What follows belongs to an exercise in optimizing a design on an open flow for small area, a short achievable clock period and few clock cycles; a production flow would make more cautious choices. RTL that was checked went through simulation tests only; none was proved equivalent to the original. Some runs may be left out. An edit can pass the tests and still lose a function that they never use. The RTL of runs 2, 4 to 6 and 8 to 10 was laid out without a check of its function.

### Clock network drawn from the DEF, run 1

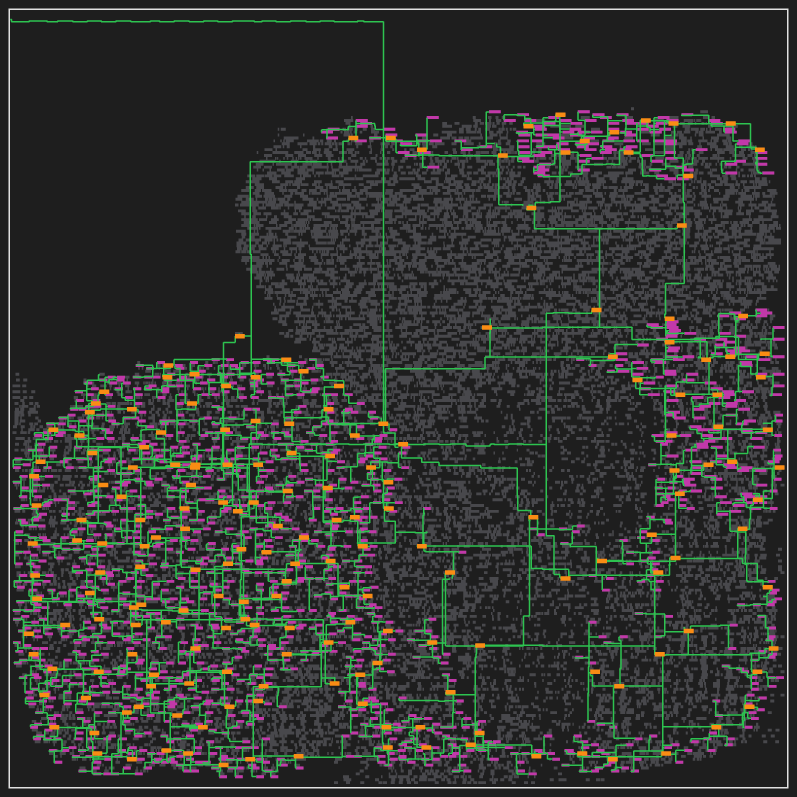
### Nets reached from selected ports, run 1

Bar = 200 um.
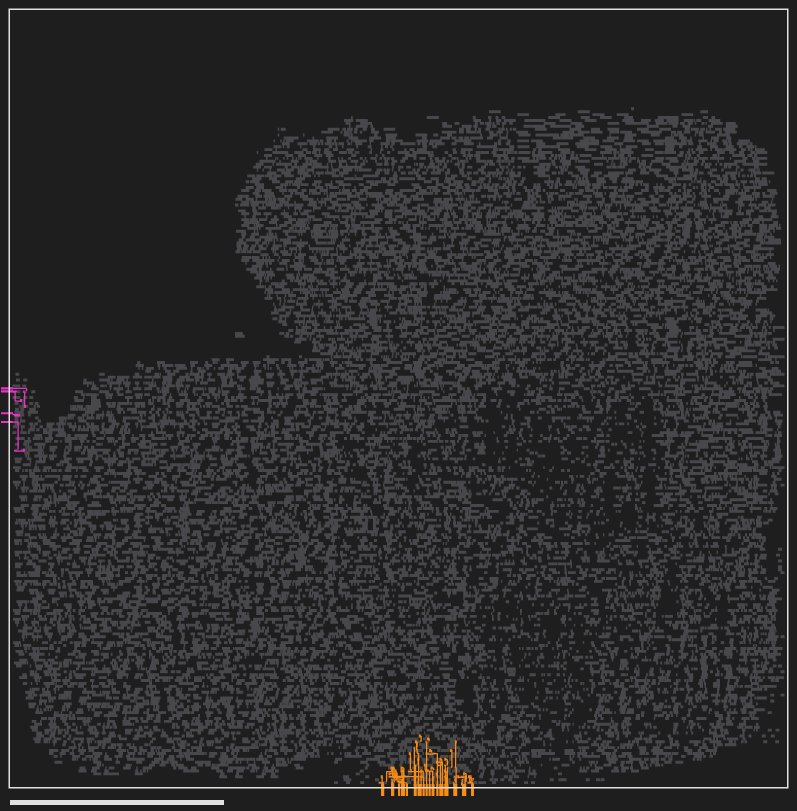
### Worst path highlighted, run 1

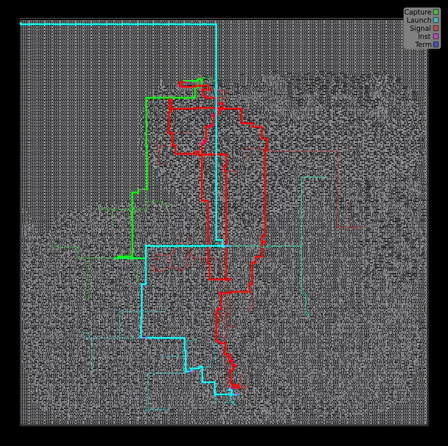
### Track usage over the die, run 1

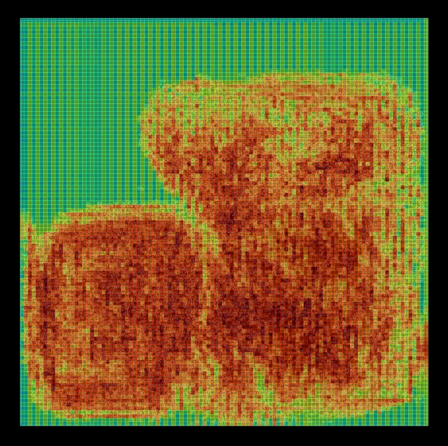
## flow/design.v

```verilog
`timescale 1ns / 1ps
module multiplier(
    input sys_clk,
    input rst_n,
    input enable,
    input is_unsign,
    input mul_low,
    input[31:0] a,
    input[31:0] b,
    output[31:0] result,
    output reg done
);
    reg [63:0] re_unsign;
    reg [63:0] re_sign;
    always @(posedge sys_clk) begin
        if (enable) begin
            re_sign   <= $signed(a) * $signed(b);
            re_unsign <= a * b;
        end
    end
    assign result = is_unsign ? (mul_low ? re_unsign[31:0] : re_unsign[63:32]) : (mul_low ? re_sign[31:0] : re_sign[63:32]);
    always @(posedge sys_clk) begin
        if (!rst_n) begin
            done <= 0;
        end else begin
            done <= enable && !done;
        end
    end
endmodule
`timescale 1ns/1ps
module mdivider (
    input sys_clk,
    input rst_n,
    input [31:0] divisor,
    input [31:0] dividend,
    input enable,
    input unsign,
    input mod,
    output [31:0] result,
    output done
);
    reg [5:0]  cnt;
    reg        busy;
    reg        fin;
    reg [31:0] quo;
    reg [31:0] rem;
    reg [31:0] dsr;
    reg        neg_q;
    reg        neg_r;
    reg        by_zero;
    reg [31:0] raw_dividend;
    wire        a_neg = !unsign && dividend[31];
    wire        b_neg = !unsign && divisor[31];
    wire [31:0] a_abs = a_neg ? -dividend : dividend;
    wire [31:0] b_abs = b_neg ? -divisor : divisor;
    wire [32:0] rem_sh = {rem, quo[31]};
    wire [32:0] diff   = rem_sh - {1'b0, dsr};
    always @(posedge sys_clk) begin
        if (!rst_n || !enable) begin
            cnt  <= 0;
            busy <= 0;
            fin  <= 0;
        end else if (!busy && !fin) begin
            busy    <= 1;
            cnt     <= 0;
            quo     <= a_abs;
            rem     <= 0;
            dsr     <= b_abs;
            neg_q   <= a_neg ^ b_neg;
            neg_r   <= a_neg;
            by_zero <= divisor == 0;
            raw_dividend <= dividend;
        end else if (busy) begin
            if (diff[32]) begin
                rem <= rem_sh[31:0];
                quo <= {quo[30:0], 1'b0};
            end else begin
                rem <= diff[31:0];
                quo <= {quo[30:0], 1'b1};
            end
            cnt <= cnt + 1;
            if (cnt == 6'd31) begin
                busy <= 0;
                fin  <= 1;
            end
        end
    end
    wire [31:0] q_out = by_zero ? 32'hFFFFFFFF : (neg_q ? -quo : quo);
    wire [31:0] r_out = by_zero ? raw_dividend : (neg_r ? -rem : rem);
    wire [63:0] dout  = {q_out, r_out};
    assign result = mod ? dout[31:0] : dout[63:32];
    assign done   = fin;
endmodule
`timescale 1ns / 1ps
module execute(
    input sys_clk,
    input rst_n,
    input [31:0] ins,    
    input [31:0] reg1,   
    input [31:0] reg2,   
    input [31:0] immd,
    input [31:0] next_pc,
    input        alu_src,  
    input       is_link,
    input       is_jump,
    input       is_branch,
    input       is_load_store,
    output reg [31:0] result,
    output reg  do_jump,
    output reg [31:0] j_addr,
    output      stall,             
    input       out_stall          
);
    wire [5:0]  opcode   = ins[31:26];        
    wire [4:0]  rt_id    = ins[20:16];
    wire R_op            = opcode == 6'b0;
    wire [4:0] ins_shamt = ins[10:6];      
    wire [5:0] func      = ins[5:0];            
    wire is_regimm_op    = opcode == 6'b000001;
    wire is_special3     = opcode == 6'b011111;
    wire is_set_op       = opcode[5:1] == 5'b00101 || (R_op && (func[5:1] == 5'b10101));
    wire is_shift        = opcode == 0 && func[5:3] == 3'b000;
    wire calc_addr       = is_load_store;
    wire is_def          = opcode[5:3] == 3'b001 || (R_op && (func[5:3] == 3'b100)) || calc_addr;
    wire is_aui          = opcode == 6'b001111;
    wire [2:0]  def_exe = calc_addr ? 3'b001 : (R_op ? func[2:0] : opcode[2:0]);
    wire [31:0] op2     = alu_src ? immd : reg2;
    wire [31:0] inv_op2 = ~op2 + 1;
    reg [31:0] result_mux;
    always @* begin
        casex (def_exe)
            3'b00x: result_mux = reg1 + op2;   
            3'b01x: result_mux = reg1 + inv_op2;  
            3'b100: result_mux = reg1 & op2;
            3'b101: result_mux = reg1 | op2;
            3'b110: result_mux = reg1 ^ op2;
            3'b111: result_mux = is_aui ? ({immd[15:0], 16'b0} + reg1) : ~ (reg1 | op2);
        endcase
    end
    wire is_special_Rop = R_op && (func == 6'b110101 || func == 6'b110111);
    reg [31:0] special_Rop;
    always @* begin
        if (func[1] ^ (reg2 == 0)) begin
            special_Rop = reg1;
        end else 
            special_Rop = 32'b0;
    end
    reg slt_result;
    always @* begin
        if (R_op) begin
            if (func[0] == 1)  
                slt_result = $unsigned(reg1) < $unsigned(reg2);  
            else
                slt_result = $signed(reg1) < $signed(reg2);      
        end else begin
            if (opcode[0] == 1)  
                slt_result = $unsigned(reg1) < $unsigned(immd);  
            else
                slt_result = $signed(reg1) < $signed(immd);      
        end
    end
    reg [31:0] shift_out;
    wire [4:0] real_shamt = func[5:2] == 4'b0000 ? ins_shamt : reg1[4:0];
    always @* begin
        case (func[1:0])
            2'b00: shift_out = reg2 << real_shamt;   
            2'b01: shift_out = func[5:2] == 4'b0001 ? (reg1 << (ins_shamt[1:0] + 1)) + reg2 : 32'b0;  
            2'b10: shift_out = $unsigned(reg2) >> real_shamt;   
            2'b11: shift_out = $signed(reg2) >>> real_shamt;  
        endcase
    end
    reg [31:0] special3_out;
    wire [4:0] ins_lsb = ins[10:6];
    wire [4:0] ins_msb = ins[15:11];
    integer i;
    always @* begin
        if (func == 6'b000100) begin
            for(i=0;i<32;i=i+1) begin
                if (i < ins_lsb) special3_out[i] = reg2[i];
                else if (i <= ins_msb && i >= ins_lsb) special3_out[i] = reg1[i-ins_lsb];
                else special3_out[i] = reg2[i];
            end
        end else if (func == 6'b000000) begin
            for(i=0;i<32;i=i+1) begin
                if (i <= ins_msb) special3_out[i] = reg1[i + ins_lsb];
                else special3_out[i] = 1'b0;
            end
        end else if (func == 6'b100000) begin
            case (ins_shamt)
                5'b10000 : special3_out = {{24{reg2[7]}}, reg2[7:0]};       
                5'b11000 : special3_out = {{16{reg2[15]}}, reg2[15:0]};     
                default  : special3_out = 32'b0;
            endcase
        end else 
            special3_out = 32'b0;
    end
    wire is_mul         = R_op && func[5:1] == 5'b01100;
    wire mul_unsign     = func[0];
    wire mul_low        = ins_shamt == 5'b00010;
    wire [31:0] mul_out;
    wire        mul_done;
    multiplier mult(
        .sys_clk(sys_clk),
        .rst_n(rst_n),
        .enable(is_mul && !mul_div_done),
        .is_unsign(mul_unsign),
        .mul_low(mul_low),
        .a(reg1),
        .b(reg2),
        .result(mul_out),
        .done(mul_done)
    );
    wire is_div_mod     = R_op && func[5:1] == 5'b01101;
    wire is_div_unsign  = func[0] == 1;
    wire is_mod         = ins_shamt == 5'b00011;
    wire [31:0] div_out;
    wire        div_done;
    mdivider divider(
        .sys_clk(sys_clk),
        .rst_n(rst_n),
        .divisor(reg2),
        .dividend(reg1),
        .enable(is_div_mod && !mul_div_done),
        .unsign(is_div_unsign),
        .mod(is_mod),
        .result(div_out),
        .done(div_done)
    );
    reg         mul_div_done;
    reg [31:0]  mul_div_result;
    always @(posedge sys_clk) begin
        if (!rst_n) begin
           mul_div_done <= 0;
           mul_div_result <= 0; 
        end else begin 
            if (is_mul || is_div_mod) begin
                if (!mul_div_done) begin
                    mul_div_done <= (is_mul && mul_done) || (is_div_mod && div_done);
                    mul_div_result <= is_mul ? mul_out : div_out;
                end else begin
                    if (out_stall) begin
                        mul_div_done <= mul_div_done;
                        mul_div_result <= mul_div_result;
                    end else begin
                        mul_div_done <= 0;
                        mul_div_result <= 0; 
                    end
                end
            end else begin
                mul_div_done <= 0;
                mul_div_result <= 0;
            end
        end
    end
    assign stall = (is_mul || is_div_mod) && !mul_div_done;
    always @* begin
        if (is_set_op)
            result = {31'b0, slt_result};
        else if (is_mul || is_div_mod)
            result = mul_div_result;
        else if (is_def)
            result = result_mux;
        else if (is_shift)
            result = shift_out;
        else if (is_link)
            result = next_pc + 4;
        else if (is_branch)
            result = 0;
        else if (is_special3)
            result = special3_out;
        else if (is_special_Rop)
            result = special_Rop;
        else
            result = 0;
    end
    reg do_branch;
    always @* begin
        if (is_regimm_op) begin
            case (rt_id)
                5'b00000: do_branch = $signed(reg1) < 0;         
                5'b00001: do_branch = $signed(reg1) >= 0;        
                5'b10001: do_branch = 1;                         
                default:  do_branch = 0;                         
            endcase
        end else begin
            case (opcode[1:0])
                2'b00: do_branch = reg1 == reg2;
                2'b01: do_branch = ~(reg1 == reg2);
                2'b10: do_branch = $signed(reg1) <= 0;           
                2'b11: do_branch = $signed(reg1) > 0;            
            endcase
        end
    end
    wire is_jr = R_op && func[5:1] == 5'b00100;
    wire [25:0] ins_j_addr = ins[25:0];
    wire [31:0] jump_addr_ext = {next_pc[31:28], ins_j_addr[25:0] , 2'b0};
    wire [31:0] branch_addr_ext = next_pc + {immd[29:0] , 2'b0};
    always @* begin
        if (is_jump) begin
            do_jump = 1;
            if (is_jr)
                j_addr = reg1;
            else
                j_addr = jump_addr_ext;
        end else if (is_branch && do_branch) begin
            do_jump = 1;
            j_addr = branch_addr_ext;
        end else begin
            do_jump = 0;
            j_addr = 0;
        end
    end
endmodule
`timescale 1ns / 1ps
module idecoder(
    input sys_clk,
    input rst_n,
    input [31:0] ins_i,
    input is_stalling,
    input reg_write_i,
    input [4:0] reg_write_id_i,
    input [31:0] reg_write_data_i,
    output [31:0] ext_immd,
    output is_link,
    output is_jump,         
    output is_branch,       
    output is_sync_ins,
    output [31:0] reg_read1,
    output [31:0] reg_read2,
    output mem_to_reg,   
    output mem_write,    
    output alu_src,      
    output reg_write,    
    output [4:0] reg_dst_id,
    output insert_bubble,
    input id_ex_mem_read,
    input [4:0] id_ex_reg_dst_id
);
    wire [5:0] opcode = ins_i[31:26];        
    wire [4:0] shift_amt = ins_i[10:6];      
    wire [5:0] func = ins_i[5:0];            
    wire R_op = opcode == 6'b0;
    wire J_op = opcode == 6'h2 || opcode == 6'h3;
    wire I_op = !(R_op || J_op);
    wire [4:0] _real_rt_id = ins_i[20:16];
    assign is_jump = opcode[5:1] == 5'b00001 || (R_op && func[5:1]==5'b00100);
    wire is_regimm_op = opcode == 6'b000001;
    wire special_link = is_regimm_op && (_real_rt_id[4:1] == 4'b1000);                       
    wire special_branch = is_regimm_op && (_real_rt_id == 5'b10001 || _real_rt_id == 5'b00001);    
    assign is_link = opcode == 6'h3 || (R_op && func==6'b001001) || special_link;        
    assign is_branch = opcode[5:2] == 4'b0001 || special_branch;
    wire [4:0] rs_id = ins_i[25:21];         
    wire [4:0] rt_id = (opcode == 6'h3 || special_link) ? 5'b11111 : _real_rt_id;  
    wire [4:0] rd_id = ins_i[15:11];         
    assign is_sync_ins = R_op && func == 6'b001111;
    wire is_special3_bshfl = opcode == 6'b011111 && func == 6'b100000;
    wire reg_dst = R_op || is_special3_bshfl;
    assign reg_dst_id = reg_dst ? rd_id : rt_id;
    assign alu_src = I_op & opcode[5:2] != 4'b0001;
    wire zero_ext = opcode[5:2]==4'b0011;
    assign ext_immd = zero_ext ? {16'b0, ins_i[15:0]} : {{16{ins_i[15]}}, ins_i[15:0]};
    assign mem_to_reg = opcode[5:3]==3'b100;  
    assign mem_write = opcode[5:2]==4'b1010 || opcode==6'b101110 || opcode[5:3]==3'b111;
    reg _reg_write_r;
    reg _reg_write_i;
    always @* begin
        casez(func)
            6'b000zzz : _reg_write_r = 1;    
            6'b0010zz : _reg_write_r = 1;    
            6'b0110zz : _reg_write_r = 1;    
            6'b10zzzz : _reg_write_r = 1;    
            6'b1101z1 : _reg_write_r = 1;    
            default   : _reg_write_r = 0;
        endcase
        casez(opcode)
            6'b000011 : _reg_write_i = 1;    
            6'b001zzz : _reg_write_i = 1;    
            6'b100zzz : _reg_write_i = 1;    
            6'b011111 : _reg_write_i = 1;    
            default   : _reg_write_i = 0;
        endcase
    end
    assign reg_write = (R_op && _reg_write_r) || _reg_write_i || special_link;
    reg [31:0] register [0:31];
    wire fwd_rs      = reg_write_i && reg_write_id_i != 5'b0 && reg_write_id_i == rs_id; 
    wire fwd_rt      = reg_write_i && reg_write_id_i != 5'b0 && reg_write_id_i == rt_id; 
    assign reg_read1 = fwd_rs ? reg_write_data_i : register[rs_id];
    assign reg_read2 = fwd_rt ? reg_write_data_i : register[rt_id];
    integer i;
    always @(posedge sys_clk) begin
        if (!rst_n) begin
            for (i = 0; i<32; i=i+1) begin
                register[i] <= 32'h0;
            end 
        end else begin
            register[0] <= 32'b0;
            for (i = 1; i<32; i=i+1) begin
                if (reg_write_i && i==reg_write_id_i && !is_stalling)
                    register[i] <= reg_write_data_i;
                else
                    register[i] <= register[i];
            end
        end
    end
    assign insert_bubble = id_ex_mem_read && id_ex_reg_dst_id != 5'b0 
            && (id_ex_reg_dst_id == rs_id || id_ex_reg_dst_id == rt_id)
            && !(mem_write && rt_id == id_ex_reg_dst_id);
endmodule
`timescale 1ns/1ps
module id_ex(
    input sys_clk,
    input rst_n,
    input id_ex_stall,
    input id_ex_bubble,
    input [31:0]    di_pc,
    input [31:0]    di_next_pc,
    input [31:0]    di_ins,
    input [31:0]    di_ext_immd,
    input           di_is_link,
    input           di_is_jump,
    input           di_is_branch,
    input           di_is_sync,
    input [31:0]    di_reg_read1,
    input [31:0]    di_reg_read2,
    input           di_mem_to_reg,
    input           di_mem_write,
    input           di_alu_src,
    input           di_reg_write,
    input [4:0]     di_reg_dst_id,
    output [31:0]   eo_ins,
    output [31:0]   eo_reg1,
    output [31:0]   eo_reg2,
    output [31:0]   eo_immd,
    output [31:0]   eo_next_pc,
    output          eo_alu_src,
    output          eo_is_link,
    output          eo_is_jump,
    output          eo_is_branch,
    output          eo_is_load_store,
    output          eo_mem_to_reg,
    output          eo_mem_write,
    output          eo_reg_write,
    output [4:0]    eo_reg_dst_id,
    output          eo_is_sync,
    input           fwd_ex_reg_write,
    input [4:0]     fwd_ex_reg_dst_id,
    input [31:0]    fwd_ex_result,
    input           fwd_mem_reg_write,
    input [4:0]     fwd_mem_reg_dst_id,
    input [31:0]    fwd_mem_result
);
    reg   [31:0]    reg_pc;
    reg   [31:0]    reg_next_pc;
    reg   [31:0]    reg_ins;
    reg   [31:0]    reg_ext_immd;
    reg             reg_is_sync;
    reg             reg_is_link;
    reg             reg_is_jump;
    reg             reg_is_branch;
    reg   [31:0]    reg_reg_read1;
    reg   [31:0]    reg_reg_read2;
    reg             reg_mem_to_reg;
    reg             reg_mem_write;
    reg             reg_alu_src;
    reg             reg_reg_write;
    reg   [4:0]     reg_reg_dst_id;
    always @(posedge sys_clk) begin
        if (!rst_n || (id_ex_bubble && !id_ex_stall)) begin
            reg_pc <= 0;
            reg_next_pc <= 0;
            reg_ins <= 0;
            reg_ext_immd <= 0;
            reg_is_sync <= 0;
            reg_is_link <= 0;
            reg_is_jump <= 0;
            reg_is_branch <= 0;
            reg_reg_read1 <= 0;
            reg_reg_read2 <= 0;
            reg_mem_to_reg <= 0;
            reg_mem_write <= 0;
            reg_alu_src <= 0;
            reg_reg_write <= 0;
            reg_reg_dst_id <= 0;
        end else begin
            if (id_ex_stall) begin 
                reg_pc          <= reg_pc        ;
                reg_next_pc     <= reg_next_pc   ;
                reg_ins         <= reg_ins       ;
                reg_ext_immd    <= reg_ext_immd  ;
                reg_is_sync     <= reg_is_sync   ;
                reg_is_link     <= reg_is_link   ;
                reg_is_jump     <= reg_is_jump   ;
                reg_is_branch   <= reg_is_branch ;
                reg_reg_read1   <= reg_reg_read1 ;
                reg_reg_read2   <= reg_reg_read2 ;
                reg_mem_to_reg  <= reg_mem_to_reg;
                reg_mem_write   <= reg_mem_write ;
                reg_alu_src     <= reg_alu_src   ;
                reg_reg_write   <= reg_reg_write ;
                reg_reg_dst_id  <= reg_reg_dst_id;
            end else begin
                reg_pc          <= di_pc;
                reg_next_pc     <= di_next_pc;
                reg_ins         <= di_ins;
                reg_ext_immd    <= di_ext_immd;
                reg_is_sync     <= di_is_sync;
                reg_is_link     <= di_is_link;
                reg_is_jump     <= di_is_jump   ;
                reg_is_branch   <= di_is_branch ;
                reg_reg_read1   <= di_reg_read1;
                reg_reg_read2   <= di_reg_read2;
                reg_mem_to_reg  <= di_mem_to_reg;
                reg_mem_write   <= di_mem_write;
                reg_alu_src     <= di_alu_src;
                reg_reg_write   <= di_reg_write;
                reg_reg_dst_id  <= di_reg_dst_id;
            end
        end
    end
    assign eo_ins    = reg_ins;
    assign eo_reg1   = forward_a_ex ? fwd_ex_result : { forward_a_mem ? fwd_mem_result : reg_reg_read1};
    assign eo_reg2   = forward_b_ex ? fwd_ex_result : { forward_b_mem ? fwd_mem_result : reg_reg_read2};
    assign eo_immd   = reg_ext_immd;
    assign eo_next_pc     = reg_next_pc;
    assign eo_is_link = reg_is_link;
    assign eo_is_jump = reg_is_jump;
    assign eo_is_branch = reg_is_branch;
    assign eo_is_load_store = reg_mem_to_reg || reg_mem_write;  
    assign eo_mem_to_reg    = reg_mem_to_reg;
    assign eo_mem_write     = reg_mem_write ;
    assign eo_alu_src       = reg_alu_src   ;
    assign eo_reg_write     = reg_reg_write ;
    assign eo_reg_dst_id    = reg_reg_dst_id;
    assign eo_is_sync       = reg_is_sync   ;
    wire [4:0] rs_id = reg_ins[25:21];
    wire forward_a_ex = fwd_ex_reg_write 
                            && fwd_ex_reg_dst_id != 5'b0 
                            && rs_id == fwd_ex_reg_dst_id;
    wire forward_a_mem = fwd_mem_reg_write
                            && fwd_mem_reg_dst_id != 5'b0
                            && rs_id == fwd_mem_reg_dst_id;
    wire [4:0] rt_id = reg_ins[20:16];
    wire forward_b_ex = fwd_ex_reg_write 
                            && fwd_ex_reg_dst_id != 5'b0 
                            && rt_id == fwd_ex_reg_dst_id;
    wire forward_b_mem = fwd_mem_reg_write
                            && fwd_mem_reg_dst_id != 5'b0
                            && rt_id == fwd_mem_reg_dst_id;
endmodule
`timescale 1ns/1ps
module ex_mem(
    input sys_clk, 
    input rst_n,
    input ex_mem_stall,
    input [31:0]    ei_result,
    input [31:0]    ei_ins,
    input           ei_is_sync      ,
    input [31:0]    ei_reg_read2    ,
    input           ei_mem_to_reg   ,    
    input           ei_mem_write    ,    
    input           ei_reg_write    ,
    input [4:0]     ei_reg_dst_id   ,
    output          mo_mem_read      ,   
    output          mo_mem_write     ,
    output [31:0]   mo_ex_result     ,   
    output [31:0]   mo_mem_write_data,
    output [1:0]    mo_mem_write_type,
    output          mo_is_sync_ins   ,
    output [4:0]    mo_sync_type     ,
    output [5:0]    mo_opcode       ,
    output          mo_reg_write    ,
    output [4:0]    mo_reg_dst_id   ,
    output          fwd_ex_reg_write,
    output [4:0]    fwd_ex_reg_dst_id,
    output [31:0]   fwd_ex_result,
    input           fwd_mem_reg_write,
    input [4:0]     fwd_mem_reg_dst_id,
    input [31:0]    fwd_mem_result
);
    wire [5:0]  ins_opcode      = ei_ins[31:26];
    wire [4:0]  ins_sync_type   = ei_ins[10:6];
    wire [4:0]  ins_rt_id       = ei_ins[20:16];
    reg [5:0]   reg_opcode      ;
    reg [4:0]   reg_rt_id       ;
    reg [31:0]  reg_result      ;
    reg [31:0]  reg_reg_read2   ;
    reg         reg_mem_to_reg  ;
    reg         reg_mem_write   ;
    reg         reg_reg_write   ;
    reg [4:0]   reg_reg_dst_id  ;
    reg         reg_is_sync     ;
    reg [4:0]   reg_sync_type   ;
    always @(posedge sys_clk) begin
        if (!rst_n) begin
            reg_opcode     <= 0;
            reg_rt_id       <= 0;
            reg_result     <= 0;
            reg_reg_read2  <= 0;
            reg_mem_to_reg <= 0;
            reg_mem_write  <= 0;
            reg_reg_write  <= 0;
            reg_reg_dst_id <= 0;
            reg_is_sync    <= 0;
            reg_sync_type  <= 0;
        end else begin
            if (ex_mem_stall) begin
                reg_opcode     <= reg_opcode     ;
                reg_rt_id      <= reg_rt_id      ;
                reg_result     <= reg_result     ;
                reg_reg_read2  <= reg_reg_read2  ;
                reg_mem_to_reg <= reg_mem_to_reg ;
                reg_mem_write  <= reg_mem_write  ;
                reg_reg_write  <= reg_reg_write  ;
                reg_reg_dst_id <= reg_reg_dst_id ;
                reg_is_sync    <= reg_is_sync   ;
                reg_sync_type  <= reg_sync_type;
            end else begin
                reg_opcode     <= ins_opcode    ;
                reg_rt_id      <= ins_rt_id     ;
                reg_result     <= ei_result     ;
                reg_reg_read2  <= ei_reg_read2  ;
                reg_mem_to_reg <= ei_mem_to_reg ;
                reg_mem_write  <= ei_mem_write  ;
                reg_reg_write  <= ei_reg_write  ;
                reg_reg_dst_id <= ei_reg_dst_id ;
                reg_is_sync    <= ei_is_sync    ;
                reg_sync_type  <= ins_sync_type ;
            end
        end
    end
    assign mo_mem_read      = reg_mem_to_reg;
    assign mo_mem_write     = reg_mem_write;
    assign mo_ex_result     = reg_result;
    assign mo_mem_write_data = foward_mem ? fwd_mem_result : reg_reg_read2;
    assign mo_mem_write_type = reg_opcode[1:0];
    assign mo_is_sync_ins   = reg_is_sync;
    assign mo_sync_type     = reg_sync_type;
    assign mo_opcode        = reg_opcode;
    assign mo_reg_write     = reg_reg_write;
    assign mo_reg_dst_id    = reg_reg_dst_id;
    assign fwd_ex_reg_write = reg_reg_write;
    assign fwd_ex_reg_dst_id = reg_reg_dst_id;
    assign fwd_ex_result    = reg_result;
    assign foward_mem = fwd_mem_reg_write
                        && fwd_mem_reg_dst_id != 5'b0
                        && reg_rt_id == fwd_mem_reg_dst_id
                        && reg_mem_write;
endmodule
`timescale 1ns/1ps
module mem_wb(
    input sys_clk,
    input rst_n,
    input mem_wb_stall,
    input [5:0]     mi_opcode,
    input           mi_mem_to_reg,
    input [31:0]    mi_ex_result,
    input           mi_reg_write,
    input [4:0]     mi_reg_dst_id,
    input [31:0]    mi_mem_read_data,
    output          wbo_reg_write,
    output [4:0]    wbo_reg_dst_id,
    output [31:0]   wbo_reg_wdata,
    output          fwd_mem_reg_write,
    output [4:0]    fwd_mem_reg_dst_id,
    output [31:0]   fwd_mem_result
);
    reg [5:0]       reg_opcode;
    reg             reg_mem_to_reg;
    reg [31:0]      reg_ex_result;
    reg             reg_reg_write;
    reg [4:0]       reg_reg_dst_id;
    reg [31:0]      reg_mem_read_data;
    always @(posedge sys_clk) begin
        if (!rst_n) begin
            reg_opcode          <= 0;
            reg_mem_to_reg      <= 0;
            reg_ex_result       <= 0;
            reg_reg_write       <= 0;
            reg_reg_dst_id      <= 0;
            reg_mem_read_data   <= 0;
        end else begin
            if (mem_wb_stall) begin
                reg_opcode          <= reg_opcode       ;
                reg_mem_to_reg      <= reg_mem_to_reg   ;
                reg_ex_result       <= reg_ex_result    ;
                reg_reg_write       <= reg_reg_write    ;
                reg_reg_dst_id      <= reg_reg_dst_id   ;
                reg_mem_read_data   <= reg_mem_read_data;
            end else begin
                reg_opcode          <= mi_opcode       ;
                reg_mem_to_reg      <= mi_mem_to_reg   ;
                reg_ex_result       <= mi_ex_result    ;
                reg_reg_write       <= mi_reg_write    ;
                reg_reg_dst_id      <= mi_reg_dst_id   ;
                reg_mem_read_data   <= mi_mem_read_data;
            end
        end
    end
    assign wbo_reg_write    = reg_reg_write;
    assign wbo_reg_dst_id   = reg_reg_dst_id;
    assign wbo_reg_wdata    = reg_mem_to_reg ? wb_ext_data : reg_ex_result;
    assign fwd_mem_reg_write    = reg_reg_write;
    assign fwd_mem_reg_dst_id   = reg_reg_dst_id;
    assign fwd_mem_result       = wbo_reg_wdata;
    reg [31:0] wb_ext_data;    
    wire [7:0] wb_byte_extra = reg_mem_read_data[reg_ex_result[1:0] * 8+:8];
    wire [15:0] wb_hw_extra = reg_mem_read_data[reg_ex_result[1] * 16+:16];
    always @* begin
        case(reg_opcode[2:0])
            3'b000: wb_ext_data = {{24{wb_byte_extra[7]}}, wb_byte_extra[7:0]};      
            3'b001: wb_ext_data = {{16{wb_hw_extra[15]}}, wb_hw_extra[15:0]};        
            3'b011: wb_ext_data = reg_mem_read_data;                                        
            3'b100: wb_ext_data = {24'b0, wb_byte_extra[7:0]};                       
            3'b101: wb_ext_data = {16'b0, wb_hw_extra[15:0]};                        
            default:wb_ext_data = reg_mem_read_data;
        endcase
    end
endmodule
`timescale 1ns / 1ps
module ifetch(
    input sys_clk,
    input rst_n,
    input do_jump,
    input [31:0] jump_addr,
    input stall,
    output global_stall,
    input fetch_bubble,
    output [31:0] ins_out,
    output [31:0] pc_out,
    output [31:0] next_pc_out,
    output [31:0] imem_addr,
    input  [31:0] imem_rdata
);
    reg [31:0] pc;
    assign imem_addr    = pc;
    assign ins_out      = imem_rdata;
    assign pc_out       = pc;
    assign next_pc_out  = pc + 4;
    assign global_stall = stall;
    always @(posedge sys_clk) begin
        if (!rst_n) begin
            pc <= 32'hFFFFE000;
        end else begin
            if (pc == 32'h00008000) begin
                pc <= 32'HFFFFE000;
            end else begin
                if (global_stall || fetch_bubble) 
                    pc <= pc;
                else if (do_jump) 
                    pc <= jump_addr;
                else
                    pc <= next_pc_out;
            end
        end
    end
endmodule
`timescale 1ns / 1ps
module cpu_core(
    input           clk,
    input           rst_n,
    output [31:0]   imem_addr,
    input  [31:0]   imem_rdata,
    output [31:0]   dmem_addr,
    output          dmem_we,
    output [3:0]    dmem_wstrb,
    output [31:0]   dmem_wdata,
    input  [31:0]   dmem_rdata
);
    wire sys_clk = clk;
    wire e_stall;
    wire global_stall;
    wire [31:0] f_ins;
    wire [31:0] f_pc;
    wire [31:0] f_next_pc;
    wire [31:0] d_ext_immd; 
    wire d_is_link;
    wire d_is_jump;      
    wire d_is_branch;
    wire d_is_sync;
    wire [31:0] d_reg_read1;
    wire [31:0] d_reg_read2;
    wire d_mem_to_reg;
    wire d_mem_write;
    wire d_alu_src;
    wire d_reg_write;
    wire [4:0] d_reg_dst_id;
    wire [31:0]   e_result;
    wire          e_do_jump;
    wire [31:0]   e_j_addr;
    wire          wb_reg_write;
    wire [4:0]    wb_reg_dst_id;
    wire [31:0]   wb_reg_wdata;
    wire          id_ex_mem_read;
    wire [4:0]    id_ex_reg_dst_id;
    wire          insert_bubble;
    ifetch fetch(
        .sys_clk(sys_clk),
        .rst_n(rst_n),
        .fetch_bubble(insert_bubble),
        .do_jump(e_do_jump),
        .jump_addr(e_j_addr),
        .stall(e_stall),
        .global_stall(global_stall),
        .ins_out(f_ins),
        .pc_out(f_pc),
        .next_pc_out(f_next_pc),
        .imem_addr(imem_addr),
        .imem_rdata(imem_rdata)
    );
    idecoder decoder(
        .sys_clk(sys_clk),
        .rst_n(rst_n),
        .ins_i(f_ins),
        .is_stalling(global_stall),
        .reg_write_i(wb_reg_write),
        .reg_write_id_i(wb_reg_dst_id),
        .reg_write_data_i(wb_reg_wdata),
        .ext_immd(d_ext_immd),
        .is_link(d_is_link),
        .is_jump(d_is_jump),
        .is_branch(d_is_branch),
        .is_sync_ins(d_is_sync),
        .reg_read1(d_reg_read1),
        .reg_read2(d_reg_read2),
        .mem_to_reg(d_mem_to_reg),
        .mem_write(d_mem_write),
        .alu_src(d_alu_src),
        .reg_write(d_reg_write),
        .reg_dst_id(d_reg_dst_id),
        .insert_bubble(insert_bubble),
        .id_ex_mem_read(id_ex_mem_read),
        .id_ex_reg_dst_id(id_ex_reg_dst_id)
    );
    wire [31:0]   ex_ins;
    wire [31:0]   ex_reg1;
    wire [31:0]   ex_reg2;
    wire [31:0]   ex_immd;
    wire [31:0]   ex_next_pc;
    wire          ex_alu_src;
    wire          ex_is_link;
    wire          ex_is_jump;
    wire          ex_is_branch;
    wire          ex_is_load_store;
    wire          eo_mem_to_reg;
    wire          eo_mem_write;
    wire          eo_reg_write;
    wire [4:0]    eo_reg_dst_id;
    wire          eo_is_sync;
    wire          fwd_ex_reg_write;
    wire [4:0]    fwd_ex_reg_dst_id;
    wire [31:0]   fwd_ex_result;
    wire          fwd_mem_reg_write;
    wire [4:0]    fwd_mem_reg_dst_id;
    wire [31:0]   fwd_mem_result;
    assign        id_ex_mem_read    = eo_mem_to_reg;
    assign        id_ex_reg_dst_id  = eo_reg_dst_id;
    id_ex id_exi(
        .sys_clk(sys_clk),
        .rst_n(rst_n),
        .id_ex_stall(global_stall),
        .id_ex_bubble(insert_bubble),
        .di_pc(f_pc),
        .di_next_pc(f_next_pc),
        .di_ins(f_ins),
        .di_ext_immd(d_ext_immd),
        .di_is_link(d_is_link),
        .di_is_jump(d_is_jump),
        .di_is_branch(d_is_branch),
        .di_is_sync(d_is_sync),
        .di_reg_read1(d_reg_read1),
        .di_reg_read2(d_reg_read2),
        .di_mem_to_reg(d_mem_to_reg),
        .di_mem_write(d_mem_write),
        .di_alu_src(d_alu_src),
        .di_reg_write(d_reg_write),
        .di_reg_dst_id(d_reg_dst_id),
        .eo_ins(ex_ins),
        .eo_reg1(ex_reg1),
        .eo_reg2(ex_reg2),
        .eo_immd(ex_immd),
        .eo_next_pc(ex_next_pc),
        .eo_alu_src(ex_alu_src),
        .eo_is_link(ex_is_link),
        .eo_is_jump(ex_is_jump),
        .eo_is_branch(ex_is_branch),
        .eo_is_load_store(ex_is_load_store),
        .eo_mem_to_reg(eo_mem_to_reg),
        .eo_mem_write(eo_mem_write),
        .eo_reg_write(eo_reg_write),
        .eo_reg_dst_id(eo_reg_dst_id),
        .eo_is_sync(eo_is_sync),
        .fwd_ex_reg_write(fwd_ex_reg_write),
        .fwd_ex_reg_dst_id(fwd_ex_reg_dst_id),
        .fwd_ex_result(fwd_ex_result),
        .fwd_mem_reg_write(fwd_mem_reg_write),
        .fwd_mem_reg_dst_id(fwd_mem_reg_dst_id),
        .fwd_mem_result(fwd_mem_result)        
    );
    execute ex(
        .sys_clk(sys_clk),
        .rst_n(rst_n),
        .ins(ex_ins),
        .reg1(ex_reg1),
        .reg2(ex_reg2),
        .immd(ex_immd),
        .next_pc(ex_next_pc),
        .alu_src(ex_alu_src),
        .is_link(ex_is_link),
        .is_jump(ex_is_jump),
        .is_branch(ex_is_branch),
        .is_load_store(ex_is_load_store),
        .result(e_result),
        .do_jump(e_do_jump),
        .j_addr(e_j_addr),
        .stall(e_stall),
        .out_stall(global_stall)
    );
    wire          mo_mem_read      ;
    wire          mo_mem_write     ;
    wire [31:0]   mo_ex_result     ;
    wire [31:0]   mo_mem_write_data;
    wire [1:0]    mo_mem_write_type;
    wire          mo_is_sync_ins   ;
    wire [4:0]    mo_sync_type     ;
    wire [5:0]    mo_opcode       ;
    wire          mo_reg_write    ;
    wire [4:0]    mo_reg_dst_id   ;
    ex_mem ex_memi(
        .sys_clk(sys_clk),
        .rst_n(rst_n),
        .ex_mem_stall(global_stall),
        .ei_result(e_result),
        .ei_ins(ex_ins),
        .ei_is_sync(eo_is_sync),
        .ei_reg_read2(ex_reg2),
        .ei_mem_to_reg(eo_mem_to_reg),
        .ei_mem_write(eo_mem_write),
        .ei_reg_write(eo_reg_write),
        .ei_reg_dst_id(eo_reg_dst_id),
        .mo_mem_read(mo_mem_read),
        .mo_mem_write(mo_mem_write),
        .mo_ex_result(mo_ex_result),
        .mo_mem_write_data(mo_mem_write_data),
        .mo_mem_write_type(mo_mem_write_type),
        .mo_is_sync_ins(mo_is_sync_ins),
        .mo_sync_type(mo_sync_type),
        .mo_opcode(mo_opcode),
        .mo_reg_write(mo_reg_write),
        .mo_reg_dst_id(mo_reg_dst_id),
        .fwd_ex_reg_write(fwd_ex_reg_write),
        .fwd_ex_reg_dst_id(fwd_ex_reg_dst_id),
        .fwd_ex_result(fwd_ex_result),
        .fwd_mem_reg_write(fwd_mem_reg_write),
        .fwd_mem_reg_dst_id(fwd_mem_reg_dst_id),
        .fwd_mem_result(fwd_mem_result)    
    );
    wire [31:0] mem_data_out = dmem_rdata;
    mem_wb mem_wbi(
        .sys_clk(sys_clk),
        .rst_n(rst_n),
        .mem_wb_stall(global_stall),
        .mi_opcode(mo_opcode),
        .mi_mem_to_reg(mo_mem_read),
        .mi_ex_result(mo_ex_result),
        .mi_reg_write(mo_reg_write),
        .mi_reg_dst_id(mo_reg_dst_id),
        .mi_mem_read_data(mem_data_out),
        .wbo_reg_write(wb_reg_write),
        .wbo_reg_dst_id(wb_reg_dst_id),
        .wbo_reg_wdata(wb_reg_wdata),
        .fwd_mem_reg_write(fwd_mem_reg_write),
        .fwd_mem_reg_dst_id(fwd_mem_reg_dst_id),
        .fwd_mem_result(fwd_mem_result)    
    );
    reg [3:0]   w_type;
    reg [31:0]  w_word;
    always @* begin
        casex ({mo_mem_write_type, mo_ex_result[1:0]})
            4'b0000 : w_type = 4'b0001;
            4'b0001 : w_type = 4'b0010;
            4'b0010 : w_type = 4'b0100;
            4'b0011 : w_type = 4'b1000;
            4'b010x : w_type = 4'b0011;
            4'b011x : w_type = 4'b1100;
            4'b10xx : w_type = 4'b0000;
            4'b11xx : w_type = 4'b1111;
            default : w_type = 4'b0000;
        endcase
        casex ({mo_mem_write_type, mo_ex_result[1:0]})
            4'b0000 : w_word = {24'b0, mo_mem_write_data[7:0]};
            4'b0001 : w_word = {16'b0, mo_mem_write_data[7:0], 8'b0};
            4'b0010 : w_word = {8'b0, mo_mem_write_data[7:0], 16'b0};
            4'b0011 : w_word = {mo_mem_write_data[7:0], 24'b0};
            4'b010x : w_word = {16'b0, mo_mem_write_data[15:0]};
            4'b011x : w_word = {mo_mem_write_data[15:0], 16'b0};
            4'b10xx : w_word = 32'b0;
            4'b11xx : w_word = mo_mem_write_data;
            default : w_word = 32'b0;
        endcase
    end
    assign dmem_addr  = mo_ex_result;
    assign dmem_we    = mo_mem_write;
    assign dmem_wstrb = w_type;
    assign dmem_wdata = w_word;
endmodule
```

## flow/run.sh

```bash
#!/bin/bash
# synth_recipe.tcl (not shown) runs the flow's synth.tcl, then flattens the netlist and writes it again
# the make line also repeats each setting of config.mk as NAME=value (left out here)
make -C /OpenROAD-flow-scripts/flow DESIGN_CONFIG=/design/flow/config.mk WORK_HOME=/design/flow/orfs CLKGATE_MAP_FILE= SYNTH_SCRIPT=/design/flow/synth_recipe.tcl finish
```

## flow/config.mk

```make
export PLATFORM = sky130hd
export DESIGN_NAME = cpu_core
export DESIGN_NICKNAME = cpu_core
export VERILOG_FILES = /design/flow/design.v
export SDC_FILE = /design/flow/constraint.sdc
export NUM_CORES = 8
export LEC_CHECK = 0
export CAP_MARGIN = 20
export CORE_MARGIN = 2
export CORE_UTILIZATION = 30
export PLACE_DENSITY = 0.5
export SLEW_MARGIN = 20
```

## flow/constraint.sdc

```tcl
create_clock -name core_clock -period 13.0 [get_ports {clk}]
set_input_delay 2.6000 -clock core_clock [delete_from_list [all_inputs] [get_ports {clk}]]
set_output_delay 2.6000 -clock core_clock [all_outputs]
set_load 0.01 [all_outputs]
```

==> summary.md, run 1 <==
| Metric | Value |
|---|---|
| Syn-to-layout area delta | `11.96%` |
| Post-DP Area | `around 170000 sq um` |
| Highest Signal Layer | `met5` |
| WL met2 | `380.3 mm` |
| Met1 wire length | `348.3 mm` |
| Top-count cell post-synth | `nand2_1` |
| Syn nets | `about 21000` |
| Worst Skew | `138.0 ps` |
| Worst hold-check path type | `reg -> reg` |
| Compound-cell area share of the yosys netlist | `21.78%` |
| Critical Path Source Type | `register` |
| Layout cells sized above 1 | `just over 8%` |
| Post-synthesis cell count | `roughly 19000` |
| Max Cap Violations | `0` |
| Crit path max-delay cell type | `a211oi_2` |
| Number of enable flip-flop cells after synthesis | `between 200 and 300` |
| Latest clock arrival within the worst-skew pair | `1100 ps` |
| Die height | `724.5 um` |
| I/O pin count | `167` |
| DR vias/cell | `6.176` |
| Die W | `724.5 um` |
| Number of global-route vias before repair | `150800` |
| Port bufs | `166` |
| Post-Synth Adder-Cell Area | `24.77%` |
| Largest net degree at the start of global routing | `about 160` |
| Detailed placement HPWL | `between 600 and 700 mm` |
| XOR/XNOR Fraction of Synth Area | `2.710%` |
| Hold Fails Final Rpt | `0` |
| Slew Viols, Final | `0` |
| Initial Util | `30.13%` |
| Drt pass-1 iters | `10` |
| Average cell area after synthesis | `8.240 sq um` |
| Postcts setup bufs | `0` |
| Clock sink total | `1618` |
| Fillers | `54330` |
| CTS Buf Count | `196` |
| # setup viols final | `0` |
| Async SR Flop Fraction | `0%` |
| Synth top area share | `19.00%` |
| Initial antenna violation count | `around 120` |
| Mapped Area | `155700 sq um` |
| First-pass GRT wire length | `about 1300 mm` |
| Outcome | `finished clean` |
| Clock transition at the registers of the reported paths | `roughly 60 ps` |
| DR WL met3 | `128.4 mm` |
| Simple-Gate Fraction of Synth Area | `around 17%` |
| Fmax | `between 80 and 90 MHz` |
| Synthesized flop and latch total | `1618` |
Testbench counts for the RTL of run 1, summed over its fixed seeds: cycles 108,697.
## Picture notes: 'Clock network drawn from the DEF'
[flip-flops] magenta | count: 1618
[cells driving clock nets] orange | count: 196
[clock wires] green | length: 28.7 mm
routed clock nets: 197

## Picture notes: 'Nets reached from selected ports'
[`dmem_rdata`] orange | direction: input | edge: south | end cells: 32 | buffers: 32 | wire: 811 um
[`dmem_wstrb`] magenta | direction: output | edge: west | end cells: 4 | buffers: 4 | wire: 111 um

## Picture notes: 'Worst path highlighted'
Final Critical Period: 12070 ps
Final Worst Setup Slack: 925.4 ps
final setup TNS: 0 ps
Post-Layout Cell Count: 25680
Core Util, Final: 33.73%

## Picture notes: 'Track usage over the die'
GRT Total Usage: 34.74%
post-DR wirelength/cell: 36.87 um
most crowded layer after global routing: met2
grt met1 use: 42.16%
GR Util met2: 49.34%

-- run 1: cell families (layout without fill, tap and decap cells) --
| kind of cell | count (synthesis) | after routing |
|---|---|---|
| mux | 439 | 439 |
| xor+xnor | 482 | 482 |
| simple gates | 6175 | 6175 |
| compound gates | 4699 | 4699 |
| fa+ha+maj | 2196 | 2196 |
| buf+inv | 3293 | 3072 |
| other cells | 0 | 84 |
| flops | 1618 | 1618 |
-- run 1: placed cells by master, fill, tap and decap left out, types with 105 or more instances in the layout --
master / netlist / routed
ha_1: 718 / 717
a22oi_1: 371 / 370
xnor2_1: 332 / 331
nor2_1: 1450 / 1358
buf_4: 11 / 648
dfxtp_1: 1361 / 1350
clkbuf_16: 0 / 197
nand2_1: 3498 / 3472
mux2i_1: 294 / 280
a21oi_1: 661 / 653
a21boi_0: 1071 / 1070
clkdlybuf4s50_1: 0 / 165
fa_1: 1478 / 1478
nand3_1: 293 / 281
a22o_1: 262 / 262
nand4_1: 177 / 177
o21ai_0: 584 / 579
o211ai_1: 105 / 105
a21o_1: 161 / 161
a221oi_1: 315 / 311
xor2_1: 150 / 150
a211oi_1: 187 / 186
inv_1: 1852 / 1847
edfxtp_1: 257 / 257
nor3_1: 261 / 235
-- run 1: per-stage QoR --
step	std cells	hold WS, ps
after floorplan	18900	396.8
after global placement	25240	405.5
after detailed placement	25240	407.6
after CTS	25600	415.9
after global routing	25610	421.7
final	25680	413.6
-- run 1: metal layers --
| metal | track usage (%) | vias up |
|---|---|---|
| met1 | 42.16 | 78980 |
| met2 | 49.34 | 12060 |
| met3 | 13.62 | 3699 |
| met4 | 26.15 | 62 |
| met5 | 0.3266 | - |
| li1 | - | 63790 |
-- run 1: path summary, 6_finish.rpt --
| kind | endpoint | slack [ps] | cells after the start |
|---|---|---|---|
| worst max-delay path | ex.mult.re_sign[57] | 930 | 31 |
| worst min-delay path | ex.mult.done | 410 | 1 |
| worst max register to register | ex.mult.re_sign[57] | 930 | 31 |
| worst min register to register | ex.mult.done | 410 | 1 |
-- run 1: cell type report --
type                    count  area (sq um)  area share [%]
clock inverters            89          1100          0.6307
inverters                1894          7109           4.077
repair buffers            822          6668           3.824
flip-flops and latches   1618         34980           20.06
well taps                6916          8653           4.963
clock buffers             267          5553           3.184
diodes                     84         210.2          0.1205
multi-input cells       13990        110100           63.14
-- run 1: critical path: cells and delay by family, from the launching register on --
kind | cells | cell delay [ps]
AOI/OAI and AO/OA | 11 | 3030
adders and majority gates | 9 | 4430
and+or+nand+nor | 3 | 720
DFF | 1 | 850
buffers and inverters | 6 | 1900
muxes | 2 | 680
## Run 2: files that changed since run 1, shown whole
==> flow/design.v <==
`timescale 1ns / 1ps
module md_unit(
    input             clk,
    input             rst_n,
    input             req,       
    input             is_mul,    
    input             uns,       
    input             hi,        
    input      [31:0] a,
    input      [31:0] b,
    output            done,
    output     [31:0] md_out
);
    localparam IDLE = 2'd0, SETUP = 2'd1, ITER = 2'd2, DONE = 2'd3;
    reg [1:0]  phase;
    reg [63:0] P;        
    reg [32:0] X;        
    reg [32:0] Y;        
    reg [4:0]  cnt;
    reg        neg;      
    assign done = (phase == DONE);
    wire [32:0] ax = {~uns & a[31], a};
    wire [32:0] bx = {~uns & b[31], b};
    function [4:0] top_pair;    
        input [32:0] v;
        reg   [36:0] w;
        integer m;
        reg [3:0] idx;
        reg nz;
        begin
            w = {v[32], v[32], v[32], v, 1'b0};
            idx = 4'd0; nz = 1'b0;
            for (m = 0; m < 9; m = m + 1)
                if (!(w[4*m+4 -: 5] == 5'b00000 || w[4*m+4 -: 5] == 5'b11111)) begin
                    idx = m; nz = 1'b1;
                end
            top_pair = {nz, idx};
        end
    endfunction
    wire [4:0] ta = top_pair(ax);
    wire [4:0] tb = top_pair(bx);
    wire       mzero = ~ta[4] | ~tb[4];
    wire       swap  = ta[3:0] < tb[3:0];      
    wire [36:0] yw = {Y[32], Y[32], Y[32], Y, 1'b0};
    wire [4:0]  dw = yw[{cnt[3:0], 2'b00} +: 5];
    function signed [35:0] booth;    
        input [2:0]  t;
        input [32:0] x;
        reg signed [35:0] xs;
        begin
            xs = {{3{x[32]}}, x};
            case (t)
                3'b001, 3'b010: booth = xs;
                3'b011:         booth = xs <<< 1;
                3'b100:         booth = -(xs <<< 1);
                3'b101, 3'b110: booth = -xs;
                default:        booth = 36'sd0;
            endcase
        end
    endfunction
    wire signed [35:0] pp_lo = booth(dw[2:0], X);
    wire signed [35:0] pp_hi = booth(dw[4:2], X);
    wire [63:0] pnext = {P[59:0], 4'b0}
                      + {{28{pp_lo[35]}}, pp_lo}
                      + {{26{pp_hi[35]}}, pp_hi, 2'b0};
    wire        sa_neg = ~uns & a[31];
    wire        sb_neg = ~uns & b[31];
    wire [31:0] a_abs  = sa_neg ? -a : a;
    wire [31:0] b_abs  = sb_neg ? -b : b;
    function [5:0] clz32;
        input [31:0] v;
        integer k;
        reg found;
        begin
            clz32 = 6'd32; found = 1'b0;
            for (k = 31; k >= 0; k = k - 1)
                if (!found && v[k]) begin
                    clz32 = 31 - k; found = 1'b1;
                end
        end
    endfunction
    wire [5:0]  zr = clz32(P[63:32]);
    wire [5:0]  zd = clz32(X[31:0]);
    wire [5:0]  kd = zd - zr;                  
    wire        dsmall = zd < zr;              
    wire [31:0] d_al = X[31:0] << kd[4:0];
    wire [32:0] diff = {1'b0, P[63:32]} - {1'b0, X[31:0]};
    always @(posedge clk) begin
        if (!rst_n) begin
            phase <= IDLE;
        end else begin
            case (phase)
                IDLE: if (req) begin
                    if (is_mul) begin
                        P   <= 64'b0;
                        X   <= swap ? bx : ax;
                        Y   <= swap ? ax : bx;
                        cnt <= {1'b0, swap ? ta[3:0] : tb[3:0]};
                        neg <= 1'b0;
                        phase <= mzero ? DONE : ITER;
                    end else begin
                        P   <= {a_abs, (b == 32'b0) ? 32'hFFFFFFFF : 32'b0};
                        X   <= {1'b0, b_abs};
                        neg <= (b == 32'b0) ? (hi & sa_neg) : (hi ? sa_neg : (sa_neg ^ sb_neg));
                        phase <= (b == 32'b0) ? DONE : SETUP;
                    end
                end
                SETUP: begin
                    X   <= {1'b0, d_al};
                    cnt <= kd[4:0];
                    phase <= dsmall ? DONE : ITER;
                end
                ITER: begin
                    if (is_mul) begin
                        P <= pnext;
                    end else begin
                        P[31:0] <= {P[30:0], ~diff[32]};
                        if (!diff[32]) P[63:32] <= diff[31:0];
                        X <= {1'b0, 1'b0, X[31:1]};
                    end
                    cnt <= cnt - 5'd1;
                    if (cnt == 5'd0) phase <= DONE;
                end
                default: phase <= IDLE;
            endcase
        end
    end
    wire        sel_hi = hi;
    wire [31:0] v = sel_hi ? P[63:32] : P[31:0];
    assign md_out = neg ? -v : v;
endmodule
`timescale 1ns / 1ps
module alu(
    input      [31:0] a,         
    input      [31:0] b,         
    input      [31:0] op2,       
    input      [4:0]  sa,        
    input      [4:0]  rdf,       
    input             sub,       
    input             lsa,       
    input             slt_u,     
    input      [1:0]  lop,       
    input             sh_var,    
    input             sh_left,   
    input             sh_srca,   
    input             sh_ext,    
    input             sh_ins,    
    input      [1:0]  sh_fill,   
    input             sel_nez,   
    input             s_add,
    input             s_slt,
    input             s_log,
    input             s_sh,
    input             s_sel,
    input             s_imm,
    input             s_md,
    input      [31:0] md_out,
    output     [31:0] result
);
    reg [31:0] a_add;
    always @* begin
        if (lsa)
            case (sa[1:0])
                2'd0: a_add = {a[30:0], 1'b0};
                2'd1: a_add = {a[29:0], 2'b0};
                2'd2: a_add = {a[28:0], 3'b0};
                default: a_add = {a[27:0], 4'b0};
            endcase
        else
            a_add = a;
    end
    wire [31:0] b_add = sub ? ~op2 : op2;
    wire [32:0] sum   = {1'b0, a_add} + {1'b0, b_add} + {32'b0, sub};
    wire        lt    = slt_u ? ~sum[32] : ((a[31] ^ op2[31]) ? a[31] : sum[31]);
    reg [31:0] lres;
    always @* begin
        case (lop)
            2'b00: lres = a & op2;
            2'b01: lres = a | op2;
            2'b10: lres = a ^ op2;
            default: lres = ~(a | op2);
        endcase
    end
    wire [31:0] rx  = sh_srca ? a : b;
    wire [4:0]  m   = sh_var ? a[4:0] : sa;
    wire [4:0]  mr  = sh_left ? ~m : m;
    wire [31:0] r0  = mr[0] ? {rx[0],     rx[31:1]}  : rx;
    wire [31:0] r1  = mr[1] ? {r0[1:0],   r0[31:2]}  : r0;
    wire [31:0] r2  = mr[2] ? {r1[3:0],   r1[31:4]}  : r1;
    wire [31:0] r3  = mr[3] ? {r2[7:0],   r2[31:8]}  : r2;
    wire [31:0] r4  = mr[4] ? {r3[15:0],  r3[31:16]} : r3;
    wire [31:0] rot = sh_left ? {r4[0], r4[31:1]} : r4;
    wire [4:0]  nm = ~m;
    reg  [31:0] tm, tr, tm_rev;
    integer i;
    always @* begin
        for (i = 0; i < 32; i = i + 1) begin
            tm[i] = (i <= nm);
            tr[i] = (i <= rdf);
        end
        for (i = 0; i < 32; i = i + 1)
            tm_rev[i] = tm[31 - i];
    end
    wire [31:0] mask = sh_ins ? (tr & tm_rev) : sh_ext ? tr : sh_left ? tm_rev : tm;
    reg         fbit;
    always @* begin
        case (sh_fill)
            2'b00: fbit = 1'b0;
            2'b01: fbit = b[31];
            2'b10: fbit = b[7];
            default: fbit = b[15];
        endcase
    end
    wire [31:0] fill = sh_ins ? b : {32{fbit}};
    wire [31:0] shres = (rot & mask) | (fill & ~mask);
    wire        bz   = (b == 32'b0);
    wire        selc = sel_nez ? ~bz : bz;
    assign result = ({32{s_add}} & sum[31:0])
                  | ({32{s_slt}} & {31'b0, lt})
                  | ({32{s_log}} & lres)
                  | ({32{s_sh}}  & shres)
                  | ({32{s_sel & selc}} & a)
                  | ({32{s_imm}} & op2)
                  | ({32{s_md}}  & md_out);
endmodule
`timescale 1ns / 1ps
module regfile(
    input             clk,
    input             rst_n,
    input             we,
    input      [4:0]  wa,
    input      [31:0] wd,
    input      [4:0]  ra1,
    input      [4:0]  ra2,
    output     [31:0] rd1,
    output     [31:0] rd2
);
    reg [31:0] r [1:31];
    wire [31:0] wdg = rst_n ? wd : 32'b0;
    integer i;
    always @(posedge clk) begin
        for (i = 1; i < 32; i = i + 1)
            if (!rst_n || (we && wa == i))
                r[i] <= wdg;
    end
    assign rd1 = (ra1 == 5'd0) ? 32'b0 : r[ra1];
    assign rd2 = (ra2 == 5'd0) ? 32'b0 : r[ra2];
endmodule
`timescale 1ns / 1ps
module cpu_core(
    input           clk,
    input           rst_n,
    output [31:0]   imem_addr,
    input  [31:0]   imem_rdata,
    output [31:0]   dmem_addr,
    output          dmem_we,
    output [3:0]    dmem_wstrb,
    output [31:0]   dmem_wdata,
    input  [31:0]   dmem_rdata
);
    wire stall;              
    wire adv = ~stall;       
    reg  [31:0] pc;
    assign imem_addr = pc;
    wire [31:0] ins = imem_rdata;
    wire [5:0]  op  = ins[31:26];
    wire [4:0]  rs  = ins[25:21];
    wire [4:0]  rt  = ins[20:16];
    wire [4:0]  rd  = ins[15:11];
    wire [4:0]  sa  = ins[10:6];
    wire [5:0]  fn  = ins[5:0];
    wire R      = (op == 6'b000000);
    wire J      = (op[5:1] == 5'b00001);
    wire REGIMM = (op == 6'b000001);
    wire SP3    = (op == 6'b011111);
    wire nal_bal = REGIMM && (rt[4:1] == 4'b1000);
    wire bshfl  = SP3 && (fn == 6'b100000);
    reg wr_r, wr_i;
    always @* begin
        casez (fn)
            6'b000???: wr_r = 1'b1;
            6'b0010??: wr_r = 1'b1;
            6'b0110??: wr_r = 1'b1;
            6'b10????: wr_r = 1'b1;
            6'b1101?1: wr_r = 1'b1;
            default:   wr_r = 1'b0;
        endcase
        casez (op)
            6'b000011: wr_i = 1'b1;
            6'b001???: wr_i = 1'b1;
            6'b100???: wr_i = 1'b1;
            6'b011111: wr_i = 1'b1;
            default:   wr_i = 1'b0;
        endcase
    end
    wire [4:0] dst  = (R || bshfl) ? rd : ((op == 6'b000011 || nal_bal) ? 5'd31 : rt);
    wire       d_rw = ((R && wr_r) || wr_i || nal_bal) && (dst != 5'd0);
    wire d_load  = (op[5:3] == 3'b100);
    wire d_store = (op[5:2] == 4'b1010) || (op == 6'b101110) || (op[5:3] == 3'b111);
    wire d_set   = (op[5:1] == 5'b00101) || (R && fn[5:1] == 5'b10101);
    wire d_md    = R && (fn[5:2] == 4'b0110);
    wire d_ismul = ~fn[1];
    wire d_def   = (op[5:3] == 3'b001) || (R && fn[5:3] == 3'b100) || d_load || d_store;
    wire d_shift = R && (fn[5:3] == 3'b000);
    wire d_link  = (op == 6'b000011) || (R && fn == 6'b001001) || nal_bal;
    wire d_sel   = R && (fn == 6'b110101 || fn == 6'b110111);
    wire d_lsa   = R && (fn == 6'b000101);
    wire [2:0] dexe  = (d_load || d_store) ? 3'b001 : (R ? fn[2:0] : op[2:0]);
    wire d_aui   = (op == 6'b001111);
    wire d_logic = dexe[2] && !(dexe == 3'b111 && d_aui);
    wire s_slt = d_set;
    wire s_md  = !d_set && d_md;
    wire s_def = !d_set && !d_md && d_def;
    wire s_add = s_def && !d_logic;
    wire s_log = s_def && d_logic;
    wire s_shf = !d_set && !d_md && !d_def && d_shift;
    wire s_lnk = !d_set && !d_md && !d_def && !d_shift && d_link;
    wire br_or_above = d_set || d_md || d_def || d_shift || d_link
                     || (op[5:2] == 4'b0001) || (REGIMM && (rt == 5'b10001 || rt == 5'b00001));
    wire s_sp3 = !br_or_above && SP3;
    wire s_sel = !br_or_above && !SP3 && d_sel;
    wire sp3_ext = (fn == 6'b000000);
    wire sp3_ins = (fn == 6'b000100);
    wire sp3_seb = bshfl && (sa == 5'b10000);
    wire sp3_seh = bshfl && (sa == 5'b11000);
    wire x_add = s_add || (s_shf && d_lsa);
    wire x_sh  = (s_shf && !d_lsa && fn[1:0] != 2'b01) || (s_sp3 && (sp3_ext || sp3_ins || sp3_seb || sp3_seh));
    wire [31:0] pc4 = pc + 32'd4;
    wire [31:0] pc8 = pc + 32'd8;
    wire [31:0] sext = {{16{ins[15]}}, ins[15:0]};
    wire [31:0] zext = {16'b0, ins[15:0]};
    wire        alu_src = (op[5:3] == 3'b001) || op[5] || s_lnk;
    wire [31:0] d_imm = s_lnk ? pc8 :
                        d_aui ? {ins[15:0], 16'b0} :
                        (op[5:2] == 4'b0011) ? zext : sext;
    wire d_beq  = (op == 6'b000100);
    wire d_bne  = (op == 6'b000101);
    wire d_blez = (op == 6'b000110);
    wire d_bgtz = (op == 6'b000111);
    wire d_bgez = REGIMM && (rt == 5'b00001);
    wire d_jr   = R && (fn[5:1] == 5'b00100);
    wire d_jmp  = J || (REGIMM && rt == 5'b10001);    
    wire [31:0] d_target = J ? {pc4[31:28], ins[25:0], 2'b00}
                             : pc4 + {sext[29:0], 2'b00};
    wire        wb_rw;
    wire [4:0]  wb_dst;
    wire [31:0] wb_wd;
    wire [31:0] rf1, rf2;
    regfile rf(
        .clk(clk), .rst_n(rst_n),
        .we(wb_rw), .wa(wb_dst), .wd(wb_wd),
        .ra1(rs), .ra2(rt), .rd1(rf1), .rd2(rf2)
    );
    reg         ex_rw, ex_load;
    reg  [4:0]  ex_dst;
    reg         mm_rw;
    reg  [4:0]  mm_dst;
    wire a1 = ex_rw && ex_dst == rs;
    wire a2 = !a1 && mm_rw && mm_dst == rs;
    wire a3 = !a1 && !a2 && wb_rw && wb_dst == rs;
    wire b1 = ex_rw && ex_dst == rt;
    wire b2 = !b1 && mm_rw && mm_dst == rt;
    wire b3 = !b1 && !b2 && wb_rw && wb_dst == rt;
    wire [4:0] rt_id = (op == 6'b000011 || nal_bal) ? 5'd31 : rt;
    wire ldh     = ex_load && ex_rw;
    wire ld_rt   = ldh && ex_dst == rt_id;
    wire bubble  = ldh && (ex_dst == rs || ex_dst == rt_id) && !(d_store && ld_rt);
    wire d_sdfwd = d_store && ld_rt;           
    reg [31:0] e_rs, e_rt, e_imm, e_target;
    reg [4:0]  e_sa, e_rd;
    reg        e_a1, e_a2, e_a3, e_b1, e_b2, e_b3, e_isrc;
    reg        e_sub, e_lsa, e_sltu, e_shvar, e_shleft, e_shsrca, e_shext, e_shins, e_selnez;
    reg [1:0]  e_fill;
    reg [1:0]  e_lop;
    reg        e_s_add, e_s_slt, e_s_log, e_s_sh, e_s_sel, e_s_imm, e_s_md;
    reg        e_md, e_mul, e_uns, e_hi;
    reg        e_beq, e_bne, e_blez, e_bgtz, e_bgez, e_jr, e_jmp;
    reg        e_store, e_sdfwd;
    reg [2:0]  e_ltype;
    always @(posedge clk) begin
        if (!rst_n || (adv && bubble)) begin
            ex_rw <= 1'b0; ex_load <= 1'b0; ex_dst <= 5'd0;
            e_s_md <= 1'b0; e_md <= 1'b0;
            e_beq <= 1'b0; e_bne <= 1'b0; e_blez <= 1'b0; e_bgtz <= 1'b0; e_bgez <= 1'b0;
            e_jr <= 1'b0; e_jmp <= 1'b0;
            e_store <= 1'b0;
        end else if (adv) begin
            ex_rw <= d_rw; ex_load <= d_load; ex_dst <= dst;
            e_s_md <= s_md; e_md <= d_md;
            e_beq <= d_beq; e_bne <= d_bne; e_blez <= d_blez; e_bgtz <= d_bgtz; e_bgez <= d_bgez;
            e_jr <= d_jr; e_jmp <= d_jmp;
            e_store <= d_store;
        end
    end
    always @(posedge clk) begin
        if (adv) begin
            e_rs <= rf1; e_rt <= rf2; e_imm <= d_imm; e_target <= d_target;
            e_sa <= bshfl ? 5'd0 : sa;
            e_rd <= sp3_seh ? 5'd15 : (sp3_seb ? 5'd7 : rd);
            e_a1 <= a1; e_a2 <= a2; e_a3 <= a3;
            e_b1 <= b1 && !alu_src; e_b2 <= b2 && !alu_src; e_b3 <= b3 && !alu_src;
            e_isrc <= alu_src;
            e_sub <= (dexe[2:1] == 2'b01) || d_set;
            e_lsa <= d_lsa;
            e_sltu <= R ? fn[0] : op[0];
            e_shvar <= R && (fn[5:2] != 4'b0000);
            e_shleft <= R ? (fn[1:0] == 2'b00) : sp3_ins;
            e_shsrca <= !R && !bshfl;
            e_shext <= !R && (sp3_ext || bshfl);
            e_shins <= !R && sp3_ins;
            e_fill <= R ? {1'b0, fn[1:0] == 2'b11} : {bshfl, bshfl && sa[3]};
            e_selnez <= fn[1];
            e_lop <= dexe[1:0];
            e_s_add <= x_add; e_s_slt <= s_slt; e_s_log <= s_log; e_s_sh <= x_sh;
            e_s_sel <= s_sel; e_s_imm <= s_lnk;
            e_mul <= d_ismul; e_uns <= fn[0];
            e_hi <= d_ismul ? (sa != 5'd2) : (sa == 5'd3);
            e_sdfwd <= d_sdfwd;
            e_ltype <= op[2:0];
        end
    end
    reg  [31:0] m_res;       
    reg  [31:0] w_wd;        
    reg  [31:0] w2_wd;       
    wire [31:0] A = ({32{e_a1}} & m_res) | ({32{e_a2}} & w_wd) | ({32{e_a3}} & w2_wd)
                  | ({32{~(e_a1 | e_a2 | e_a3)}} & e_rs);
    wire [31:0] B = ({32{e_b1}} & m_res) | ({32{e_b2}} & w_wd) | ({32{e_b3}} & w2_wd)
                  | ({32{~(e_b1 | e_b2 | e_b3 | e_isrc)}} & e_rt);
    wire [31:0] OP2 = B | ({32{e_isrc}} & e_imm);
    reg         e_sd_b1, e_sd_b2, e_sd_b3;
    always @(posedge clk) if (adv) begin
        e_sd_b1 <= b1; e_sd_b2 <= b2; e_sd_b3 <= b3;
    end
    wire [31:0] SD = ({32{e_sd_b1}} & m_res) | ({32{e_sd_b2}} & w_wd) | ({32{e_sd_b3}} & w2_wd)
                   | ({32{~(e_sd_b1 | e_sd_b2 | e_sd_b3)}} & e_rt);
    wire        md_done;
    wire [31:0] md_out;
    md_unit md(
        .clk(clk), .rst_n(rst_n),
        .req(e_md), .is_mul(e_mul), .uns(e_uns), .hi(e_hi),
        .a(A), .b(SD),
        .done(md_done), .md_out(md_out)
    );
    assign stall = e_md && !md_done;
    wire [31:0] e_result;
    alu alu0(
        .a(A), .b(SD), .op2(OP2), .sa(e_sa), .rdf(e_rd),
        .sub(e_sub), .lsa(e_lsa), .slt_u(e_sltu), .lop(e_lop),
        .sh_var(e_shvar), .sh_left(e_shleft), .sh_srca(e_shsrca), .sh_ext(e_shext),
        .sh_ins(e_shins), .sh_fill(e_fill), .sel_nez(e_selnez),
        .s_add(e_s_add), .s_slt(e_s_slt), .s_log(e_s_log), .s_sh(e_s_sh),
        .s_sel(e_s_sel), .s_imm(e_s_imm),
        .s_md(e_s_md), .md_out(md_out),
        .result(e_result)
    );
    wire a_zero = (A == 32'b0);
    wire eq     = (A == SD);
    wire taken  = e_jmp || e_jr
               || (e_beq && eq) || (e_bne && !eq)
               || (e_blez && (A[31] || a_zero))
               || (e_bgtz && !A[31] && !a_zero)
               || (e_bgez && !A[31]);
    wire [31:0] jtarget = e_jr ? A : e_target;
    always @(posedge clk) begin
        if (!rst_n)
            pc <= 32'hFFFFE000;
        else if (pc == 32'h00008000)
            pc <= 32'hFFFFE000;
        else if (adv && !bubble)
            pc <= taken ? jtarget : pc4;
    end
    reg        m_load, m_store, m_sdfwd;
    reg [31:0] m_sd;
    reg [2:0]  m_ltype;
    always @(posedge clk) begin
        if (!rst_n) begin
            mm_rw <= 1'b0; m_load <= 1'b0; m_store <= 1'b0;
        end else begin
            mm_rw <= ex_rw && adv; m_load <= ex_load && adv; m_store <= e_store && adv;
        end
    end
    always @(posedge clk) begin
        mm_dst <= ex_dst; m_res <= e_result; m_sd <= SD; m_sdfwd <= e_sdfwd; m_ltype <= e_ltype;
    end
    wire [31:0] sdata = m_sdfwd ? w_wd : m_sd;
    reg  [3:0]  strb;
    reg  [31:0] wword;
    always @* begin
        casez ({m_ltype[1:0], m_res[1:0]})
            4'b0000: begin strb = 4'b0001; wword = {24'b0, sdata[7:0]};        end
            4'b0001: begin strb = 4'b0010; wword = {16'b0, sdata[7:0], 8'b0};  end
            4'b0010: begin strb = 4'b0100; wword = {8'b0, sdata[7:0], 16'b0};  end
            4'b0011: begin strb = 4'b1000; wword = {sdata[7:0], 24'b0};        end
            4'b010?: begin strb = 4'b0011; wword = {16'b0, sdata[15:0]};       end
            4'b011?: begin strb = 4'b1100; wword = {sdata[15:0], 16'b0};       end
            4'b11??: begin strb = 4'b1111; wword = sdata;                      end
            default: begin strb = 4'b0000; wword = 32'b0;                      end
        endcase
    end
    assign dmem_addr  = m_res;
    assign dmem_we    = m_store;
    assign dmem_wstrb = strb;
    assign dmem_wdata = wword;
    wire [7:0]  lbyte = m_res[1] ? (m_res[0] ? dmem_rdata[31:24] : dmem_rdata[23:16])
                                 : (m_res[0] ? dmem_rdata[15:8]  : dmem_rdata[7:0]);
    wire [15:0] lhalf = m_res[1] ? dmem_rdata[31:16] : dmem_rdata[15:0];
    reg  [31:0] ldata;
    always @* begin
        case (m_ltype)
            3'b000:  ldata = {{24{lbyte[7]}}, lbyte};
            3'b001:  ldata = {{16{lhalf[15]}}, lhalf};
            3'b100:  ldata = {24'b0, lbyte};
            3'b101:  ldata = {16'b0, lhalf};
            default: ldata = dmem_rdata;
        endcase
    end
    reg        w_rw;
    reg [4:0]  w_dst;
    always @(posedge clk) begin
        if (!rst_n) begin
            w_rw <= 1'b0;
        end else begin
            w_rw <= mm_rw;
        end
    end
    always @(posedge clk) begin
        w_dst <= mm_dst; w_wd <= m_load ? ldata : m_res;
        w2_wd <= w_wd;
    end
    assign wb_rw  = w_rw;
    assign wb_dst = w_dst;
    assign wb_wd  = w_wd;
endmodule
==> flow/config.mk <==
export PLATFORM = sky130hd
export DESIGN_NAME = cpu_core
export DESIGN_NICKNAME = cpu_core
export VERILOG_FILES = /design/flow/design.v
export SDC_FILE = /design/flow/constraint.sdc
export NUM_CORES = 8
export LEC_CHECK = 0
export CAP_MARGIN = 20
export CORE_MARGIN = 2
export CORE_UTILIZATION = 50
export PLACE_DENSITY = 0.65
export SETUP_SLACK_MARGIN = 5
export SLEW_MARGIN = 20
### Track usage over the die, run 2

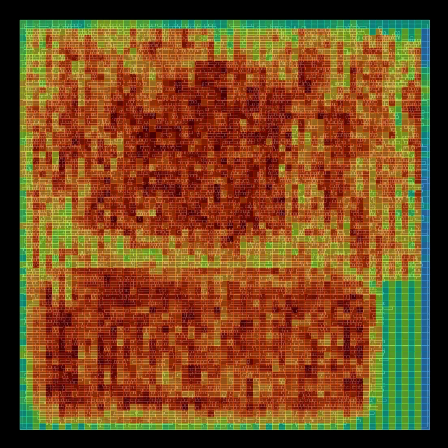
post-DR wirelength/cell: 40.66 um
GR Util met2: 65.06%
GR Layer Usage met3: 23.63%

### Clock network drawn from the DEF, run 2

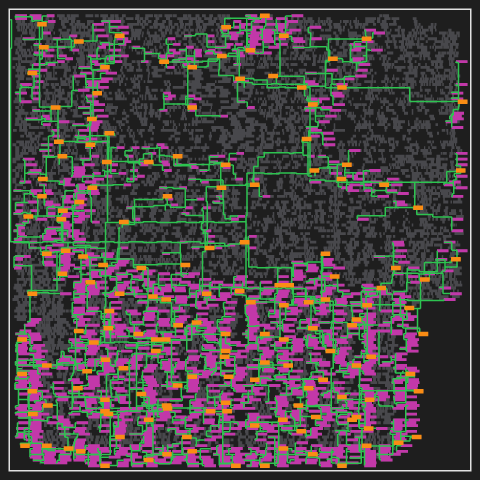
[cells driving clock nets] orange | count: 161
[clock wires] green | length: 19300 um
[flip-flops] magenta | count: 1499
flops lie: widely spread
routed clock nets: 162

### Worst path highlighted, run 2

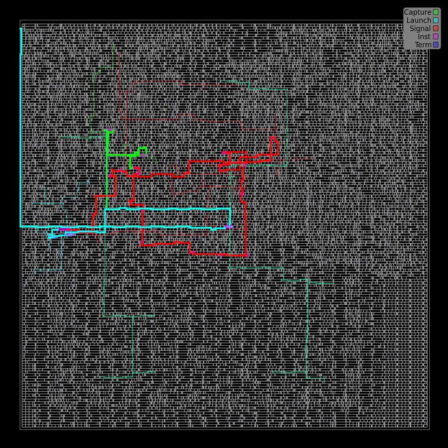
Post-Layout Cell Count: 11900
Final Worst Setup Slack: 5041 ps

### Nets reached from selected ports, run 2

Bar = 100 um.
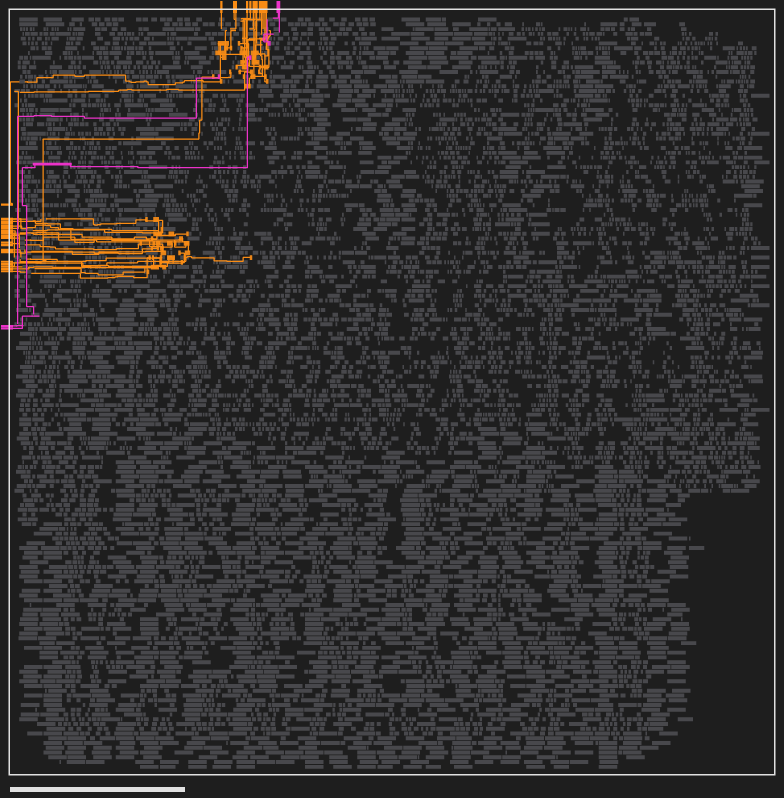
[`dmem_rdata`] orange | direction: input | edge: 19 west, 13 north | end cells: 73 | buffers: 32 | wire: 2950 um
[`dmem_wstrb`] magenta | direction: output | edge: 2 west, 2 north | end cells: 4 | buffers: 4 | wire: 623 um
port bufs: 166
I/O pin count: 167

==> summary.md, run 2 <==
| Metric | Value |
|---|---|
| Max incr delay on CP | `890 ps` |
| Most crowded layer after global routing | `met2` |
| Die height | `around 440 um` |
| Post-DP Area | `approximately 100000 sq um` |
| Outcome | `finished clean` |
| Worst hold-check path type | `reg -> reg` |
| DRC viols | `0` |
| Slew Viols, Final | `0` |
| Async SR Flop Fraction | `0%` |
| Mapped Area | `93570 sq um` |
| Synthesized flop and latch total | `roughly 1500` |
| Die W | `436.6 um` |
| Crit path max-delay cell type | `a2111oi_1` |
| Latest clock arrival within the worst-skew pair | `880 ps` |
| Flop2flop setup slack | `5040 ps` |
| # setup viols final | `0` |
| FF-to-FF End | `m_res[0]` |
| GRT Total Usage | `48.80%` |
| WS Path Type | `reg -> reg` |
| Hold depth | `0` |
| Final setup TNS | `0 ps` |
| Post-synthesis cell count | `9309` |
| Most frequent cells in the layout | `1302 x edfxtp_1, 746 x a21oi_1, 678 x nand2_1` |
| Largest net degree at the start of global routing | `109` |
| Iter 0 DRT Violations | `about 22000` |
| Clock transition at the registers of the reported paths | `60 ps` |
| Buf+Inv Stages, Crit Path | `3` |
| Synth top area share | `41.78%` |
| Number of enable flip-flop cells after synthesis | `between 1000 and 1500` |
| Clock sink total | `1499` |
| Core box area | `185600 sq um` |
| Syn nets | `9681` |
| CTS Buf Count | `161` |
| Worst Hold End | `m_ltype[1]` |
| Detailed placement HPWL | `316.7 mm` |
| Hold Fails Final Rpt | `0` |
| Top Family by Delay on Critical Path | `compound AO/OA/AOI/OAI gates` |
| Reg2Reg Depth | `19` |
| Top-count cell post-synth | `edfxtp_1` |
| First-pass GRT wire length | `657.2 mm` |
| Average cell area after synthesis | `approximately 10 sq um` |
| Max Cap Violations | `0` |
| Initial antenna violation count | `38` |
| Worst Skew | `56.83 ps` |
| CP Data Required Time | `13730 ps` |
| Final Critical Period | `7959 ps` |
| Fmax | `125.6 MHz` |
| Syn-to-layout area delta | `11.77%` |
| Drt pass-1 iters | `14` |
| Critical Path Source Type | `register` |
| Grt met1 use | `about three fifths` |
| Initial Util | `50.41%` |
| Most common cell after layout, fill and taps aside | `edfxtp_1` |
| DR vias/cell | `7.757` |
| Layout cells sized above 1 | `roughly a tenth` |
-- run 2: changes by cell type after synthesis, moves of 123 or more --
| cell | previous run | this run |
|---|---|---|
| ha_1 | 718 | 242 |
| inv_1 | 1852 | 390 |
| a21boi_0 | 1071 | 9 |
| fa_1 | 1478 | 64 |
| edfxtp_1 | 257 | 1302 |
| o21ai_0 | 584 | 461 |
| nor2_1 | 1450 | 698 |
| dfxtp_1 | 1361 | 197 |
| nand2_1 | 3498 | 678 |
| clkbuf_1 | 1147 | 605 |
-- run 2: logic make-up after synthesis --
group | synth area share, %
buf+inv | 4.731
mux | 5.049
xor+xnor | 4.006
flops | 46.00
compound gates | 23.69
fa+ha+maj | 4.605
simple gates | 11.92
-- run 2: per-stage QoR --
stage / hold WS, ps / utilization, % / std cells
2_1_floorplan: 323.3 / - / 9309
3_3_place_gp: 326.2 / 53.32 / 11540
3_5_place_dp: 331.1 / 53.33 / 11550
4_1_cts: 323.7 / 56.19 / 11850
5_1_grt: 347.4 / 56.30 / 11870
6_report: 323.8 / 56.34 / 11900
-- run 2: cell type report --
| type | instances | area, sq um |
|---|---|---|
| antenna | 33 | 82.58 |
| clock buffer | 207 | 4264 |
| clock inverter | 91 | 970.9 |
| fill | 15950 | 81040 |
| inverter | 429 | 1618 |
| multi-input combinational | 6657 | 47270 |
| sequential | 1499 | 43040 |
| tap | 2480 | 3103 |
| timing repair buffer | 503 | 4238 |
-- run 2: worst max path at each step --
stage / from / endpoint / slack, ps / cells past startpoint
detailed placement: md.X[11] / md.P[48] / 4060 / 24
global placement: md.X[11] / md.P[55] / 4290 / 24
CTS: md.X[14] / md.P[56] / 5090 / 25
finish: e_a1 / m_res[0] / 5040 / 19
global route: md.X[11] / md.P[60] / 5000 / 24
floorplan: md.X[5] / md.P[60] / 5540 / 27
-- run 2: timing repair --
| action | CTS | global route |
|---|---|---|
| setup endpoints to repair | 21 | 13 |
| gates resized for setup | 3 | 3 |
| cloned | 1 | 0 |
| pin swaps | 1 | 1 |
| endpoints found under the hold margin | 0 | 0 |
| setup buffers | 5 | 12 |
-- run 2: per-layer routing --
| metal | up-vias | share of wire [%] |
|---|---|---|
| li1 | 36020 | - |
| met2 | 9805 | 38 |
| met4 | 35 | 10 |
| met1 | 43680 | 34 |
| met3 | 2762 | 18 |
| met5 | - | 0.086 |
--- run 3 (diff from run 2) ---
--- a/flow/design.v
+++ b/flow/design.v
@@ -145,12 +145,14 @@
     input             sh_srca,   
     input             sh_ext,    
     input             sh_ins,    
-    input      [1:0]  sh_fill,   
+    input             sh_sra,    
     input             sel_nez,   
     input             s_add,
     input             s_slt,
     input             s_log,
     input             s_sh,
+    input             s_seb,
+    input             s_seh,
     input             s_sel,
     input             s_imm,
     input             s_md,
@@ -202,16 +204,7 @@
             tm_rev[i] = tm[31 - i];
     end
     wire [31:0] mask = sh_ins ? (tr & tm_rev) : sh_ext ? tr : sh_left ? tm_rev : tm;
-    reg         fbit;
-    always @* begin
-        case (sh_fill)
-            2'b00: fbit = 1'b0;
-            2'b01: fbit = b[31];
-            2'b10: fbit = b[7];
-            default: fbit = b[15];
-        endcase
-    end
-    wire [31:0] fill = sh_ins ? b : {32{fbit}};
+    wire [31:0] fill = sh_ins ? b : (sh_sra ? {32{b[31]}} : 32'b0);
     wire [31:0] shres = (rot & mask) | (fill & ~mask);
     wire        bz   = (b == 32'b0);
     wire        selc = sel_nez ? ~bz : bz;
@@ -219,6 +212,8 @@
                   | ({32{s_slt}} & {31'b0, lt})
                   | ({32{s_log}} & lres)
                   | ({32{s_sh}}  & shres)
+                  | ({32{s_seb}} & {{24{b[7]}}, b[7:0]})
+                  | ({32{s_seh}} & {{16{b[15]}}, b[15:0]})
                   | ({32{s_sel & selc}} & a)
                   | ({32{s_imm}} & op2)
                   | ({32{s_md}}  & md_out);
@@ -324,7 +319,9 @@
     wire sp3_seb = bshfl && (sa == 5'b10000);
     wire sp3_seh = bshfl && (sa == 5'b11000);
     wire x_add = s_add || (s_shf && d_lsa);
-    wire x_sh  = (s_shf && !d_lsa && fn[1:0] != 2'b01) || (s_sp3 && (sp3_ext || sp3_ins || sp3_seb || sp3_seh));
+    wire x_sh  = (s_shf && !d_lsa && fn[1:0] != 2'b01) || (s_sp3 && (sp3_ext || sp3_ins));
+    wire x_seb = s_sp3 && sp3_seb;
+    wire x_seh = s_sp3 && sp3_seh;
     wire [31:0] pc4 = pc + 32'd4;
     wire [31:0] pc8 = pc + 32'd8;
     wire [31:0] sext = {{16{ins[15]}}, ins[15:0]};
@@ -361,18 +358,17 @@
     wire b1 = ex_rw && ex_dst == rt;
     wire b2 = !b1 && mm_rw && mm_dst == rt;
     wire b3 = !b1 && !b2 && wb_rw && wb_dst == rt;
-    wire [4:0] rt_id = (op == 6'b000011 || nal_bal) ? 5'd31 : rt;
-    wire ldh     = ex_load && ex_rw;
-    wire ld_rt   = ldh && ex_dst == rt_id;
-    wire bubble  = ldh && (ex_dst == rs || ex_dst == rt_id) && !(d_store && ld_rt);
+    wire uses_rt = R || (op[5:1] == 5'b00010) || SP3;
+    wire ld_rs   = ex_load && ex_rw && ex_dst == rs && !J;
+    wire ld_rt   = ex_load && ex_rw && ex_dst == rt;
+    wire bubble  = ld_rs || (ld_rt && uses_rt && !d_store);
     wire d_sdfwd = d_store && ld_rt;           
     reg [31:0] e_rs, e_rt, e_imm, e_target;
     reg [4:0]  e_sa, e_rd;
     reg        e_a1, e_a2, e_a3, e_b1, e_b2, e_b3, e_isrc;
-    reg        e_sub, e_lsa, e_sltu, e_shvar, e_shleft, e_shsrca, e_shext, e_shins, e_selnez;
-    reg [1:0]  e_fill;
+    reg        e_sub, e_lsa, e_sltu, e_shvar, e_shleft, e_shsrca, e_shext, e_shins, e_shsra, e_selnez;
     reg [1:0]  e_lop;
-    reg        e_s_add, e_s_slt, e_s_log, e_s_sh, e_s_sel, e_s_imm, e_s_md;
+    reg        e_s_add, e_s_slt, e_s_log, e_s_sh, e_s_seb, e_s_seh, e_s_sel, e_s_imm, e_s_md;
     reg        e_md, e_mul, e_uns, e_hi;
     reg        e_beq, e_bne, e_blez, e_bgtz, e_bgez, e_jr, e_jmp;
     reg        e_store, e_sdfwd;
@@ -395,8 +391,7 @@
     always @(posedge clk) begin
         if (adv) begin
             e_rs <= rf1; e_rt <= rf2; e_imm <= d_imm; e_target <= d_target;
-            e_sa <= bshfl ? 5'd0 : sa;
-            e_rd <= sp3_seh ? 5'd15 : (sp3_seb ? 5'd7 : rd);
+            e_sa <= sa; e_rd <= rd;
             e_a1 <= a1; e_a2 <= a2; e_a3 <= a3;
             e_b1 <= b1 && !alu_src; e_b2 <= b2 && !alu_src; e_b3 <= b3 && !alu_src;
             e_isrc <= alu_src;
@@ -405,14 +400,14 @@
             e_sltu <= R ? fn[0] : op[0];
             e_shvar <= R && (fn[5:2] != 4'b0000);
             e_shleft <= R ? (fn[1:0] == 2'b00) : sp3_ins;
-            e_shsrca <= !R && !bshfl;
-            e_shext <= !R && (sp3_ext || bshfl);
+            e_shsrca <= !R;
+            e_shext <= !R && sp3_ext;
             e_shins <= !R && sp3_ins;
-            e_fill <= R ? {1'b0, fn[1:0] == 2'b11} : {bshfl, bshfl && sa[3]};
+            e_shsra <= R && fn[1:0] == 2'b11;
             e_selnez <= fn[1];
             e_lop <= dexe[1:0];
             e_s_add <= x_add; e_s_slt <= s_slt; e_s_log <= s_log; e_s_sh <= x_sh;
-            e_s_sel <= s_sel; e_s_imm <= s_lnk;
+            e_s_seb <= x_seb; e_s_seh <= x_seh; e_s_sel <= s_sel; e_s_imm <= s_lnk;
             e_mul <= d_ismul; e_uns <= fn[0];
             e_hi <= d_ismul ? (sa != 5'd2) : (sa == 5'd3);
             e_sdfwd <= d_sdfwd;
@@ -447,9 +442,9 @@
         .a(A), .b(SD), .op2(OP2), .sa(e_sa), .rdf(e_rd),
         .sub(e_sub), .lsa(e_lsa), .slt_u(e_sltu), .lop(e_lop),
         .sh_var(e_shvar), .sh_left(e_shleft), .sh_srca(e_shsrca), .sh_ext(e_shext),
-        .sh_ins(e_shins), .sh_fill(e_fill), .sel_nez(e_selnez),
+        .sh_ins(e_shins), .sh_sra(e_shsra), .sel_nez(e_selnez),
         .s_add(e_s_add), .s_slt(e_s_slt), .s_log(e_s_log), .s_sh(e_s_sh),
-        .s_sel(e_s_sel), .s_imm(e_s_imm),
+        .s_seb(e_s_seb), .s_seh(e_s_seh), .s_sel(e_s_sel), .s_imm(e_s_imm),
         .s_md(e_s_md), .md_out(md_out),
         .result(e_result)
     );
@@ -475,11 +470,11 @@
     always @(posedge clk) begin
         if (!rst_n) begin
             mm_rw <= 1'b0; m_load <= 1'b0; m_store <= 1'b0;
-        end else begin
-            mm_rw <= ex_rw && adv; m_load <= ex_load && adv; m_store <= e_store && adv;
+        end else if (adv) begin
+            mm_rw <= ex_rw; m_load <= ex_load; m_store <= e_store;
         end
     end
-    always @(posedge clk) begin
+    always @(posedge clk) if (adv) begin
         mm_dst <= ex_dst; m_res <= e_result; m_sd <= SD; m_sdfwd <= e_sdfwd; m_ltype <= e_ltype;
     end
     wire [31:0] sdata = m_sdfwd ? w_wd : m_sd;
@@ -519,11 +514,11 @@
     always @(posedge clk) begin
         if (!rst_n) begin
             w_rw <= 1'b0;
-        end else begin
+        end else if (adv) begin
             w_rw <= mm_rw;
         end
     end
-    always @(posedge clk) begin
+    always @(posedge clk) if (adv) begin
         w_dst <= mm_dst; w_wd <= m_load ? ldata : m_res;
         w2_wd <= w_wd;
     end
--- a/flow/config.mk
+++ b/flow/config.mk
@@ -7,7 +7,6 @@
 export LEC_CHECK = 0
 export CAP_MARGIN = 20
 export CORE_MARGIN = 2
-export CORE_UTILIZATION = 50
-export PLACE_DENSITY = 0.65
-export SETUP_SLACK_MARGIN = 5
+export CORE_UTILIZATION = 30
+export PLACE_DENSITY = 0.5
 export SLEW_MARGIN = 20
### Worst path highlighted, run 3

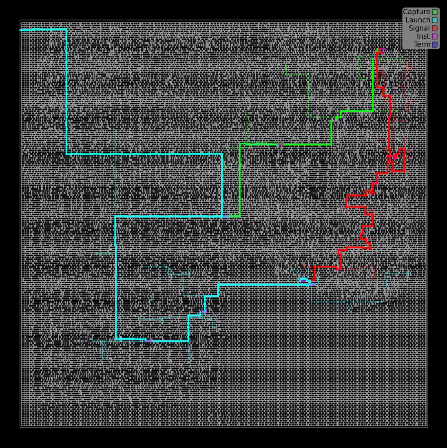
Final Worst Setup Slack: 4426 ps
Post-Layout Cell Count: 13730

### Nets reached from selected ports, run 3

Bar = 200 um.
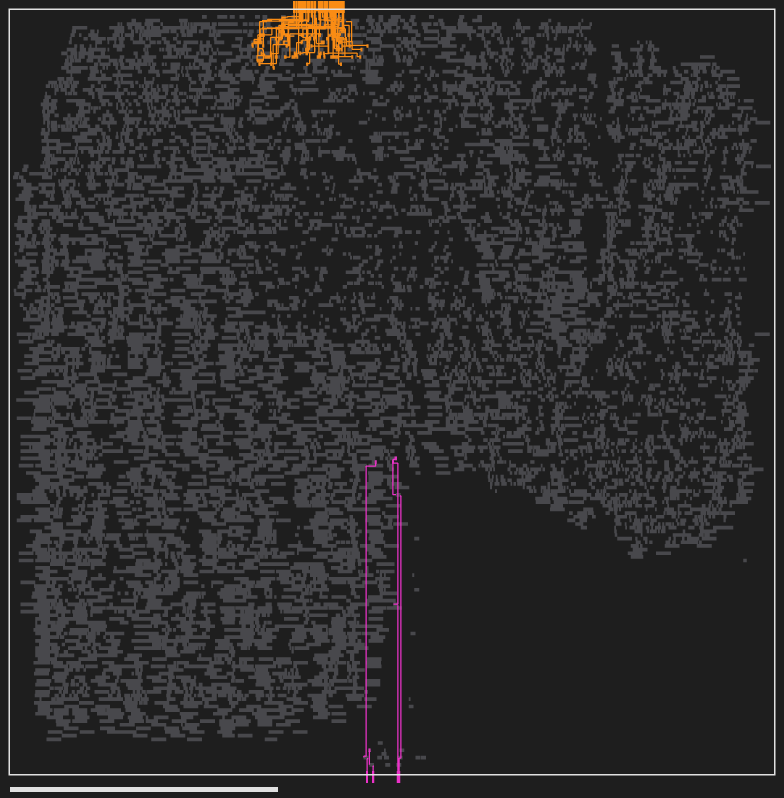
[`dmem_wstrb`] magenta | direction: output | edge: south | end cells: 4 | buffers: 4 | wire: 732 um
[`dmem_rdata`] orange | direction: input | edge: north | end cells: 72 | buffers: 32 | wire: 1780 um

### Track usage over the die, run 3

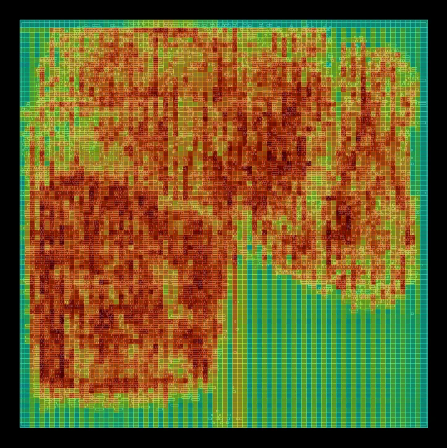
grt met1 use: 42.17%
GR Layer Usage met3: 10.29%

### Clock network drawn from the DEF, run 3

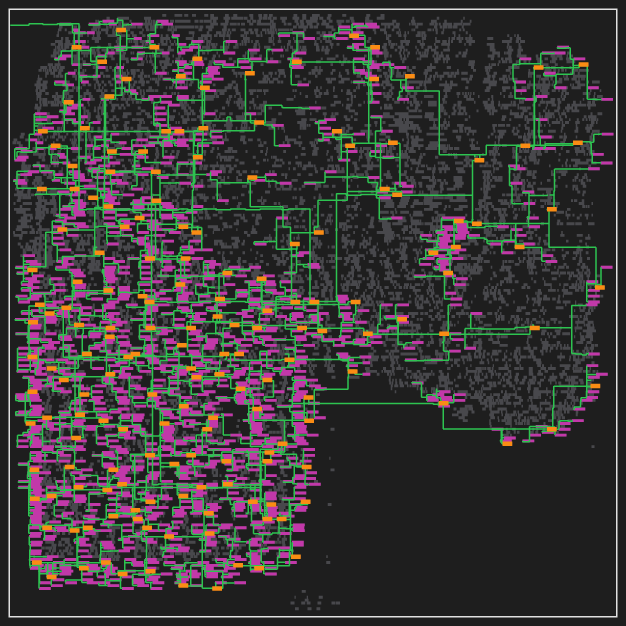
[cells driving clock nets] orange | count: 177
[flip-flops] magenta | count: 1500
[clock wires] green | length: 23.1 mm
routed clock nets: 178

==> summary.md, run 3 <==
| Metric | Value |
|---|---|
| Least-Margin Pin Slew | `1272 ps` |
| Max Buffers Root-to-Sink | `4` |
| Synthesized flop and latch total | `1500` |
| Most frequent CP cell | `nand4_1` |
| Distinct cells, synth | `approximately 110` |
| Max Cap Violations | `0` |
| Worst hold-check path type | `reg -> reg` |
| Total wire length | `577.9 mm` |
| Vias | `93320` |
| Worst Skew | `158.9 ps` |
| DRC viols | `0` |
| # setup viols final | `0` |
| Clock sink total | `1500` |
| RSZ-0062 raised after global routing | `no` |
| Number of enable flip-flop cells after synthesis | `1445` |
| Placer Congestion | `1.058` |
| GRT Total Usage | `roughly 34%` |
| CTS H-tree lvls | `4` |
| Largest register FFs | `992` |
| Largest Register | `rf.r` |
| Seq/Total Area, Yosys | `46.38%` |
| Crit. End Element | `register` |
| Synth top cells by count | `1445 x edfxtp_1, 748 x nand2_1, 712 x a21oi_1` |
| Post-synthesis cell count | `9373` |
| Initial Util | `around 30%` |
| Outcome | `finished clean` |
| Buf+Inv Stages, Crit Path | `2` |
| Sequential cell area | `44500 sq um` |
| Mapped Area | `95930 sq um` |
| Syn nets | `9745` |
| Period utilisation layout | `65.95%` |
| DR vias/cell | `6.797` |
| First-pass GRT wire length | `767.6 mm` |
| Multi-input gate area | `47840 sq um` |
| Worst path depth | `24` |
| Synth top area cells | `edfxtp_1 45%, a21oi_1 3.7%, a22oi_1 3.2%` |
| Largest regs | `rf.r (992), md.P (64)` |
| Post-Layout Inst Area | `109800 sq um` |
| Average cell area after synthesis | `10.23 sq um` |
| Post-DP Area | `104000 sq um` |
| WP data arrival | `9160 ps` |
| Post-route ant nets | `0` |
| CTS Buf Count | `~180` |
| Core Util, Final | `34.54%` |
| Cell taking the most area after synthesis | `edfxtp_1` |
| Max incr delay on CP | `approximately 850 ps` |
| Final setup TNS | `0 ps` |
| WS Path Type | `reg -> reg` |
| Layout cells sized above 1 | `11.01%` |
| Critical Path Source Type | `register` |
| Largest net degree at the start of global routing | `131` |
| Slew Viols, Final | `0` |
| Clock transition at the registers of the reported paths | `approximately 60 ps` |
| Synth top area share | `between 40% and 50%` |
| CTS tree | `done` |
| DIE AREA | `324300 sq um` |
| Hold depth | `0` |
| Pre-CTS setup slack | `4813 ps` |
| Hold Fails Final Rpt | `0` |
| Die height | `569.5 um` |
| Crit-path cells | `nor4_2, nand4_1, nor3_1, nand4_1, or3_1, nand4b_1, nor2_2, o21bai_1, a21oi_1, nor3_1, a31oi_4, buf_4, fa_1, inv_1, ha_1, and2_1, nand4_1, nor2_1, nand2_1, o31ai_1, o21ai_0, a21oi_1, nand2_1, a211o_1` |
| Async SR Flop Fraction | `0%` |
| I/O pin count | `167` |
| Top-count cell post-synth | `edfxtp_1` |
| Post-DR wirelength/cell | `42.09 um` |
| Most frequent cells in the layout | `1445 x edfxtp_1, 748 x nand2_1, 711 x a21oi_1` |
| Postcts setup bufs | `0` |
| Die W | `569.5 um` |
| Latest clock arrival within the worst-skew pair | `980 ps` |
| Iter 0 DRT Violations | `18250` |
| Ys Warns | `37` |
| Number of global-route vias before repair | `86820` |
| Gates resized, CTS repair | `0` |
| Layout net count | `9758` |
| Syn-to-layout area delta | `14.50%` |
| CTS Hold Bufs | `0` |
| Most common cell after layout, fill and taps aside | `edfxtp_1` |
| Reg2Reg Depth | `24` |
| Core box area | `roughly 320000 sq um` |
| Drt pass-1 iters | `10` |
| CP max FO | `26` |
| Fmax | `116.6 MHz` |
| Rows | `between 200 and 250` |
| Crit path max-delay cell type | `nor3_1` |
| Slew headroom | `between 10% and 20%` |
| Fillers | `31940` |
| Most common flop cell mapped by yosys | `edfxtp_1` |
| Initial antenna violation count | `between 50 and 60` |
| Port bufs | `166` |
| Detailed placement HPWL | `386.4 mm` |
| GRT overflow | `0` |
| Top Family by Delay on Critical Path | `simple AND/OR/NAND/NOR gates` |
| Root Buffer | `clkbuf_16` |
| Final Critical Period | `8574 ps` |
| CP Data Required Time | `13580 ps` |
Testbench counts for the RTL of run 3, summed over its fixed seeds: cycles 84,440.
==> run 3: area by class of cell <==
cell class                 instances  share of cell area, %
antenna                           31                0.07062
clock buffer                     207                  4.220
clock inverter                   105                  1.032
inverter                         429                  1.474
multi-input combinational       6694                  43.55
sequential                      1500                  40.51
tap                             4180                  4.761
timing repair buffer             584                  4.381
==> run 3: path summary, 6_finish.rpt <==
path	to	slack, ps	startpoint
setup / recovery	md.P[56]	4430	md.X[11]
setup reg to reg	md.P[56]	4430	md.X[11]
hold reg to reg	m_sdfwd	420	e_sdfwd
hold / removal	m_sdfwd	420	e_sdfwd
==> run 3: per-stage QoR <==
stage | std cells | hold slack, ps
after floorplan | 9373 | 400.3
after global placement | 13390 | 403.8
after detailed placement | 13390 | 408.9
after CTS | 13700 | 421.9
after global routing | 13700 | 442.7
final | 13730 | 420.5
==> run 3: layer usage <==
metal | track usage, % | up-vias | wire length [um]
li1 | - | 36610 | -
met2 | 50.32 | 8086 | 242500
met1 | 42.17 | 46440 | 211400
met4 | 25.79 | 24 | 52570
met3 | 10.29 | 2163 | 71230
met5 | 0.04462 | - | 168
==> run 3: cell families (layout without fill, tap and decap cells) <==
group / count (synthesis) / after routing / synth area share [%]
AO/OA/AOI/OAI: 3231 / 3231 / 23.80
AND/OR/NAND/NOR: 2401 / 2401 / 11.65
flip-flops: 1500 / 1500 / 46.38
buffers and inverters: 1179 / 1325 / 4.861
XOR/XNOR: 427 / 427 / 3.922
multiplexers: 329 / 329 / 4.901
adder cells (fa/ha/maj): 306 / 306 / 4.492
other: 0 / 31 / 0
--- run 4 (changed files replaced; the others as in run 3) ---
==> flow/design.v <==
`timescale 1ns / 1ps
module md_unit(
    input             clk,
    input             rst_n,
    input             req,       
    input             is_mul,    
    input             uns,       
    input             hi,        
    input      [31:0] a,
    input      [31:0] b,
    output            done,
    output     [31:0] md_out
);
    localparam IDLE = 2'd0, SETUP = 2'd1, ITER = 2'd2, DONE = 2'd3;
    reg [1:0]  phase;
    reg [63:0] P;        
    reg [31:0] X;        
    reg [4:0]  cnt;
    reg        swp;      
    assign done = (phase == DONE);
    wire [32:0] ax = {~uns & a[31], a};
    wire [32:0] bx = {~uns & b[31], b};
    function [4:0] top_pair;    
        input [32:0] v;
        reg   [36:0] w;
        integer m;
        reg [3:0] idx;
        reg nz;
        begin
            w = {v[32], v[32], v[32], v, 1'b0};
            idx = 4'd0; nz = 1'b0;
            for (m = 0; m < 9; m = m + 1)
                if (!(w[4*m+4 -: 5] == 5'b00000 || w[4*m+4 -: 5] == 5'b11111)) begin
                    idx = m; nz = 1'b1;
                end
            top_pair = {nz, idx};
        end
    endfunction
    wire [4:0] ta = top_pair(ax);
    wire [4:0] tb = top_pair(bx);
    wire       mzero = ~ta[4] | ~tb[4];
    wire       swap  = ta[3:0] < tb[3:0];      
    wire [32:0] x  = swp ? bx : ax;
    wire [32:0] y  = swp ? ax : bx;
    wire [36:0] yw = {y[32], y[32], y[32], y, 1'b0};
    wire [4:0]  dw = yw[{cnt[3:0], 2'b00} +: 5];
    function [34:0] brow;
        input [2:0]  t;
        input [32:0] xv;
        reg one, two, ng;
        reg [34:0] mag;
        begin
            one = t[1] ^ t[0];
            two = (t[2] & ~t[1] & ~t[0]) | (~t[2] & t[1] & t[0]);
            ng  = t[2] & ~(t[1] & t[0]);
            mag = one ? {xv[32], xv[32], xv} : (two ? {xv[32], xv, 1'b0} : 35'b0);
            brow = mag ^ {35{ng}};
        end
    endfunction
    wire        ng_lo = dw[2] & ~(dw[1] & dw[0]);
    wire        ng_hi = dw[4] & ~(dw[3] & dw[2]);
    wire [34:0] r_lo  = brow(dw[2:0], x);
    wire [34:0] r_hi  = brow(dw[4:2], x);
    wire [63:0] pnext = {P[59:0], 1'b0, ng_hi, 1'b0, ng_lo}
                      + {{29{r_lo[34]}}, r_lo}
                      + {{27{r_hi[34]}}, r_hi, 2'b00};
    wire        a_neg = ~uns & a[31];
    wire        b_neg = ~uns & b[31];
    wire        bz    = (b == 32'b0);
    wire [31:0] a_abs = a_neg ? -a : a;
    wire [31:0] b_abs = b_neg ? -b : b;
    function [5:0] clz32;
        input [31:0] v;
        integer k;
        reg found;
        begin
            clz32 = 6'd32; found = 1'b0;
            for (k = 31; k >= 0; k = k - 1)
                if (!found && v[k]) begin
                    clz32 = 31 - k; found = 1'b1;
                end
        end
    endfunction
    wire [5:0]  zr = clz32(P[63:32]);
    wire [5:0]  zd = clz32(X);
    wire [5:0]  kd = zd - zr;                  
    wire        dsmall = zd < zr;              
    wire [31:0] d_al = X << kd[4:0];
    wire [32:0] diff = {1'b0, P[63:32]} - {1'b0, X};
    always @(posedge clk) begin
        if (!rst_n) begin
            phase <= IDLE;
        end else begin
            case (phase)
                IDLE: if (req) begin
                    if (is_mul) begin
                        P   <= 64'b0;
                        swp <= swap;
                        cnt <= {1'b0, swap ? ta[3:0] : tb[3:0]};
                        phase <= mzero ? DONE : ITER;
                    end else begin
                        P   <= {a_abs, bz ? 32'hFFFFFFFF : 32'b0};
                        X   <= b_abs;
                        phase <= bz ? DONE : SETUP;
                    end
                end
                SETUP: begin
                    X   <= d_al;
                    cnt <= kd[4:0];
                    phase <= dsmall ? DONE : ITER;
                end
                ITER: begin
                    if (is_mul) begin
                        P <= pnext;
                    end else begin
                        P[31:0] <= {P[30:0], ~diff[32]};
                        if (!diff[32]) P[63:32] <= diff[31:0];
                        X <= {1'b0, X[31:1]};
                    end
                    cnt <= cnt - 5'd1;
                    if (cnt == 5'd0) phase <= DONE;
                end
                default: phase <= IDLE;
            endcase
        end
    end
    wire neg = ~is_mul & (hi ? a_neg : ((a_neg ^ b_neg) & ~bz));
    wire [31:0] v = hi ? P[63:32] : P[31:0];
    assign md_out = neg ? -v : v;
endmodule
`timescale 1ns / 1ps
module alu(
    input      [31:0] a,         
    input      [31:0] b,         
    input      [4:0]  sa,        
    input      [4:0]  rdf,       
    input             sub,       
    input             lsa,       
    input             slt_u,     
    input      [1:0]  lop,       
    input             sh_var,    
    input             sh_left,   
    input             sh_srca,   
    input             sh_ext,    
    input             sh_ins,    
    input      [1:0]  sh_fill,   
    input             sel_nez,   
    input             s_add,
    input             s_slt,
    input             s_log,
    input             s_sh,
    input             s_sel,
    input             s_imm,
    input             kill,
    output     [31:0] sum_out,   
    output     [31:0] result
);
    reg [31:0] a_add;
    always @* begin
        if (lsa)
            case (sa[1:0])
                2'd0: a_add = {a[30:0], 1'b0};
                2'd1: a_add = {a[29:0], 2'b0};
                2'd2: a_add = {a[28:0], 3'b0};
                default: a_add = {a[27:0], 4'b0};
            endcase
        else
            a_add = a;
    end
    wire [31:0] b_add = sub ? ~b : b;
    wire [32:0] sum   = {1'b0, a_add} + {1'b0, b_add} + {32'b0, sub};
    wire        lt    = slt_u ? ~sum[32] : ((a[31] ^ b[31]) ? a[31] : sum[31]);
    reg [31:0] lres;
    always @* begin
        case (lop)
            2'b00: lres = a & b;
            2'b01: lres = a | b;
            2'b10: lres = a ^ b;
            default: lres = ~(a | b);
        endcase
    end
    wire [31:0] rx  = sh_srca ? a : b;
    wire [4:0]  m   = sh_var ? a[4:0] : sa;
    wire [4:0]  mr  = sh_left ? ~m : m;
    wire [31:0] r0  = mr[0] ? {rx[0],     rx[31:1]}  : rx;
    wire [31:0] r1  = mr[1] ? {r0[1:0],   r0[31:2]}  : r0;
    wire [31:0] r2  = mr[2] ? {r1[3:0],   r1[31:4]}  : r1;
    wire [31:0] r3  = mr[3] ? {r2[7:0],   r2[31:8]}  : r2;
    wire [31:0] r4  = mr[4] ? {r3[15:0],  r3[31:16]} : r3;
    wire [31:0] rot = sh_left ? {r4[0], r4[31:1]} : r4;
    wire [4:0]  nm = ~m;
    reg  [31:0] tm, tr, tm_rev;
    integer i;
    always @* begin
        for (i = 0; i < 32; i = i + 1) begin
            tm[i] = (i <= nm);
            tr[i] = (i <= rdf);
        end
        for (i = 0; i < 32; i = i + 1)
            tm_rev[i] = tm[31 - i];
    end
    wire [31:0] mask = sh_ins ? (tr & tm_rev) : sh_ext ? tr : sh_left ? tm_rev : tm;
    reg         fbit;
    always @* begin
        case (sh_fill)
            2'b00: fbit = 1'b0;
            2'b01: fbit = b[31];
            2'b10: fbit = b[7];
            default: fbit = b[15];
        endcase
    end
    wire [31:0] fill = sh_ins ? b : {32{fbit}};
    wire [31:0] shres = (rot & mask) | (fill & ~mask);
    wire        bz   = (b == 32'b0);
    wire        selc = sel_nez ? ~bz : bz;
    assign sum_out = sum[31:0];
    assign result = ({32{s_add & ~kill}} & sum[31:0])
                  | ({32{s_slt & ~kill}} & {31'b0, lt})
                  | ({32{s_log & ~kill}} & lres)
                  | ({32{s_sh  & ~kill}} & shres)
                  | ({32{s_sel & ~kill & selc}} & a)
                  | ({32{s_imm & ~kill}} & b);
endmodule
`timescale 1ns / 1ps
module regfile(
    input             clk,
    input             rst_n,
    input             we,
    input      [4:0]  wa,
    input      [31:0] wd,
    input      [4:0]  ra1,
    input      [4:0]  ra2,
    output     [31:0] rd1,
    output     [31:0] rd2
);
    reg [31:0] r [1:31];
    wire [31:0] wdg = rst_n ? wd : 32'b0;
    integer i;
    always @(posedge clk) begin
        for (i = 1; i < 32; i = i + 1)
            if (!rst_n || (we && wa == i))
                r[i] <= wdg;
    end
    assign rd1 = (ra1 == 5'd0) ? 32'b0 : r[ra1];
    assign rd2 = (ra2 == 5'd0) ? 32'b0 : r[ra2];
endmodule
`timescale 1ns / 1ps
module cpu_core(
    input           clk,
    input           rst_n,
    output [31:0]   imem_addr,
    input  [31:0]   imem_rdata,
    output [31:0]   dmem_addr,
    output          dmem_we,
    output [3:0]    dmem_wstrb,
    output [31:0]   dmem_wdata,
    input  [31:0]   dmem_rdata
);
    wire stall;              
    wire adv = ~stall;       
    reg  [31:0] pc;
    assign imem_addr = pc;
    wire [31:0] ins = imem_rdata;
    wire [5:0]  op  = ins[31:26];
    wire [4:0]  rs  = ins[25:21];
    wire [4:0]  rt  = ins[20:16];
    wire [4:0]  rd  = ins[15:11];
    wire [4:0]  sa  = ins[10:6];
    wire [5:0]  fn  = ins[5:0];
    wire R      = (op == 6'b000000);
    wire J      = (op[5:1] == 5'b00001);
    wire REGIMM = (op == 6'b000001);
    wire SP3    = (op == 6'b011111);
    wire nal_bal = REGIMM && (rt[4:1] == 4'b1000);
    wire bshfl  = SP3 && (fn == 6'b100000);
    reg wr_r, wr_i;
    always @* begin
        casez (fn)
            6'b000???: wr_r = 1'b1;
            6'b0010??: wr_r = 1'b1;
            6'b0110??: wr_r = 1'b1;
            6'b10????: wr_r = 1'b1;
            6'b1101?1: wr_r = 1'b1;
            default:   wr_r = 1'b0;
        endcase
        casez (op)
            6'b000011: wr_i = 1'b1;
            6'b001???: wr_i = 1'b1;
            6'b100???: wr_i = 1'b1;
            6'b011111: wr_i = 1'b1;
            default:   wr_i = 1'b0;
        endcase
    end
    wire [4:0] dst  = (R || bshfl) ? rd : ((op == 6'b000011 || nal_bal) ? 5'd31 : rt);
    wire       d_rw = ((R && wr_r) || wr_i || nal_bal) && (dst != 5'd0);
    wire d_load  = (op[5:3] == 3'b100);
    wire d_store = (op[5:2] == 4'b1010) || (op == 6'b101110) || (op[5:3] == 3'b111);
    wire d_set   = (op[5:1] == 5'b00101) || (R && fn[5:1] == 5'b10101);
    wire d_md    = R && (fn[5:2] == 4'b0110);
    wire d_ismul = ~fn[1];
    wire d_def   = (op[5:3] == 3'b001) || (R && fn[5:3] == 3'b100) || d_load || d_store;
    wire d_shift = R && (fn[5:3] == 3'b000);
    wire d_link  = (op == 6'b000011) || (R && fn == 6'b001001) || nal_bal;
    wire d_sel   = R && (fn == 6'b110101 || fn == 6'b110111);
    wire d_lsa   = R && (fn == 6'b000101);
    wire [2:0] dexe  = (d_load || d_store) ? 3'b001 : (R ? fn[2:0] : op[2:0]);
    wire d_aui   = (op == 6'b001111);
    wire d_logic = dexe[2] && !(dexe == 3'b111 && d_aui);
    wire s_slt = d_set;
    wire s_def = !d_set && !d_md && d_def;
    wire s_add = s_def && !d_logic;
    wire s_log = s_def && d_logic;
    wire s_shf = !d_set && !d_md && !d_def && d_shift;
    wire s_lnk = !d_set && !d_md && !d_def && !d_shift && d_link;
    wire br_or_above = d_set || d_md || d_def || d_shift || d_link
                     || (op[5:2] == 4'b0001) || (REGIMM && (rt == 5'b10001 || rt == 5'b00001));
    wire s_sp3 = !br_or_above && SP3;
    wire s_sel = !br_or_above && !SP3 && d_sel;
    wire sp3_ext = (fn == 6'b000000);
    wire sp3_ins = (fn == 6'b000100);
    wire sp3_seb = bshfl && (sa == 5'b10000);
    wire sp3_seh = bshfl && (sa == 5'b11000);
    wire x_add = s_add || (s_shf && d_lsa);
    wire x_sh  = (s_shf && !d_lsa && fn[1:0] != 2'b01) || (s_sp3 && (sp3_ext || sp3_ins || sp3_seb || sp3_seh));
    wire [31:0] pc4 = pc + 32'd4;
    wire [31:0] pc8 = pc + 32'd8;
    wire [31:0] sext = {{16{ins[15]}}, ins[15:0]};
    wire [31:0] zext = {16'b0, ins[15:0]};
    wire        alu_src = (op[5:3] == 3'b001) || op[5] || s_lnk;
    wire [31:0] d_imm = s_lnk ? pc8 :
                        d_aui ? {ins[15:0], 16'b0} :
                        (op[5:2] == 4'b0011) ? zext : sext;
    wire d_beq  = (op == 6'b000100);
    wire d_bne  = (op == 6'b000101);
    wire d_blez = (op == 6'b000110);
    wire d_bgtz = (op == 6'b000111);
    wire d_bgez = REGIMM && (rt == 5'b00001);
    wire d_jr   = R && (fn[5:1] == 5'b00100);
    wire d_jmp  = J || (REGIMM && rt == 5'b10001);    
    wire [31:0] d_target = J ? {pc4[31:28], ins[25:0], 2'b00}
                             : pc4 + {sext[29:0], 2'b00};
    reg         ex_rw;
    reg  [4:0]  ex_dst;
    wire [31:0] wbv;                  
    wire [31:0] rf1, rf2;
    regfile rf(
        .clk(clk), .rst_n(rst_n),
        .we(ex_rw && adv), .wa(ex_dst), .wd(wbv),
        .ra1(rs), .ra2(rt), .rd1(rf1), .rd2(rf2)
    );
    wire byp1 = ex_rw && ex_dst == rs;
    wire byp2 = ex_rw && ex_dst == rt;
    wire [31:0] rsv = byp1 ? wbv : rf1;
    wire [31:0] rtv = byp2 ? wbv : rf2;
    reg         ex_load;
    reg         e_md;
    wire [4:0]  rt_id = (op == 6'b000011 || nal_bal) ? 5'd31 : rt;
    wire        ldh   = ex_load && ex_rw && !e_md;
    wire        wrap  = (pc == 32'h00008000);
    wire        drop  = wrap && ldh && (ex_dst == rs || ex_dst == rt_id)
                      && !(d_store && ex_dst == rt_id);
    reg [31:0] e_a, e_b;
    reg        e_mul, e_uns, e_hi;
    always @(posedge clk) begin
        if (!rst_n) begin
            ex_rw <= 1'b0; ex_dst <= 5'd0; e_md <= 1'b0;
        end else if (adv) begin
            ex_rw <= d_rw && !drop; ex_dst <= dst; e_md <= d_md && !drop;
        end
    end
    always @(posedge clk) if (adv) begin
        e_a <= rsv;
        e_b <= alu_src ? d_imm : rtv;
        e_mul <= d_ismul; e_uns <= fn[0];
        e_hi <= d_ismul ? (sa != 5'd2) : (sa == 5'd3);
    end
    reg [31:0] e_c, e_target;
    reg [4:0]  e_sa, e_rd;
    reg        e_sub, e_lsa, e_sltu, e_shvar, e_shleft, e_shsrca, e_shext, e_shins, e_selnez;
    reg [1:0]  e_fill, e_lop;
    reg        e_s_add, e_s_slt, e_s_log, e_s_sh, e_s_sel, e_s_imm;
    reg        e_beq, e_bne, e_blez, e_bgtz, e_bgez, e_jr, e_jmp, e_store;
    reg [2:0]  e_ltype;
    always @(posedge clk) begin
        if (!rst_n) begin
            ex_load <= 1'b0;
            e_beq <= 1'b0; e_bne <= 1'b0; e_blez <= 1'b0; e_bgtz <= 1'b0; e_bgez <= 1'b0;
            e_jr <= 1'b0; e_jmp <= 1'b0; e_store <= 1'b0;
        end else begin
            ex_load <= d_load;
            e_beq <= d_beq && !drop; e_bne <= d_bne && !drop; e_blez <= d_blez && !drop;
            e_bgtz <= d_bgtz && !drop; e_bgez <= d_bgez && !drop;
            e_jr <= d_jr && !drop; e_jmp <= d_jmp && !drop; e_store <= d_store && !drop;
        end
    end
    always @(posedge clk) begin
        e_c <= rtv; e_target <= d_target;
        e_sa <= bshfl ? 5'd0 : sa;
        e_rd <= sp3_seh ? 5'd15 : (sp3_seb ? 5'd7 : rd);
        e_sub <= (dexe[2:1] == 2'b01) || d_set;
        e_lsa <= d_lsa;
        e_sltu <= R ? fn[0] : op[0];
        e_shvar <= R && (fn[5:2] != 4'b0000);
        e_shleft <= R ? (fn[1:0] == 2'b00) : sp3_ins;
        e_shsrca <= !R && !bshfl;
        e_shext <= !R && (sp3_ext || bshfl);
        e_shins <= !R && sp3_ins;
        e_fill <= R ? {1'b0, fn[1:0] == 2'b11} : {bshfl, bshfl && sa[3]};
        e_selnez <= fn[1];
        e_lop <= dexe[1:0];
        e_s_add <= x_add; e_s_slt <= s_slt; e_s_log <= s_log; e_s_sh <= x_sh;
        e_s_sel <= s_sel; e_s_imm <= s_lnk;
        e_ltype <= op[2:0];
    end
    wire        md_done;
    wire [31:0] md_out;
    md_unit md(
        .clk(clk), .rst_n(rst_n),
        .req(e_md), .is_mul(e_mul), .uns(e_uns), .hi(e_hi),
        .a(e_a), .b(e_b),
        .done(md_done), .md_out(md_out)
    );
    assign stall = e_md && !md_done;
    wire [31:0] alu_out, addr;
    alu alu0(
        .a(e_a), .b(e_b), .sa(e_sa), .rdf(e_rd),
        .sub(e_sub), .lsa(e_lsa), .slt_u(e_sltu), .lop(e_lop),
        .sh_var(e_shvar), .sh_left(e_shleft), .sh_srca(e_shsrca), .sh_ext(e_shext),
        .sh_ins(e_shins), .sh_fill(e_fill), .sel_nez(e_selnez),
        .s_add(e_s_add & ~ex_load), .s_slt(e_s_slt), .s_log(e_s_log), .s_sh(e_s_sh),
        .s_sel(e_s_sel), .s_imm(e_s_imm), .kill(e_md),
        .sum_out(addr), .result(alu_out)
    );
    wire a_zero = (e_a == 32'b0);
    wire eq     = (e_a == e_b);
    wire taken  = !e_md && (e_jmp || e_jr
               || (e_beq && eq) || (e_bne && !eq)
               || (e_blez && (e_a[31] || a_zero))
               || (e_bgtz && !e_a[31] && !a_zero)
               || (e_bgez && !e_a[31]));
    wire [31:0] jtarget = e_jr ? e_a : e_target;
    always @(posedge clk) begin
        if (!rst_n)
            pc <= 32'hFFFFE000;
        else if (wrap)
            pc <= 32'hFFFFE000;
        else if (adv)
            pc <= taken ? jtarget : pc4;
    end
    reg  [3:0]  strb;
    reg  [31:0] wword;
    always @* begin
        casez ({e_ltype[1:0], addr[1:0]})
            4'b0000: begin strb = 4'b0001; wword = {24'b0, e_c[7:0]};        end
            4'b0001: begin strb = 4'b0010; wword = {16'b0, e_c[7:0], 8'b0};  end
            4'b0010: begin strb = 4'b0100; wword = {8'b0, e_c[7:0], 16'b0};  end
            4'b0011: begin strb = 4'b1000; wword = {e_c[7:0], 24'b0};        end
            4'b010?: begin strb = 4'b0011; wword = {16'b0, e_c[15:0]};       end
            4'b011?: begin strb = 4'b1100; wword = {e_c[15:0], 16'b0};       end
            4'b11??: begin strb = 4'b1111; wword = e_c;                      end
            default: begin strb = 4'b0000; wword = 32'b0;                    end
        endcase
    end
    assign dmem_addr  = addr;
    assign dmem_we    = e_store && !e_md;
    assign dmem_wstrb = strb;
    assign dmem_wdata = wword;
    wire [7:0]  lbyte = addr[1] ? (addr[0] ? dmem_rdata[31:24] : dmem_rdata[23:16])
                                : (addr[0] ? dmem_rdata[15:8]  : dmem_rdata[7:0]);
    wire [15:0] lhalf = addr[1] ? dmem_rdata[31:16] : dmem_rdata[15:0];
    reg  [31:0] ldata;
    always @* begin
        case (e_ltype)
            3'b000:  ldata = {{24{lbyte[7]}}, lbyte};
            3'b001:  ldata = {{16{lhalf[15]}}, lhalf};
            3'b100:  ldata = {24'b0, lbyte};
            3'b101:  ldata = {16'b0, lhalf};
            default: ldata = dmem_rdata;
        endcase
    end
    assign wbv = ({32{e_md}} & md_out)
               | ({32{ex_load & ~e_md}} & ldata)
               | alu_out;
endmodule
==> flow/config.mk <==
export PLATFORM = sky130hd
export DESIGN_NAME = cpu_core
export DESIGN_NICKNAME = cpu_core
export VERILOG_FILES = /design/flow/design.v
export SDC_FILE = /design/flow/constraint.sdc
export NUM_CORES = 8
export LEC_CHECK = 0
export CAP_MARGIN = 20
export CORE_MARGIN = 2
export CORE_UTILIZATION = 50
export PLACE_DENSITY = 0.65
export SETUP_SLACK_MARGIN = 5
export SLEW_MARGIN = 20
### Nets reached from selected ports, run 4

Bar = 100 um.
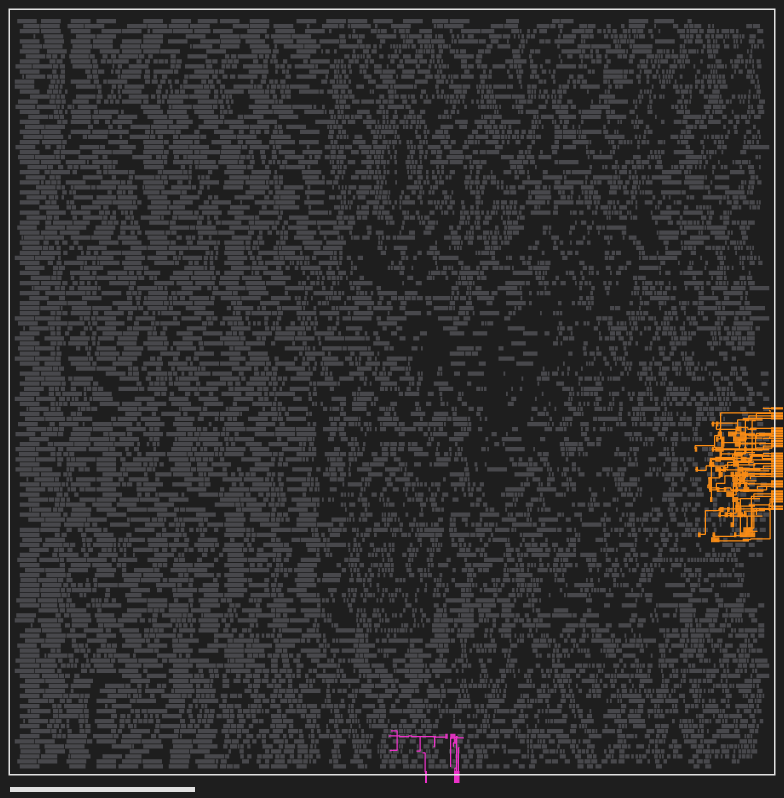
[`dmem_wstrb`] magenta | direction: output | edge: south | end cells: 4 | buffers: 4 | wire: 141 um
[`dmem_rdata`] orange | direction: input | edge: east | end cells: 69 | buffers: 32 | wire: 1440 um

### Metal 1, run 4

Bar = 100 um. Supply wires on this layer in grey.
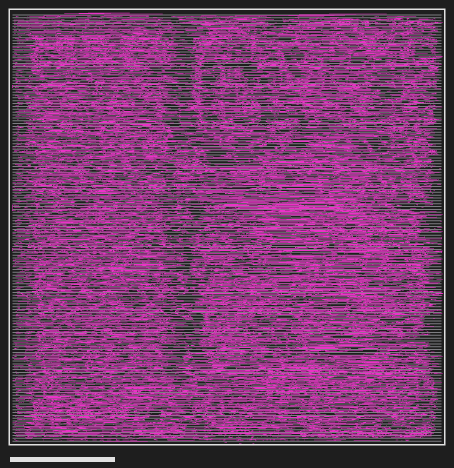
longest straight run: 105 um
wire length on this layer: 150 mm
main direction: horizontal

### Clock network drawn from the DEF, run 4

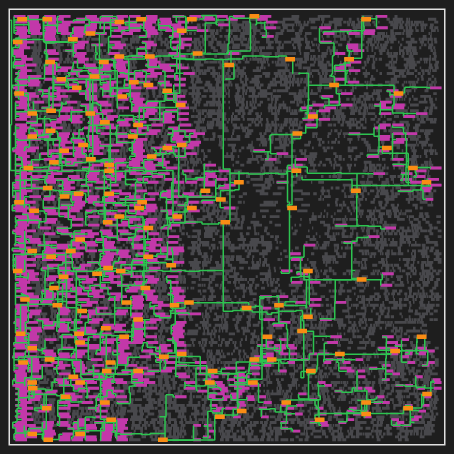
[cells driving clock nets] orange | count: 142
[clock wires] green | length: 17200 um
[flip-flops] magenta | count: 1307
flops lie: widely spread

### Track usage over the die, run 4

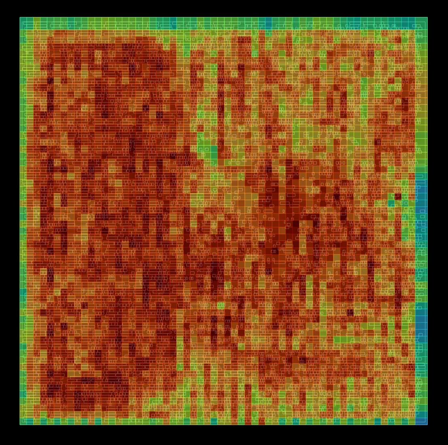
Core Util, Final: 56.93%
GR Layer Usage met3: 18.91%
GR Util met2: 70.19%

==> summary.md, run 4 <==
| Metric | Value |
|---|---|
| Outcome | `finished clean` |
| Async SR Flop Fraction | `0%` |
| CTS Buf Count | `142` |
| Final Critical Period | `7912 ps` |
| Latest clock arrival within the worst-skew pair | `850 ps` |
| DIE AREA | `170300 sq um` |
| Slew Viols, Final | `0` |
| Syn-to-layout area delta | `12.75%` |
| Mapped Area | `~84000 sq um` |
| Fillers | `14250` |
| Hold_sp | `e_target[0]` |
| Iter 0 DRT Violations | `between 15000 and 20000` |
| Synthesized flop and latch total | `around 1300` |
| Largest register FFs | `approximately 990` |
| Seq/Total Area, Yosys | `45.25%` |
| Largest net degree at the start of global routing | `97` |
| Cell taking the most area after synthesis | `edfxtp_1` |
| Average cell area after synthesis | `between 10 and 15 sq um` |
| Fmax | `126.4 MHz` |
| Max Buffers Root-to-Sink | `3` |
| CP max FO | `42` |
| DRC viols | `0` |
| Period utilisation layout | `60.86%` |
| Total wire length | `434.5 mm` |
| Reg2Reg Depth | `24` |
| Ys Warns | `37` |
| Worst hold-check path type | `reg -> reg` |
| Hold Fails Final Rpt | `0` |
| Placer Congestion | `1.100` |
| Post-synthesis cell count | `8158` |
| Vias | `81320` |
| Top-count cell post-synth | `edfxtp_1` |
| GRT overflow | `0` |
| DR vias/cell | `7.761` |
| Synth top area cells | `edfxtp_1 42%, a21oi_1 3.7%, ha_1 3.7%` |
| Initial Util | `50.50%` |
| CP Data Required Time | `10400 ps` |
| R2R Path Start | `md.cnt[1]` |
-- run 4: cell count changes in the layout (fill, tap and decap cells not counted), moves of 104 or more --
| cell | delta |
|---|---|
| o21ai_0 | +104 |
| nand2_1 | -203 |
| inv_1 | -153 |
| buf_4 | -118 |
| edfxtp_1 | -284 |
| nor2_1 | -175 |
-- run 4: routing by layer --
| metal | share of wire, % | vias to the layer above | wire length, um | track usage (%) |
|---|---|---|---|---|
| met2 | 41 | 7978 | 176300 | 70.19 |
| met4 | 9.3 | 41 | 40300 | 35.44 |
| li1 | - | 31900 | - | - |
| met5 | 0.13 | - | 572 | 1.131 |
| met3 | 15 | 2365 | 67110 | 18.91 |
| met1 | 35 | 39040 | 150300 | 61.49 |
-- run 4: worst max path at each step --
stage                     depth (start not counted)             to    start
after floorplan                                  25       md.P[58]   md.swp
after global placement                           26       md.P[63]   md.swp
after detailed placement                         26       md.P[63]   md.swp
after CTS                                        17  dmem_addr[31]  e_sa[1]
after global routing                             24       md.P[45]  e_a[28]
final                                            16  dmem_addr[25]  e_sa[1]
-- run 4: cell families after synthesis --
logic type / share of synthesized area (%)
and+or+nand+nor: 11.68
adders and majority gates: 5.181
AOI/OAI and AO/OA: 23.44
xor gates and xnor gates: 4.213
muxes: 6.112
buffers and inverters: 4.130
DFF: 45.25
-- run 4: cell type report --
| class | instances | share of cell area (%) |
|---|---|---|
| Inverter | 239 | 0.9675 |
| Clock inverter | 98 | 1.260 |
| Sequential cell | 1307 | 40.15 |
| Timing Repair Buffer | 481 | 4.396 |
| Antenna cell | 28 | 0.07442 |
| Tap cell | 2189 | 2.909 |
| Timing Repair inverter | 1 | 0.005316 |
| Clock buffer | 164 | 3.938 |
| Multi-Input combinational cell | 5971 | 46.30 |
-- run 4: through the flow --
step / setup WS [ps] / area (sq um) / instances / hold WS [ps]
after floorplan: 5081 / 83520 / 8158 / 495.9
after global placement: 4049 / 88710 / 10170 / 549.0
after detailed placement: 4008 / 88720 / 10170 / 549.5
after CTS: 5019 / 93780 / 10440 / 557.6
after global routing: 4972 / 94090 / 10450 / 579.6
final: 5088 / 94150 / 10480 / 554.2
-- run 4: timing repair --
item	in CTS	in global routing
gates resized for setup	32	27
setup endpoints to repair	49	34
setup buffers	4	4
hold buffers	0	0
pin swaps	0	2
gates cloned	1	3
-- run 4: critical path, stage by stage (launching register included) --
cell and delay [ps]:
dfxtp_2 340, buf_12 260, mux2i_1 300, mux2i_1 110, nand2_1 70, o21ai_0 100
ha_1 430, a21o_1 220, a21o_1 190, a21o_1 170, a21o_1 170, a21oi_1 230
nor2_1 140, or3_1 470, nand2_1 110, xnor2_1 400, clkdlybuf4s50_1 700
--- run 5 (diff from run 4) ---
==> flow/flow/run.sh (new file) <==
#!/bin/bash
set -euo pipefail
bash standard.sh SETUP_SLACK_MARGIN=7.5 finish > run_standard.log 2>&1
==> flow/standard.sh (new file) <==
#!/bin/bash
# synth_recipe.tcl (not shown) runs the flow's synth.tcl, then flattens the netlist and writes it again
# the make line also repeats each setting of config.mk as NAME=value (left out here)
make -C /OpenROAD-flow-scripts/flow DESIGN_CONFIG=/design/flow/config.mk WORK_HOME=/design/flow/orfs CLKGATE_MAP_FILE= SYNTH_SCRIPT=/design/flow/synth_recipe.tcl "${@:-finish}"
removed: flow/run.sh
### Metal 1, run 5

Bar = 100 um. Supply wires on this layer in grey.
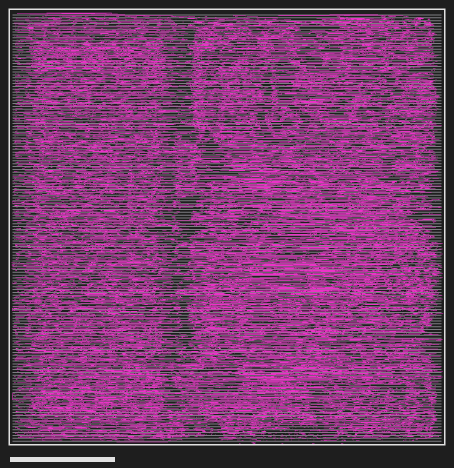
longest straight run: 99.4 um
main direction: horizontal
share of all routed wire: 33%
nets with wire on the layer: 8512
grt met1 use: 62.34%
vias: 84700

### Track usage over the die, run 5

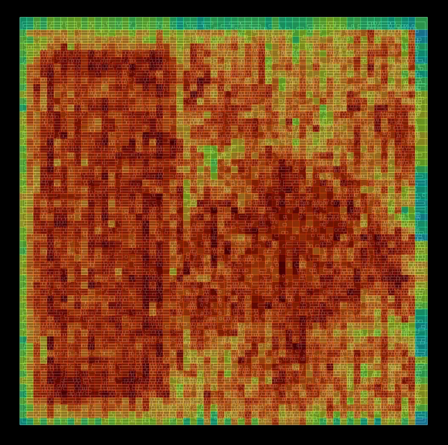
GRT Total Usage: 51.45%
post-DR wirelength/cell: 41.62 um

### Worst path highlighted, run 5

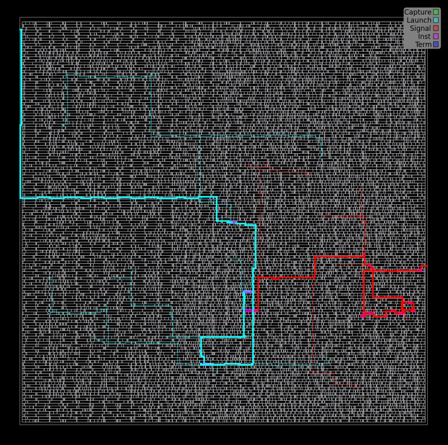
Core Util, Final: 61.59%
Final Critical Period: 7123 ps
Final Worst Setup Slack: 5877 ps
Post-Layout Cell Count: 10930

### Clock network drawn from the DEF, run 5

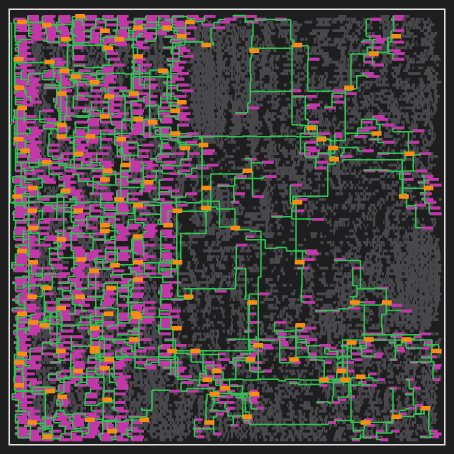
[clock wires] green | length: 17600 um
[flip-flops] magenta | count: 1307
[cells driving clock nets] orange | count: 144
routed clock nets: 145

==> summary.md, run 5 <==
| Metric | Value |
|---|---|
| Outcome | `finished clean` |
| Crit path max-delay cell type | `o21ai_1` |
| # setup viols final | `0` |
| Synth top cells by count | `1161 x edfxtp_1, 624 x a21oi_1, 559 x o21ai_0` |
| Most common flop cell mapped by yosys | `edfxtp_1` |
| Initial Util | `50.50%` |
| CTS tree | `done` |
| Mux share of post-synthesis cell area | `6.112%` |
| Synthesized flop and latch total | `1307` |
| DR vias/cell | `7.748` |
| Number of global-route vias before repair | `77240` |
| Slew Viols, Final | `0` |
| CTS Buf Count | `about 140` |
| Async SR Flop Fraction | `0%` |
| Fmax | `140.4 MHz` |
| Top-count cell post-synth | `edfxtp_1` |
| Most common cell after layout, fill and taps aside | `edfxtp_1` |
| Most crowded layer after global routing | `met2` |
| GR Util met2 | `72.33%` |
| Core box area | `165400 sq um` |
| Detailed placement HPWL | `283.0 mm` |
| WP data arrival | `approximately 4500 ps` |
| XOR/XNOR Fraction of Synth Area | `4.213%` |
| CTS H-tree lvls | `4` |
| Crit-path cells | `buf_4, inv_1, o21ai_1, ha_1, or2_2, a21oi_1, a21oi_2, and2_1, nand3_1, nor4_2, o41ai_1, nor2b_4, buf_6` |
| Layout net count | `roughly 9000` |
| Worst Hold Slack | `524.0 ps` |
| WS Path Type | `reg -> out` |
| R2R Path Start | `e_a[0]` |
| Worst hold-check path type | `reg -> reg` |
| RSZ-0062 raised after global routing | `yes` |
| Seq/Total Area, Yosys | `45.25%` |
| Crit. End Element | `output pin` |
| Largest regs | `rf.r (992), md.P (64)` |
| Distinct cells, synth | `101` |
| Synth top area cells | `edfxtp_1 42%, a21oi_1 3.7%, ha_1 3.7%` |
| DIE AREA | `roughly 170000 sq um` |
| Final setup TNS | `0 ps` |
| Largest register FFs | `992` |
| First-pass GRT wire length | `612.2 mm` |
| Port bufs | `166` |
| Ys Warns | `37` |
| Placed cells | `10170` |
| Syn nets | `8532` |
| Critical Path Source Type | `register` |
| Number of enable flip-flop cells after synthesis | `1161` |
| Cell taking the most area after synthesis | `edfxtp_1` |
| Syn-to-layout area delta | `21.96%` |
| DRC viols | `0` |
| Buf+Inv Stages, Crit Path | `3` |
| Period utilisation layout | `between 50% and 60%` |
| Latest clock arrival within the worst-skew pair | `860 ps` |
| Hold Fails Final Rpt | `0` |
| Top Family by Delay on Critical Path | `simple AND/OR/NAND/NOR gates` |
| Mapped Area | `83500 sq um` |
| Drt pass-1 iters | `14` |
| GR Layer Usage met3 | `about a fifth` |
| Largest net degree at the start of global routing | `84` |
| Compound-cell area share of the yosys netlist | `between 20% and 30%` |
| Post-synthesis cell count | `between 8000 and 9000` |
| Worst Skew | `between 90 and 100 ps` |
| Iter 0 DRT Violations | `17860` |
| Root Buffer | `clkbuf_16` |
| Max Cap Violations | `0` |
| Die height | `412.7 um` |
| Layout cells sized above 1 | `21.10%` |
| Hold_sp | `e_target[1]` |
| Post-route ant nets | `0` |
run 5: cell counts after synthesis:
Identical to the previous run, type by type.
run 5: per-layer routing:
metal  vias up  routed length [um]
met4        46               47870
met3      2704               73160
met2      8733              181800
met5         -                 387
met1     40390              151700
li1      32830                   -
run 5: cells by family (layout without fill, tap and decap cells):
kind of cell	after synthesis	after routing
compound gates	2850	2850
simple gates	2017	2023
flops	1307	1307
buf+inv	880	1424
xor+xnor	400	400
mux	396	396
fa+ha+maj	308	308
other cells	0	35
run 5: worst reg2reg max path: stages (launching register included):
cell and delay (ps):
edfxtp_1 460, buf_12 180, buf_6 140, mux4_2 460, mux4_2 550, nor2_4 130, nor2_2 60, ha_4 150
or2_4 220, or2_4 300, buf_12 160, xnor2_4 120, fa_1 570, ha_4 220, a2111o_1 410, o2111ai_2 230
a21oi_2 60, o21a_1 240, o221a_4 290, a221o_1 400, buf_6 150, a31oi_4 300, buf_4 190, o21ai_4 60
a31oi_1 220, xor2_1 170, nand2_1 90, a31o_2 270
run 5: area by class of cell:
class                   instances  area (sq um)
diodes                         35         87.58
clock inverters                89          1032
flip-flops and latches       1307         37810
repair buffers                922          8484
inverters                     239         957.2
fillers                     13310         63520
multi-input cells            5977         46880
well taps                    2189          2739
repair inverters                1         8.758
clock buffers                 173          3847
run 5: through the flow:
step                      instance area [sq um]
after global routing                     101800
after floorplan                           84200
after global placement                    89090
final                                    101800
after CTS                                 99090
after detailed placement                  89110
run 5: repair_timing:
| item | 4_1_cts | 5_1_grt |
|---|---|---|
| gates cloned | 24 | 2 |
| hold buffers | 0 | 0 |
| endpoints found under the setup margin | 1127 | 555 |
| buffers inserted | 275 | 166 |
| gates resized for setup | 783 | 332 |
| pin swaps | 178 | 165 |
run 5: worst paths after layout:
path                            slack (ps)       endpoint  cells after the start
worst max-delay path                  5880  dmem_addr[31]                     13
worst min-delay path                   520          pc[1]                      2
worst max register to register        5970       md.P[43]                     27
worst min register to register         520          pc[1]                      2
--- run 6 (diff from run 5) ---
--- a/flow/design.v
+++ b/flow/design.v
@@ -8,6 +8,7 @@
     input             hi,        
     input      [31:0] a,
     input      [31:0] b,
+    input             hold,      
     output            done,
     output     [31:0] md_out
 );
@@ -17,7 +18,8 @@
     reg [31:0] X;        
     reg [4:0]  cnt;
     reg        swp;      
-    assign done = (phase == DONE);
+    wire fast = (phase == IDLE) && !hold && (is_mul ? mzero : bz);
+    assign done = (phase == DONE) || fast;
     wire [32:0] ax = {~uns & a[31], a};
     wire [32:0] bx = {~uns & b[31], b};
     function [4:0] top_pair;    
@@ -41,9 +43,12 @@
     wire       mzero = ~ta[4] | ~tb[4];
     wire       swap  = ta[3:0] < tb[3:0];      
     wire [32:0] x  = swp ? bx : ax;
-    wire [32:0] y  = swp ? ax : bx;
-    wire [36:0] yw = {y[32], y[32], y[32], y, 1'b0};
-    wire [4:0]  dw = yw[{cnt[3:0], 2'b00} +: 5];
+    wire        first = (phase == IDLE);
+    wire [32:0] yn = (first ? swap : swp) ? ax : bx;
+    wire [3:0]  in = first ? (swap ? ta[3:0] : tb[3:0]) : (cnt[3:0] - 4'd1);
+    wire [36:0] yw = {yn[32], yn[32], yn[32], yn, 1'b0};
+    wire [4:0]  dwn = yw[{in, 2'b00} +: 5];
+    reg  [4:0]  dw;
     function [34:0] brow;
         input [2:0]  t;
         input [32:0] xv;
@@ -61,9 +66,14 @@
     wire        ng_hi = dw[4] & ~(dw[3] & dw[2]);
     wire [34:0] r_lo  = brow(dw[2:0], x);
     wire [34:0] r_hi  = brow(dw[4:2], x);
-    wire [63:0] pnext = {P[59:0], 1'b0, ng_hi, 1'b0, ng_lo}
-                      + {{29{r_lo[34]}}, r_lo}
-                      + {{27{r_hi[34]}}, r_hi, 2'b00};
+    wire [41:0] plow  = {2'b00, P[35:0], 1'b0, ng_hi, 1'b0, ng_lo}
+                      + {{7{r_lo[34]}}, r_lo}
+                      + {{5{r_hi[34]}}, r_hi, 2'b00};
+    wire [23:0] p_up  = P[59:36];
+    wire [23:0] p_inc = p_up + 24'd1;
+    wire [23:0] p_dec = p_up - 24'd1;
+    wire [23:0] pnup  = plow[41] ? p_dec : (plow[40] ? p_inc : p_up);
+    wire [63:0] pnext = {pnup, plow[39:0]};
     wire        a_neg = ~uns & a[31];
     wire        b_neg = ~uns & b[31];
     wire        bz    = (b == 32'b0);
@@ -92,11 +102,12 @@
             phase <= IDLE;
         end else begin
             case (phase)
-                IDLE: if (req) begin
+                IDLE: if (req && !fast) begin
                     if (is_mul) begin
                         P   <= 64'b0;
                         swp <= swap;
                         cnt <= {1'b0, swap ? ta[3:0] : tb[3:0]};
+                        dw  <= dwn;
                         phase <= mzero ? DONE : ITER;
                     end else begin
                         P   <= {a_abs, bz ? 32'hFFFFFFFF : 32'b0};
@@ -111,7 +122,8 @@
                 end
                 ITER: begin
                     if (is_mul) begin
-                        P <= pnext;
+                        P  <= pnext;
+                        dw <= dwn;
                     end else begin
                         P[31:0] <= {P[30:0], ~diff[32]};
                         if (!diff[32]) P[63:32] <= diff[31:0];
@@ -126,7 +138,7 @@
     end
     wire neg = ~is_mul & (hi ? a_neg : ((a_neg ^ b_neg) & ~bz));
     wire [31:0] v = hi ? P[63:32] : P[31:0];
-    assign md_out = neg ? -v : v;
+    assign md_out = fast ? (is_mul ? 32'b0 : (hi ? a : 32'hFFFFFFFF)) : (neg ? -v : v);
 endmodule
 `timescale 1ns / 1ps
 module alu(
@@ -241,8 +253,16 @@
             if (!rst_n || (we && wa == i))
                 r[i] <= wdg;
     end
-    assign rd1 = (ra1 == 5'd0) ? 32'b0 : r[ra1];
-    assign rd2 = (ra2 == 5'd0) ? 32'b0 : r[ra2];
+    reg [31:0] o1, o2;
+    always @* begin
+        o1 = 32'b0; o2 = 32'b0;
+        for (i = 1; i < 32; i = i + 1) begin
+            o1 = o1 | ({32{ra1 == i}} & r[i]);
+            o2 = o2 | ({32{ra2 == i}} & r[i]);
+        end
+    end
+    assign rd1 = o1;
+    assign rd2 = o2;
 endmodule
 `timescale 1ns / 1ps
 module cpu_core(
@@ -374,7 +394,7 @@
         e_mul <= d_ismul; e_uns <= fn[0];
         e_hi <= d_ismul ? (sa != 5'd2) : (sa == 5'd3);
     end
-    reg [31:0] e_c, e_target;
+    reg [31:0] e_target;              
     reg [4:0]  e_sa, e_rd;
     reg        e_sub, e_lsa, e_sltu, e_shvar, e_shleft, e_shsrca, e_shext, e_shins, e_selnez;
     reg [1:0]  e_fill, e_lop;
@@ -394,7 +414,7 @@
         end
     end
     always @(posedge clk) begin
-        e_c <= rtv; e_target <= d_target;
+        e_target <= d_store ? rtv : d_target;
         e_sa <= bshfl ? 5'd0 : sa;
         e_rd <= sp3_seh ? 5'd15 : (sp3_seb ? 5'd7 : rd);
         e_sub <= (dexe[2:1] == 2'b01) || d_set;
@@ -417,7 +437,7 @@
     md_unit md(
         .clk(clk), .rst_n(rst_n),
         .req(e_md), .is_mul(e_mul), .uns(e_uns), .hi(e_hi),
-        .a(e_a), .b(e_b),
+        .a(e_a), .b(e_b), .hold(wrap),
         .done(md_done), .md_out(md_out)
     );
     assign stall = e_md && !md_done;
@@ -451,13 +471,13 @@
     reg  [31:0] wword;
     always @* begin
         casez ({e_ltype[1:0], addr[1:0]})
-            4'b0000: begin strb = 4'b0001; wword = {24'b0, e_c[7:0]};        end
-            4'b0001: begin strb = 4'b0010; wword = {16'b0, e_c[7:0], 8'b0};  end
-            4'b0010: begin strb = 4'b0100; wword = {8'b0, e_c[7:0], 16'b0};  end
-            4'b0011: begin strb = 4'b1000; wword = {e_c[7:0], 24'b0};        end
-            4'b010?: begin strb = 4'b0011; wword = {16'b0, e_c[15:0]};       end
-            4'b011?: begin strb = 4'b1100; wword = {e_c[15:0], 16'b0};       end
-            4'b11??: begin strb = 4'b1111; wword = e_c;                      end
+            4'b0000: begin strb = 4'b0001; wword = {24'b0, e_target[7:0]};        end
+            4'b0001: begin strb = 4'b0010; wword = {16'b0, e_target[7:0], 8'b0};  end
+            4'b0010: begin strb = 4'b0100; wword = {8'b0, e_target[7:0], 16'b0};  end
+            4'b0011: begin strb = 4'b1000; wword = {e_target[7:0], 24'b0};        end
+            4'b010?: begin strb = 4'b0011; wword = {16'b0, e_target[15:0]};       end
+            4'b011?: begin strb = 4'b1100; wword = {e_target[15:0], 16'b0};       end
+            4'b11??: begin strb = 4'b1111; wword = e_target;                      end
             default: begin strb = 4'b0000; wword = 32'b0;                    end
         endcase
     end
==> flow/flow/run.sh (replaced) <==
#!/bin/bash
set -euo pipefail
bash standard.sh SETUP_SLACK_MARGIN=8 MATCH_CELL_FOOTPRINT=0 \
  "BUFFER_PORTS_ARGS=-buffer_cell sky130_fd_sc_hd__buf_4" finish > run_standard.log 2>&1
### Worst path highlighted, run 6

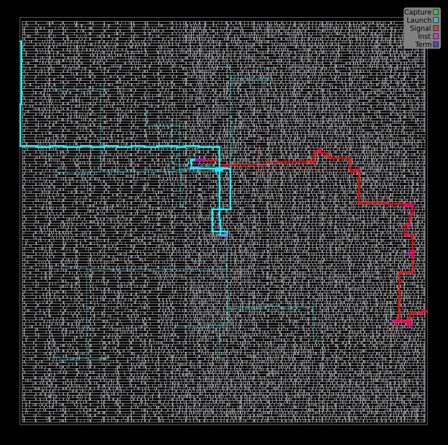
Post-Layout Cell Count: 10900
Core Util, Final: 60.88%

### Nets reached from selected ports, run 6

Bar = 100 um.
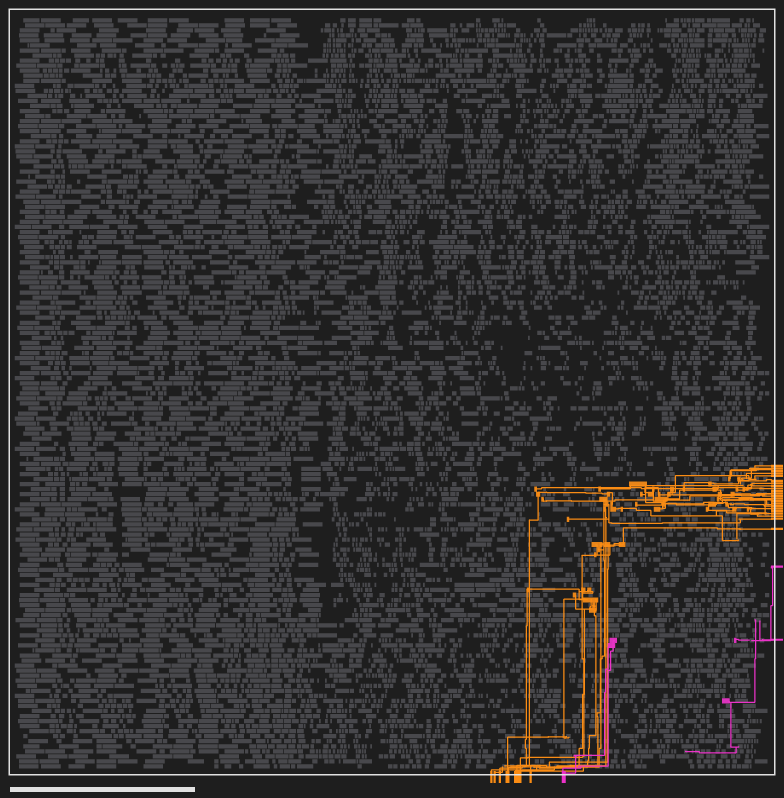
[`dmem_wstrb`] magenta | direction: output | edge: 2 east, 2 south | end cells: 4 | buffers: 5 | wire: 396 um
[`dmem_rdata`] orange | direction: input | edge: 22 east, 10 south | end cells: 55 | buffers: 32 | wire: 3260 um

### Clock network drawn from the DEF, run 6

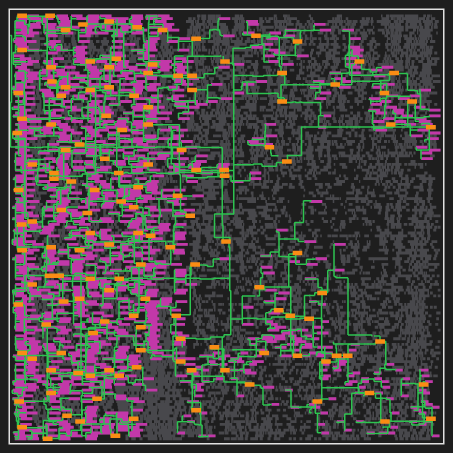
[flip-flops] magenta | count: 1280
[cells driving clock nets] orange | count: 140
[clock wires] green | length: 16900 um
routed clock nets: 141

### Track usage over the die, run 6

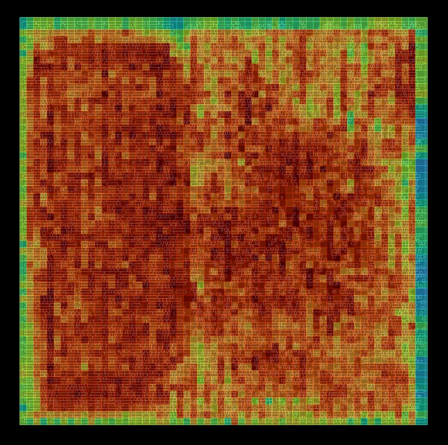
post-DR wirelength/cell: 43.41 um
GRT Total Usage: 53.51%
grt met1 use: 65.20%
GR Layer Usage met3: 25.06%
GR Util met2: 72.87%

==> summary.md, run 6 <==
| Metric | Value |
|---|---|
| Max incr delay on CP | `560 ps` |
| Largest register FFs | `992` |
| Die height | `412.2 um` |
| Crit-path cells | `buf_4, clkinvlp_4, o21ai_2, ha_4, a21o_1, a21o_1, a21oi_2, a2bb2oi_2, o21ai_4, o41ai_4, inv_1, a31oi_2, xnor2_2, buf_4` |
| Critical Path Source Type | `register` |
| Clock sink total | `roughly 1300` |
| Detailed placement HPWL | `297.0 mm` |
| Post-route ant nets | `0` |
| Least-Margin Pin Slew | `1213 ps` |
| I/O pin count | `167` |
| CP max FO | `6` |
| Worst Setup EP | `dmem_addr[27]` |
| Post-synthesis cell count | `8266` |
| Top Family by Delay on Critical Path | `compound AO/OA/AOI/OAI gates` |
| CP Data Required Time | `~10000 ps` |
| Synth top area share | `42.03%` |
| Port bufs | `around 170` |
| Average cell area after synthesis | `10.08 sq um` |
| DIE AREA | `169900 sq um` |
| Distinct cells, synth | `between 100 and 150` |
| CTS H-tree lvls | `4` |
| Worst path depth | `14` |
| DRC viols | `0` |
| Rows | `~150` |
| # setup viols final | `0` |
| Number of global-route vias before repair | `77520` |
| Cell taking the most area after synthesis | `edfxtp_1` |
| GRT overflow | `0` |
| Fmax | `145.1 MHz` |
| Crit path max-delay cell type | `edfxtp_1` |
| FF-to-FF End | `md.P[59]` |
| Buf+Inv Stages, Crit Path | `4` |
| Worst hold-check path type | `reg -> reg` |
| Largest Register | `rf.r` |
| Final Critical Period | `6892 ps` |
| Crit. Startpoint | `e_a[8]` |
| Number of enable flip-flop cells after synthesis | `1166` |
| Period utilisation layout | `53.01%` |
| Reg2Reg Depth | `22` |
| Placed cells | `10250` |
| Iter 0 DRT Violations | `19580` |
| Final setup TNS | `0 ps` |
| CTS Hold Bufs | `0` |
| Die W | `412.2 um` |
| Synth top area cells | `edfxtp_1 42%, mux2i_1 3.8%, a221oi_1 3.5%` |
| Largest regs | `rf.r (992), md.P (64)` |
| Max Cap Violations | `0` |
| Worst Skew | `49.50 ps` |
| Hold Fails Final Rpt | `0` |
| Latest clock arrival within the worst-skew pair | `860 ps` |
| Drt pass-1 iters | `15` |
| Slew Viols, Final | `0` |
| Vias | `86500` |
| Async SR Flop Fraction | `0%` |
| Top-count cell post-synth | `edfxtp_1` |
| Outcome | `finished clean` |
| Placer Congestion | `approximately 1.1` |
| First-pass GRT wire length | `630.1 mm` |
| Initial Util | `50.43%` |
| CTS Buf Count | `140` |
| Largest net degree at the start of global routing | `97` |
| Most common flop cell mapped by yosys | `edfxtp_1` |
| Clock transition at the registers of the reported paths | `70 ps` |
| Max Buffers Root-to-Sink | `3` |
| WP data arrival | `4290 ps` |
| Slew headroom | `a little under a fifth` |
| Most common cell after layout, fill and taps aside | `edfxtp_1` |
| WS Path Type | `reg -> out` |
| Syn-to-layout area delta | `20.71%` |
| Syn nets | `8599` |
| Final Worst Setup Slack | `6108 ps` |
| Core box area | `~170000 sq um` |
| CTS tree | `done` |
| RSZ-0062 raised after global routing | `yes` |
| DR vias/cell | `7.935` |
| Worst Hold Slack | `559.1 ps` |
| Pre-CTS setup slack | `between 6000 and 7000 ps` |
| Layout cells sized above 1 | `21.75%` |
| Synthesized flop and latch total | `1280` |
| Ys Warns | `5` |
| Layout net count | `8914` |
| Crit. End Element | `output pin` |
-- run 6: changes by cell type after synthesis, sizes merged, moves of 31 or more --
cell	delta
o22ai	+32
nor2b	-34
a21oi	-109
a22o	+34
nand2	+89
o211ai	+31
a221oi	+50
nand3	+31
nor2	+46
dfxtp	-32
mux2i	+45
a22oi	-44
o31ai	-31
-- run 6: logic make-up (layout without fill, tap and decap cells) --
kind of cell    count (synthesis)  count (layout)  share of synthesized area, %
compound gates               2842            2843                         23.91
simple gates                 2123            2128                         12.06
flops                        1280            1280                         44.77
buf+inv                       924            1341                         4.309
mux                           432             432                         6.364
xor+xnor                      398             398                         4.211
fa+ha+maj                     267             267                         4.380
other cells                     0              23                             0
-- run 6: repair_timing --
item	in CTS	in global routing
endpoints found under the setup margin	2229	1972
gates resized for setup	564	417
gates cloned	21	4
setup buffers	200	156
pin swaps	113	159
-- run 6: how the worst min path moves through the flow --
stage                      from           to  slack (ps)  cells after the start
finish              md.phase[0]  md.phase[0]         560                      2
CTS                 md.phase[0]  md.phase[0]         540                      2
floorplan           md.phase[0]  md.phase[0]         470                      2
detailed placement  md.phase[0]  md.phase[0]         540                      2
global route        md.phase[0]  md.phase[0]         560                      2
global placement    md.phase[0]  md.phase[0]         510                      2
-- run 6: final cells by class --
class,instances,area [sq um]
timing repair inverter,1,8.758
clock inverter,78,945.9
sequential,1280,37320
fill,13700,64620
multi-input combinational,6068,46810
tap,2189,2739
antenna,23,57.56
clock buffer,172,3760
timing repair buffer,844,7871
inverter,246,1041
-- run 6: layer usage --
layer	vias up	track usage (%)	routed length (um)
met4	45	40.41	49660
li1	33060	-	-
met1	41070	65.20	155600
met5	-	1.781	764
met3	2896	25.06	83400
met2	9430	72.87	183800
-- run 6: per-stage QoR --
step                util, %  area [sq um]
finish                60.88        100600
global placement      53.53         88430
CTS                   58.91         97300
global route          60.85        100500
detailed placement    53.57         88490
floorplan                 -         84000
-- run 6: worst register-to-register path: cells and delay by family (launching register included) --
family          cells  cell delay [ps]
flops               1              570
buf+inv             4              660
simple gates        6             1490
fa+ha+maj           2              860
compound gates      8             1720
xor+xnor            2              390
--- run 7 (diff from run 6) ---
--- a/flow/design.v
+++ b/flow/design.v
@@ -22,6 +22,7 @@
     assign done = (phase == DONE) || fast;
     wire [32:0] ax = {~uns & a[31], a};
     wire [32:0] bx = {~uns & b[31], b};
+    wire        bz = (b == 32'b0);
     function [4:0] top_pair;    
         input [32:0] v;
         reg   [36:0] w;
@@ -40,7 +41,7 @@
     endfunction
     wire [4:0] ta = top_pair(ax);
     wire [4:0] tb = top_pair(bx);
-    wire       mzero = ~ta[4] | ~tb[4];
+    wire       mzero = (a == 32'b0) | bz;       
     wire       swap  = ta[3:0] < tb[3:0];      
     wire [32:0] x  = swp ? bx : ax;
     wire        first = (phase == IDLE);
@@ -76,7 +77,6 @@
     wire [63:0] pnext = {pnup, plow[39:0]};
     wire        a_neg = ~uns & a[31];
     wire        b_neg = ~uns & b[31];
-    wire        bz    = (b == 32'b0);
     wire [31:0] a_abs = a_neg ? -a : a;
     wire [31:0] b_abs = b_neg ? -b : b;
     function [5:0] clz32;
@@ -359,42 +359,49 @@
     wire d_jmp  = J || (REGIMM && rt == 5'b10001);    
     wire [31:0] d_target = J ? {pc4[31:28], ins[25:0], 2'b00}
                              : pc4 + {sext[29:0], 2'b00};
-    reg         ex_rw;
-    reg  [4:0]  ex_dst;
-    wire [31:0] wbv;                  
+    reg         m_rw;
+    reg  [4:0]  m_dst;
+    wire [31:0] m_wd;                 
     wire [31:0] rf1, rf2;
     regfile rf(
         .clk(clk), .rst_n(rst_n),
-        .we(ex_rw && adv), .wa(ex_dst), .wd(wbv),
+        .we(m_rw), .wa(m_dst), .wd(m_wd),
         .ra1(rs), .ra2(rt), .rd1(rf1), .rd2(rf2)
     );
-    wire byp1 = ex_rw && ex_dst == rs;
-    wire byp2 = ex_rw && ex_dst == rt;
-    wire [31:0] rsv = byp1 ? wbv : rf1;
-    wire [31:0] rtv = byp2 ? wbv : rf2;
-    reg         ex_load;
-    reg         e_md;
-    wire [4:0]  rt_id = (op == 6'b000011 || nal_bal) ? 5'd31 : rt;
-    wire        ldh   = ex_load && ex_rw && !e_md;
-    wire        wrap  = (pc == 32'h00008000);
-    wire        drop  = wrap && ldh && (ex_dst == rs || ex_dst == rt_id)
-                      && !(d_store && ex_dst == rt_id);
+    wire byp1 = m_rw && m_dst == rs;
+    wire byp2 = m_rw && m_dst == rt;
+    wire [31:0] rsv = byp1 ? m_wd : rf1;
+    wire [31:0] rtv = byp2 ? m_wd : rf2;
+    reg         ex_rw, ex_load, e_md;
+    reg  [4:0]  ex_dst;
+    wire fwa = ex_rw && ex_dst == rs;
+    wire fwb = ex_rw && ex_dst == rt;
+    wire [4:0]  rt_id  = (op == 6'b000011 || nal_bal) ? 5'd31 : rt;
+    wire        ldh    = ex_load && ex_rw && !e_md;
+    wire        bubble = ldh && (ex_dst == rs || ex_dst == rt_id)
+                       && !(d_store && ex_dst == rt_id);
+    wire        wrap   = (pc == 32'h00008000);
+    wire        kill   = bubble;      
     reg [31:0] e_a, e_b;
+    reg        e_fa, e_fb;
     reg        e_mul, e_uns, e_hi;
     always @(posedge clk) begin
         if (!rst_n) begin
             ex_rw <= 1'b0; ex_dst <= 5'd0; e_md <= 1'b0;
         end else if (adv) begin
-            ex_rw <= d_rw && !drop; ex_dst <= dst; e_md <= d_md && !drop;
+            ex_rw <= d_rw && !kill; ex_dst <= dst; e_md <= d_md && !kill;
         end
     end
     always @(posedge clk) if (adv) begin
         e_a <= rsv;
         e_b <= alu_src ? d_imm : rtv;
+        e_fa <= fwa;
+        e_fb <= fwb && !alu_src;
         e_mul <= d_ismul; e_uns <= fn[0];
         e_hi <= d_ismul ? (sa != 5'd2) : (sa == 5'd3);
     end
     reg [31:0] e_target;              
+    reg        e_fc;                  
     reg [4:0]  e_sa, e_rd;
     reg        e_sub, e_lsa, e_sltu, e_shvar, e_shleft, e_shsrca, e_shext, e_shins, e_selnez;
     reg [1:0]  e_fill, e_lop;
@@ -407,14 +414,15 @@
             e_beq <= 1'b0; e_bne <= 1'b0; e_blez <= 1'b0; e_bgtz <= 1'b0; e_bgez <= 1'b0;
             e_jr <= 1'b0; e_jmp <= 1'b0; e_store <= 1'b0;
         end else begin
-            ex_load <= d_load;
-            e_beq <= d_beq && !drop; e_bne <= d_bne && !drop; e_blez <= d_blez && !drop;
-            e_bgtz <= d_bgtz && !drop; e_bgez <= d_bgez && !drop;
-            e_jr <= d_jr && !drop; e_jmp <= d_jmp && !drop; e_store <= d_store && !drop;
+            ex_load <= d_load && !kill;
+            e_beq <= d_beq && !kill; e_bne <= d_bne && !kill; e_blez <= d_blez && !kill;
+            e_bgtz <= d_bgtz && !kill; e_bgez <= d_bgez && !kill;
+            e_jr <= d_jr && !kill; e_jmp <= d_jmp && !kill; e_store <= d_store && !kill;
         end
     end
     always @(posedge clk) begin
         e_target <= d_store ? rtv : d_target;
+        e_fc <= fwb;
         e_sa <= bshfl ? 5'd0 : sa;
         e_rd <= sp3_seh ? 5'd15 : (sp3_seb ? 5'd7 : rd);
         e_sub <= (dexe[2:1] == 2'b01) || d_set;
@@ -432,65 +440,83 @@
         e_s_sel <= s_sel; e_s_imm <= s_lnk;
         e_ltype <= op[2:0];
     end
+    reg  [31:0] m_res;
+    wire [31:0] A  = e_fa ? m_res : e_a;
+    wire [31:0] B  = e_fb ? m_res : e_b;
+    wire [31:0] SD = e_fc ? m_wd : e_target;
     wire        md_done;
     wire [31:0] md_out;
     md_unit md(
         .clk(clk), .rst_n(rst_n),
         .req(e_md), .is_mul(e_mul), .uns(e_uns), .hi(e_hi),
-        .a(e_a), .b(e_b), .hold(wrap),
+        .a(A), .b(B), .hold(wrap),
         .done(md_done), .md_out(md_out)
     );
     assign stall = e_md && !md_done;
     wire [31:0] alu_out, addr;
     alu alu0(
-        .a(e_a), .b(e_b), .sa(e_sa), .rdf(e_rd),
+        .a(A), .b(B), .sa(e_sa), .rdf(e_rd),
         .sub(e_sub), .lsa(e_lsa), .slt_u(e_sltu), .lop(e_lop),
         .sh_var(e_shvar), .sh_left(e_shleft), .sh_srca(e_shsrca), .sh_ext(e_shext),
         .sh_ins(e_shins), .sh_fill(e_fill), .sel_nez(e_selnez),
-        .s_add(e_s_add & ~ex_load), .s_slt(e_s_slt), .s_log(e_s_log), .s_sh(e_s_sh),
+        .s_add(e_s_add), .s_slt(e_s_slt), .s_log(e_s_log), .s_sh(e_s_sh),
         .s_sel(e_s_sel), .s_imm(e_s_imm), .kill(e_md),
         .sum_out(addr), .result(alu_out)
     );
-    wire a_zero = (e_a == 32'b0);
-    wire eq     = (e_a == e_b);
+    wire [31:0] e_res = ({32{e_md}} & md_out) | alu_out;
+    wire a_zero = (A == 32'b0);
+    wire eq     = (A == B);
     wire taken  = !e_md && (e_jmp || e_jr
                || (e_beq && eq) || (e_bne && !eq)
-               || (e_blez && (e_a[31] || a_zero))
-               || (e_bgtz && !e_a[31] && !a_zero)
-               || (e_bgez && !e_a[31]));
-    wire [31:0] jtarget = e_jr ? e_a : e_target;
+               || (e_blez && (A[31] || a_zero))
+               || (e_bgtz && !A[31] && !a_zero)
+               || (e_bgez && !A[31]));
+    wire [31:0] jtarget = e_jr ? A : e_target;
     always @(posedge clk) begin
         if (!rst_n)
             pc <= 32'hFFFFE000;
         else if (wrap)
             pc <= 32'hFFFFE000;
-        else if (adv)
+        else if (adv && !bubble)
             pc <= taken ? jtarget : pc4;
     end
+    reg        m_load, m_store;
+    reg [31:0] m_sd;
+    reg [2:0]  m_ltype;
+    always @(posedge clk) begin
+        if (!rst_n) begin
+            m_rw <= 1'b0; m_load <= 1'b0; m_store <= 1'b0;
+        end else if (adv) begin
+            m_rw <= ex_rw; m_load <= ex_load && !e_md; m_store <= e_store && !e_md;
+        end
+    end
+    always @(posedge clk) if (adv) begin
+        m_dst <= ex_dst; m_res <= e_res; m_sd <= SD; m_ltype <= e_ltype;
+    end
     reg  [3:0]  strb;
     reg  [31:0] wword;
     always @* begin
-        casez ({e_ltype[1:0], addr[1:0]})
-            4'b0000: begin strb = 4'b0001; wword = {24'b0, e_target[7:0]};        end
-            4'b0001: begin strb = 4'b0010; wword = {16'b0, e_target[7:0], 8'b0};  end
-            4'b0010: begin strb = 4'b0100; wword = {8'b0, e_target[7:0], 16'b0};  end
-            4'b0011: begin strb = 4'b1000; wword = {e_target[7:0], 24'b0};        end
-            4'b010?: begin strb = 4'b0011; wword = {16'b0, e_target[15:0]};       end
-            4'b011?: begin strb = 4'b1100; wword = {e_target[15:0], 16'b0};       end
-            4'b11??: begin strb = 4'b1111; wword = e_target;                      end
-            default: begin strb = 4'b0000; wword = 32'b0;                    end
+        casez ({m_ltype[1:0], m_res[1:0]})
+            4'b0000: begin strb = 4'b0001; wword = {24'b0, m_sd[7:0]};        end
+            4'b0001: begin strb = 4'b0010; wword = {16'b0, m_sd[7:0], 8'b0};  end
+            4'b0010: begin strb = 4'b0100; wword = {8'b0, m_sd[7:0], 16'b0};  end
+            4'b0011: begin strb = 4'b1000; wword = {m_sd[7:0], 24'b0};        end
+            4'b010?: begin strb = 4'b0011; wword = {16'b0, m_sd[15:0]};       end
+            4'b011?: begin strb = 4'b1100; wword = {m_sd[15:0], 16'b0};       end
+            4'b11??: begin strb = 4'b1111; wword = m_sd;                      end
+            default: begin strb = 4'b0000; wword = 32'b0;                     end
         endcase
     end
-    assign dmem_addr  = addr;
-    assign dmem_we    = e_store && !e_md;
+    assign dmem_addr  = m_res;
+    assign dmem_we    = m_store;
     assign dmem_wstrb = strb;
     assign dmem_wdata = wword;
-    wire [7:0]  lbyte = addr[1] ? (addr[0] ? dmem_rdata[31:24] : dmem_rdata[23:16])
-                                : (addr[0] ? dmem_rdata[15:8]  : dmem_rdata[7:0]);
-    wire [15:0] lhalf = addr[1] ? dmem_rdata[31:16] : dmem_rdata[15:0];
+    wire [7:0]  lbyte = m_res[1] ? (m_res[0] ? dmem_rdata[31:24] : dmem_rdata[23:16])
+                                 : (m_res[0] ? dmem_rdata[15:8]  : dmem_rdata[7:0]);
+    wire [15:0] lhalf = m_res[1] ? dmem_rdata[31:16] : dmem_rdata[15:0];
     reg  [31:0] ldata;
     always @* begin
-        case (e_ltype)
+        case (m_ltype)
             3'b000:  ldata = {{24{lbyte[7]}}, lbyte};
             3'b001:  ldata = {{16{lhalf[15]}}, lhalf};
             3'b100:  ldata = {24'b0, lbyte};
@@ -498,7 +524,5 @@
             default: ldata = dmem_rdata;
         endcase
     end
-    assign wbv = ({32{e_md}} & md_out)
-               | ({32{ex_load & ~e_md}} & ldata)
-               | alu_out;
+    assign m_wd = m_load ? ldata : m_res;
 endmodule
### Clock network drawn from the DEF, run 7

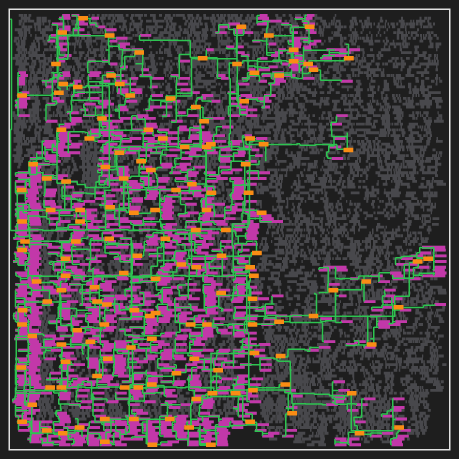
[cells driving clock nets] orange | count: 147
[clock wires] green | length: 17200 um
[flip-flops] magenta | count: 1358
routed clock nets: 148
Worst Skew: 51.83 ps
latest clock arrival within the worst-skew pair: 870 ps

### Worst path highlighted, run 7

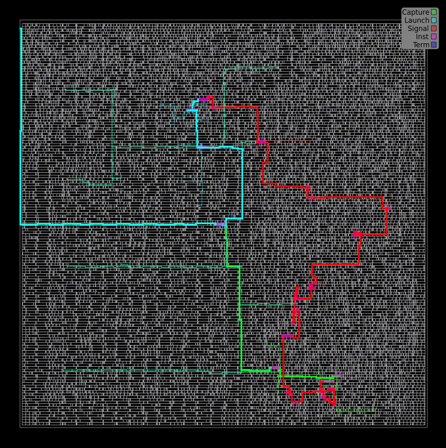
Final Worst Setup Slack: 6946 ps
Final Critical Period: 6054 ps
Core Util, Final: 60.25%
Post-Layout Cell Count: 11030

### Track usage over the die, run 7

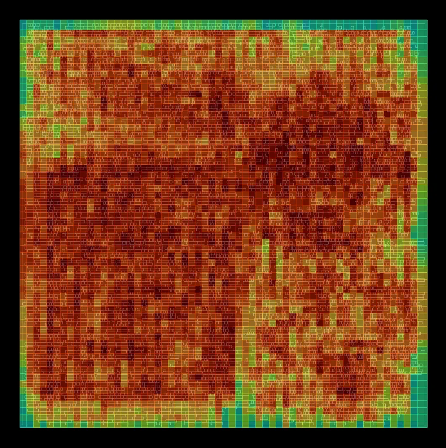
GR Util met2: 73.21%
GRT Total Usage: 53.32%
grt met1 use: 63.15%

### Nets reached from selected ports, run 7

Bar = 100 um.
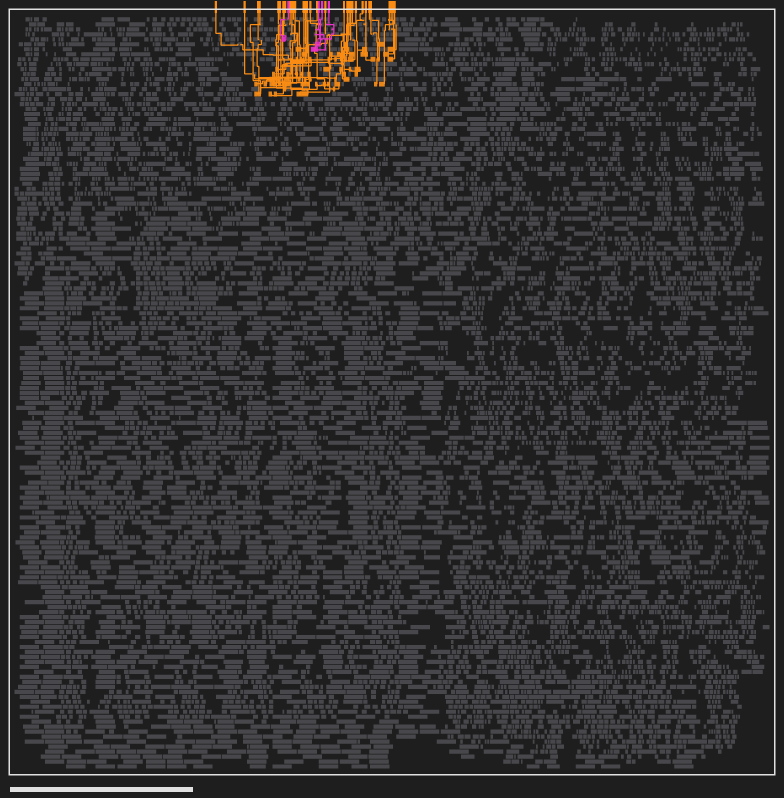
[`dmem_rdata`] orange | direction: input | edge: north | end cells: 72 | buffers: 32 | wire: 1840 um
[`dmem_wstrb`] magenta | direction: output | edge: north | end cells: 4 | buffers: 4 | wire: 114 um

==> summary.md, run 7 <==
| Metric | Value |
|---|---|
| R2R Path Start | `e_fa` |
| Slew Viols, Final | `0` |
| Post-synthesis cell count | `8409` |
| Layout cells sized above 1 | `between 20% and 30%` |
| WS Path Type | `reg -> reg` |
| Fmax | `between 150 and 200 MHz` |
| Ys Warns | `5` |
| First-pass GRT wire length | `644.7 mm` |
| Hold depth | `0` |
| CP max FO | `4` |
| Crit. End Element | `register` |
| Reg2Reg Depth | `30` |
| Outcome | `finished clean` |
| CP Data Required Time | `~14000 ps` |
| Worst Hold Slack | `403.2 ps` |
| Worst path depth | `30` |
| I/O pin count | `167` |
| Placer Congestion | `1.098` |
| Largest Register | `rf.r` |
| DR vias/cell | `a little under 8` |
| DIE AREA | `174100 sq um` |
| Max Buffers Root-to-Sink | `3` |
| Seq/Total Area, Yosys | `46.38%` |
| Crit. Startpoint | `e_fa` |
| Mapped Area | `about 85000 sq um` |
| Critical Path Source Type | `register` |
| CTS H-tree lvls | `4` |
| Post-DR wirelength/cell | `~44 um` |
| Clock sink total | `1358` |
| Fillers | `13970` |
| Final setup TNS | `0 ps` |
| Pre-CTS setup slack | `just under 6000 ps` |
| Largest register FFs | `about 990` |
| Synthesized flop and latch total | `1358` |
| Distinct cells, synth | `106` |
| Number of global-route vias before repair | `78850` |
| Number of enable flip-flop cells after synthesis | `about 1200` |
| Most common cell after layout, fill and taps aside | `edfxtp_1` |
| Synth top cells by count | `1240 x edfxtp_1, 742 x nor2_1, 590 x a21oi_1` |
| CTS Hold Bufs | `0` |
| GRT overflow | `0` |
| Cell taking the most area after synthesis | `edfxtp_1` |
| Iter 0 DRT Violations | `19920` |
| Async SR Flop Fraction | `0%` |
| Synth top area share | `a little over two fifths` |
| Rows | `151` |
| Flop2flop setup slack | `6950 ps` |
| Most frequent cells in the layout | `1240 x edfxtp_1, 629 x nor2_1, 627 x buf_4` |
| Worst Setup EP | `md.P[61]` |
| Die W | `417.2 um` |
| Max incr delay on CP | `~600 ps` |
| Layout net count | `approximately 9000` |
| Worst hold-check path type | `reg -> reg` |
| CTS Buf Count | `around 150` |
| Drt pass-1 iters | `15` |
| Post-route ant nets | `0` |
| Syn nets | `8742` |
| # setup viols final | `0` |
| Crit path max-delay cell type | `fa_1` |
| Die height | `~420 um` |
| FF-to-FF End | `md.P[61]` |
| Synth top area cells | `edfxtp_1 44%, a22oi_1 4.6%, a21oi_1 3.5%` |
| Total wire length | `between 400 and 500 mm` |
| WP data arrival | `6640 ps` |
| Most common flop cell mapped by yosys | `edfxtp_1` |
| Slew headroom | `7.899%` |
| Syn-to-layout area delta | `19.60%` |
| CTS tree | `done` |
| Vias | `87640` |
| DRC viols | `0` |
| Root Buffer | `clkbuf_16` |
| Core box area | `169500 sq um` |
| Hold Fails Final Rpt | `0` |
| Clock transition at the registers of the reported paths | `around 70 ps` |
| Detailed placement HPWL | `306.5 mm` |
| RSZ-0062 raised after global routing | `yes` |
| Initial Util | `50.37%` |
| Largest net degree at the start of global routing | `between 70 and 80` |
| Top-count cell post-synth | `edfxtp_1` |
| Average cell area after synthesis | `10.15 sq um` |
| Initial antenna violation count | `31` |
| Max Cap Violations | `0` |
| Buf+Inv Stages, Crit Path | `10` |
Testbench counts for the RTL of run 7, summed over its fixed seeds: cycles 83,165.
## run 7: changes by cell type after synthesis, moves of 44 or more
cell	previous run	this run
a22oi_1	326	525
nand2_1	634	573
nor2_1	530	742
o21ai_0	550	457
a221oi_1	333	268
edfxtp_1	1166	1240
mux2i_1	313	215
a22o_1	303	254
xnor2_1	247	291
a21oi_1	513	590
## run 7: through the flow
step	cell area, sq um	instances
after floorplan	86070	8409
after global placement	90760	10430
after detailed placement	90820	10440
after CTS	99880	10910
after global routing	102000	11010
final	102100	11030
## run 7: worst min path at each step
stage | startpoint | end | slack [ps]
4_1_cts | e_ltype[1] | m_ltype[1] | 400
6_report | e_ltype[1] | m_ltype[1] | 400
5_1_grt | e_ltype[0] | m_ltype[0] | 420
3_3_place_gp | e_ltype[2] | m_ltype[2] | 390
3_5_place_dp | e_ltype[1] | m_ltype[1] | 390
2_1_floorplan | e_ltype[0] | m_ltype[0] | 390
## run 7: worst register-to-register path, delay by kind of cell (launching register included)
kind / cells / cell delay [ps]
flip-flops: 1 / 430
AO/OA/AOI/OAI: 11 / 1800
XOR/XNOR: 2 / 190
buffers and inverters: 10 / 1460
AND/OR/NAND/NOR: 4 / 890
multiplexers: 1 / 190
adder cells (fa/ha/maj): 2 / 830
## run 7: layer usage
layer  global-route usage, %  part of all wire, %  vias to the layer above
met4                   46.59                   12                       22
met3                   23.24                   17                     2981
li1                        -                    -                    33390
met5                   1.278                0.081                        -
met1                   63.15                   32                    41510
met2                   73.21                   39                     9738
## run 7: cell type report
cell class / count / area [sq um] / share of cell area (%)
sequential: 1358 / 39630 / 38.81
timing repair inverter: 2 / 12.51 / 0.01225
clock inverter: 97 / 1196 / 1.172
tap: 2218 / 2775 / 2.718
inverter: 211 / 918.4 / 0.8995
clock buffer: 170 / 3837 / 3.759
antenna: 32 / 80.08 / 0.07843
timing repair buffer: 773 / 6845 / 6.705
multi-input combinational: 6173 / 46810 / 45.85
## run 7: cell families (layout without fill, tap and decap cells)
family                     Yosys count  in the layout  share of synthesized area (%)
other                                0             32                              0
adders and majority gates          267            267                          4.274
AOI/OAI and AO/OA                 2860           2863                          23.24
DFF                               1358           1358                          46.38
buffers and inverters              881           1253                          4.073
and+or+nand+nor                   2289           2289                          12.53
muxes                              354            354                          5.358
xor gates and xnor gates           400            400                          4.138
## run 7: timing repair
action / in CTS / in global routing
gates resized for setup: 503 / 271
gates cloned: 20 / 2
buffers inserted: 186 / 86
hold endpoints to repair: 0 / 0
pin swaps: 128 / 125
endpoints found under the setup margin: 929 / 620
--- run 8 (diff from run 7) ---
--- a/flow/design.v
+++ b/flow/design.v
@@ -1,4 +1,37 @@
 `timescale 1ns / 1ps
+module bkadd #(parameter N = 32) (
+    input  [N-1:0] a,
+    input  [N-1:0] b,
+    input          cin,
+    output [N-1:0] s
+);
+    localparam L = $clog2(N);
+    reg [N-1:0] G, P;
+    integer i, lv, st;
+    always @* begin
+        G = a & b;
+        P = a ^ b;
+        G[0] = G[0] | (P[0] & cin);
+        for (lv = 0; lv < L; lv = lv + 1) begin
+            st = 1 << lv;
+            for (i = 0; i < N; i = i + 1)
+                if ((i % (2*st)) == 2*st-1) begin
+                    G[i] = G[i] | (P[i] & G[i-st]);
+                    P[i] = P[i] & P[i-st];
+                end
+        end
+        for (lv = L-2; lv >= 0; lv = lv - 1) begin
+            st = 1 << lv;
+            for (i = 0; i < N; i = i + 1)
+                if (i >= 3*st-1 && (i % (2*st)) == st-1) begin
+                    G[i] = G[i] | (P[i] & G[i-st]);
+                    P[i] = P[i] & P[i-st];
+                end
+        end
+    end
+    assign s = (a ^ b) ^ {G[N-2:0], cin};
+endmodule
+`timescale 1ns / 1ps
 module md_unit(
     input             clk,
     input             rst_n,
@@ -15,7 +48,7 @@
     localparam IDLE = 2'd0, SETUP = 2'd1, ITER = 2'd2, DONE = 2'd3;
     reg [1:0]  phase;
     reg [63:0] P;        
-    reg [31:0] X;        
+    reg [32:0] X;        
     reg [4:0]  cnt;
     reg        swp;      
     wire fast = (phase == IDLE) && !hold && (is_mul ? mzero : bz);
@@ -43,7 +76,7 @@
     wire [4:0] tb = top_pair(bx);
     wire       mzero = (a == 32'b0) | bz;       
     wire       swap  = ta[3:0] < tb[3:0];      
-    wire [32:0] x  = swp ? bx : ax;
+    wire [32:0] x  = X;
     wire        first = (phase == IDLE);
     wire [32:0] yn = (first ? swap : swp) ? ax : bx;
     wire [3:0]  in = first ? (swap ? ta[3:0] : tb[3:0]) : (cnt[3:0] - 4'd1);
@@ -77,8 +110,9 @@
     wire [63:0] pnext = {pnup, plow[39:0]};
     wire        a_neg = ~uns & a[31];
     wire        b_neg = ~uns & b[31];
-    wire [31:0] a_abs = a_neg ? -a : a;
-    wire [31:0] b_abs = b_neg ? -b : b;
+    wire [31:0] a_abs, b_abs;
+    bkadd #(32) abs_a(.a(a ^ {32{a_neg}}), .b(32'b0), .cin(a_neg), .s(a_abs));
+    bkadd #(32) abs_b(.a(b ^ {32{b_neg}}), .b(32'b0), .cin(b_neg), .s(b_abs));
     function [5:0] clz32;
         input [31:0] v;
         integer k;
@@ -92,11 +126,12 @@
         end
     endfunction
     wire [5:0]  zr = clz32(P[63:32]);
-    wire [5:0]  zd = clz32(X);
+    wire [5:0]  zd = clz32(X[31:0]);
     wire [5:0]  kd = zd - zr;                  
     wire        dsmall = zd < zr;              
-    wire [31:0] d_al = X << kd[4:0];
-    wire [32:0] diff = {1'b0, P[63:32]} - {1'b0, X};
+    wire [31:0] d_al = X[31:0] << kd[4:0];
+    wire [32:0] diff;                
+    bkadd #(33) sub_d(.a({1'b0, P[63:32]}), .b({1'b1, ~X[31:0]}), .cin(1'b1), .s(diff));
     always @(posedge clk) begin
         if (!rst_n) begin
             phase <= IDLE;
@@ -106,17 +141,18 @@
                     if (is_mul) begin
                         P   <= 64'b0;
                         swp <= swap;
+                        X   <= swap ? bx : ax;
                         cnt <= {1'b0, swap ? ta[3:0] : tb[3:0]};
                         dw  <= dwn;
                         phase <= mzero ? DONE : ITER;
                     end else begin
                         P   <= {a_abs, bz ? 32'hFFFFFFFF : 32'b0};
-                        X   <= b_abs;
+                        X   <= {1'b0, b_abs};
                         phase <= bz ? DONE : SETUP;
                     end
                 end
                 SETUP: begin
-                    X   <= d_al;
+                    X   <= {1'b0, d_al};
                     cnt <= kd[4:0];
                     phase <= dsmall ? DONE : ITER;
                 end
@@ -127,7 +163,7 @@
                     end else begin
                         P[31:0] <= {P[30:0], ~diff[32]};
                         if (!diff[32]) P[63:32] <= diff[31:0];
-                        X <= {1'b0, X[31:1]};
+                        X <= {2'b0, X[31:1]};
                     end
                     cnt <= cnt - 5'd1;
                     if (cnt == 5'd0) phase <= DONE;
@@ -138,7 +174,9 @@
     end
     wire neg = ~is_mul & (hi ? a_neg : ((a_neg ^ b_neg) & ~bz));
     wire [31:0] v = hi ? P[63:32] : P[31:0];
-    assign md_out = fast ? (is_mul ? 32'b0 : (hi ? a : 32'hFFFFFFFF)) : (neg ? -v : v);
+    wire [31:0] vn;
+    bkadd #(32) neg_v(.a(v ^ {32{neg}}), .b(32'b0), .cin(neg), .s(vn));
+    assign md_out = fast ? (is_mul ? 32'b0 : (hi ? a : 32'hFFFFFFFF)) : vn;
 endmodule
 `timescale 1ns / 1ps
 module alu(
@@ -357,8 +395,9 @@
     wire d_bgez = REGIMM && (rt == 5'b00001);
     wire d_jr   = R && (fn[5:1] == 5'b00100);
     wire d_jmp  = J || (REGIMM && rt == 5'b10001);    
-    wire [31:0] d_target = J ? {pc4[31:28], ins[25:0], 2'b00}
-                             : pc4 + {sext[29:0], 2'b00};
+    wire [31:0] br_target;
+    bkadd #(32) tgt(.a(pc4), .b({sext[29:0], 2'b00}), .cin(1'b0), .s(br_target));
+    wire [31:0] d_target = J ? {pc4[31:28], ins[25:0], 2'b00} : br_target;
     reg         m_rw;
     reg  [4:0]  m_dst;
     wire [31:0] m_wd;                 
### Track usage over the die, run 8

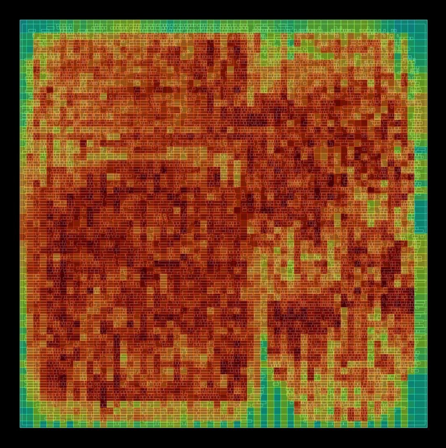
GR Util met2: 70.29%
Core Util, Final: 61.14%
GR Layer Usage met3: 21.89%

### Clock network drawn from the DEF, run 8

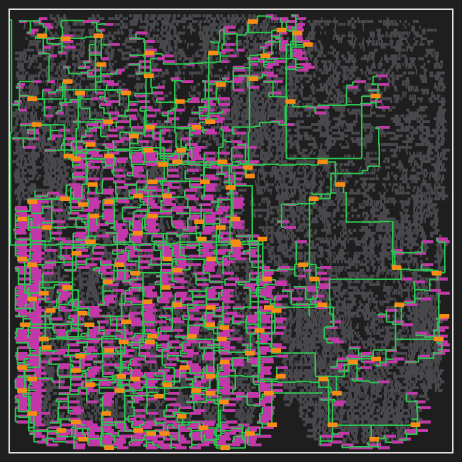
[cells driving clock nets] orange | count: 149
[clock wires] green | length: 18300 um
[flip-flops] magenta | count: 1359
routed clock nets: 150

### Nets reached from selected ports, run 8

Bar = 100 um.
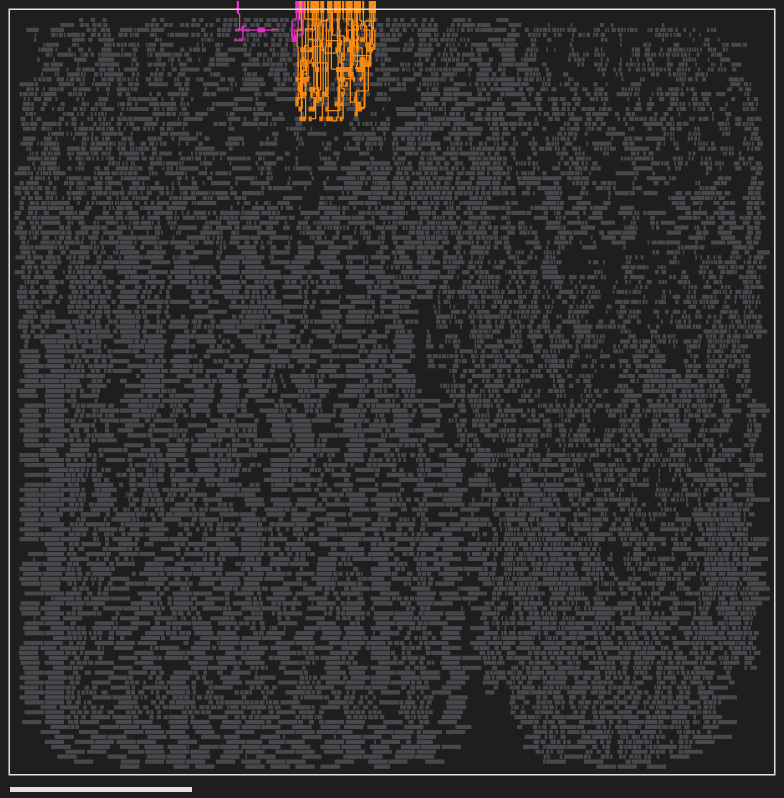
[`dmem_wstrb`] magenta | direction: output | edge: north | end cells: 4 | buffers: 5 | wire: 98.9 um
[`dmem_rdata`] orange | direction: input | edge: north | end cells: 72 | buffers: 32 | wire: 1770 um

### Worst path highlighted, run 8

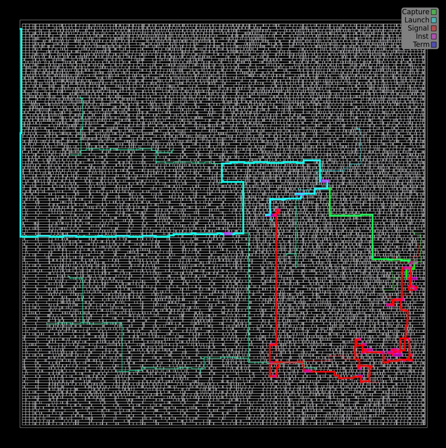
Post-Layout Cell Count: 11280
Final Critical Period: 5541 ps
Final Worst Setup Slack: 7459 ps

==> summary.md, run 8 <==
| Metric | Value |
|---|---|
| Outcome | `finished clean` |
| Worst Hold Slack | `slightly above 400 ps` |
| Period utilisation layout | `42.63%` |
| Most common flop cell mapped by yosys | `edfxtp_1` |
| Max Cap Violations | `0` |
| Die W | `between 400 and 500 um` |
| CP Data Required Time | `13550 ps` |
| Crit. End Element | `register` |
| CP max FO | `6` |
| Largest net degree at the start of global routing | `about 120` |
| Synth top area share | `43.00%` |
| Critical Path Source Type | `register` |
| Layout cells sized above 1 | `23.17%` |
| DIE AREA | `176700 sq um` |
| Synthesized flop and latch total | `1359` |
| I/O pin count | `167` |
| Slew headroom | `about 5.3%` |
| Reg2Reg Depth | `27` |
| Core box area | `about 170000 sq um` |
| WP data arrival | `about 6100 ps` |
| Drt pass-1 iters | `13` |
| FF-to-FF End | `md.P[58]` |
| Worst hold-check path type | `reg -> reg` |
| Hold_sp | `e_ltype[0]` |
| Largest register FFs | `992` |
| Final setup TNS | `0 ps` |
| Average cell area after synthesis | `10.24 sq um` |
| Flop2flop setup slack | `~7500 ps` |
| WS Path Type | `reg -> reg` |
| Layout net count | `9223` |
| Largest Register | `rf.r` |
| Max Buffers Root-to-Sink | `3` |
| Die height | `420.3 um` |
| Post-DR wirelength/cell | `around 42 um` |
| Distinct cells, synth | `104` |
| Most frequent cells in the layout | `1241 x edfxtp_1, 712 x buf_4, 598 x nand2_1` |
| Rows | `152` |
| Post-DP Area | `around 92000 sq um` |
| CTS H-tree lvls | `4` |
-- run 8: routing by layer --
metal / vias to the layer above / global-route usage [%] / wire [um]
met5: - / 1.028 / 545
met4: 30 / 42.42 / 51840
met3: 2950 / 21.89 / 81730
met2: 9663 / 70.29 / 185700
met1: 41850 / 62.77 / 153800
li1: 33700 / - / -
-- run 8: worst max path at each step --
stage	slack, ps	start	cells past startpoint	to
global route	7260	md.dw[2]	21	md.P[58]
CTS	7480	imem_rdata[0]	21	e_target[31]
global placement	6070	e_fa	23	m_res[31]
detailed placement	6020	e_fa	23	m_res[31]
floorplan	7300	imem_rdata[0]	20	e_target[31]
finish	7460	md.dw[1]	27	md.P[58]
-- run 8: kinds of logic after synthesis --
| family | after synthesis | share of synthesized area [%] |
|---|---|---|
| compound gates | 2750 | 22.09 |
| xor+xnor | 416 | 4.220 |
| fa+ha+maj | 337 | 5.472 |
| buf+inv | 974 | 4.327 |
| flops | 1359 | 45.73 |
| mux | 417 | 6.295 |
| simple gates | 2208 | 11.87 |
-- run 8: worst max-delay path, cell delays in order, from the launching register on --
cell,delay [ps]
edfxtp_1,400
buf_6,170
buf_6,130
buf_6,110
and3b_2,240
buf_12,140
o21ba_4,220
buf_4,180
buf_4,150
a22oi_2,130
xnor2_1,120
fa_2,370
ha_2,200
a21o_1,170
a21o_1,180
a21oi_1,140
o21ai_0,110
a21oi_1,240
o21bai_2,130
o41ai_4,400
a41oi_4,70
buf_12,170
buf_12,120
a211oi_4,380
clkbuf_16,240
nand2_4,50
mux2i_1,200
nand3_1,100
-- run 8: cell type report --
| class | instances | area [sq um] |
|---|---|---|
| multi-input cells | 6143 | 48180 |
| well taps | 2310 | 2890 |
| diodes | 28 | 70.07 |
| repair buffers | 888 | 7928 |
| fillers | 14140 | 66810 |
| flip-flops and latches | 1359 | 39650 |
| repair inverters | 1 | 5.005 |
| clock inverters | 101 | 1329 |
| inverters | 278 | 1122 |
| clock buffers | 173 | 3944 |
-- run 8: timing repair --
| action | in CTS | in global routing |
|---|---|---|
| setup endpoints to repair | 491 | 378 |
| gates resized for setup | 526 | 396 |
| setup buffers | 190 | 193 |
| pin swaps | 192 | 159 |
| hold buffers | 0 | 0 |
| gates cloned | 22 | 10 |
-- run 8: through the flow --
stage | worst slack (ps) | cells
after CTS | 7481 | 11050
after global placement | 6067 | 10560
after global routing | 7259 | 11260
after detailed placement | 6016 | 10560
after floorplan | 7301 | 8461
final | 7459 | 11280
--- run 9 (diff from run 8) ---
==> flow/flow/run.sh (replaced) <==
#!/bin/bash
set -euo pipefail
bash standard.sh SETUP_SLACK_MARGIN=7.3 MATCH_CELL_FOOTPRINT=0 \
  "BUFFER_PORTS_ARGS=-buffer_cell sky130_fd_sc_hd__buf_2" finish > run_standard.log 2>&1
--- a/flow/config.mk
+++ b/flow/config.mk
@@ -5,9 +5,10 @@
 export SDC_FILE = /design/flow/constraint.sdc
 export NUM_CORES = 8
 export LEC_CHECK = 0
-export CAP_MARGIN = 20
+export CAP_MARGIN = 5
 export CORE_MARGIN = 2
 export CORE_UTILIZATION = 50
+export CTS_BUF_LIST = sky130_fd_sc_hd__clkbuf_4 sky130_fd_sc_hd__clkbuf_8
 export PLACE_DENSITY = 0.65
 export SETUP_SLACK_MARGIN = 5
-export SLEW_MARGIN = 20
+export SLEW_MARGIN = 5
### Metal 1, run 9

Bar = 100 um. Supply wires on this layer in grey.
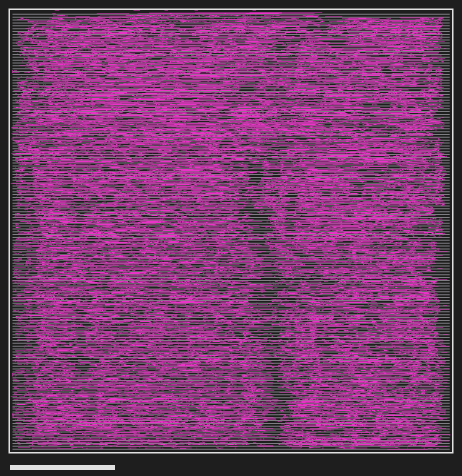
share of all routed wire: 34%
nets with wire on the layer: 8553
wire length on this layer: 159 mm
main direction: horizontal
longest straight run: 134 um
total wire length: 472.6 mm
vias: 86540
grt met1 use: 64.34%

### Track usage over the die, run 9

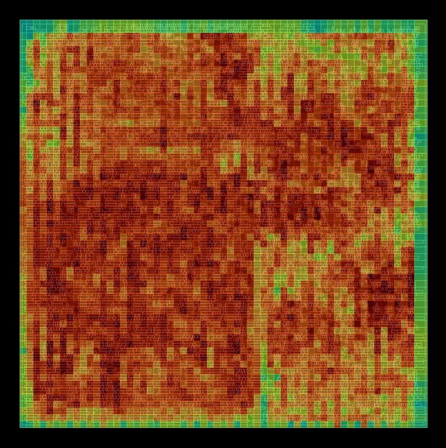
GRT Total Usage: 51.73%
GR Layer Usage met3: 20.55%
Core Util, Final: 57.30%

### Worst path highlighted, run 9

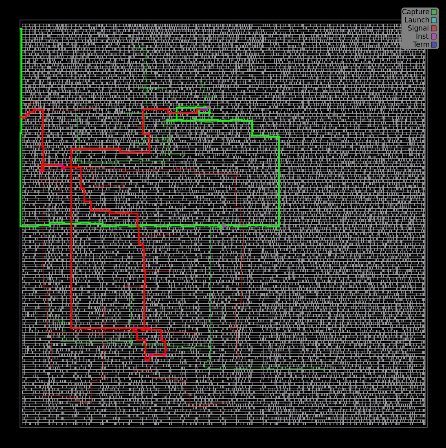
Final Worst Setup Slack: 6982 ps
Post-Layout Cell Count: 11130
Final Critical Period: 6018 ps

### Clock network drawn from the DEF, run 9

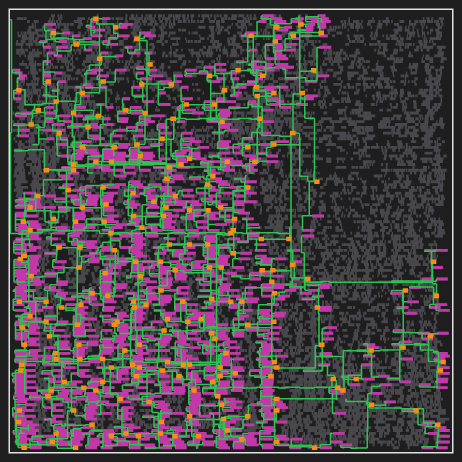
[clock wires] green | length: 18600 um
[flip-flops] magenta | count: 1359
[cells driving clock nets] orange | count: 224
routed clock nets: 225
Worst Skew: 72.52 ps
latest clock arrival within the worst-skew pair: 1020 ps

==> summary.md, run 9 <==
| Metric | Value |
|---|---|
| Outcome | `complete, but fails checks` |
| Layout check faults | `max-capacitance violations, max-slew violations` |
| Number of global-route vias before repair | `78770` |
| Cell taking the most area after synthesis | `edfxtp_1` |
| Ys Warns | `7` |
| GRT overflow | `0` |
| Number of enable flip-flop cells after synthesis | `1241` |
| Initial Util | `50.40%` |
| Distinct cells, synth | `around 100` |
| Initial antenna violation count | `39` |
| Iter 0 DRT Violations | `19160` |
| Die W | `420.3 um` |
| Largest regs | `rf.r (992), md.P (64), md.X (33)` |
| Post-synthesis cell count | `8461` |
| Post-route ant nets | `0` |
| Hold Fails Final Rpt | `0` |
| DIE AREA | `176700 sq um` |
| Synthesized flop and latch total | `1359` |
| Top Family by Delay on Critical Path | `simple AND/OR/NAND/NOR gates` |
| Synth top area share | `43.00%` |
| CTS Hold Bufs | `0` |
| Syn-to-layout area delta | `13.69%` |
| Slew Viols, Final | `2` |
| Largest register FFs | `992` |
| Buf+Inv Stages, Crit Path | `3` |
| WP data arrival | `roughly 6700 ps` |
| Crit path max-delay cell type | `nand3_1` |
| Least-Margin Pin Slew | `1593 ps` |
| Detailed placement HPWL | `297.3 mm` |
| Worst Hold Slack | `406.8 ps` |
| Drt pass-1 iters | `14` |
| Port bufs | `166` |
| Max incr delay on CP | `670 ps` |
| Max Cap Violations | `1` |
| Root Buffer | `clkbuf_8` |
| Mapped Area | `86660 sq um` |
| Average cell area after synthesis | `between 10 and 15 sq um` |
| Final setup TNS | `0 ps` |
| Worst hold-check path type | `reg -> reg` |
| Seq/Total Area, Yosys | `between 40% and 50%` |
| DRC viols | `0` |
| R2R Path Start | `e_fb` |
| Most frequent cells in the layout | `1241 x edfxtp_1, 620 x nand2_1, 585 x nor2_1` |
| Pre-CTS setup slack | `5627 ps` |
| Placer Congestion | `1.069` |
| Period utilisation layout | `about 46%` |
| Syn nets | `between 8000 and 9000` |
| Max Buffers Root-to-Sink | `3` |
| Crit. Startpoint | `imem_rdata[16]` |
| Largest Register | `rf.r` |
| Top-count cell post-synth | `edfxtp_1` |
| CTS tree | `done` |
| RSZ-0062 raised after global routing | `yes` |
| Crit-path cells | `buf_2, or2_2, nor2_4, buf_4, buf_4, a22o_1, a221oi_1, nand4_1, nor3_1, nand3_1, o21ai_0, o21ai_0` |
| Fmax | `166.2 MHz` |
| I/O pin count | `167` |
| Rows | `between 150 and 200` |
| Async SR Flop Fraction | `0%` |
| Most common cell after layout, fill and taps aside | `edfxtp_1` |
| Placed cells | `10580` |
| Slew headroom | `-7.021%` |
| Clock transition at the registers of the reported paths | `60 ps` |
| Layout cells sized above 1 | `17.52%` |
| Clock sink total | `1359` |
## run 9: metal layers
layer	track usage [%]	share of wire (%)	vias up
li1	-	-	33260
met4	40.61	10	40
met3	20.55	16	2589
met2	71.16	40	9148
met5	0	0.073	-
met1	64.34	34	41500
## run 9: final timing paths
kind	end	slack, ps	cells after the start
max	e_b[24]	6980	12
min	m_ltype[2]	410	0
max reg2reg	m_res[4]	7240	16
min reg2reg	m_ltype[2]	410	0
## run 9: worst register-to-register path: cells and delay by family, from the launching register on
kind	cells	cell delay, ps
AND/OR/NAND/NOR	2	1050
multiplexers	1	210
XOR/XNOR	1	260
AO/OA/AOI/OAI	6	2230
buffers and inverters	6	1090
flip-flops	1	430
## run 9: area by class of cell
class / count / area [sq um]
repair buffers: 614 / 4584
clock inverters: 110 / 1017
well taps: 2310 / 2890
inverters: 278 / 1090
fillers: 14940 / 73410
multi-input cells: 6135 / 45520
flip-flops and latches: 1359 / 39650
clock buffers: 298 / 3707
diodes: 23 / 57.56
## run 9: cell families after synthesis
group | Yosys count | share of synthesized area [%]
flops | 1359 | 45.73
mux | 417 | 6.295
simple gates | 2208 | 11.87
fa+ha+maj | 337 | 5.472
xor+xnor | 416 | 4.220
buf+inv | 974 | 4.327
compound gates | 2750 | 22.09
## run 9: stage by stage
step	instance area (sq um)	utilization (%)
floorplan	86760	-
CTS	97320	56.60
global route	98470	57.27
finish	98520	57.30
detailed placement	91520	53.23
global placement	91520	53.23
## run 9: timing repair
action	CTS	global route
pin swaps	22	66
gates cloned	6	8
setup buffers	58	48
setup endpoints to repair	177	153
resized for setup	104	145
--- run 10 (diff from run 9) ---
--- a/flow/design.v
+++ b/flow/design.v
@@ -1,37 +1,4 @@
 `timescale 1ns / 1ps
-module bkadd #(parameter N = 32) (
-    input  [N-1:0] a,
-    input  [N-1:0] b,
-    input          cin,
-    output [N-1:0] s
-);
-    localparam L = $clog2(N);
-    reg [N-1:0] G, P;
-    integer i, lv, st;
-    always @* begin
-        G = a & b;
-        P = a ^ b;
-        G[0] = G[0] | (P[0] & cin);
-        for (lv = 0; lv < L; lv = lv + 1) begin
-            st = 1 << lv;
-            for (i = 0; i < N; i = i + 1)
-                if ((i % (2*st)) == 2*st-1) begin
-                    G[i] = G[i] | (P[i] & G[i-st]);
-                    P[i] = P[i] & P[i-st];
-                end
-        end
-        for (lv = L-2; lv >= 0; lv = lv - 1) begin
-            st = 1 << lv;
-            for (i = 0; i < N; i = i + 1)
-                if (i >= 3*st-1 && (i % (2*st)) == st-1) begin
-                    G[i] = G[i] | (P[i] & G[i-st]);
-                    P[i] = P[i] & P[i-st];
-                end
-        end
-    end
-    assign s = (a ^ b) ^ {G[N-2:0], cin};
-endmodule
-`timescale 1ns / 1ps
 module md_unit(
     input             clk,
     input             rst_n,
@@ -41,18 +8,31 @@
     input             hi,        
     input      [31:0] a,
     input      [31:0] b,
-    input             hold,      
-    output            done,
+    input      [4:0]  dst,
+    input             rw,
+    input             cancel,    
+    output            fast,      
+    output     [31:0] fast_out,
+    output            busy,
+    output reg [4:0]  q_dst,
+    output reg        q_rw,
+    input             wr_ok,
+    output            wr,        
+    output            ready,     
     output     [31:0] md_out
 );
     localparam IDLE = 2'd0, SETUP = 2'd1, ITER = 2'd2, DONE = 2'd3;
     reg [1:0]  phase;
     reg [63:0] P;        
     reg [32:0] X;        
+    reg [32:0] Y;        
     reg [4:0]  cnt;
-    reg        swp;      
-    wire fast = (phase == IDLE) && !hold && (is_mul ? mzero : bz);
-    assign done = (phase == DONE) || fast;
+    reg        mul_q, hi_q, neg_q;
+    assign fast     = is_mul ? mzero : bz;
+    assign fast_out = is_mul ? 32'b0 : (hi ? a : 32'hFFFFFFFF);
+    assign busy     = (phase != IDLE);
+    assign wr       = (phase == DONE) && wr_ok;
+    assign ready    = (phase == DONE);
     wire [32:0] ax = {~uns & a[31], a};
     wire [32:0] bx = {~uns & b[31], b};
     wire        bz = (b == 32'b0);
@@ -78,7 +58,7 @@
     wire       swap  = ta[3:0] < tb[3:0];      
     wire [32:0] x  = X;
     wire        first = (phase == IDLE);
-    wire [32:0] yn = (first ? swap : swp) ? ax : bx;
+    wire [32:0] yn = first ? (swap ? ax : bx) : Y;
     wire [3:0]  in = first ? (swap ? ta[3:0] : tb[3:0]) : (cnt[3:0] - 4'd1);
     wire [36:0] yw = {yn[32], yn[32], yn[32], yn, 1'b0};
     wire [4:0]  dwn = yw[{in, 2'b00} +: 5];
@@ -110,9 +90,8 @@
     wire [63:0] pnext = {pnup, plow[39:0]};
     wire        a_neg = ~uns & a[31];
     wire        b_neg = ~uns & b[31];
-    wire [31:0] a_abs, b_abs;
-    bkadd #(32) abs_a(.a(a ^ {32{a_neg}}), .b(32'b0), .cin(a_neg), .s(a_abs));
-    bkadd #(32) abs_b(.a(b ^ {32{b_neg}}), .b(32'b0), .cin(b_neg), .s(b_abs));
+    wire [31:0] a_abs = a_neg ? -a : a;
+    wire [31:0] b_abs = b_neg ? -b : b;
     function [5:0] clz32;
         input [31:0] v;
         integer k;
@@ -130,25 +109,30 @@
     wire [5:0]  kd = zd - zr;                  
     wire        dsmall = zd < zr;              
     wire [31:0] d_al = X[31:0] << kd[4:0];
-    wire [32:0] diff;                
-    bkadd #(33) sub_d(.a({1'b0, P[63:32]}), .b({1'b1, ~X[31:0]}), .cin(1'b1), .s(diff));
+    wire [32:0] diff = {1'b0, P[63:32]} - {1'b0, X[31:0]};    
     always @(posedge clk) begin
         if (!rst_n) begin
             phase <= IDLE;
         end else begin
             case (phase)
                 IDLE: if (req && !fast) begin
+                    mul_q <= is_mul;
+                    hi_q  <= hi;
+                    q_dst <= dst;
+                    q_rw  <= rw;
                     if (is_mul) begin
                         P   <= 64'b0;
-                        swp <= swap;
                         X   <= swap ? bx : ax;
+                        Y   <= swap ? ax : bx;
                         cnt <= {1'b0, swap ? ta[3:0] : tb[3:0]};
                         dw  <= dwn;
-                        phase <= mzero ? DONE : ITER;
+                        neg_q <= 1'b0;
+                        phase <= ITER;
                     end else begin
-                        P   <= {a_abs, bz ? 32'hFFFFFFFF : 32'b0};
+                        P   <= {a_abs, 32'b0};
                         X   <= {1'b0, b_abs};
-                        phase <= bz ? DONE : SETUP;
+                        neg_q <= hi ? a_neg : (a_neg ^ b_neg);
+                        phase <= SETUP;
                     end
                 end
                 SETUP: begin
@@ -157,7 +141,7 @@
                     phase <= dsmall ? DONE : ITER;
                 end
                 ITER: begin
-                    if (is_mul) begin
+                    if (mul_q) begin
                         P  <= pnext;
                         dw <= dwn;
                     end else begin
@@ -168,15 +152,13 @@
                     cnt <= cnt - 5'd1;
                     if (cnt == 5'd0) phase <= DONE;
                 end
-                default: phase <= IDLE;
+                default: if (wr_ok) phase <= IDLE;
             endcase
+            if (phase != IDLE && cancel) q_rw <= 1'b0;
         end
     end
-    wire neg = ~is_mul & (hi ? a_neg : ((a_neg ^ b_neg) & ~bz));
-    wire [31:0] v = hi ? P[63:32] : P[31:0];
-    wire [31:0] vn;
-    bkadd #(32) neg_v(.a(v ^ {32{neg}}), .b(32'b0), .cin(neg), .s(vn));
-    assign md_out = fast ? (is_mul ? 32'b0 : (hi ? a : 32'hFFFFFFFF)) : vn;
+    wire [31:0] v = hi_q ? P[63:32] : P[31:0];
+    assign md_out = neg_q ? -v : v;
 endmodule
 `timescale 1ns / 1ps
 module alu(
@@ -314,8 +296,6 @@
     output [31:0]   dmem_wdata,
     input  [31:0]   dmem_rdata
 );
-    wire stall;              
-    wire adv = ~stall;       
     reg  [31:0] pc;
     assign imem_addr = pc;
     wire [31:0] ins = imem_rdata;
@@ -395,50 +375,52 @@
     wire d_bgez = REGIMM && (rt == 5'b00001);
     wire d_jr   = R && (fn[5:1] == 5'b00100);
     wire d_jmp  = J || (REGIMM && rt == 5'b10001);    
-    wire [31:0] br_target;
-    bkadd #(32) tgt(.a(pc4), .b({sext[29:0], 2'b00}), .cin(1'b0), .s(br_target));
+    wire [31:0] br_target = pc4 + {sext[29:0], 2'b00};
     wire [31:0] d_target = J ? {pc4[31:28], ins[25:0], 2'b00} : br_target;
     reg         m_rw;
     reg  [4:0]  m_dst;
     wire [31:0] m_wd;                 
+    wire        md_wr;
+    wire [4:0]  md_dst;
+    wire        md_busy;
+    wire        md_qrw;
+    wire [31:0] md_out;
     wire [31:0] rf1, rf2;
     regfile rf(
         .clk(clk), .rst_n(rst_n),
-        .we(m_rw), .wa(m_dst), .wd(m_wd),
+        .we(m_rw || (md_wr && md_qrw)), .wa(md_wr ? md_dst : m_dst), .wd(md_wr ? md_out : m_wd),
         .ra1(rs), .ra2(rt), .rd1(rf1), .rd2(rf2)
     );
-    wire byp1 = m_rw && m_dst == rs;
-    wire byp2 = m_rw && m_dst == rt;
-    wire [31:0] rsv = byp1 ? m_wd : rf1;
-    wire [31:0] rtv = byp2 ? m_wd : rf2;
+    wire        md_ready;
+    wire byp1  = m_rw && m_dst == rs;
+    wire byp2  = m_rw && m_dst == rt;
+    wire bypq1 = md_ready && md_qrw && md_dst == rs;
+    wire bypq2 = md_ready && md_qrw && md_dst == rt;
+    wire [31:0] rsv = byp1 ? m_wd : (bypq1 ? md_out : rf1);
+    wire [31:0] rtv = byp2 ? m_wd : (bypq2 ? md_out : rf2);
     reg         ex_rw, ex_load, e_md;
     reg  [4:0]  ex_dst;
-    wire fwa = ex_rw && ex_dst == rs;
-    wire fwb = ex_rw && ex_dst == rt;
+    wire        e_fast;               
+    wire        e_rw_now = ex_rw && !(e_md && !e_fast);
+    wire fwa = e_rw_now && ex_dst == rs;
+    wire fwb = e_rw_now && ex_dst == rt;
     wire [4:0]  rt_id  = (op == 6'b000011 || nal_bal) ? 5'd31 : rt;
-    wire        ldh    = ex_load && ex_rw && !e_md;
-    wire        bubble = ldh && (ex_dst == rs || ex_dst == rt_id)
+    wire        ldh    = ex_load && ex_rw;
+    wire        ld_use = ldh && (ex_dst == rs || ex_dst == rt_id)
                        && !(d_store && ex_dst == rt_id);
+    wire        pend = md_busy || (e_md && !e_fast);
+    wire [4:0]  pdst = md_busy ? md_dst : ex_dst;
+    wire        prw  = md_busy ? md_qrw : ex_rw;
+    wire        md_hz = pend && (d_md || (prw && (rs == pdst || rt == pdst) && !md_ready));
+    wire        waw   = pend && prw && d_rw && dst == pdst;
     wire        wrap   = (pc == 32'h00008000);
-    wire        kill   = bubble;      
+    wire        drop   = wrap && (ld_use || e_md);
+    wire        hold   = !drop && (ld_use || md_hz);    
+    wire        kill   = drop || hold;                   
+    wire        cancel = waw && !kill;
     reg [31:0] e_a, e_b;
     reg        e_fa, e_fb;
     reg        e_mul, e_uns, e_hi;
-    always @(posedge clk) begin
-        if (!rst_n) begin
-            ex_rw <= 1'b0; ex_dst <= 5'd0; e_md <= 1'b0;
-        end else if (adv) begin
-            ex_rw <= d_rw && !kill; ex_dst <= dst; e_md <= d_md && !kill;
-        end
-    end
-    always @(posedge clk) if (adv) begin
-        e_a <= rsv;
-        e_b <= alu_src ? d_imm : rtv;
-        e_fa <= fwa;
-        e_fb <= fwb && !alu_src;
-        e_mul <= d_ismul; e_uns <= fn[0];
-        e_hi <= d_ismul ? (sa != 5'd2) : (sa == 5'd3);
-    end
     reg [31:0] e_target;              
     reg        e_fc;                  
     reg [4:0]  e_sa, e_rd;
@@ -449,19 +431,26 @@
     reg [2:0]  e_ltype;
     always @(posedge clk) begin
         if (!rst_n) begin
-            ex_load <= 1'b0;
+            ex_rw <= 1'b0; ex_load <= 1'b0; e_md <= 1'b0;
             e_beq <= 1'b0; e_bne <= 1'b0; e_blez <= 1'b0; e_bgtz <= 1'b0; e_bgez <= 1'b0;
             e_jr <= 1'b0; e_jmp <= 1'b0; e_store <= 1'b0;
         end else begin
-            ex_load <= d_load && !kill;
+            ex_rw <= d_rw && !kill; ex_load <= d_load && !kill; e_md <= d_md && !kill;
             e_beq <= d_beq && !kill; e_bne <= d_bne && !kill; e_blez <= d_blez && !kill;
             e_bgtz <= d_bgtz && !kill; e_bgez <= d_bgez && !kill;
             e_jr <= d_jr && !kill; e_jmp <= d_jmp && !kill; e_store <= d_store && !kill;
         end
     end
     always @(posedge clk) begin
-        e_target <= d_store ? rtv : d_target;
+        ex_dst <= dst;
+        e_a <= rsv;
+        e_b <= alu_src ? d_imm : rtv;
+        e_fa <= fwa;
+        e_fb <= fwb && !alu_src;
         e_fc <= fwb;
+        e_mul <= d_ismul; e_uns <= fn[0];
+        e_hi <= d_ismul ? (sa != 5'd2) : (sa == 5'd3);
+        e_target <= d_store ? rtv : d_target;
         e_sa <= bshfl ? 5'd0 : sa;
         e_rd <= sp3_seh ? 5'd15 : (sp3_seb ? 5'd7 : rd);
         e_sub <= (dexe[2:1] == 2'b01) || d_set;
@@ -483,15 +472,15 @@
     wire [31:0] A  = e_fa ? m_res : e_a;
     wire [31:0] B  = e_fb ? m_res : e_b;
     wire [31:0] SD = e_fc ? m_wd : e_target;
-    wire        md_done;
-    wire [31:0] md_out;
+    wire [31:0] md_fast_out;
     md_unit md(
         .clk(clk), .rst_n(rst_n),
         .req(e_md), .is_mul(e_mul), .uns(e_uns), .hi(e_hi),
-        .a(A), .b(B), .hold(wrap),
-        .done(md_done), .md_out(md_out)
+        .a(A), .b(B), .dst(ex_dst), .rw(ex_rw && !cancel), .cancel(cancel),
+        .fast(e_fast), .fast_out(md_fast_out),
+        .busy(md_busy), .q_dst(md_dst), .q_rw(md_qrw),
+        .wr_ok(!m_rw), .wr(md_wr), .ready(md_ready), .md_out(md_out)
     );
-    assign stall = e_md && !md_done;
     wire [31:0] alu_out, addr;
     alu alu0(
         .a(A), .b(B), .sa(e_sa), .rdf(e_rd),
@@ -502,22 +491,31 @@
         .s_sel(e_s_sel), .s_imm(e_s_imm), .kill(e_md),
         .sum_out(addr), .result(alu_out)
     );
-    wire [31:0] e_res = ({32{e_md}} & md_out) | alu_out;
+    wire [31:0] e_res = ({32{e_md}} & md_fast_out) | alu_out;
     wire a_zero = (A == 32'b0);
     wire eq     = (A == B);
-    wire taken  = !e_md && (e_jmp || e_jr
+    wire taken  = e_jmp || e_jr
                || (e_beq && eq) || (e_bne && !eq)
                || (e_blez && (A[31] || a_zero))
                || (e_bgtz && !A[31] && !a_zero)
-               || (e_bgez && !A[31]));
+               || (e_bgez && !A[31]);
     wire [31:0] jtarget = e_jr ? A : e_target;
+    reg         rd_pend;
+    reg  [31:0] rd_tgt;
     always @(posedge clk) begin
-        if (!rst_n)
+        if (!rst_n) begin
             pc <= 32'hFFFFE000;
-        else if (wrap)
+            rd_pend <= 1'b0;
+        end else if (wrap && !hold) begin
             pc <= 32'hFFFFE000;
-        else if (adv && !bubble)
-            pc <= taken ? jtarget : pc4;
+            rd_pend <= 1'b0;
+        end else if (!hold) begin
+            pc <= rd_pend ? rd_tgt : (taken ? jtarget : pc4);
+            rd_pend <= 1'b0;
+        end else if (taken) begin
+            rd_pend <= 1'b1;
+            rd_tgt <= jtarget;
+        end
     end
     reg        m_load, m_store;
     reg [31:0] m_sd;
@@ -525,11 +523,11 @@
     always @(posedge clk) begin
         if (!rst_n) begin
             m_rw <= 1'b0; m_load <= 1'b0; m_store <= 1'b0;
-        end else if (adv) begin
-            m_rw <= ex_rw; m_load <= ex_load && !e_md; m_store <= e_store && !e_md;
+        end else begin
+            m_rw <= e_rw_now; m_load <= ex_load; m_store <= e_store;
         end
     end
-    always @(posedge clk) if (adv) begin
+    always @(posedge clk) begin
         m_dst <= ex_dst; m_res <= e_res; m_sd <= SD; m_ltype <= e_ltype;
     end
     reg  [3:0]  strb;
--- a/flow/config.mk
+++ b/flow/config.mk
@@ -5,10 +5,10 @@
 export SDC_FILE = /design/flow/constraint.sdc
 export NUM_CORES = 8
 export LEC_CHECK = 0
-export CAP_MARGIN = 5
+export CAP_MARGIN = 10
 export CORE_MARGIN = 2
 export CORE_UTILIZATION = 50
 export CTS_BUF_LIST = sky130_fd_sc_hd__clkbuf_4 sky130_fd_sc_hd__clkbuf_8
 export PLACE_DENSITY = 0.65
 export SETUP_SLACK_MARGIN = 5
-export SLEW_MARGIN = 5
+export SLEW_MARGIN = 10
### Track usage over the die, run 10

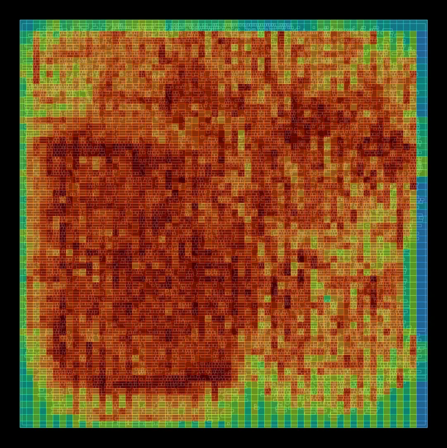
GR Util met2: 67.91%
grt met1 use: 60.56%
GRT Total Usage: 50.15%

### Nets reached from selected ports, run 10

Bar = 100 um.
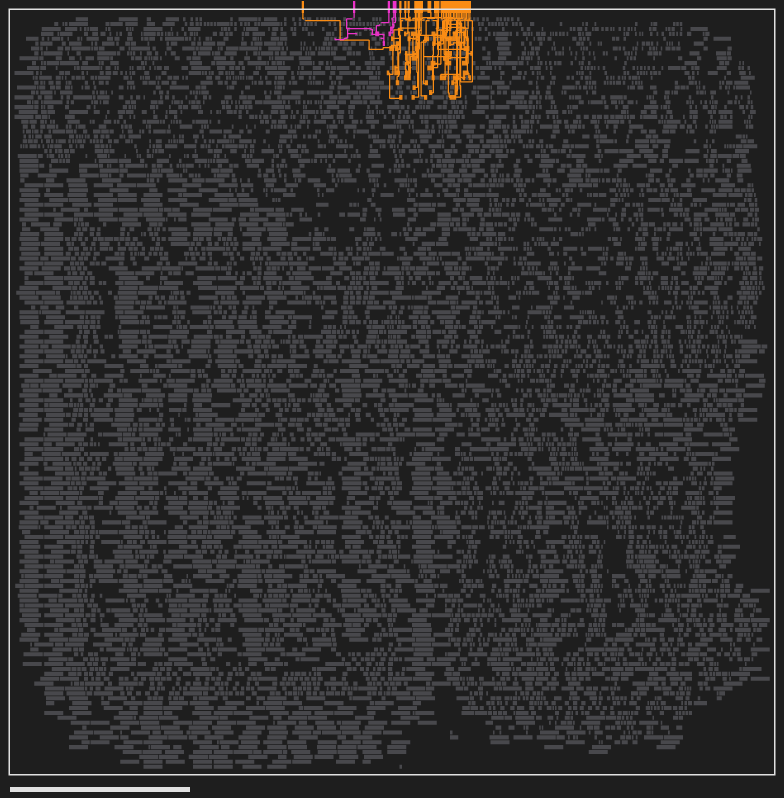
[`dmem_wstrb`] magenta | direction: output | edge: north | end cells: 4 | buffers: 4 | wire: 108 um
[`dmem_rdata`] orange | direction: input | edge: north | end cells: 71 | buffers: 32 | wire: 1500 um

### Metal 1, run 10

Bar = 100 um. Supply wires on this layer in grey.
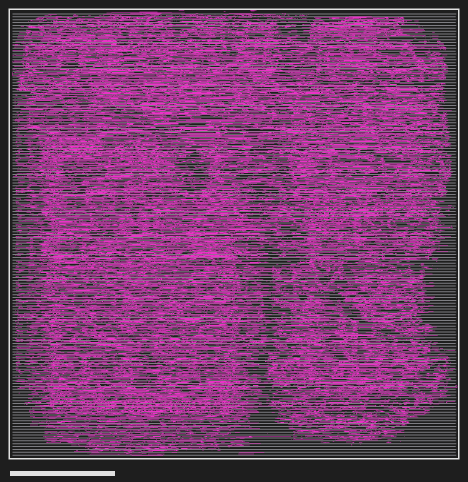
main direction: horizontal
wire length on this layer: 155 mm
total wire length: 469.8 mm
vias: 89140

### Worst path highlighted, run 10

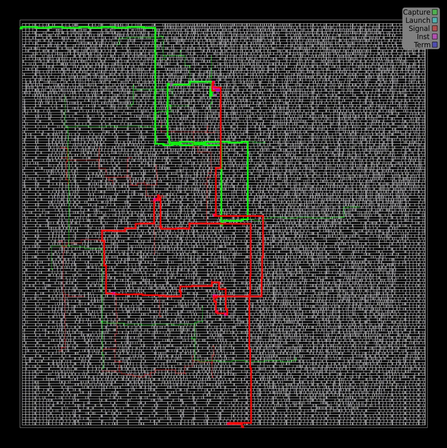
Final Worst Setup Slack: 6929 ps
Post-Layout Cell Count: 11480
Core Util, Final: 56.77%

==> summary.md, run 10 <==
| Metric | Value |
|---|---|
| CP max FO | `18` |
| Average cell area after synthesis | `around 10 sq um` |
| Largest register FFs | `992` |
| Number of global-route vias before repair | `80970` |
| Main combinational cell family by area after synthesis | `compound AO/OA/AOI/OAI gates` |
| CTS H-tree lvls | `4` |
| Rows | `154` |
| Largest regs | `rf.r (992), md.P (64)` |
| Die W | `425.4 um` |
| Most frequent CP cell | `a21oi_1` |
| Slew Viols, Final | `0` |
| # setup viols final | `0` |
| Initial antenna violation count | `40` |
| Final Critical Period | `6071 ps` |
| Synth top area cells | `edfxtp_1 40%, dfxtp_1 5.9%, a22oi_1 4.4%` |
| First-pass GRT wire length | `between 600 and 700 mm` |
| Die height | `between 400 and 500 um` |
| Mapped Area | `roughly 90000 sq um` |
| Least-Margin Pin Slew | `1456 ps` |
| WS Path Type | `in -> reg` |
| Most common flop cell mapped by yosys | `edfxtp_1` |
| Post-DR wirelength/cell | `40.93 um` |
| Most frequent cells in the layout | `1173 x edfxtp_1, 765 x nor2_1, 585 x a21oi_1` |
| Worst hold-check path type | `reg -> reg` |
| Worst Skew | `approximately 120 ps` |
| Ys Warns | `5` |
| Top Family by Delay on Critical Path | `simple AND/OR/NAND/NOR gates` |
| Drt pass-1 iters | `17` |
| Largest net degree at the start of global routing | `92` |
| XOR/XNOR Fraction of Synth Area | `4.292%` |
| Core box area | `176300 sq um` |
| Fmax | `164.7 MHz` |
| Max Cap Violations | `0` |
| Crit. Startpoint | `imem_rdata[18]` |
| Latest clock arrival within the worst-skew pair | `1110 ps` |
| Fillers | `15260` |
| Syn-to-layout area delta | `12.76%` |
| Post-route ant nets | `0` |
| Clock sink total | `1433` |
| Critical Path Source Type | `input port` |
| Top-count cell post-synth | `edfxtp_1` |
| Placer Congestion | `1.107` |
| Iter 0 DRT Violations | `22220` |
| I/O pin count | `167` |
| Period utilisation layout | `46.70%` |
| Max Buffers Root-to-Sink | `3` |
| Mux share of post-synthesis cell area | `6.912%` |
| Seq/Total Area, Yosys | `45.54%` |
| Crit-path cells | `buf_2, nand3_1, nor2_4, buf_4, a221oi_1, nand4_1, nor3_1, a21oi_1, a21oi_1, o221ai_1, o21a_1` |
| DRC viols | `0` |
| Largest Register | `rf.r` |
| CTS Buf Count | `238` |
| Synth top area share | `between 30 and 40%` |
| WP data arrival | `7100 ps` |
| Initial Util | `50.35%` |
| Layout net count | `9237` |
| Port bufs | `166` |
| Simple-Gate Fraction of Synth Area | `11.91%` |
| Clock transition at the registers of the reported paths | `about 70 ps` |
| Hold Fails Final Rpt | `0` |
| CP Data Required Time | `roughly 14000 ps` |
| Compound-cell area share of the yosys netlist | `23.04%` |
| R2R Path Start | `m_res[10]` |
| Detailed placement HPWL | `300.7 mm` |
| Crit path max-delay cell type | `nor2_4` |
| Hold_sp | `e_ltype[1]` |
| Crit. End Element | `register` |
| DR vias/cell | `7.766` |
| Outcome | `finished clean` |
| Async SR Flop Fraction | `0%` |
| DIE AREA | `roughly 180000 sq um` |
| Distinct cells, synth | `99` |
| Syn nets | `9146` |
| Final setup TNS | `0 ps` |
| GRT overflow | `0` |
| Post-synthesis cell count | `between 8000 and 9000` |
| Slew headroom | `2.161%` |
| Cell taking the most area after synthesis | `edfxtp_1` |
| CTS Hold Bufs | `0` |
| Synthesized flop and latch total | `1433` |
| Buf+Inv Stages, Crit Path | `2` |
| Layout cells sized above 1 | `between 15 and 20%` |
| Synth top cells by count | `1173 x edfxtp_1, 833 x nor2_1, 603 x a21oi_1` |
| Number of enable flip-flop cells after synthesis | `1173` |
| CTS tree | `done` |
| Post-Synth Adder-Cell Area | `under 10%` |
| Most common cell after layout, fill and taps aside | `edfxtp_1` |
-- run 10: kinds of logic (layout without fill, tap and decap cells) --
logic type	Yosys count	in the layout
AOI/OAI and AO/OA	2970	2972
and+or+nand+nor	2294	2299
DFF	1433	1433
buffers and inverters	951	1236
muxes	468	468
xor gates and xnor gates	430	430
adders and majority gates	267	267
other	0	34
-- run 10: metal layers --
layer | up-vias | wire (um) | global-route usage (%) | part of all wire, %
met2 | 9654 | 182500 | 67.91 | 39
met3 | 3138 | 83140 | 25.41 | 18
li1 | 34410 | - | - | -
met5 | - | 473 | 1.693 | 0.10
met4 | 33 | 48500 | 36.84 | 10
met1 | 41900 | 155200 | 60.56 | 33
-- run 10: metrics by stage --
| step | instance area (sq um) | setup slack [ps] | hold WS [ps] | instances | util, % |
|---|---|---|---|---|---|
| 3_5_place_dp | 93590 | 5945 | 312.1 | 10950 | 53.08 |
| 5_1_grt | 100000 | 7263 | 336.1 | 11460 | 56.74 |
| 4_1_cts | 99250 | 7230 | 327.3 | 11410 | 56.29 |
| 3_3_place_gp | 93590 | 5982 | 311.4 | 10950 | 53.08 |
| 2_1_floorplan | 88860 | 7310 | 309.6 | 8813 | - |
| 6_report | 100100 | 6929 | 326.4 | 11480 | 56.77 |
-- run 10: layout make-up --
type	instances	area (sq um)	area share [%]
diodes	34	85.08	0.08500
clock inverters	128	1343	1.341
inverters	250	964.7	0.9638
multi-input cells	6436	46490	46.44
clock buffers	313	3945	3.941
repair buffers	544	3884	3.880
well taps	2340	2928	2.925
repair inverters	1	5.005	0.005000
flip-flops and latches	1433	40450	40.41
-- run 10: path summary, 6_finish.rpt --
check,to,slack (ps),depth (start not counted)
setup / recovery,e_b[4],6930,11
hold / removal,m_ltype[1],330,0
setup reg to reg,m_res[29],7230,18
hold reg to reg,m_ltype[1],330,0
-- run 10: worst reg2reg max path: stages (launching register included) --
cell and delay, ps:
dfxtp_1 970, mux2i_4 330, buf_4 330, inv_1 440
nor2_1 80, a21oi_1 170, ha_1 320, a21o_1 200
a21o_1 180, a221o_1 290, a41o_1 310, o41a_1 400
o41a_1 390, a22oi_2 260, a21boi_2 140, a21o_1 240
a211oi_4 310, mux2i_1 210, nand3_1 80
-- run 10: repair_timing --
action                                  4_1_cts  5_1_grt
buffers inserted                             16       22
gates resized for setup                      42       90
endpoints found under the setup margin      203      316
cloned                                        4        6
pin swaps                                     8       23
--- run 11 (diff from run 10) ---
--- a/flow/design.v
+++ b/flow/design.v
@@ -411,7 +411,11 @@
     wire        pend = md_busy || (e_md && !e_fast);
     wire [4:0]  pdst = md_busy ? md_dst : ex_dst;
     wire        prw  = md_busy ? md_qrw : ex_rw;
-    wire        md_hz = pend && (d_md || (prw && (rs == pdst || rt == pdst) && !md_ready));
+    wire        rd_rs = !J;
+    wire        rd_rt = R || (op[5:1] == 5'b00010) || d_store || SP3;
+    wire        md_raw = prw && ((rd_rs && rs == pdst) || (rd_rt && rt == pdst)) && !md_ready;
+    wire        md_full = md_busy ? !md_wr : (e_md && !e_fast);
+    wire        md_hz = pend && md_raw || d_md && md_full;
     wire        waw   = pend && prw && d_rw && dst == pdst;
     wire        wrap   = (pc == 32'h00008000);
     wire        drop   = wrap && (ld_use || e_md);
### Nets reached from selected ports, run 11

Bar = 100 um.
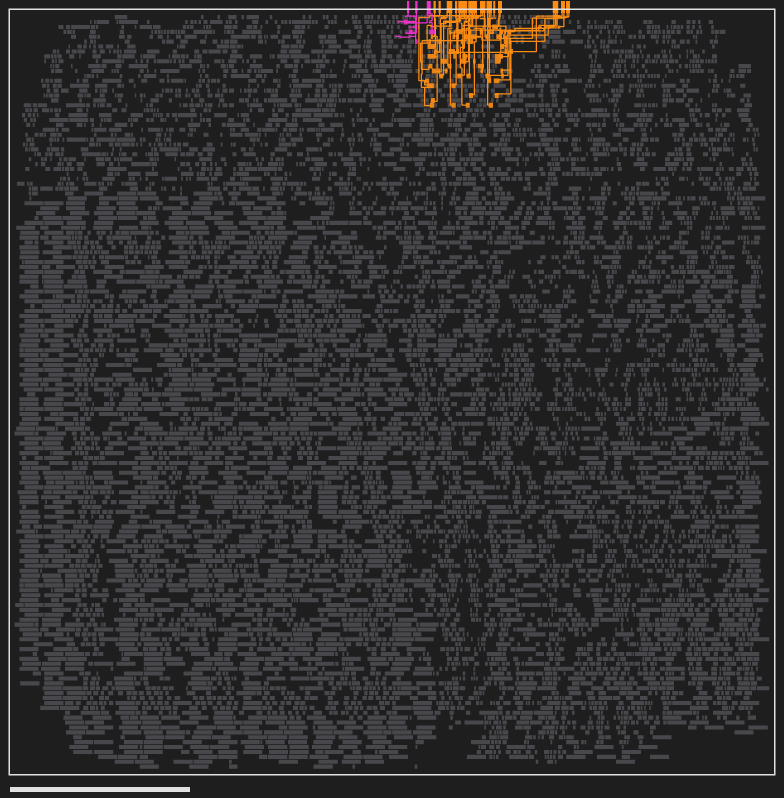
[`dmem_wstrb`] magenta | direction: output | edge: north | end cells: 4 | buffers: 4 | wire: 107 um
[`dmem_rdata`] orange | direction: input | edge: north | end cells: 71 | buffers: 32 | wire: 1680 um

### Clock network drawn from the DEF, run 11

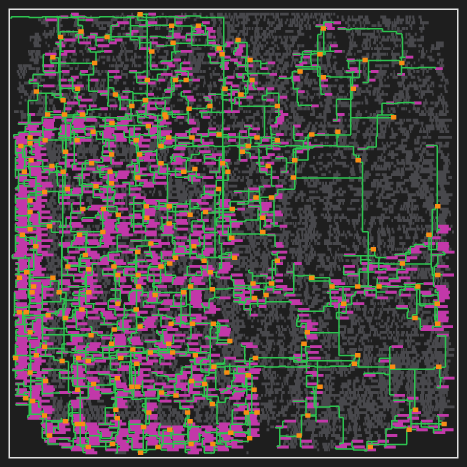
[flip-flops] magenta | count: 1433
[clock wires] green | length: 20.3 mm
[cells driving clock nets] orange | count: 237
flops lie: widely spread

### Metal 1, run 11

Bar = 100 um. Supply wires on this layer in grey.
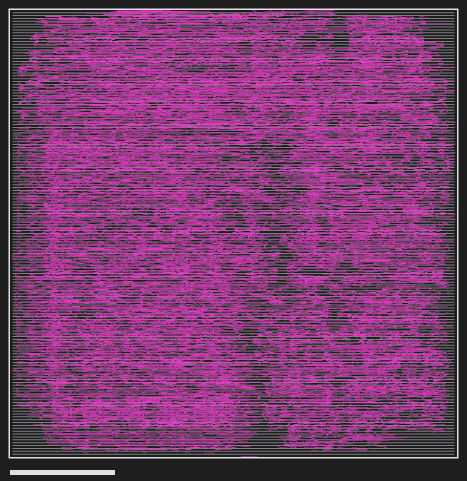
wire length on this layer: 158 mm
nets with wire on the layer: 8701
longest straight run: 97.5 um
share of all routed wire: 33%
main direction: horizontal

### Worst path highlighted, run 11

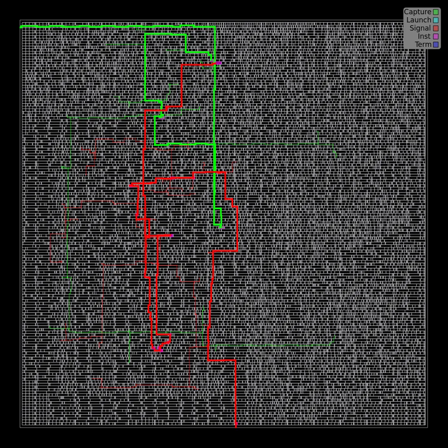
Post-Layout Cell Count: 11450
Core Util, Final: 56.92%
Final Worst Setup Slack: 7025 ps

==> summary.md, run 11 <==
| Metric | Value |
|---|---|
| WP data arrival | `6900 ps` |
| DRC viols | `0` |
| Latest clock arrival within the worst-skew pair | `1100 ps` |
| Layout net count | `9164` |
| Hold depth | `0` |
| WS Path Type | `in -> reg` |
| I/O pin count | `167` |
| Layout cells sized above 1 | `16.25%` |
| Final setup TNS | `0 ps` |
| Number of enable flip-flop cells after synthesis | `1173` |
| Largest Register | `rf.r` |
| Least-Margin Pin Slew | `1434 ps` |
| Post-synthesis cell count | `roughly 8700` |
| Crit. Startpoint | `imem_rdata[16]` |
| Synth top area share | `39.90%` |
| Mapped Area | `88290 sq um` |
| WL met2 | `roughly 180 mm` |
| CTS tree | `done` |
| Outcome | `finished clean` |
| Largest register FFs | `992` |
| Detailed placement HPWL | `304.4 mm` |
| Hold_sp | `e_ltype[2]` |
| Met1 wire length | `157.6 mm` |
| Post-DR wirelength/cell | `41.53 um` |
| Average cell area after synthesis | `10.11 sq um` |
| Die height | `424.2 um` |
| GRT overflow | `0` |
| Hold Fails Final Rpt | `0` |
| FF-to-FF End | `md.dw[0]` |
| CP Data Required Time | `around 14000 ps` |
| Pre-CTS setup slack | `5730 ps` |
| Most common flop cell mapped by yosys | `edfxtp_1` |
| CTS Hold Bufs | `0` |
| Distinct cells, synth | `94` |
| Rows | `approximately 150` |
| Initial Util | `between 50 and 60%` |
| Async SR Flop Fraction | `0%` |
Testbench counts for the RTL of run 11, summed over its fixed seeds: cycles 76,130.
## run 11: cell count changes in the layout (fill, tap and decap cells not counted), moves of 32 or more
cell,change
nor2b_1,+47
a22oi_1,-101
a21oi_1,+33
o21ai_1,-43
diode_2,+37
nor2_1,-75
nand3_1,-45
a22o_1,+32
a221oi_1,+35
## run 11: cell families after synthesis
family | count (synthesis) | share of synthesized area [%]
buffers and inverters | 958 | 4.191
DFF | 1433 | 45.79
xor gates and xnor gates | 434 | 4.351
and+or+nand+nor | 2293 | 12.17
adders and majority gates | 267 | 4.133
muxes | 457 | 6.536
AOI/OAI and AO/OA | 2891 | 22.83
## run 11: timing repair
action | 4_1_cts | 5_1_grt
endpoints found under the setup margin | 214 | 257
pin swaps | 15 | 27
setup buffers | 15 | 34
gates resized for setup | 88 | 91
cloned | 3 | 4
## run 11: worst max path at each step
| stage | to | slack [ps] | cells past startpoint |
|---|---|---|---|
| after floorplan | md.P[47] | 7250 | 18 |
| after global placement | md.P[63] | 5760 | 20 |
| after detailed placement | md.P[63] | 5730 | 20 |
| after CTS | md.P[58] | 7300 | 19 |
| after global routing | md.P[59] | 7270 | 21 |
| final | e_target[9] | 7030 | 12 |
## run 11: worst max-delay path: cells and delay by family
| kind | cells | cell delay (ps) |
|---|---|---|
| buffers and inverters | 3 | 1460 |
| multiplexers | 1 | 450 |
| AND/OR/NAND/NOR | 5 | 1550 |
| AO/OA/AOI/OAI | 3 | 770 |
## run 11: area by class of cell
cell class                 instances  area share (%)
sequential                      1433           40.44
antenna                           71          0.1776
tap                             2340           2.927
multi-input combinational       6346           46.16
clock inverter                   127           1.312
inverter                         246          0.9669
clock buffer                     316           3.991
timing repair buffer             567           4.028
## run 11: metal layers
layer  vias up  track usage, %
met3      3014           25.88
met4        64           39.51
met1     42140           61.18
met5         -           4.365
li1      34180               -
met2      9436           67.86
## run 11: per-stage QoR
| step | cell area (sq um) | utilization, % | instances |
|---|---|---|---|
| final | 100000 | 56.92 | 11450 |
| after global routing | 99910 | 56.86 | 11400 |
| after CTS | 99060 | 56.37 | 11340 |
| after detailed placement | 93130 | 53.00 | 10880 |
| after global placement | 93130 | 53.00 | 10880 |
| after floorplan | 88410 | - | 8733 |
--- run 12 (diff from run 11) ---
--- a/flow/config.mk
+++ b/flow/config.mk
@@ -9,6 +9,8 @@
 export CORE_MARGIN = 2
 export CORE_UTILIZATION = 50
 export CTS_BUF_LIST = sky130_fd_sc_hd__clkbuf_4 sky130_fd_sc_hd__clkbuf_8
+export CTS_CLUSTER_DIAMETER = 60
+export CTS_CLUSTER_SIZE = 12
 export PLACE_DENSITY = 0.65
 export SETUP_SLACK_MARGIN = 5
 export SLEW_MARGIN = 10
### Clock network drawn from the DEF, run 12

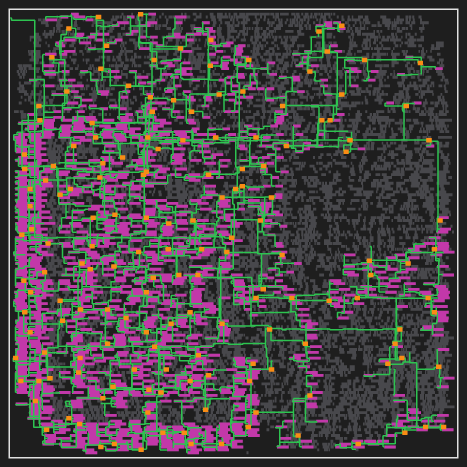
[flip-flops] magenta | count: 1433
[cells driving clock nets] orange | count: 162
[clock wires] green | length: 18900 um
routed clock nets: 163
latest clock arrival within the worst-skew pair: 1090 ps
Worst Skew: 137.5 ps

### Metal 1, run 12

Bar = 100 um. Supply wires on this layer in grey.
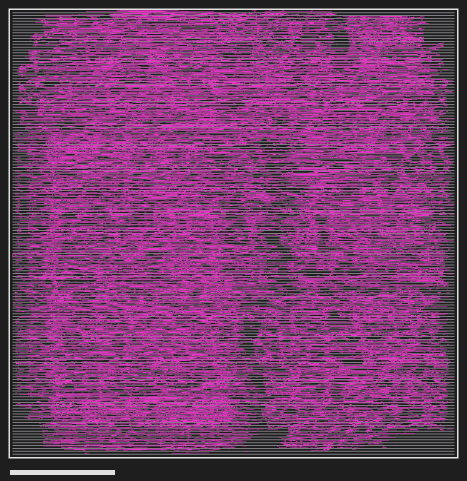
share of all routed wire: 33%
main direction: horizontal
nets with wire on the layer: 8668

### Nets reached from selected ports, run 12

Bar = 100 um.
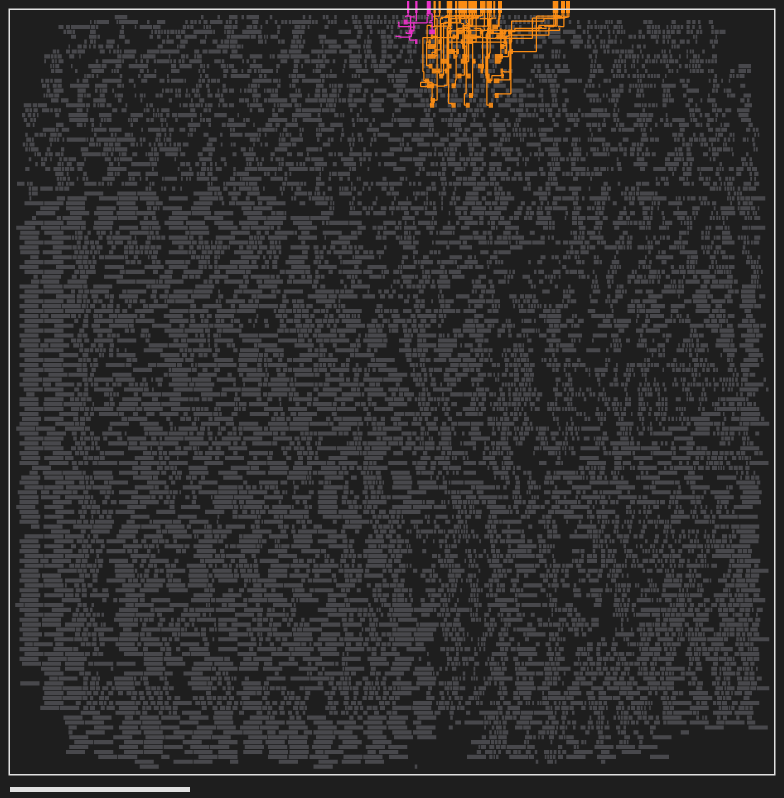
[`dmem_wstrb`] magenta | direction: output | edge: north | end cells: 4 | buffers: 4 | wire: 101 um
[`dmem_rdata`] orange | direction: input | edge: north | end cells: 71 | buffers: 32 | wire: 1670 um

### Track usage over the die, run 12

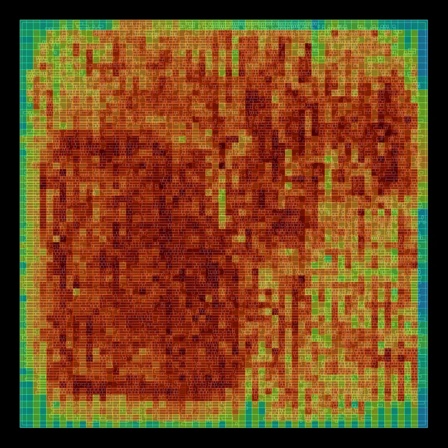
GR Layer Usage met3: 25.56%
GRT Total Usage: 50.69%
GR Util met2: 68.10%
grt met1 use: 61.19%
post-DR wirelength/cell: 42.11 um

==> summary.md, run 12 <==
| Metric | Value |
|---|---|
| Outcome | `finished clean` |
| CTS tree | `done` |
| Largest net degree at the start of global routing | `just over 80` |
| Most common cell after layout, fill and taps aside | `edfxtp_1` |
| Distinct cells, synth | `94` |
| Hold_sp | `e_ltype[0]` |
| Post-Layout Inst Area | `around 100000 sq um` |
| Synth top cells by count | `1173 x edfxtp_1, 760 x nor2_1, 642 x a21oi_1` |
| Final setup TNS | `0 ps` |
| I/O pin count | `167` |
| Number of enable flip-flop cells after synthesis | `roughly 1200` |
| First-pass GRT wire length | `639.1 mm` |
| Mapped Area | `88290 sq um` |
| Async SR Flop Fraction | `0%` |
| GRT overflow | `0` |
| Worst Hold End | `m_ltype[0]` |
| Max incr delay on CP | `860 ps` |
| Ys Warns | `5` |
| Slew Viols, Final | `0` |
| Die W | `424.2 um` |
| Post-route ant nets | `0` |
| Syn-to-layout area delta | `11.15%` |
| Top-count cell post-synth | `edfxtp_1` |
| Initial Util | `50.24%` |
| Seq/Total Area, Yosys | `45.79%` |
| Post-DP Area | `a little over 90000 sq um` |
| Clock transition at the registers of the reported paths | `80 ps` |
| Post-synthesis cell count | `8733` |
| Largest register FFs | `992` |
| Fillers | `15350` |
| Reg2Reg Depth | `21` |
| Drt pass-1 iters | `17` |
| Final Critical Period | `6034 ps` |
| Hold depth | `0` |
| R2R Path Start | `e_fb` |
| CP Data Required Time | `approximately 14000 ps` |
| Total wire length | `473.8 mm` |
| WS Path Type | `in -> reg` |
| Iter 0 DRT Violations | `~21000` |
| Most common flop cell mapped by yosys | `edfxtp_1` |
| Rows | `154` |
| Root Buffer | `clkbuf_8` |
| Crit-path cells | `buf_2, nand2_2, nor2_4, buf_4, a221oi_1, nand4_1, nor3_1, a21oi_1, a21oi_2, nor2_1, a311oi_1, a21oi_1` |
| Fmax | `165.7 MHz` |
| Initial antenna violation count | `59` |
| Crit. End Element | `register` |
| Vias | `between 80000 and 90000` |
| Number of global-route vias before repair | `79570` |
| Largest regs | `rf.r (992), md.P (64)` |
[run 12: cell count changes in the layout (fill, tap and decap cells not counted), moves of 5 or more]
cell | before | now
clkbuf_8 | 259 | 164
clkinv_16 | 7 | 0
inv_6 | 1 | 9
clkinv_1 | 59 | 13
bufinv_16 | 18 | 10
clkinv_2 | 39 | 7
buf_4 | 380 | 389
inv_8 | 0 | 11
diode_2 | 71 | 50
clkinv_4 | 3 | 8
clkbuf_4 | 57 | 32
[run 12: metal layers]
layer  global-route usage [%]  part of all wire [%]  vias to the layer above
met3                    25.56                    17                     3003
met2                    68.10                    39                     9363
met1                    61.19                    33                    41970
li1                         -                     -                    33890
met5                    3.757                  0.27                        -
met4                    38.42                    10                       69
[run 12: cells by family after synthesis]
logic type	count (synthesis)	share of synthesized area, %
XOR/XNOR	434	4.351
multiplexers	457	6.536
AND/OR/NAND/NOR	2293	12.17
flip-flops	1433	45.79
adder cells (fa/ha/maj)	267	4.133
buffers and inverters	958	4.191
AO/OA/AOI/OAI	2891	22.83
[run 12: critical path, delay by kind of cell]
family / cells / cell delay, ps
AO/OA/AOI/OAI: 5 / 1690
AND/OR/NAND/NOR: 5 / 1480
buffers and inverters: 2 / 1160
[run 12: worst max-delay path by stage]
stage / cells after the start / startpoint / slack (ps) / endpoint
2_1_floorplan: 18 / md.dw[2] / 7250 / md.P[47]
3_3_place_gp: 20 / md.dw[1] / 5760 / md.P[63]
6_report: 12 / imem_rdata[16] / 6970 / e_b[3]
3_5_place_dp: 20 / md.dw[1] / 5730 / md.P[63]
4_1_cts: 18 / e_fb / 7320 / md.dw[0]
5_1_grt: 20 / e_fa / 7260 / md.dw[0]
[run 12: final cells by class]
class                           count  area, sq um  area share (%)
Sequential cell                  1433        40450           41.22
Multi-Input combinational cell   6346        46170           47.05
Clock buffer                      196         2497           2.545
Clock inverter                     64        859.6          0.8760
Tap cell                         2340         2928           2.984
Timing Repair Buffer              576         4136           4.215
Inverter                          246        969.7          0.9882
Antenna cell                       50        125.1          0.1275
[run 12: metrics by stage]
| stage | hold slack [ps] | util, % | instances | setup slack (ps) |
|---|---|---|---|---|
| 2_1_floorplan | 309.6 | - | 8733 | 7250 |
| 3_3_place_gp | 310.7 | 53.00 | 10880 | 5758 |
| 3_5_place_dp | 312.8 | 53.00 | 10880 | 5730 |
| 4_1_cts | 332.7 | 55.28 | 11150 | 7320 |
| 5_1_grt | 341.8 | 55.79 | 11210 | 7259 |
| 6_report | 333.0 | 55.84 | 11250 | 6966 |
[run 12: what timing repair did]
item	4_1_cts	5_1_grt
pin swaps	15	25
resized for setup	88	90
cloned	3	3
buffers inserted	15	44
setup endpoints to repair	209	294
--- run 13 (diff from run 12) ---
==> flow/flow/run.sh (replaced) <==
#!/bin/bash
set -euo pipefail
bash standard.sh SETUP_SLACK_MARGIN=7.6 MATCH_CELL_FOOTPRINT=0 \
  "BUFFER_PORTS_ARGS=-buffer_cell sky130_fd_sc_hd__buf_2" finish > run_standard.log 2>&1
### Clock network drawn from the DEF, run 13

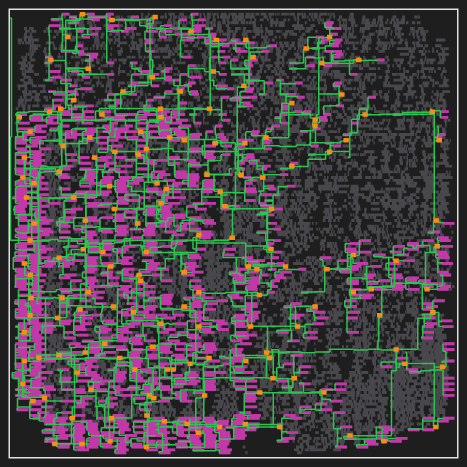
[cells driving clock nets] orange | count: 160
[clock wires] green | length: 18900 um
[flip-flops] magenta | count: 1433
flops lie: widely spread
routed clock nets: 161
Worst Skew: 94.83 ps
latest clock arrival within the worst-skew pair: 1070 ps

### Track usage over the die, run 13

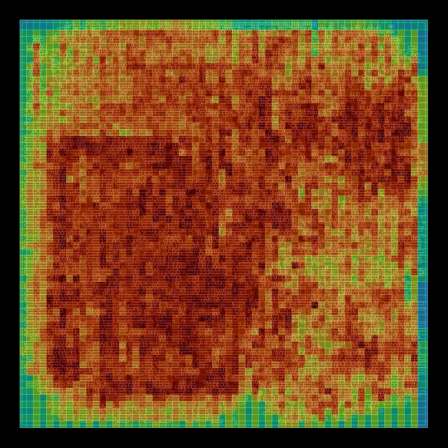
Core Util, Final: 56.68%
grt met1 use: 61.46%

### Worst path highlighted, run 13

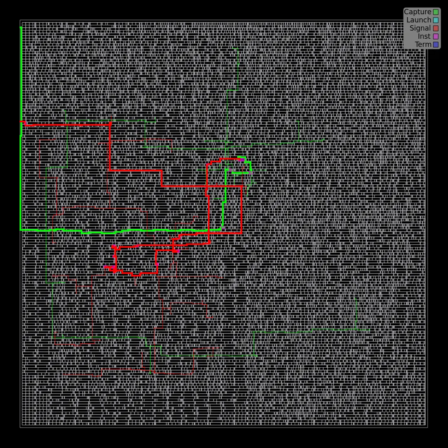
Final Worst Setup Slack: 7208 ps
Post-Layout Cell Count: 11330
Final Critical Period: 5792 ps

### Metal 1, run 13

Bar = 100 um. Supply wires on this layer in grey.
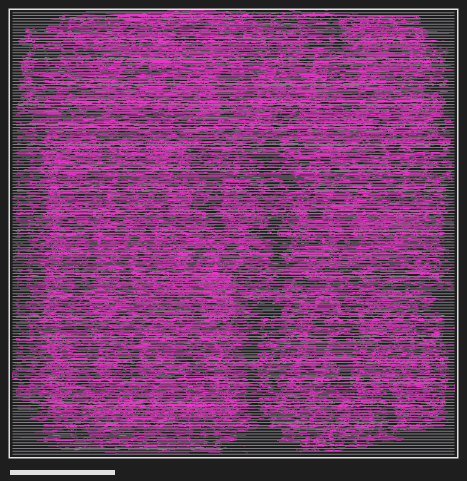
longest straight run: 129 um
main direction: horizontal
share of all routed wire: 33%
nets with wire on the layer: 8751
wire length on this layer: 158 mm
total wire length: 475.0 mm
vias: 88570

==> summary.md, run 13 <==
| Metric | Value |
|---|---|
| WS Path Type | `in -> reg` |
| Top-count cell post-synth | `edfxtp_1` |
| CP max FO | `20` |
| CP Data Required Time | `13870 ps` |
| Async SR Flop Fraction | `0%` |
| Period utilisation layout | `44.56%` |
| Rows | `between 150 and 200` |
| Syn nets | `about 9000` |
| Clock transition at the registers of the reported paths | `roughly 90 ps` |
| Die height | `424.2 um` |
| Syn-to-layout area delta | `12.83%` |
| Max incr delay on CP | `870 ps` |
| GRT overflow | `0` |
| Critical Path Source Type | `input port` |
| Synth top area share | `39.90%` |
| Number of enable flip-flop cells after synthesis | `1173` |
| # setup viols final | `0` |
| Fmax | `172.6 MHz` |
| Crit-path cells | `buf_2, nand2_1, nor2_4, buf_4, a22o_1, a221oi_1, nand3_1, nor2_1, nand4_1, o22ai_1, o21ai_0` |
| Outcome | `finished clean` |
| Synth top area cells | `edfxtp_1 40%, dfxtp_1 5.9%, a21oi_1 3.6%` |
| Largest Register | `rf.r` |
| Post-synthesis cell count | `8733` |
| Distinct cells, synth | `94` |
| Pre-CTS setup slack | `5632 ps` |
| Top Family by Delay on Critical Path | `simple AND/OR/NAND/NOR gates` |
| Root Buffer | `clkbuf_8` |
| GRT Total Usage | `50.80%` |
| Synth top cells by count | `1173 x edfxtp_1, 760 x nor2_1, 642 x a21oi_1` |
| Largest net degree at the start of global routing | `83` |
| Seq/Total Area, Yosys | `45.79%` |
| Largest regs | `rf.r (992), md.P (64)` |
| CTS tree | `done` |
| DRC viols | `0` |
| CTS Buf Count | `160` |
| Synthesized flop and latch total | `1433` |
| Mapped Area | `88290 sq um` |
| Hold Fails Final Rpt | `0` |
| Most frequent cells in the layout | `1173 x edfxtp_1, 683 x nor2_1, 610 x a21oi_1` |
| Least-Margin Pin Slew | `1398 ps` |
| Most crowded layer after global routing | `met2` |
| Placer Congestion | `roughly 1.1` |
[run 13: stage by stage]
stage	cells	instance area, sq um
2_1_floorplan	8733	88540
3_3_place_gp	10860	93120
3_5_place_dp	10860	93120
4_1_cts	11190	97990
5_1_grt	11290	99510
6_report	11330	99610
[run 13: cells by family after synthesis]
| kind of cell | count (synthesis) | synth area share (%) |
|---|---|---|
| simple gates | 2293 | 12.17 |
| mux | 457 | 6.536 |
| compound gates | 2891 | 22.83 |
| buf+inv | 958 | 4.191 |
| xor+xnor | 434 | 4.351 |
| fa+ha+maj | 267 | 4.133 |
| flops | 1433 | 45.79 |
[run 13: area by class of cell]
| cell class | count | area (sq um) | area share (%) |
|---|---|---|---|
| tap | 2340 | 2928 | 2.939 |
| timing repair buffer | 652 | 4971 | 4.991 |
| antenna | 52 | 130.1 | 0.1306 |
| sequential | 1433 | 40460 | 40.61 |
| inverter | 246 | 974.7 | 0.9785 |
| multi-input combinational | 6352 | 47050 | 47.23 |
| clock inverter | 54 | 551.8 | 0.5539 |
| clock buffer | 201 | 2554 | 2.564 |
[run 13: routing by layer]
layer | wire, um | vias to the layer above
li1 | - | 34100
met1 | 157600 | 41930
met2 | 185500 | 9437
met3 | 81190 | 3061
met4 | 49450 | 42
met5 | 1203 | -
[run 13: worst paths after layout]
kind / from / end / depth (start not counted)
worst max register to register: md.dw[1] / md.P[49] / 22
worst min-delay path: e_ltype[0] / m_ltype[0] / 0
worst min register to register: e_ltype[0] / m_ltype[0] / 0
worst max-delay path: imem_rdata[24] / e_a[10] / 11
[run 13: repair_timing]
action	CTS	global route
endpoints found under the setup margin	491	366
setup buffers	64	75
pin swaps	69	73
hold buffers	0	0
gates resized for setup	189	159
cloned	12	8
--- run 14 (diff from run 13) ---
--- a/flow/design.v
+++ b/flow/design.v
@@ -392,12 +392,12 @@
         .ra1(rs), .ra2(rt), .rd1(rf1), .rd2(rf2)
     );
     wire        md_ready;
-    wire byp1  = m_rw && m_dst == rs;
-    wire byp2  = m_rw && m_dst == rt;
     wire bypq1 = md_ready && md_qrw && md_dst == rs;
     wire bypq2 = md_ready && md_qrw && md_dst == rt;
-    wire [31:0] rsv = byp1 ? m_wd : (bypq1 ? md_out : rf1);
-    wire [31:0] rtv = byp2 ? m_wd : (bypq2 ? md_out : rf2);
+    wire [31:0] rsv = bypq1 ? md_out : rf1;
+    wire [31:0] rtv = bypq2 ? md_out : rf2;
+    wire fma = m_rw && m_dst == rs;
+    wire fmb = m_rw && m_dst == rt;
     reg         ex_rw, ex_load, e_md;
     reg  [4:0]  ex_dst;
     wire        e_fast;               
@@ -423,10 +423,10 @@
     wire        kill   = drop || hold;                   
     wire        cancel = waw && !kill;
     reg [31:0] e_a, e_b;
-    reg        e_fa, e_fb;
+    reg        e_fa, e_fb, e_wa, e_wb;
     reg        e_mul, e_uns, e_hi;
     reg [31:0] e_target;              
-    reg        e_fc;                  
+    reg        e_fc, e_wc;            
     reg [4:0]  e_sa, e_rd;
     reg        e_sub, e_lsa, e_sltu, e_shvar, e_shleft, e_shsrca, e_shext, e_shins, e_selnez;
     reg [1:0]  e_fill, e_lop;
@@ -452,6 +452,9 @@
         e_fa <= fwa;
         e_fb <= fwb && !alu_src;
         e_fc <= fwb;
+        e_wa <= fma;
+        e_wb <= fmb && !alu_src;
+        e_wc <= fmb;
         e_mul <= d_ismul; e_uns <= fn[0];
         e_hi <= d_ismul ? (sa != 5'd2) : (sa == 5'd3);
         e_target <= d_store ? rtv : d_target;
@@ -473,9 +476,10 @@
         e_ltype <= op[2:0];
     end
     reg  [31:0] m_res;
-    wire [31:0] A  = e_fa ? m_res : e_a;
-    wire [31:0] B  = e_fb ? m_res : e_b;
-    wire [31:0] SD = e_fc ? m_wd : e_target;
+    reg  [31:0] w_wd;                 
+    wire [31:0] A  = e_fa ? m_res : (e_wa ? w_wd : e_a);
+    wire [31:0] B  = e_fb ? m_res : (e_wb ? w_wd : e_b);
+    wire [31:0] SD = e_fc ? m_wd : (e_wc ? w_wd : e_target);
     wire [31:0] md_fast_out;
     md_unit md(
         .clk(clk), .rst_n(rst_n),
@@ -566,4 +570,5 @@
         endcase
     end
     assign m_wd = m_load ? ldata : m_res;
+    always @(posedge clk) w_wd <= m_wd;
 endmodule
==> flow/flow/run.sh (replaced) <==
#!/bin/bash
set -euo pipefail
bash standard.sh SETUP_SLACK_MARGIN=7.3 MATCH_CELL_FOOTPRINT=0 \
  "BUFFER_PORTS_ARGS=-buffer_cell sky130_fd_sc_hd__buf_2" finish > run_standard.log 2>&1
--- a/flow/config.mk
+++ b/flow/config.mk
@@ -7,10 +7,8 @@
 export LEC_CHECK = 0
 export CAP_MARGIN = 10
 export CORE_MARGIN = 2
-export CORE_UTILIZATION = 50
+export CORE_UTILIZATION = 45
 export CTS_BUF_LIST = sky130_fd_sc_hd__clkbuf_4 sky130_fd_sc_hd__clkbuf_8
-export CTS_CLUSTER_DIAMETER = 60
-export CTS_CLUSTER_SIZE = 12
-export PLACE_DENSITY = 0.65
+export PLACE_DENSITY = 0.55
 export SETUP_SLACK_MARGIN = 5
 export SLEW_MARGIN = 10
### Metal 1, run 14

Bar = 100 um. Supply wires on this layer in grey.
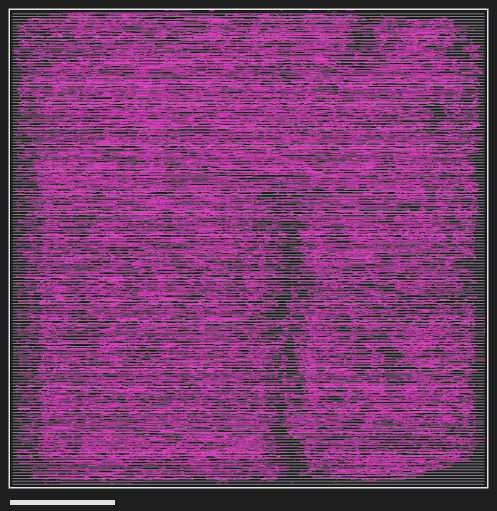
share of all routed wire: 36%
main direction: horizontal
longest straight run: 134 um
nets with wire on the layer: 8976
grt met1 use: 59.39%
total wire length: 500.2 mm
vias: 88520

### Clock network drawn from the DEF, run 14

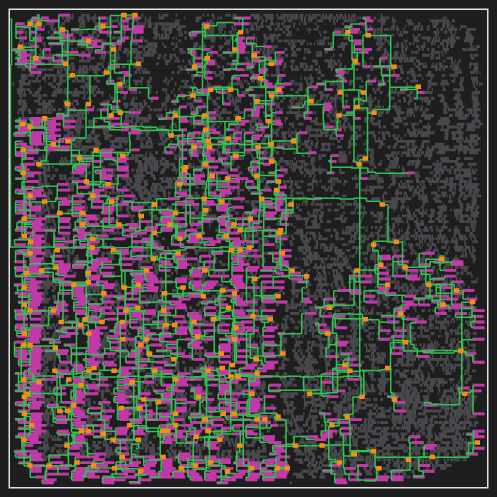
[clock wires] green | length: 21.8 mm
[cells driving clock nets] orange | count: 281
[flip-flops] magenta | count: 1468
routed clock nets: 282
flops lie: widely spread
Worst Skew: 93.80 ps
latest clock arrival within the worst-skew pair: 1090 ps

### Track usage over the die, run 14

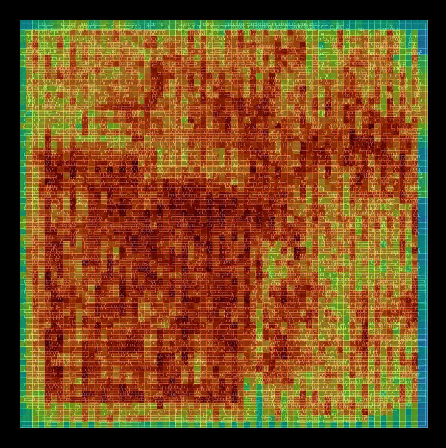
GRT Total Usage: 47.14%
GR Util met2: 66.71%
Core Util, Final: 51.68%

### Nets reached from selected ports, run 14

Bar = 100 um.
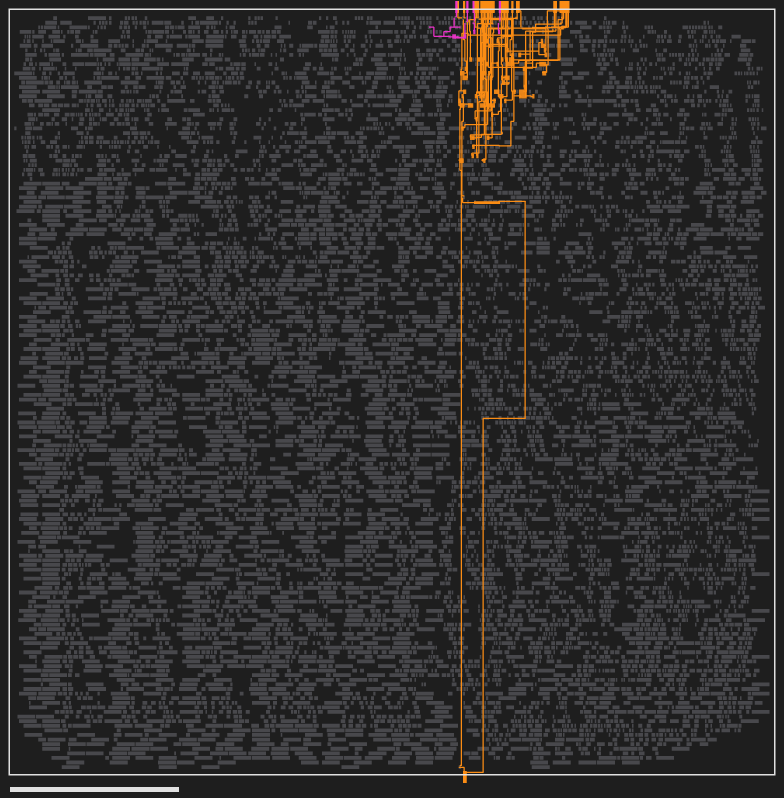
[`dmem_rdata`] orange | direction: input | edge: 30 north, 2 south | end cells: 71 | buffers: 32 | wire: 3120 um
[`dmem_wstrb`] magenta | direction: output | edge: north | end cells: 4 | buffers: 4 | wire: 96.9 um

==> summary.md, run 14 <==
| Metric | Value |
|---|---|
| Drt pass-1 iters | `12` |
| Largest Register | `rf.r` |
| Number of enable flip-flop cells after synthesis | `between 1000 and 1500` |
| Slew Viols, Final | `2` |
| Layout cells sized above 1 | `between 15 and 20%` |
| Mapped Area | `around 90000 sq um` |
| Largest net degree at the start of global routing | `71` |
| First-pass GRT wire length | `671.0 mm` |
| DR vias/cell | `7.367` |
| Layout net count | `around 9500` |
| CP Data Required Time | `13830 ps` |
| Core box area | `199700 sq um` |
| Seq/Total Area, Yosys | `45.48%` |
| Die W | `452.3 um` |
| Final Critical Period | `5818 ps` |
| DIE AREA | `approximately 200000 sq um` |
| Async SR Flop Fraction | `0%` |
| Synth top cells by count | `1173 x edfxtp_1, 774 x nand2_1, 645 x nor2_1` |
| CP max FO | `20` |
| Max Buffers Root-to-Sink | `4` |
| Pre-CTS setup slack | `5641 ps` |
| Outcome | `complete, but fails checks` |
| Post-route ant nets | `0` |
| Critical Path Source Type | `input port` |
| Die height | `452.3 um` |
| Average cell area after synthesis | `10.05 sq um` |
| Rows | `164` |
| Hold_sp | `e_ltype[0]` |
| Initial antenna violation count | `38` |
| Post-Layout Inst Area | `103200 sq um` |
| Number of global-route vias before repair | `approximately 81000` |
| Cell taking the most area after synthesis | `edfxtp_1` |
| Synthesized flop and latch total | `approximately 1500` |
| Most common flop cell mapped by yosys | `edfxtp_1` |
| Hold depth | `0` |
| WP data arrival | `~6600 ps` |
| Hold Fails Final Rpt | `0` |
| Crit. Startpoint | `imem_rdata[24]` |
| Post-synthesis cell count | `around 9000` |
| R2R Path Start | `md.dw[0]` |
| Synth top area share | `38.95%` |
| Port bufs | `166` |
| WS Path Type | `in -> reg` |
| Post-DP Area | `94970 sq um` |
| DRC viols | `0` |
| Detailed placement HPWL | `324.5 mm` |
| # setup viols final | `0` |
| CTS Hold Bufs | `0` |
| Most frequent cells in the layout | `1173 x edfxtp_1, 770 x nand2_1, 566 x nor2_1` |
| CTS H-tree lvls | `5` |
| Crit. End Element | `register` |
| Ys Warns | `5` |
| CTS Buf Count | `281` |
| Largest register FFs | `992` |
| CTS tree | `done` |
| Initial Util | `between 40% and 50%` |
| Period utilisation layout | `44.76%` |
| Top-count cell post-synth | `edfxtp_1` |
| I/O pin count | `between 150 and 200` |
| Iter 0 DRT Violations | `16820` |
| Worst hold-check path type | `reg -> reg` |
| Clock transition at the registers of the reported paths | `approximately 70 ps` |
| RSZ-0062 raised after global routing | `yes` |
| Final Worst Setup Slack | `7182 ps` |
| Most common cell after layout, fill and taps aside | `edfxtp_1` |
| Post-DR wirelength/cell | `between 40 and 50 um` |
| Syn-to-layout area delta | `14.10%` |
| Layout check faults | `max-capacitance violations, max-slew violations` |
| Max Cap Violations | `1` |
| Reg2Reg Depth | `23` |
| Largest regs | `rf.r (992), md.P (64)` |
| Final setup TNS | `0 ps` |
| Clock sink total | `1468` |
| GRT overflow | `0` |
| Placer Congestion | `between 1 and 1.5` |
| Least-Margin Pin Slew | `~1500 ps` |
| Syn nets | `a little over 9000` |
| Fmax | `about 170 MHz` |
| Slew headroom | `-2.271%` |
| Distinct cells, synth | `116` |
| Root Buffer | `clkbuf_8` |
| Synth top area cells | `edfxtp_1 39%, dfxtp_1 6.5%, mux2i_1 4.5%` |
Testbench counts for the RTL of run 14, summed over its fixed seeds: cycles 76,130.
==> run 14: cell count changes in the layout (fill, tap and decap cells not counted), sizes merged, moves of 32 or more <==
cell | previous run | this run
a21oi | 642 | 472
a221oi | 326 | 270
a22o | 281 | 249
a22oi | 418 | 481
clkbuf | 213 | 387
dfxtp | 260 | 295
mux2i | 333 | 411
nand2 | 562 | 774
nor2 | 762 | 647
o211ai | 70 | 113
o21a | 21 | 94
o21ai | 462 | 595
==> run 14: kinds of logic after synthesis <==
group                      count (synthesis)  share of synthesized area [%]
AOI/OAI and AO/OA                       2894                          22.25
xor gates and xnor gates                 416                          4.053
adders and majority gates                267                          4.035
buffers and inverters                   1005                          4.570
DFF                                     1468                          45.48
muxes                                    551                          7.207
and+or+nand+nor                         2397                          12.40
==> run 14: area by class of cell <==
type	count	area, sq um
Tap cell	2656	3323
Clock inverter	85	765.7
Inverter	255	1039
Antenna cell	25	62.56
Multi-Input combinational cell	6529	47520
Timing Repair Buffer	617	4536
Timing Repair inverter	2	10.01
Clock buffer	379	4766
Sequential cell	1468	41160
Fill cell	18170	96480
==> run 14: metal layers <==
layer / GRT usage, % / wire length, um
met3: 16.84 / 70950
met1: 59.39 / 179600
met5: 0.1632 / 283
met4: 33.82 / 44780
met2: 66.71 / 204500
==> run 14: worst paths after layout <==
check	end	slack (ps)
hold / removal	m_ltype[0]	330
hold reg to reg	m_ltype[0]	330
setup reg to reg	md.P[61]	7210
setup / recovery	e_a[24]	7180
==> run 14: repair_timing <==
action / in CTS / in global routing
endpoints found under the setup margin: 360 / 241
setup buffers: 49 / 82
pin swaps: 39 / 59
cloned: 4 / 6
resized for setup: 129 / 157
==> run 14: through the flow <==
| stage | hold WS [ps] | cells |
|---|---|---|
| 2_1_floorplan | 309.6 | 8998 |
| 3_3_place_gp | 311.8 | 11380 |
| 3_5_place_dp | 312.1 | 11380 |
| 4_1_cts | 326.5 | 11890 |
| 5_1_grt | 342.6 | 11990 |
| 6_report | 326.2 | 12020 |
==> run 14: worst max-delay path: stages <==
cell and delay, ps:
buf_2 270, nand2b_1 760, nor2_4 370, buf_4 450, a22o_1 280, a221oi_1 290, nand4_1 140, nor3_1 1170
a21oi_1 260

## afterwards: timing with drivers on the ports
The flow's constraints put no driver on any port. The routed layouts listed below were extracted and timed again, unchanged, in two steps. Step 1 (the two cells are an assumption about what drives the block):
set clk [get_ports {clk}]
set_driving_cell -lib_cell sky130_fd_sc_hd__clkbuf_16 $clk
set_driving_cell -lib_cell sky130_fd_sc_hd__buf_2 [delete_from_list [all_inputs] $clk]
Step 2, shift: input delay + t, output delay - t, t = (earliest + latest rising clock arrival at the registers) / 2. This alone moves slack from input paths to output paths. Three values: ideal, step 1, step 2; two values: the first two.
run | shift t [ns] | setup WS [ns] | worst setup path at the end | worst slew at a driven data input, ns | pins driven straight from the clock port
run 1 | 1.154 | 0.925 / 0.925 / 0.925 | register to register | 0.07 | 1
run 2 | 0.948 | 5.041 / 5.041 / 5.041 | register to register | 0.22 | 1
run 3 | 1.017 | 4.426 / 4.426 / 4.426 | register to register | 0.09 | 1
run 4 | 0.915 | 5.088 / 5.000 / 4.821 | input to register | 0.05 | 1
run 5 | 0.899 | 5.877 / 5.787 / 5.967 | register to register | 0.06 | 1
run 6 | 0.930 | 6.108 / 6.016 / 6.845 | input to register | 0.06 | 1
run 7 | 0.942 | 6.946 / 6.946 / 6.561 | input to register | 0.32 | 1
run 8 | 0.915 | 7.459 / 7.459 / 6.711 | input to register | 0.16 | 1
run 9 | 1.081 | 6.982 / 7.052 / 5.971 | input to register | 0.17 | 1
run 10 | 1.154 | 6.929 / 6.995 / 5.841 | input to register | 0.12 | 1
run 11 | 1.144 | 7.025 / 6.960 / 5.816 | input to register | 0.28 | 1
run 12 | 1.127 | 6.966 / 6.897 / 5.770 | input to register | 0.25 | 1
run 13 | 1.105 | 7.208 / 7.263 / 6.158 | input to register | 0.17 | 1
run 14 | 1.130 | 7.182 / 7.193 / 6.063 | input to register | 0.40 | 1
The setup slack of run 11, which loses most, moves by -0.065 ns with the drivers and by -1.209 ns with both steps.
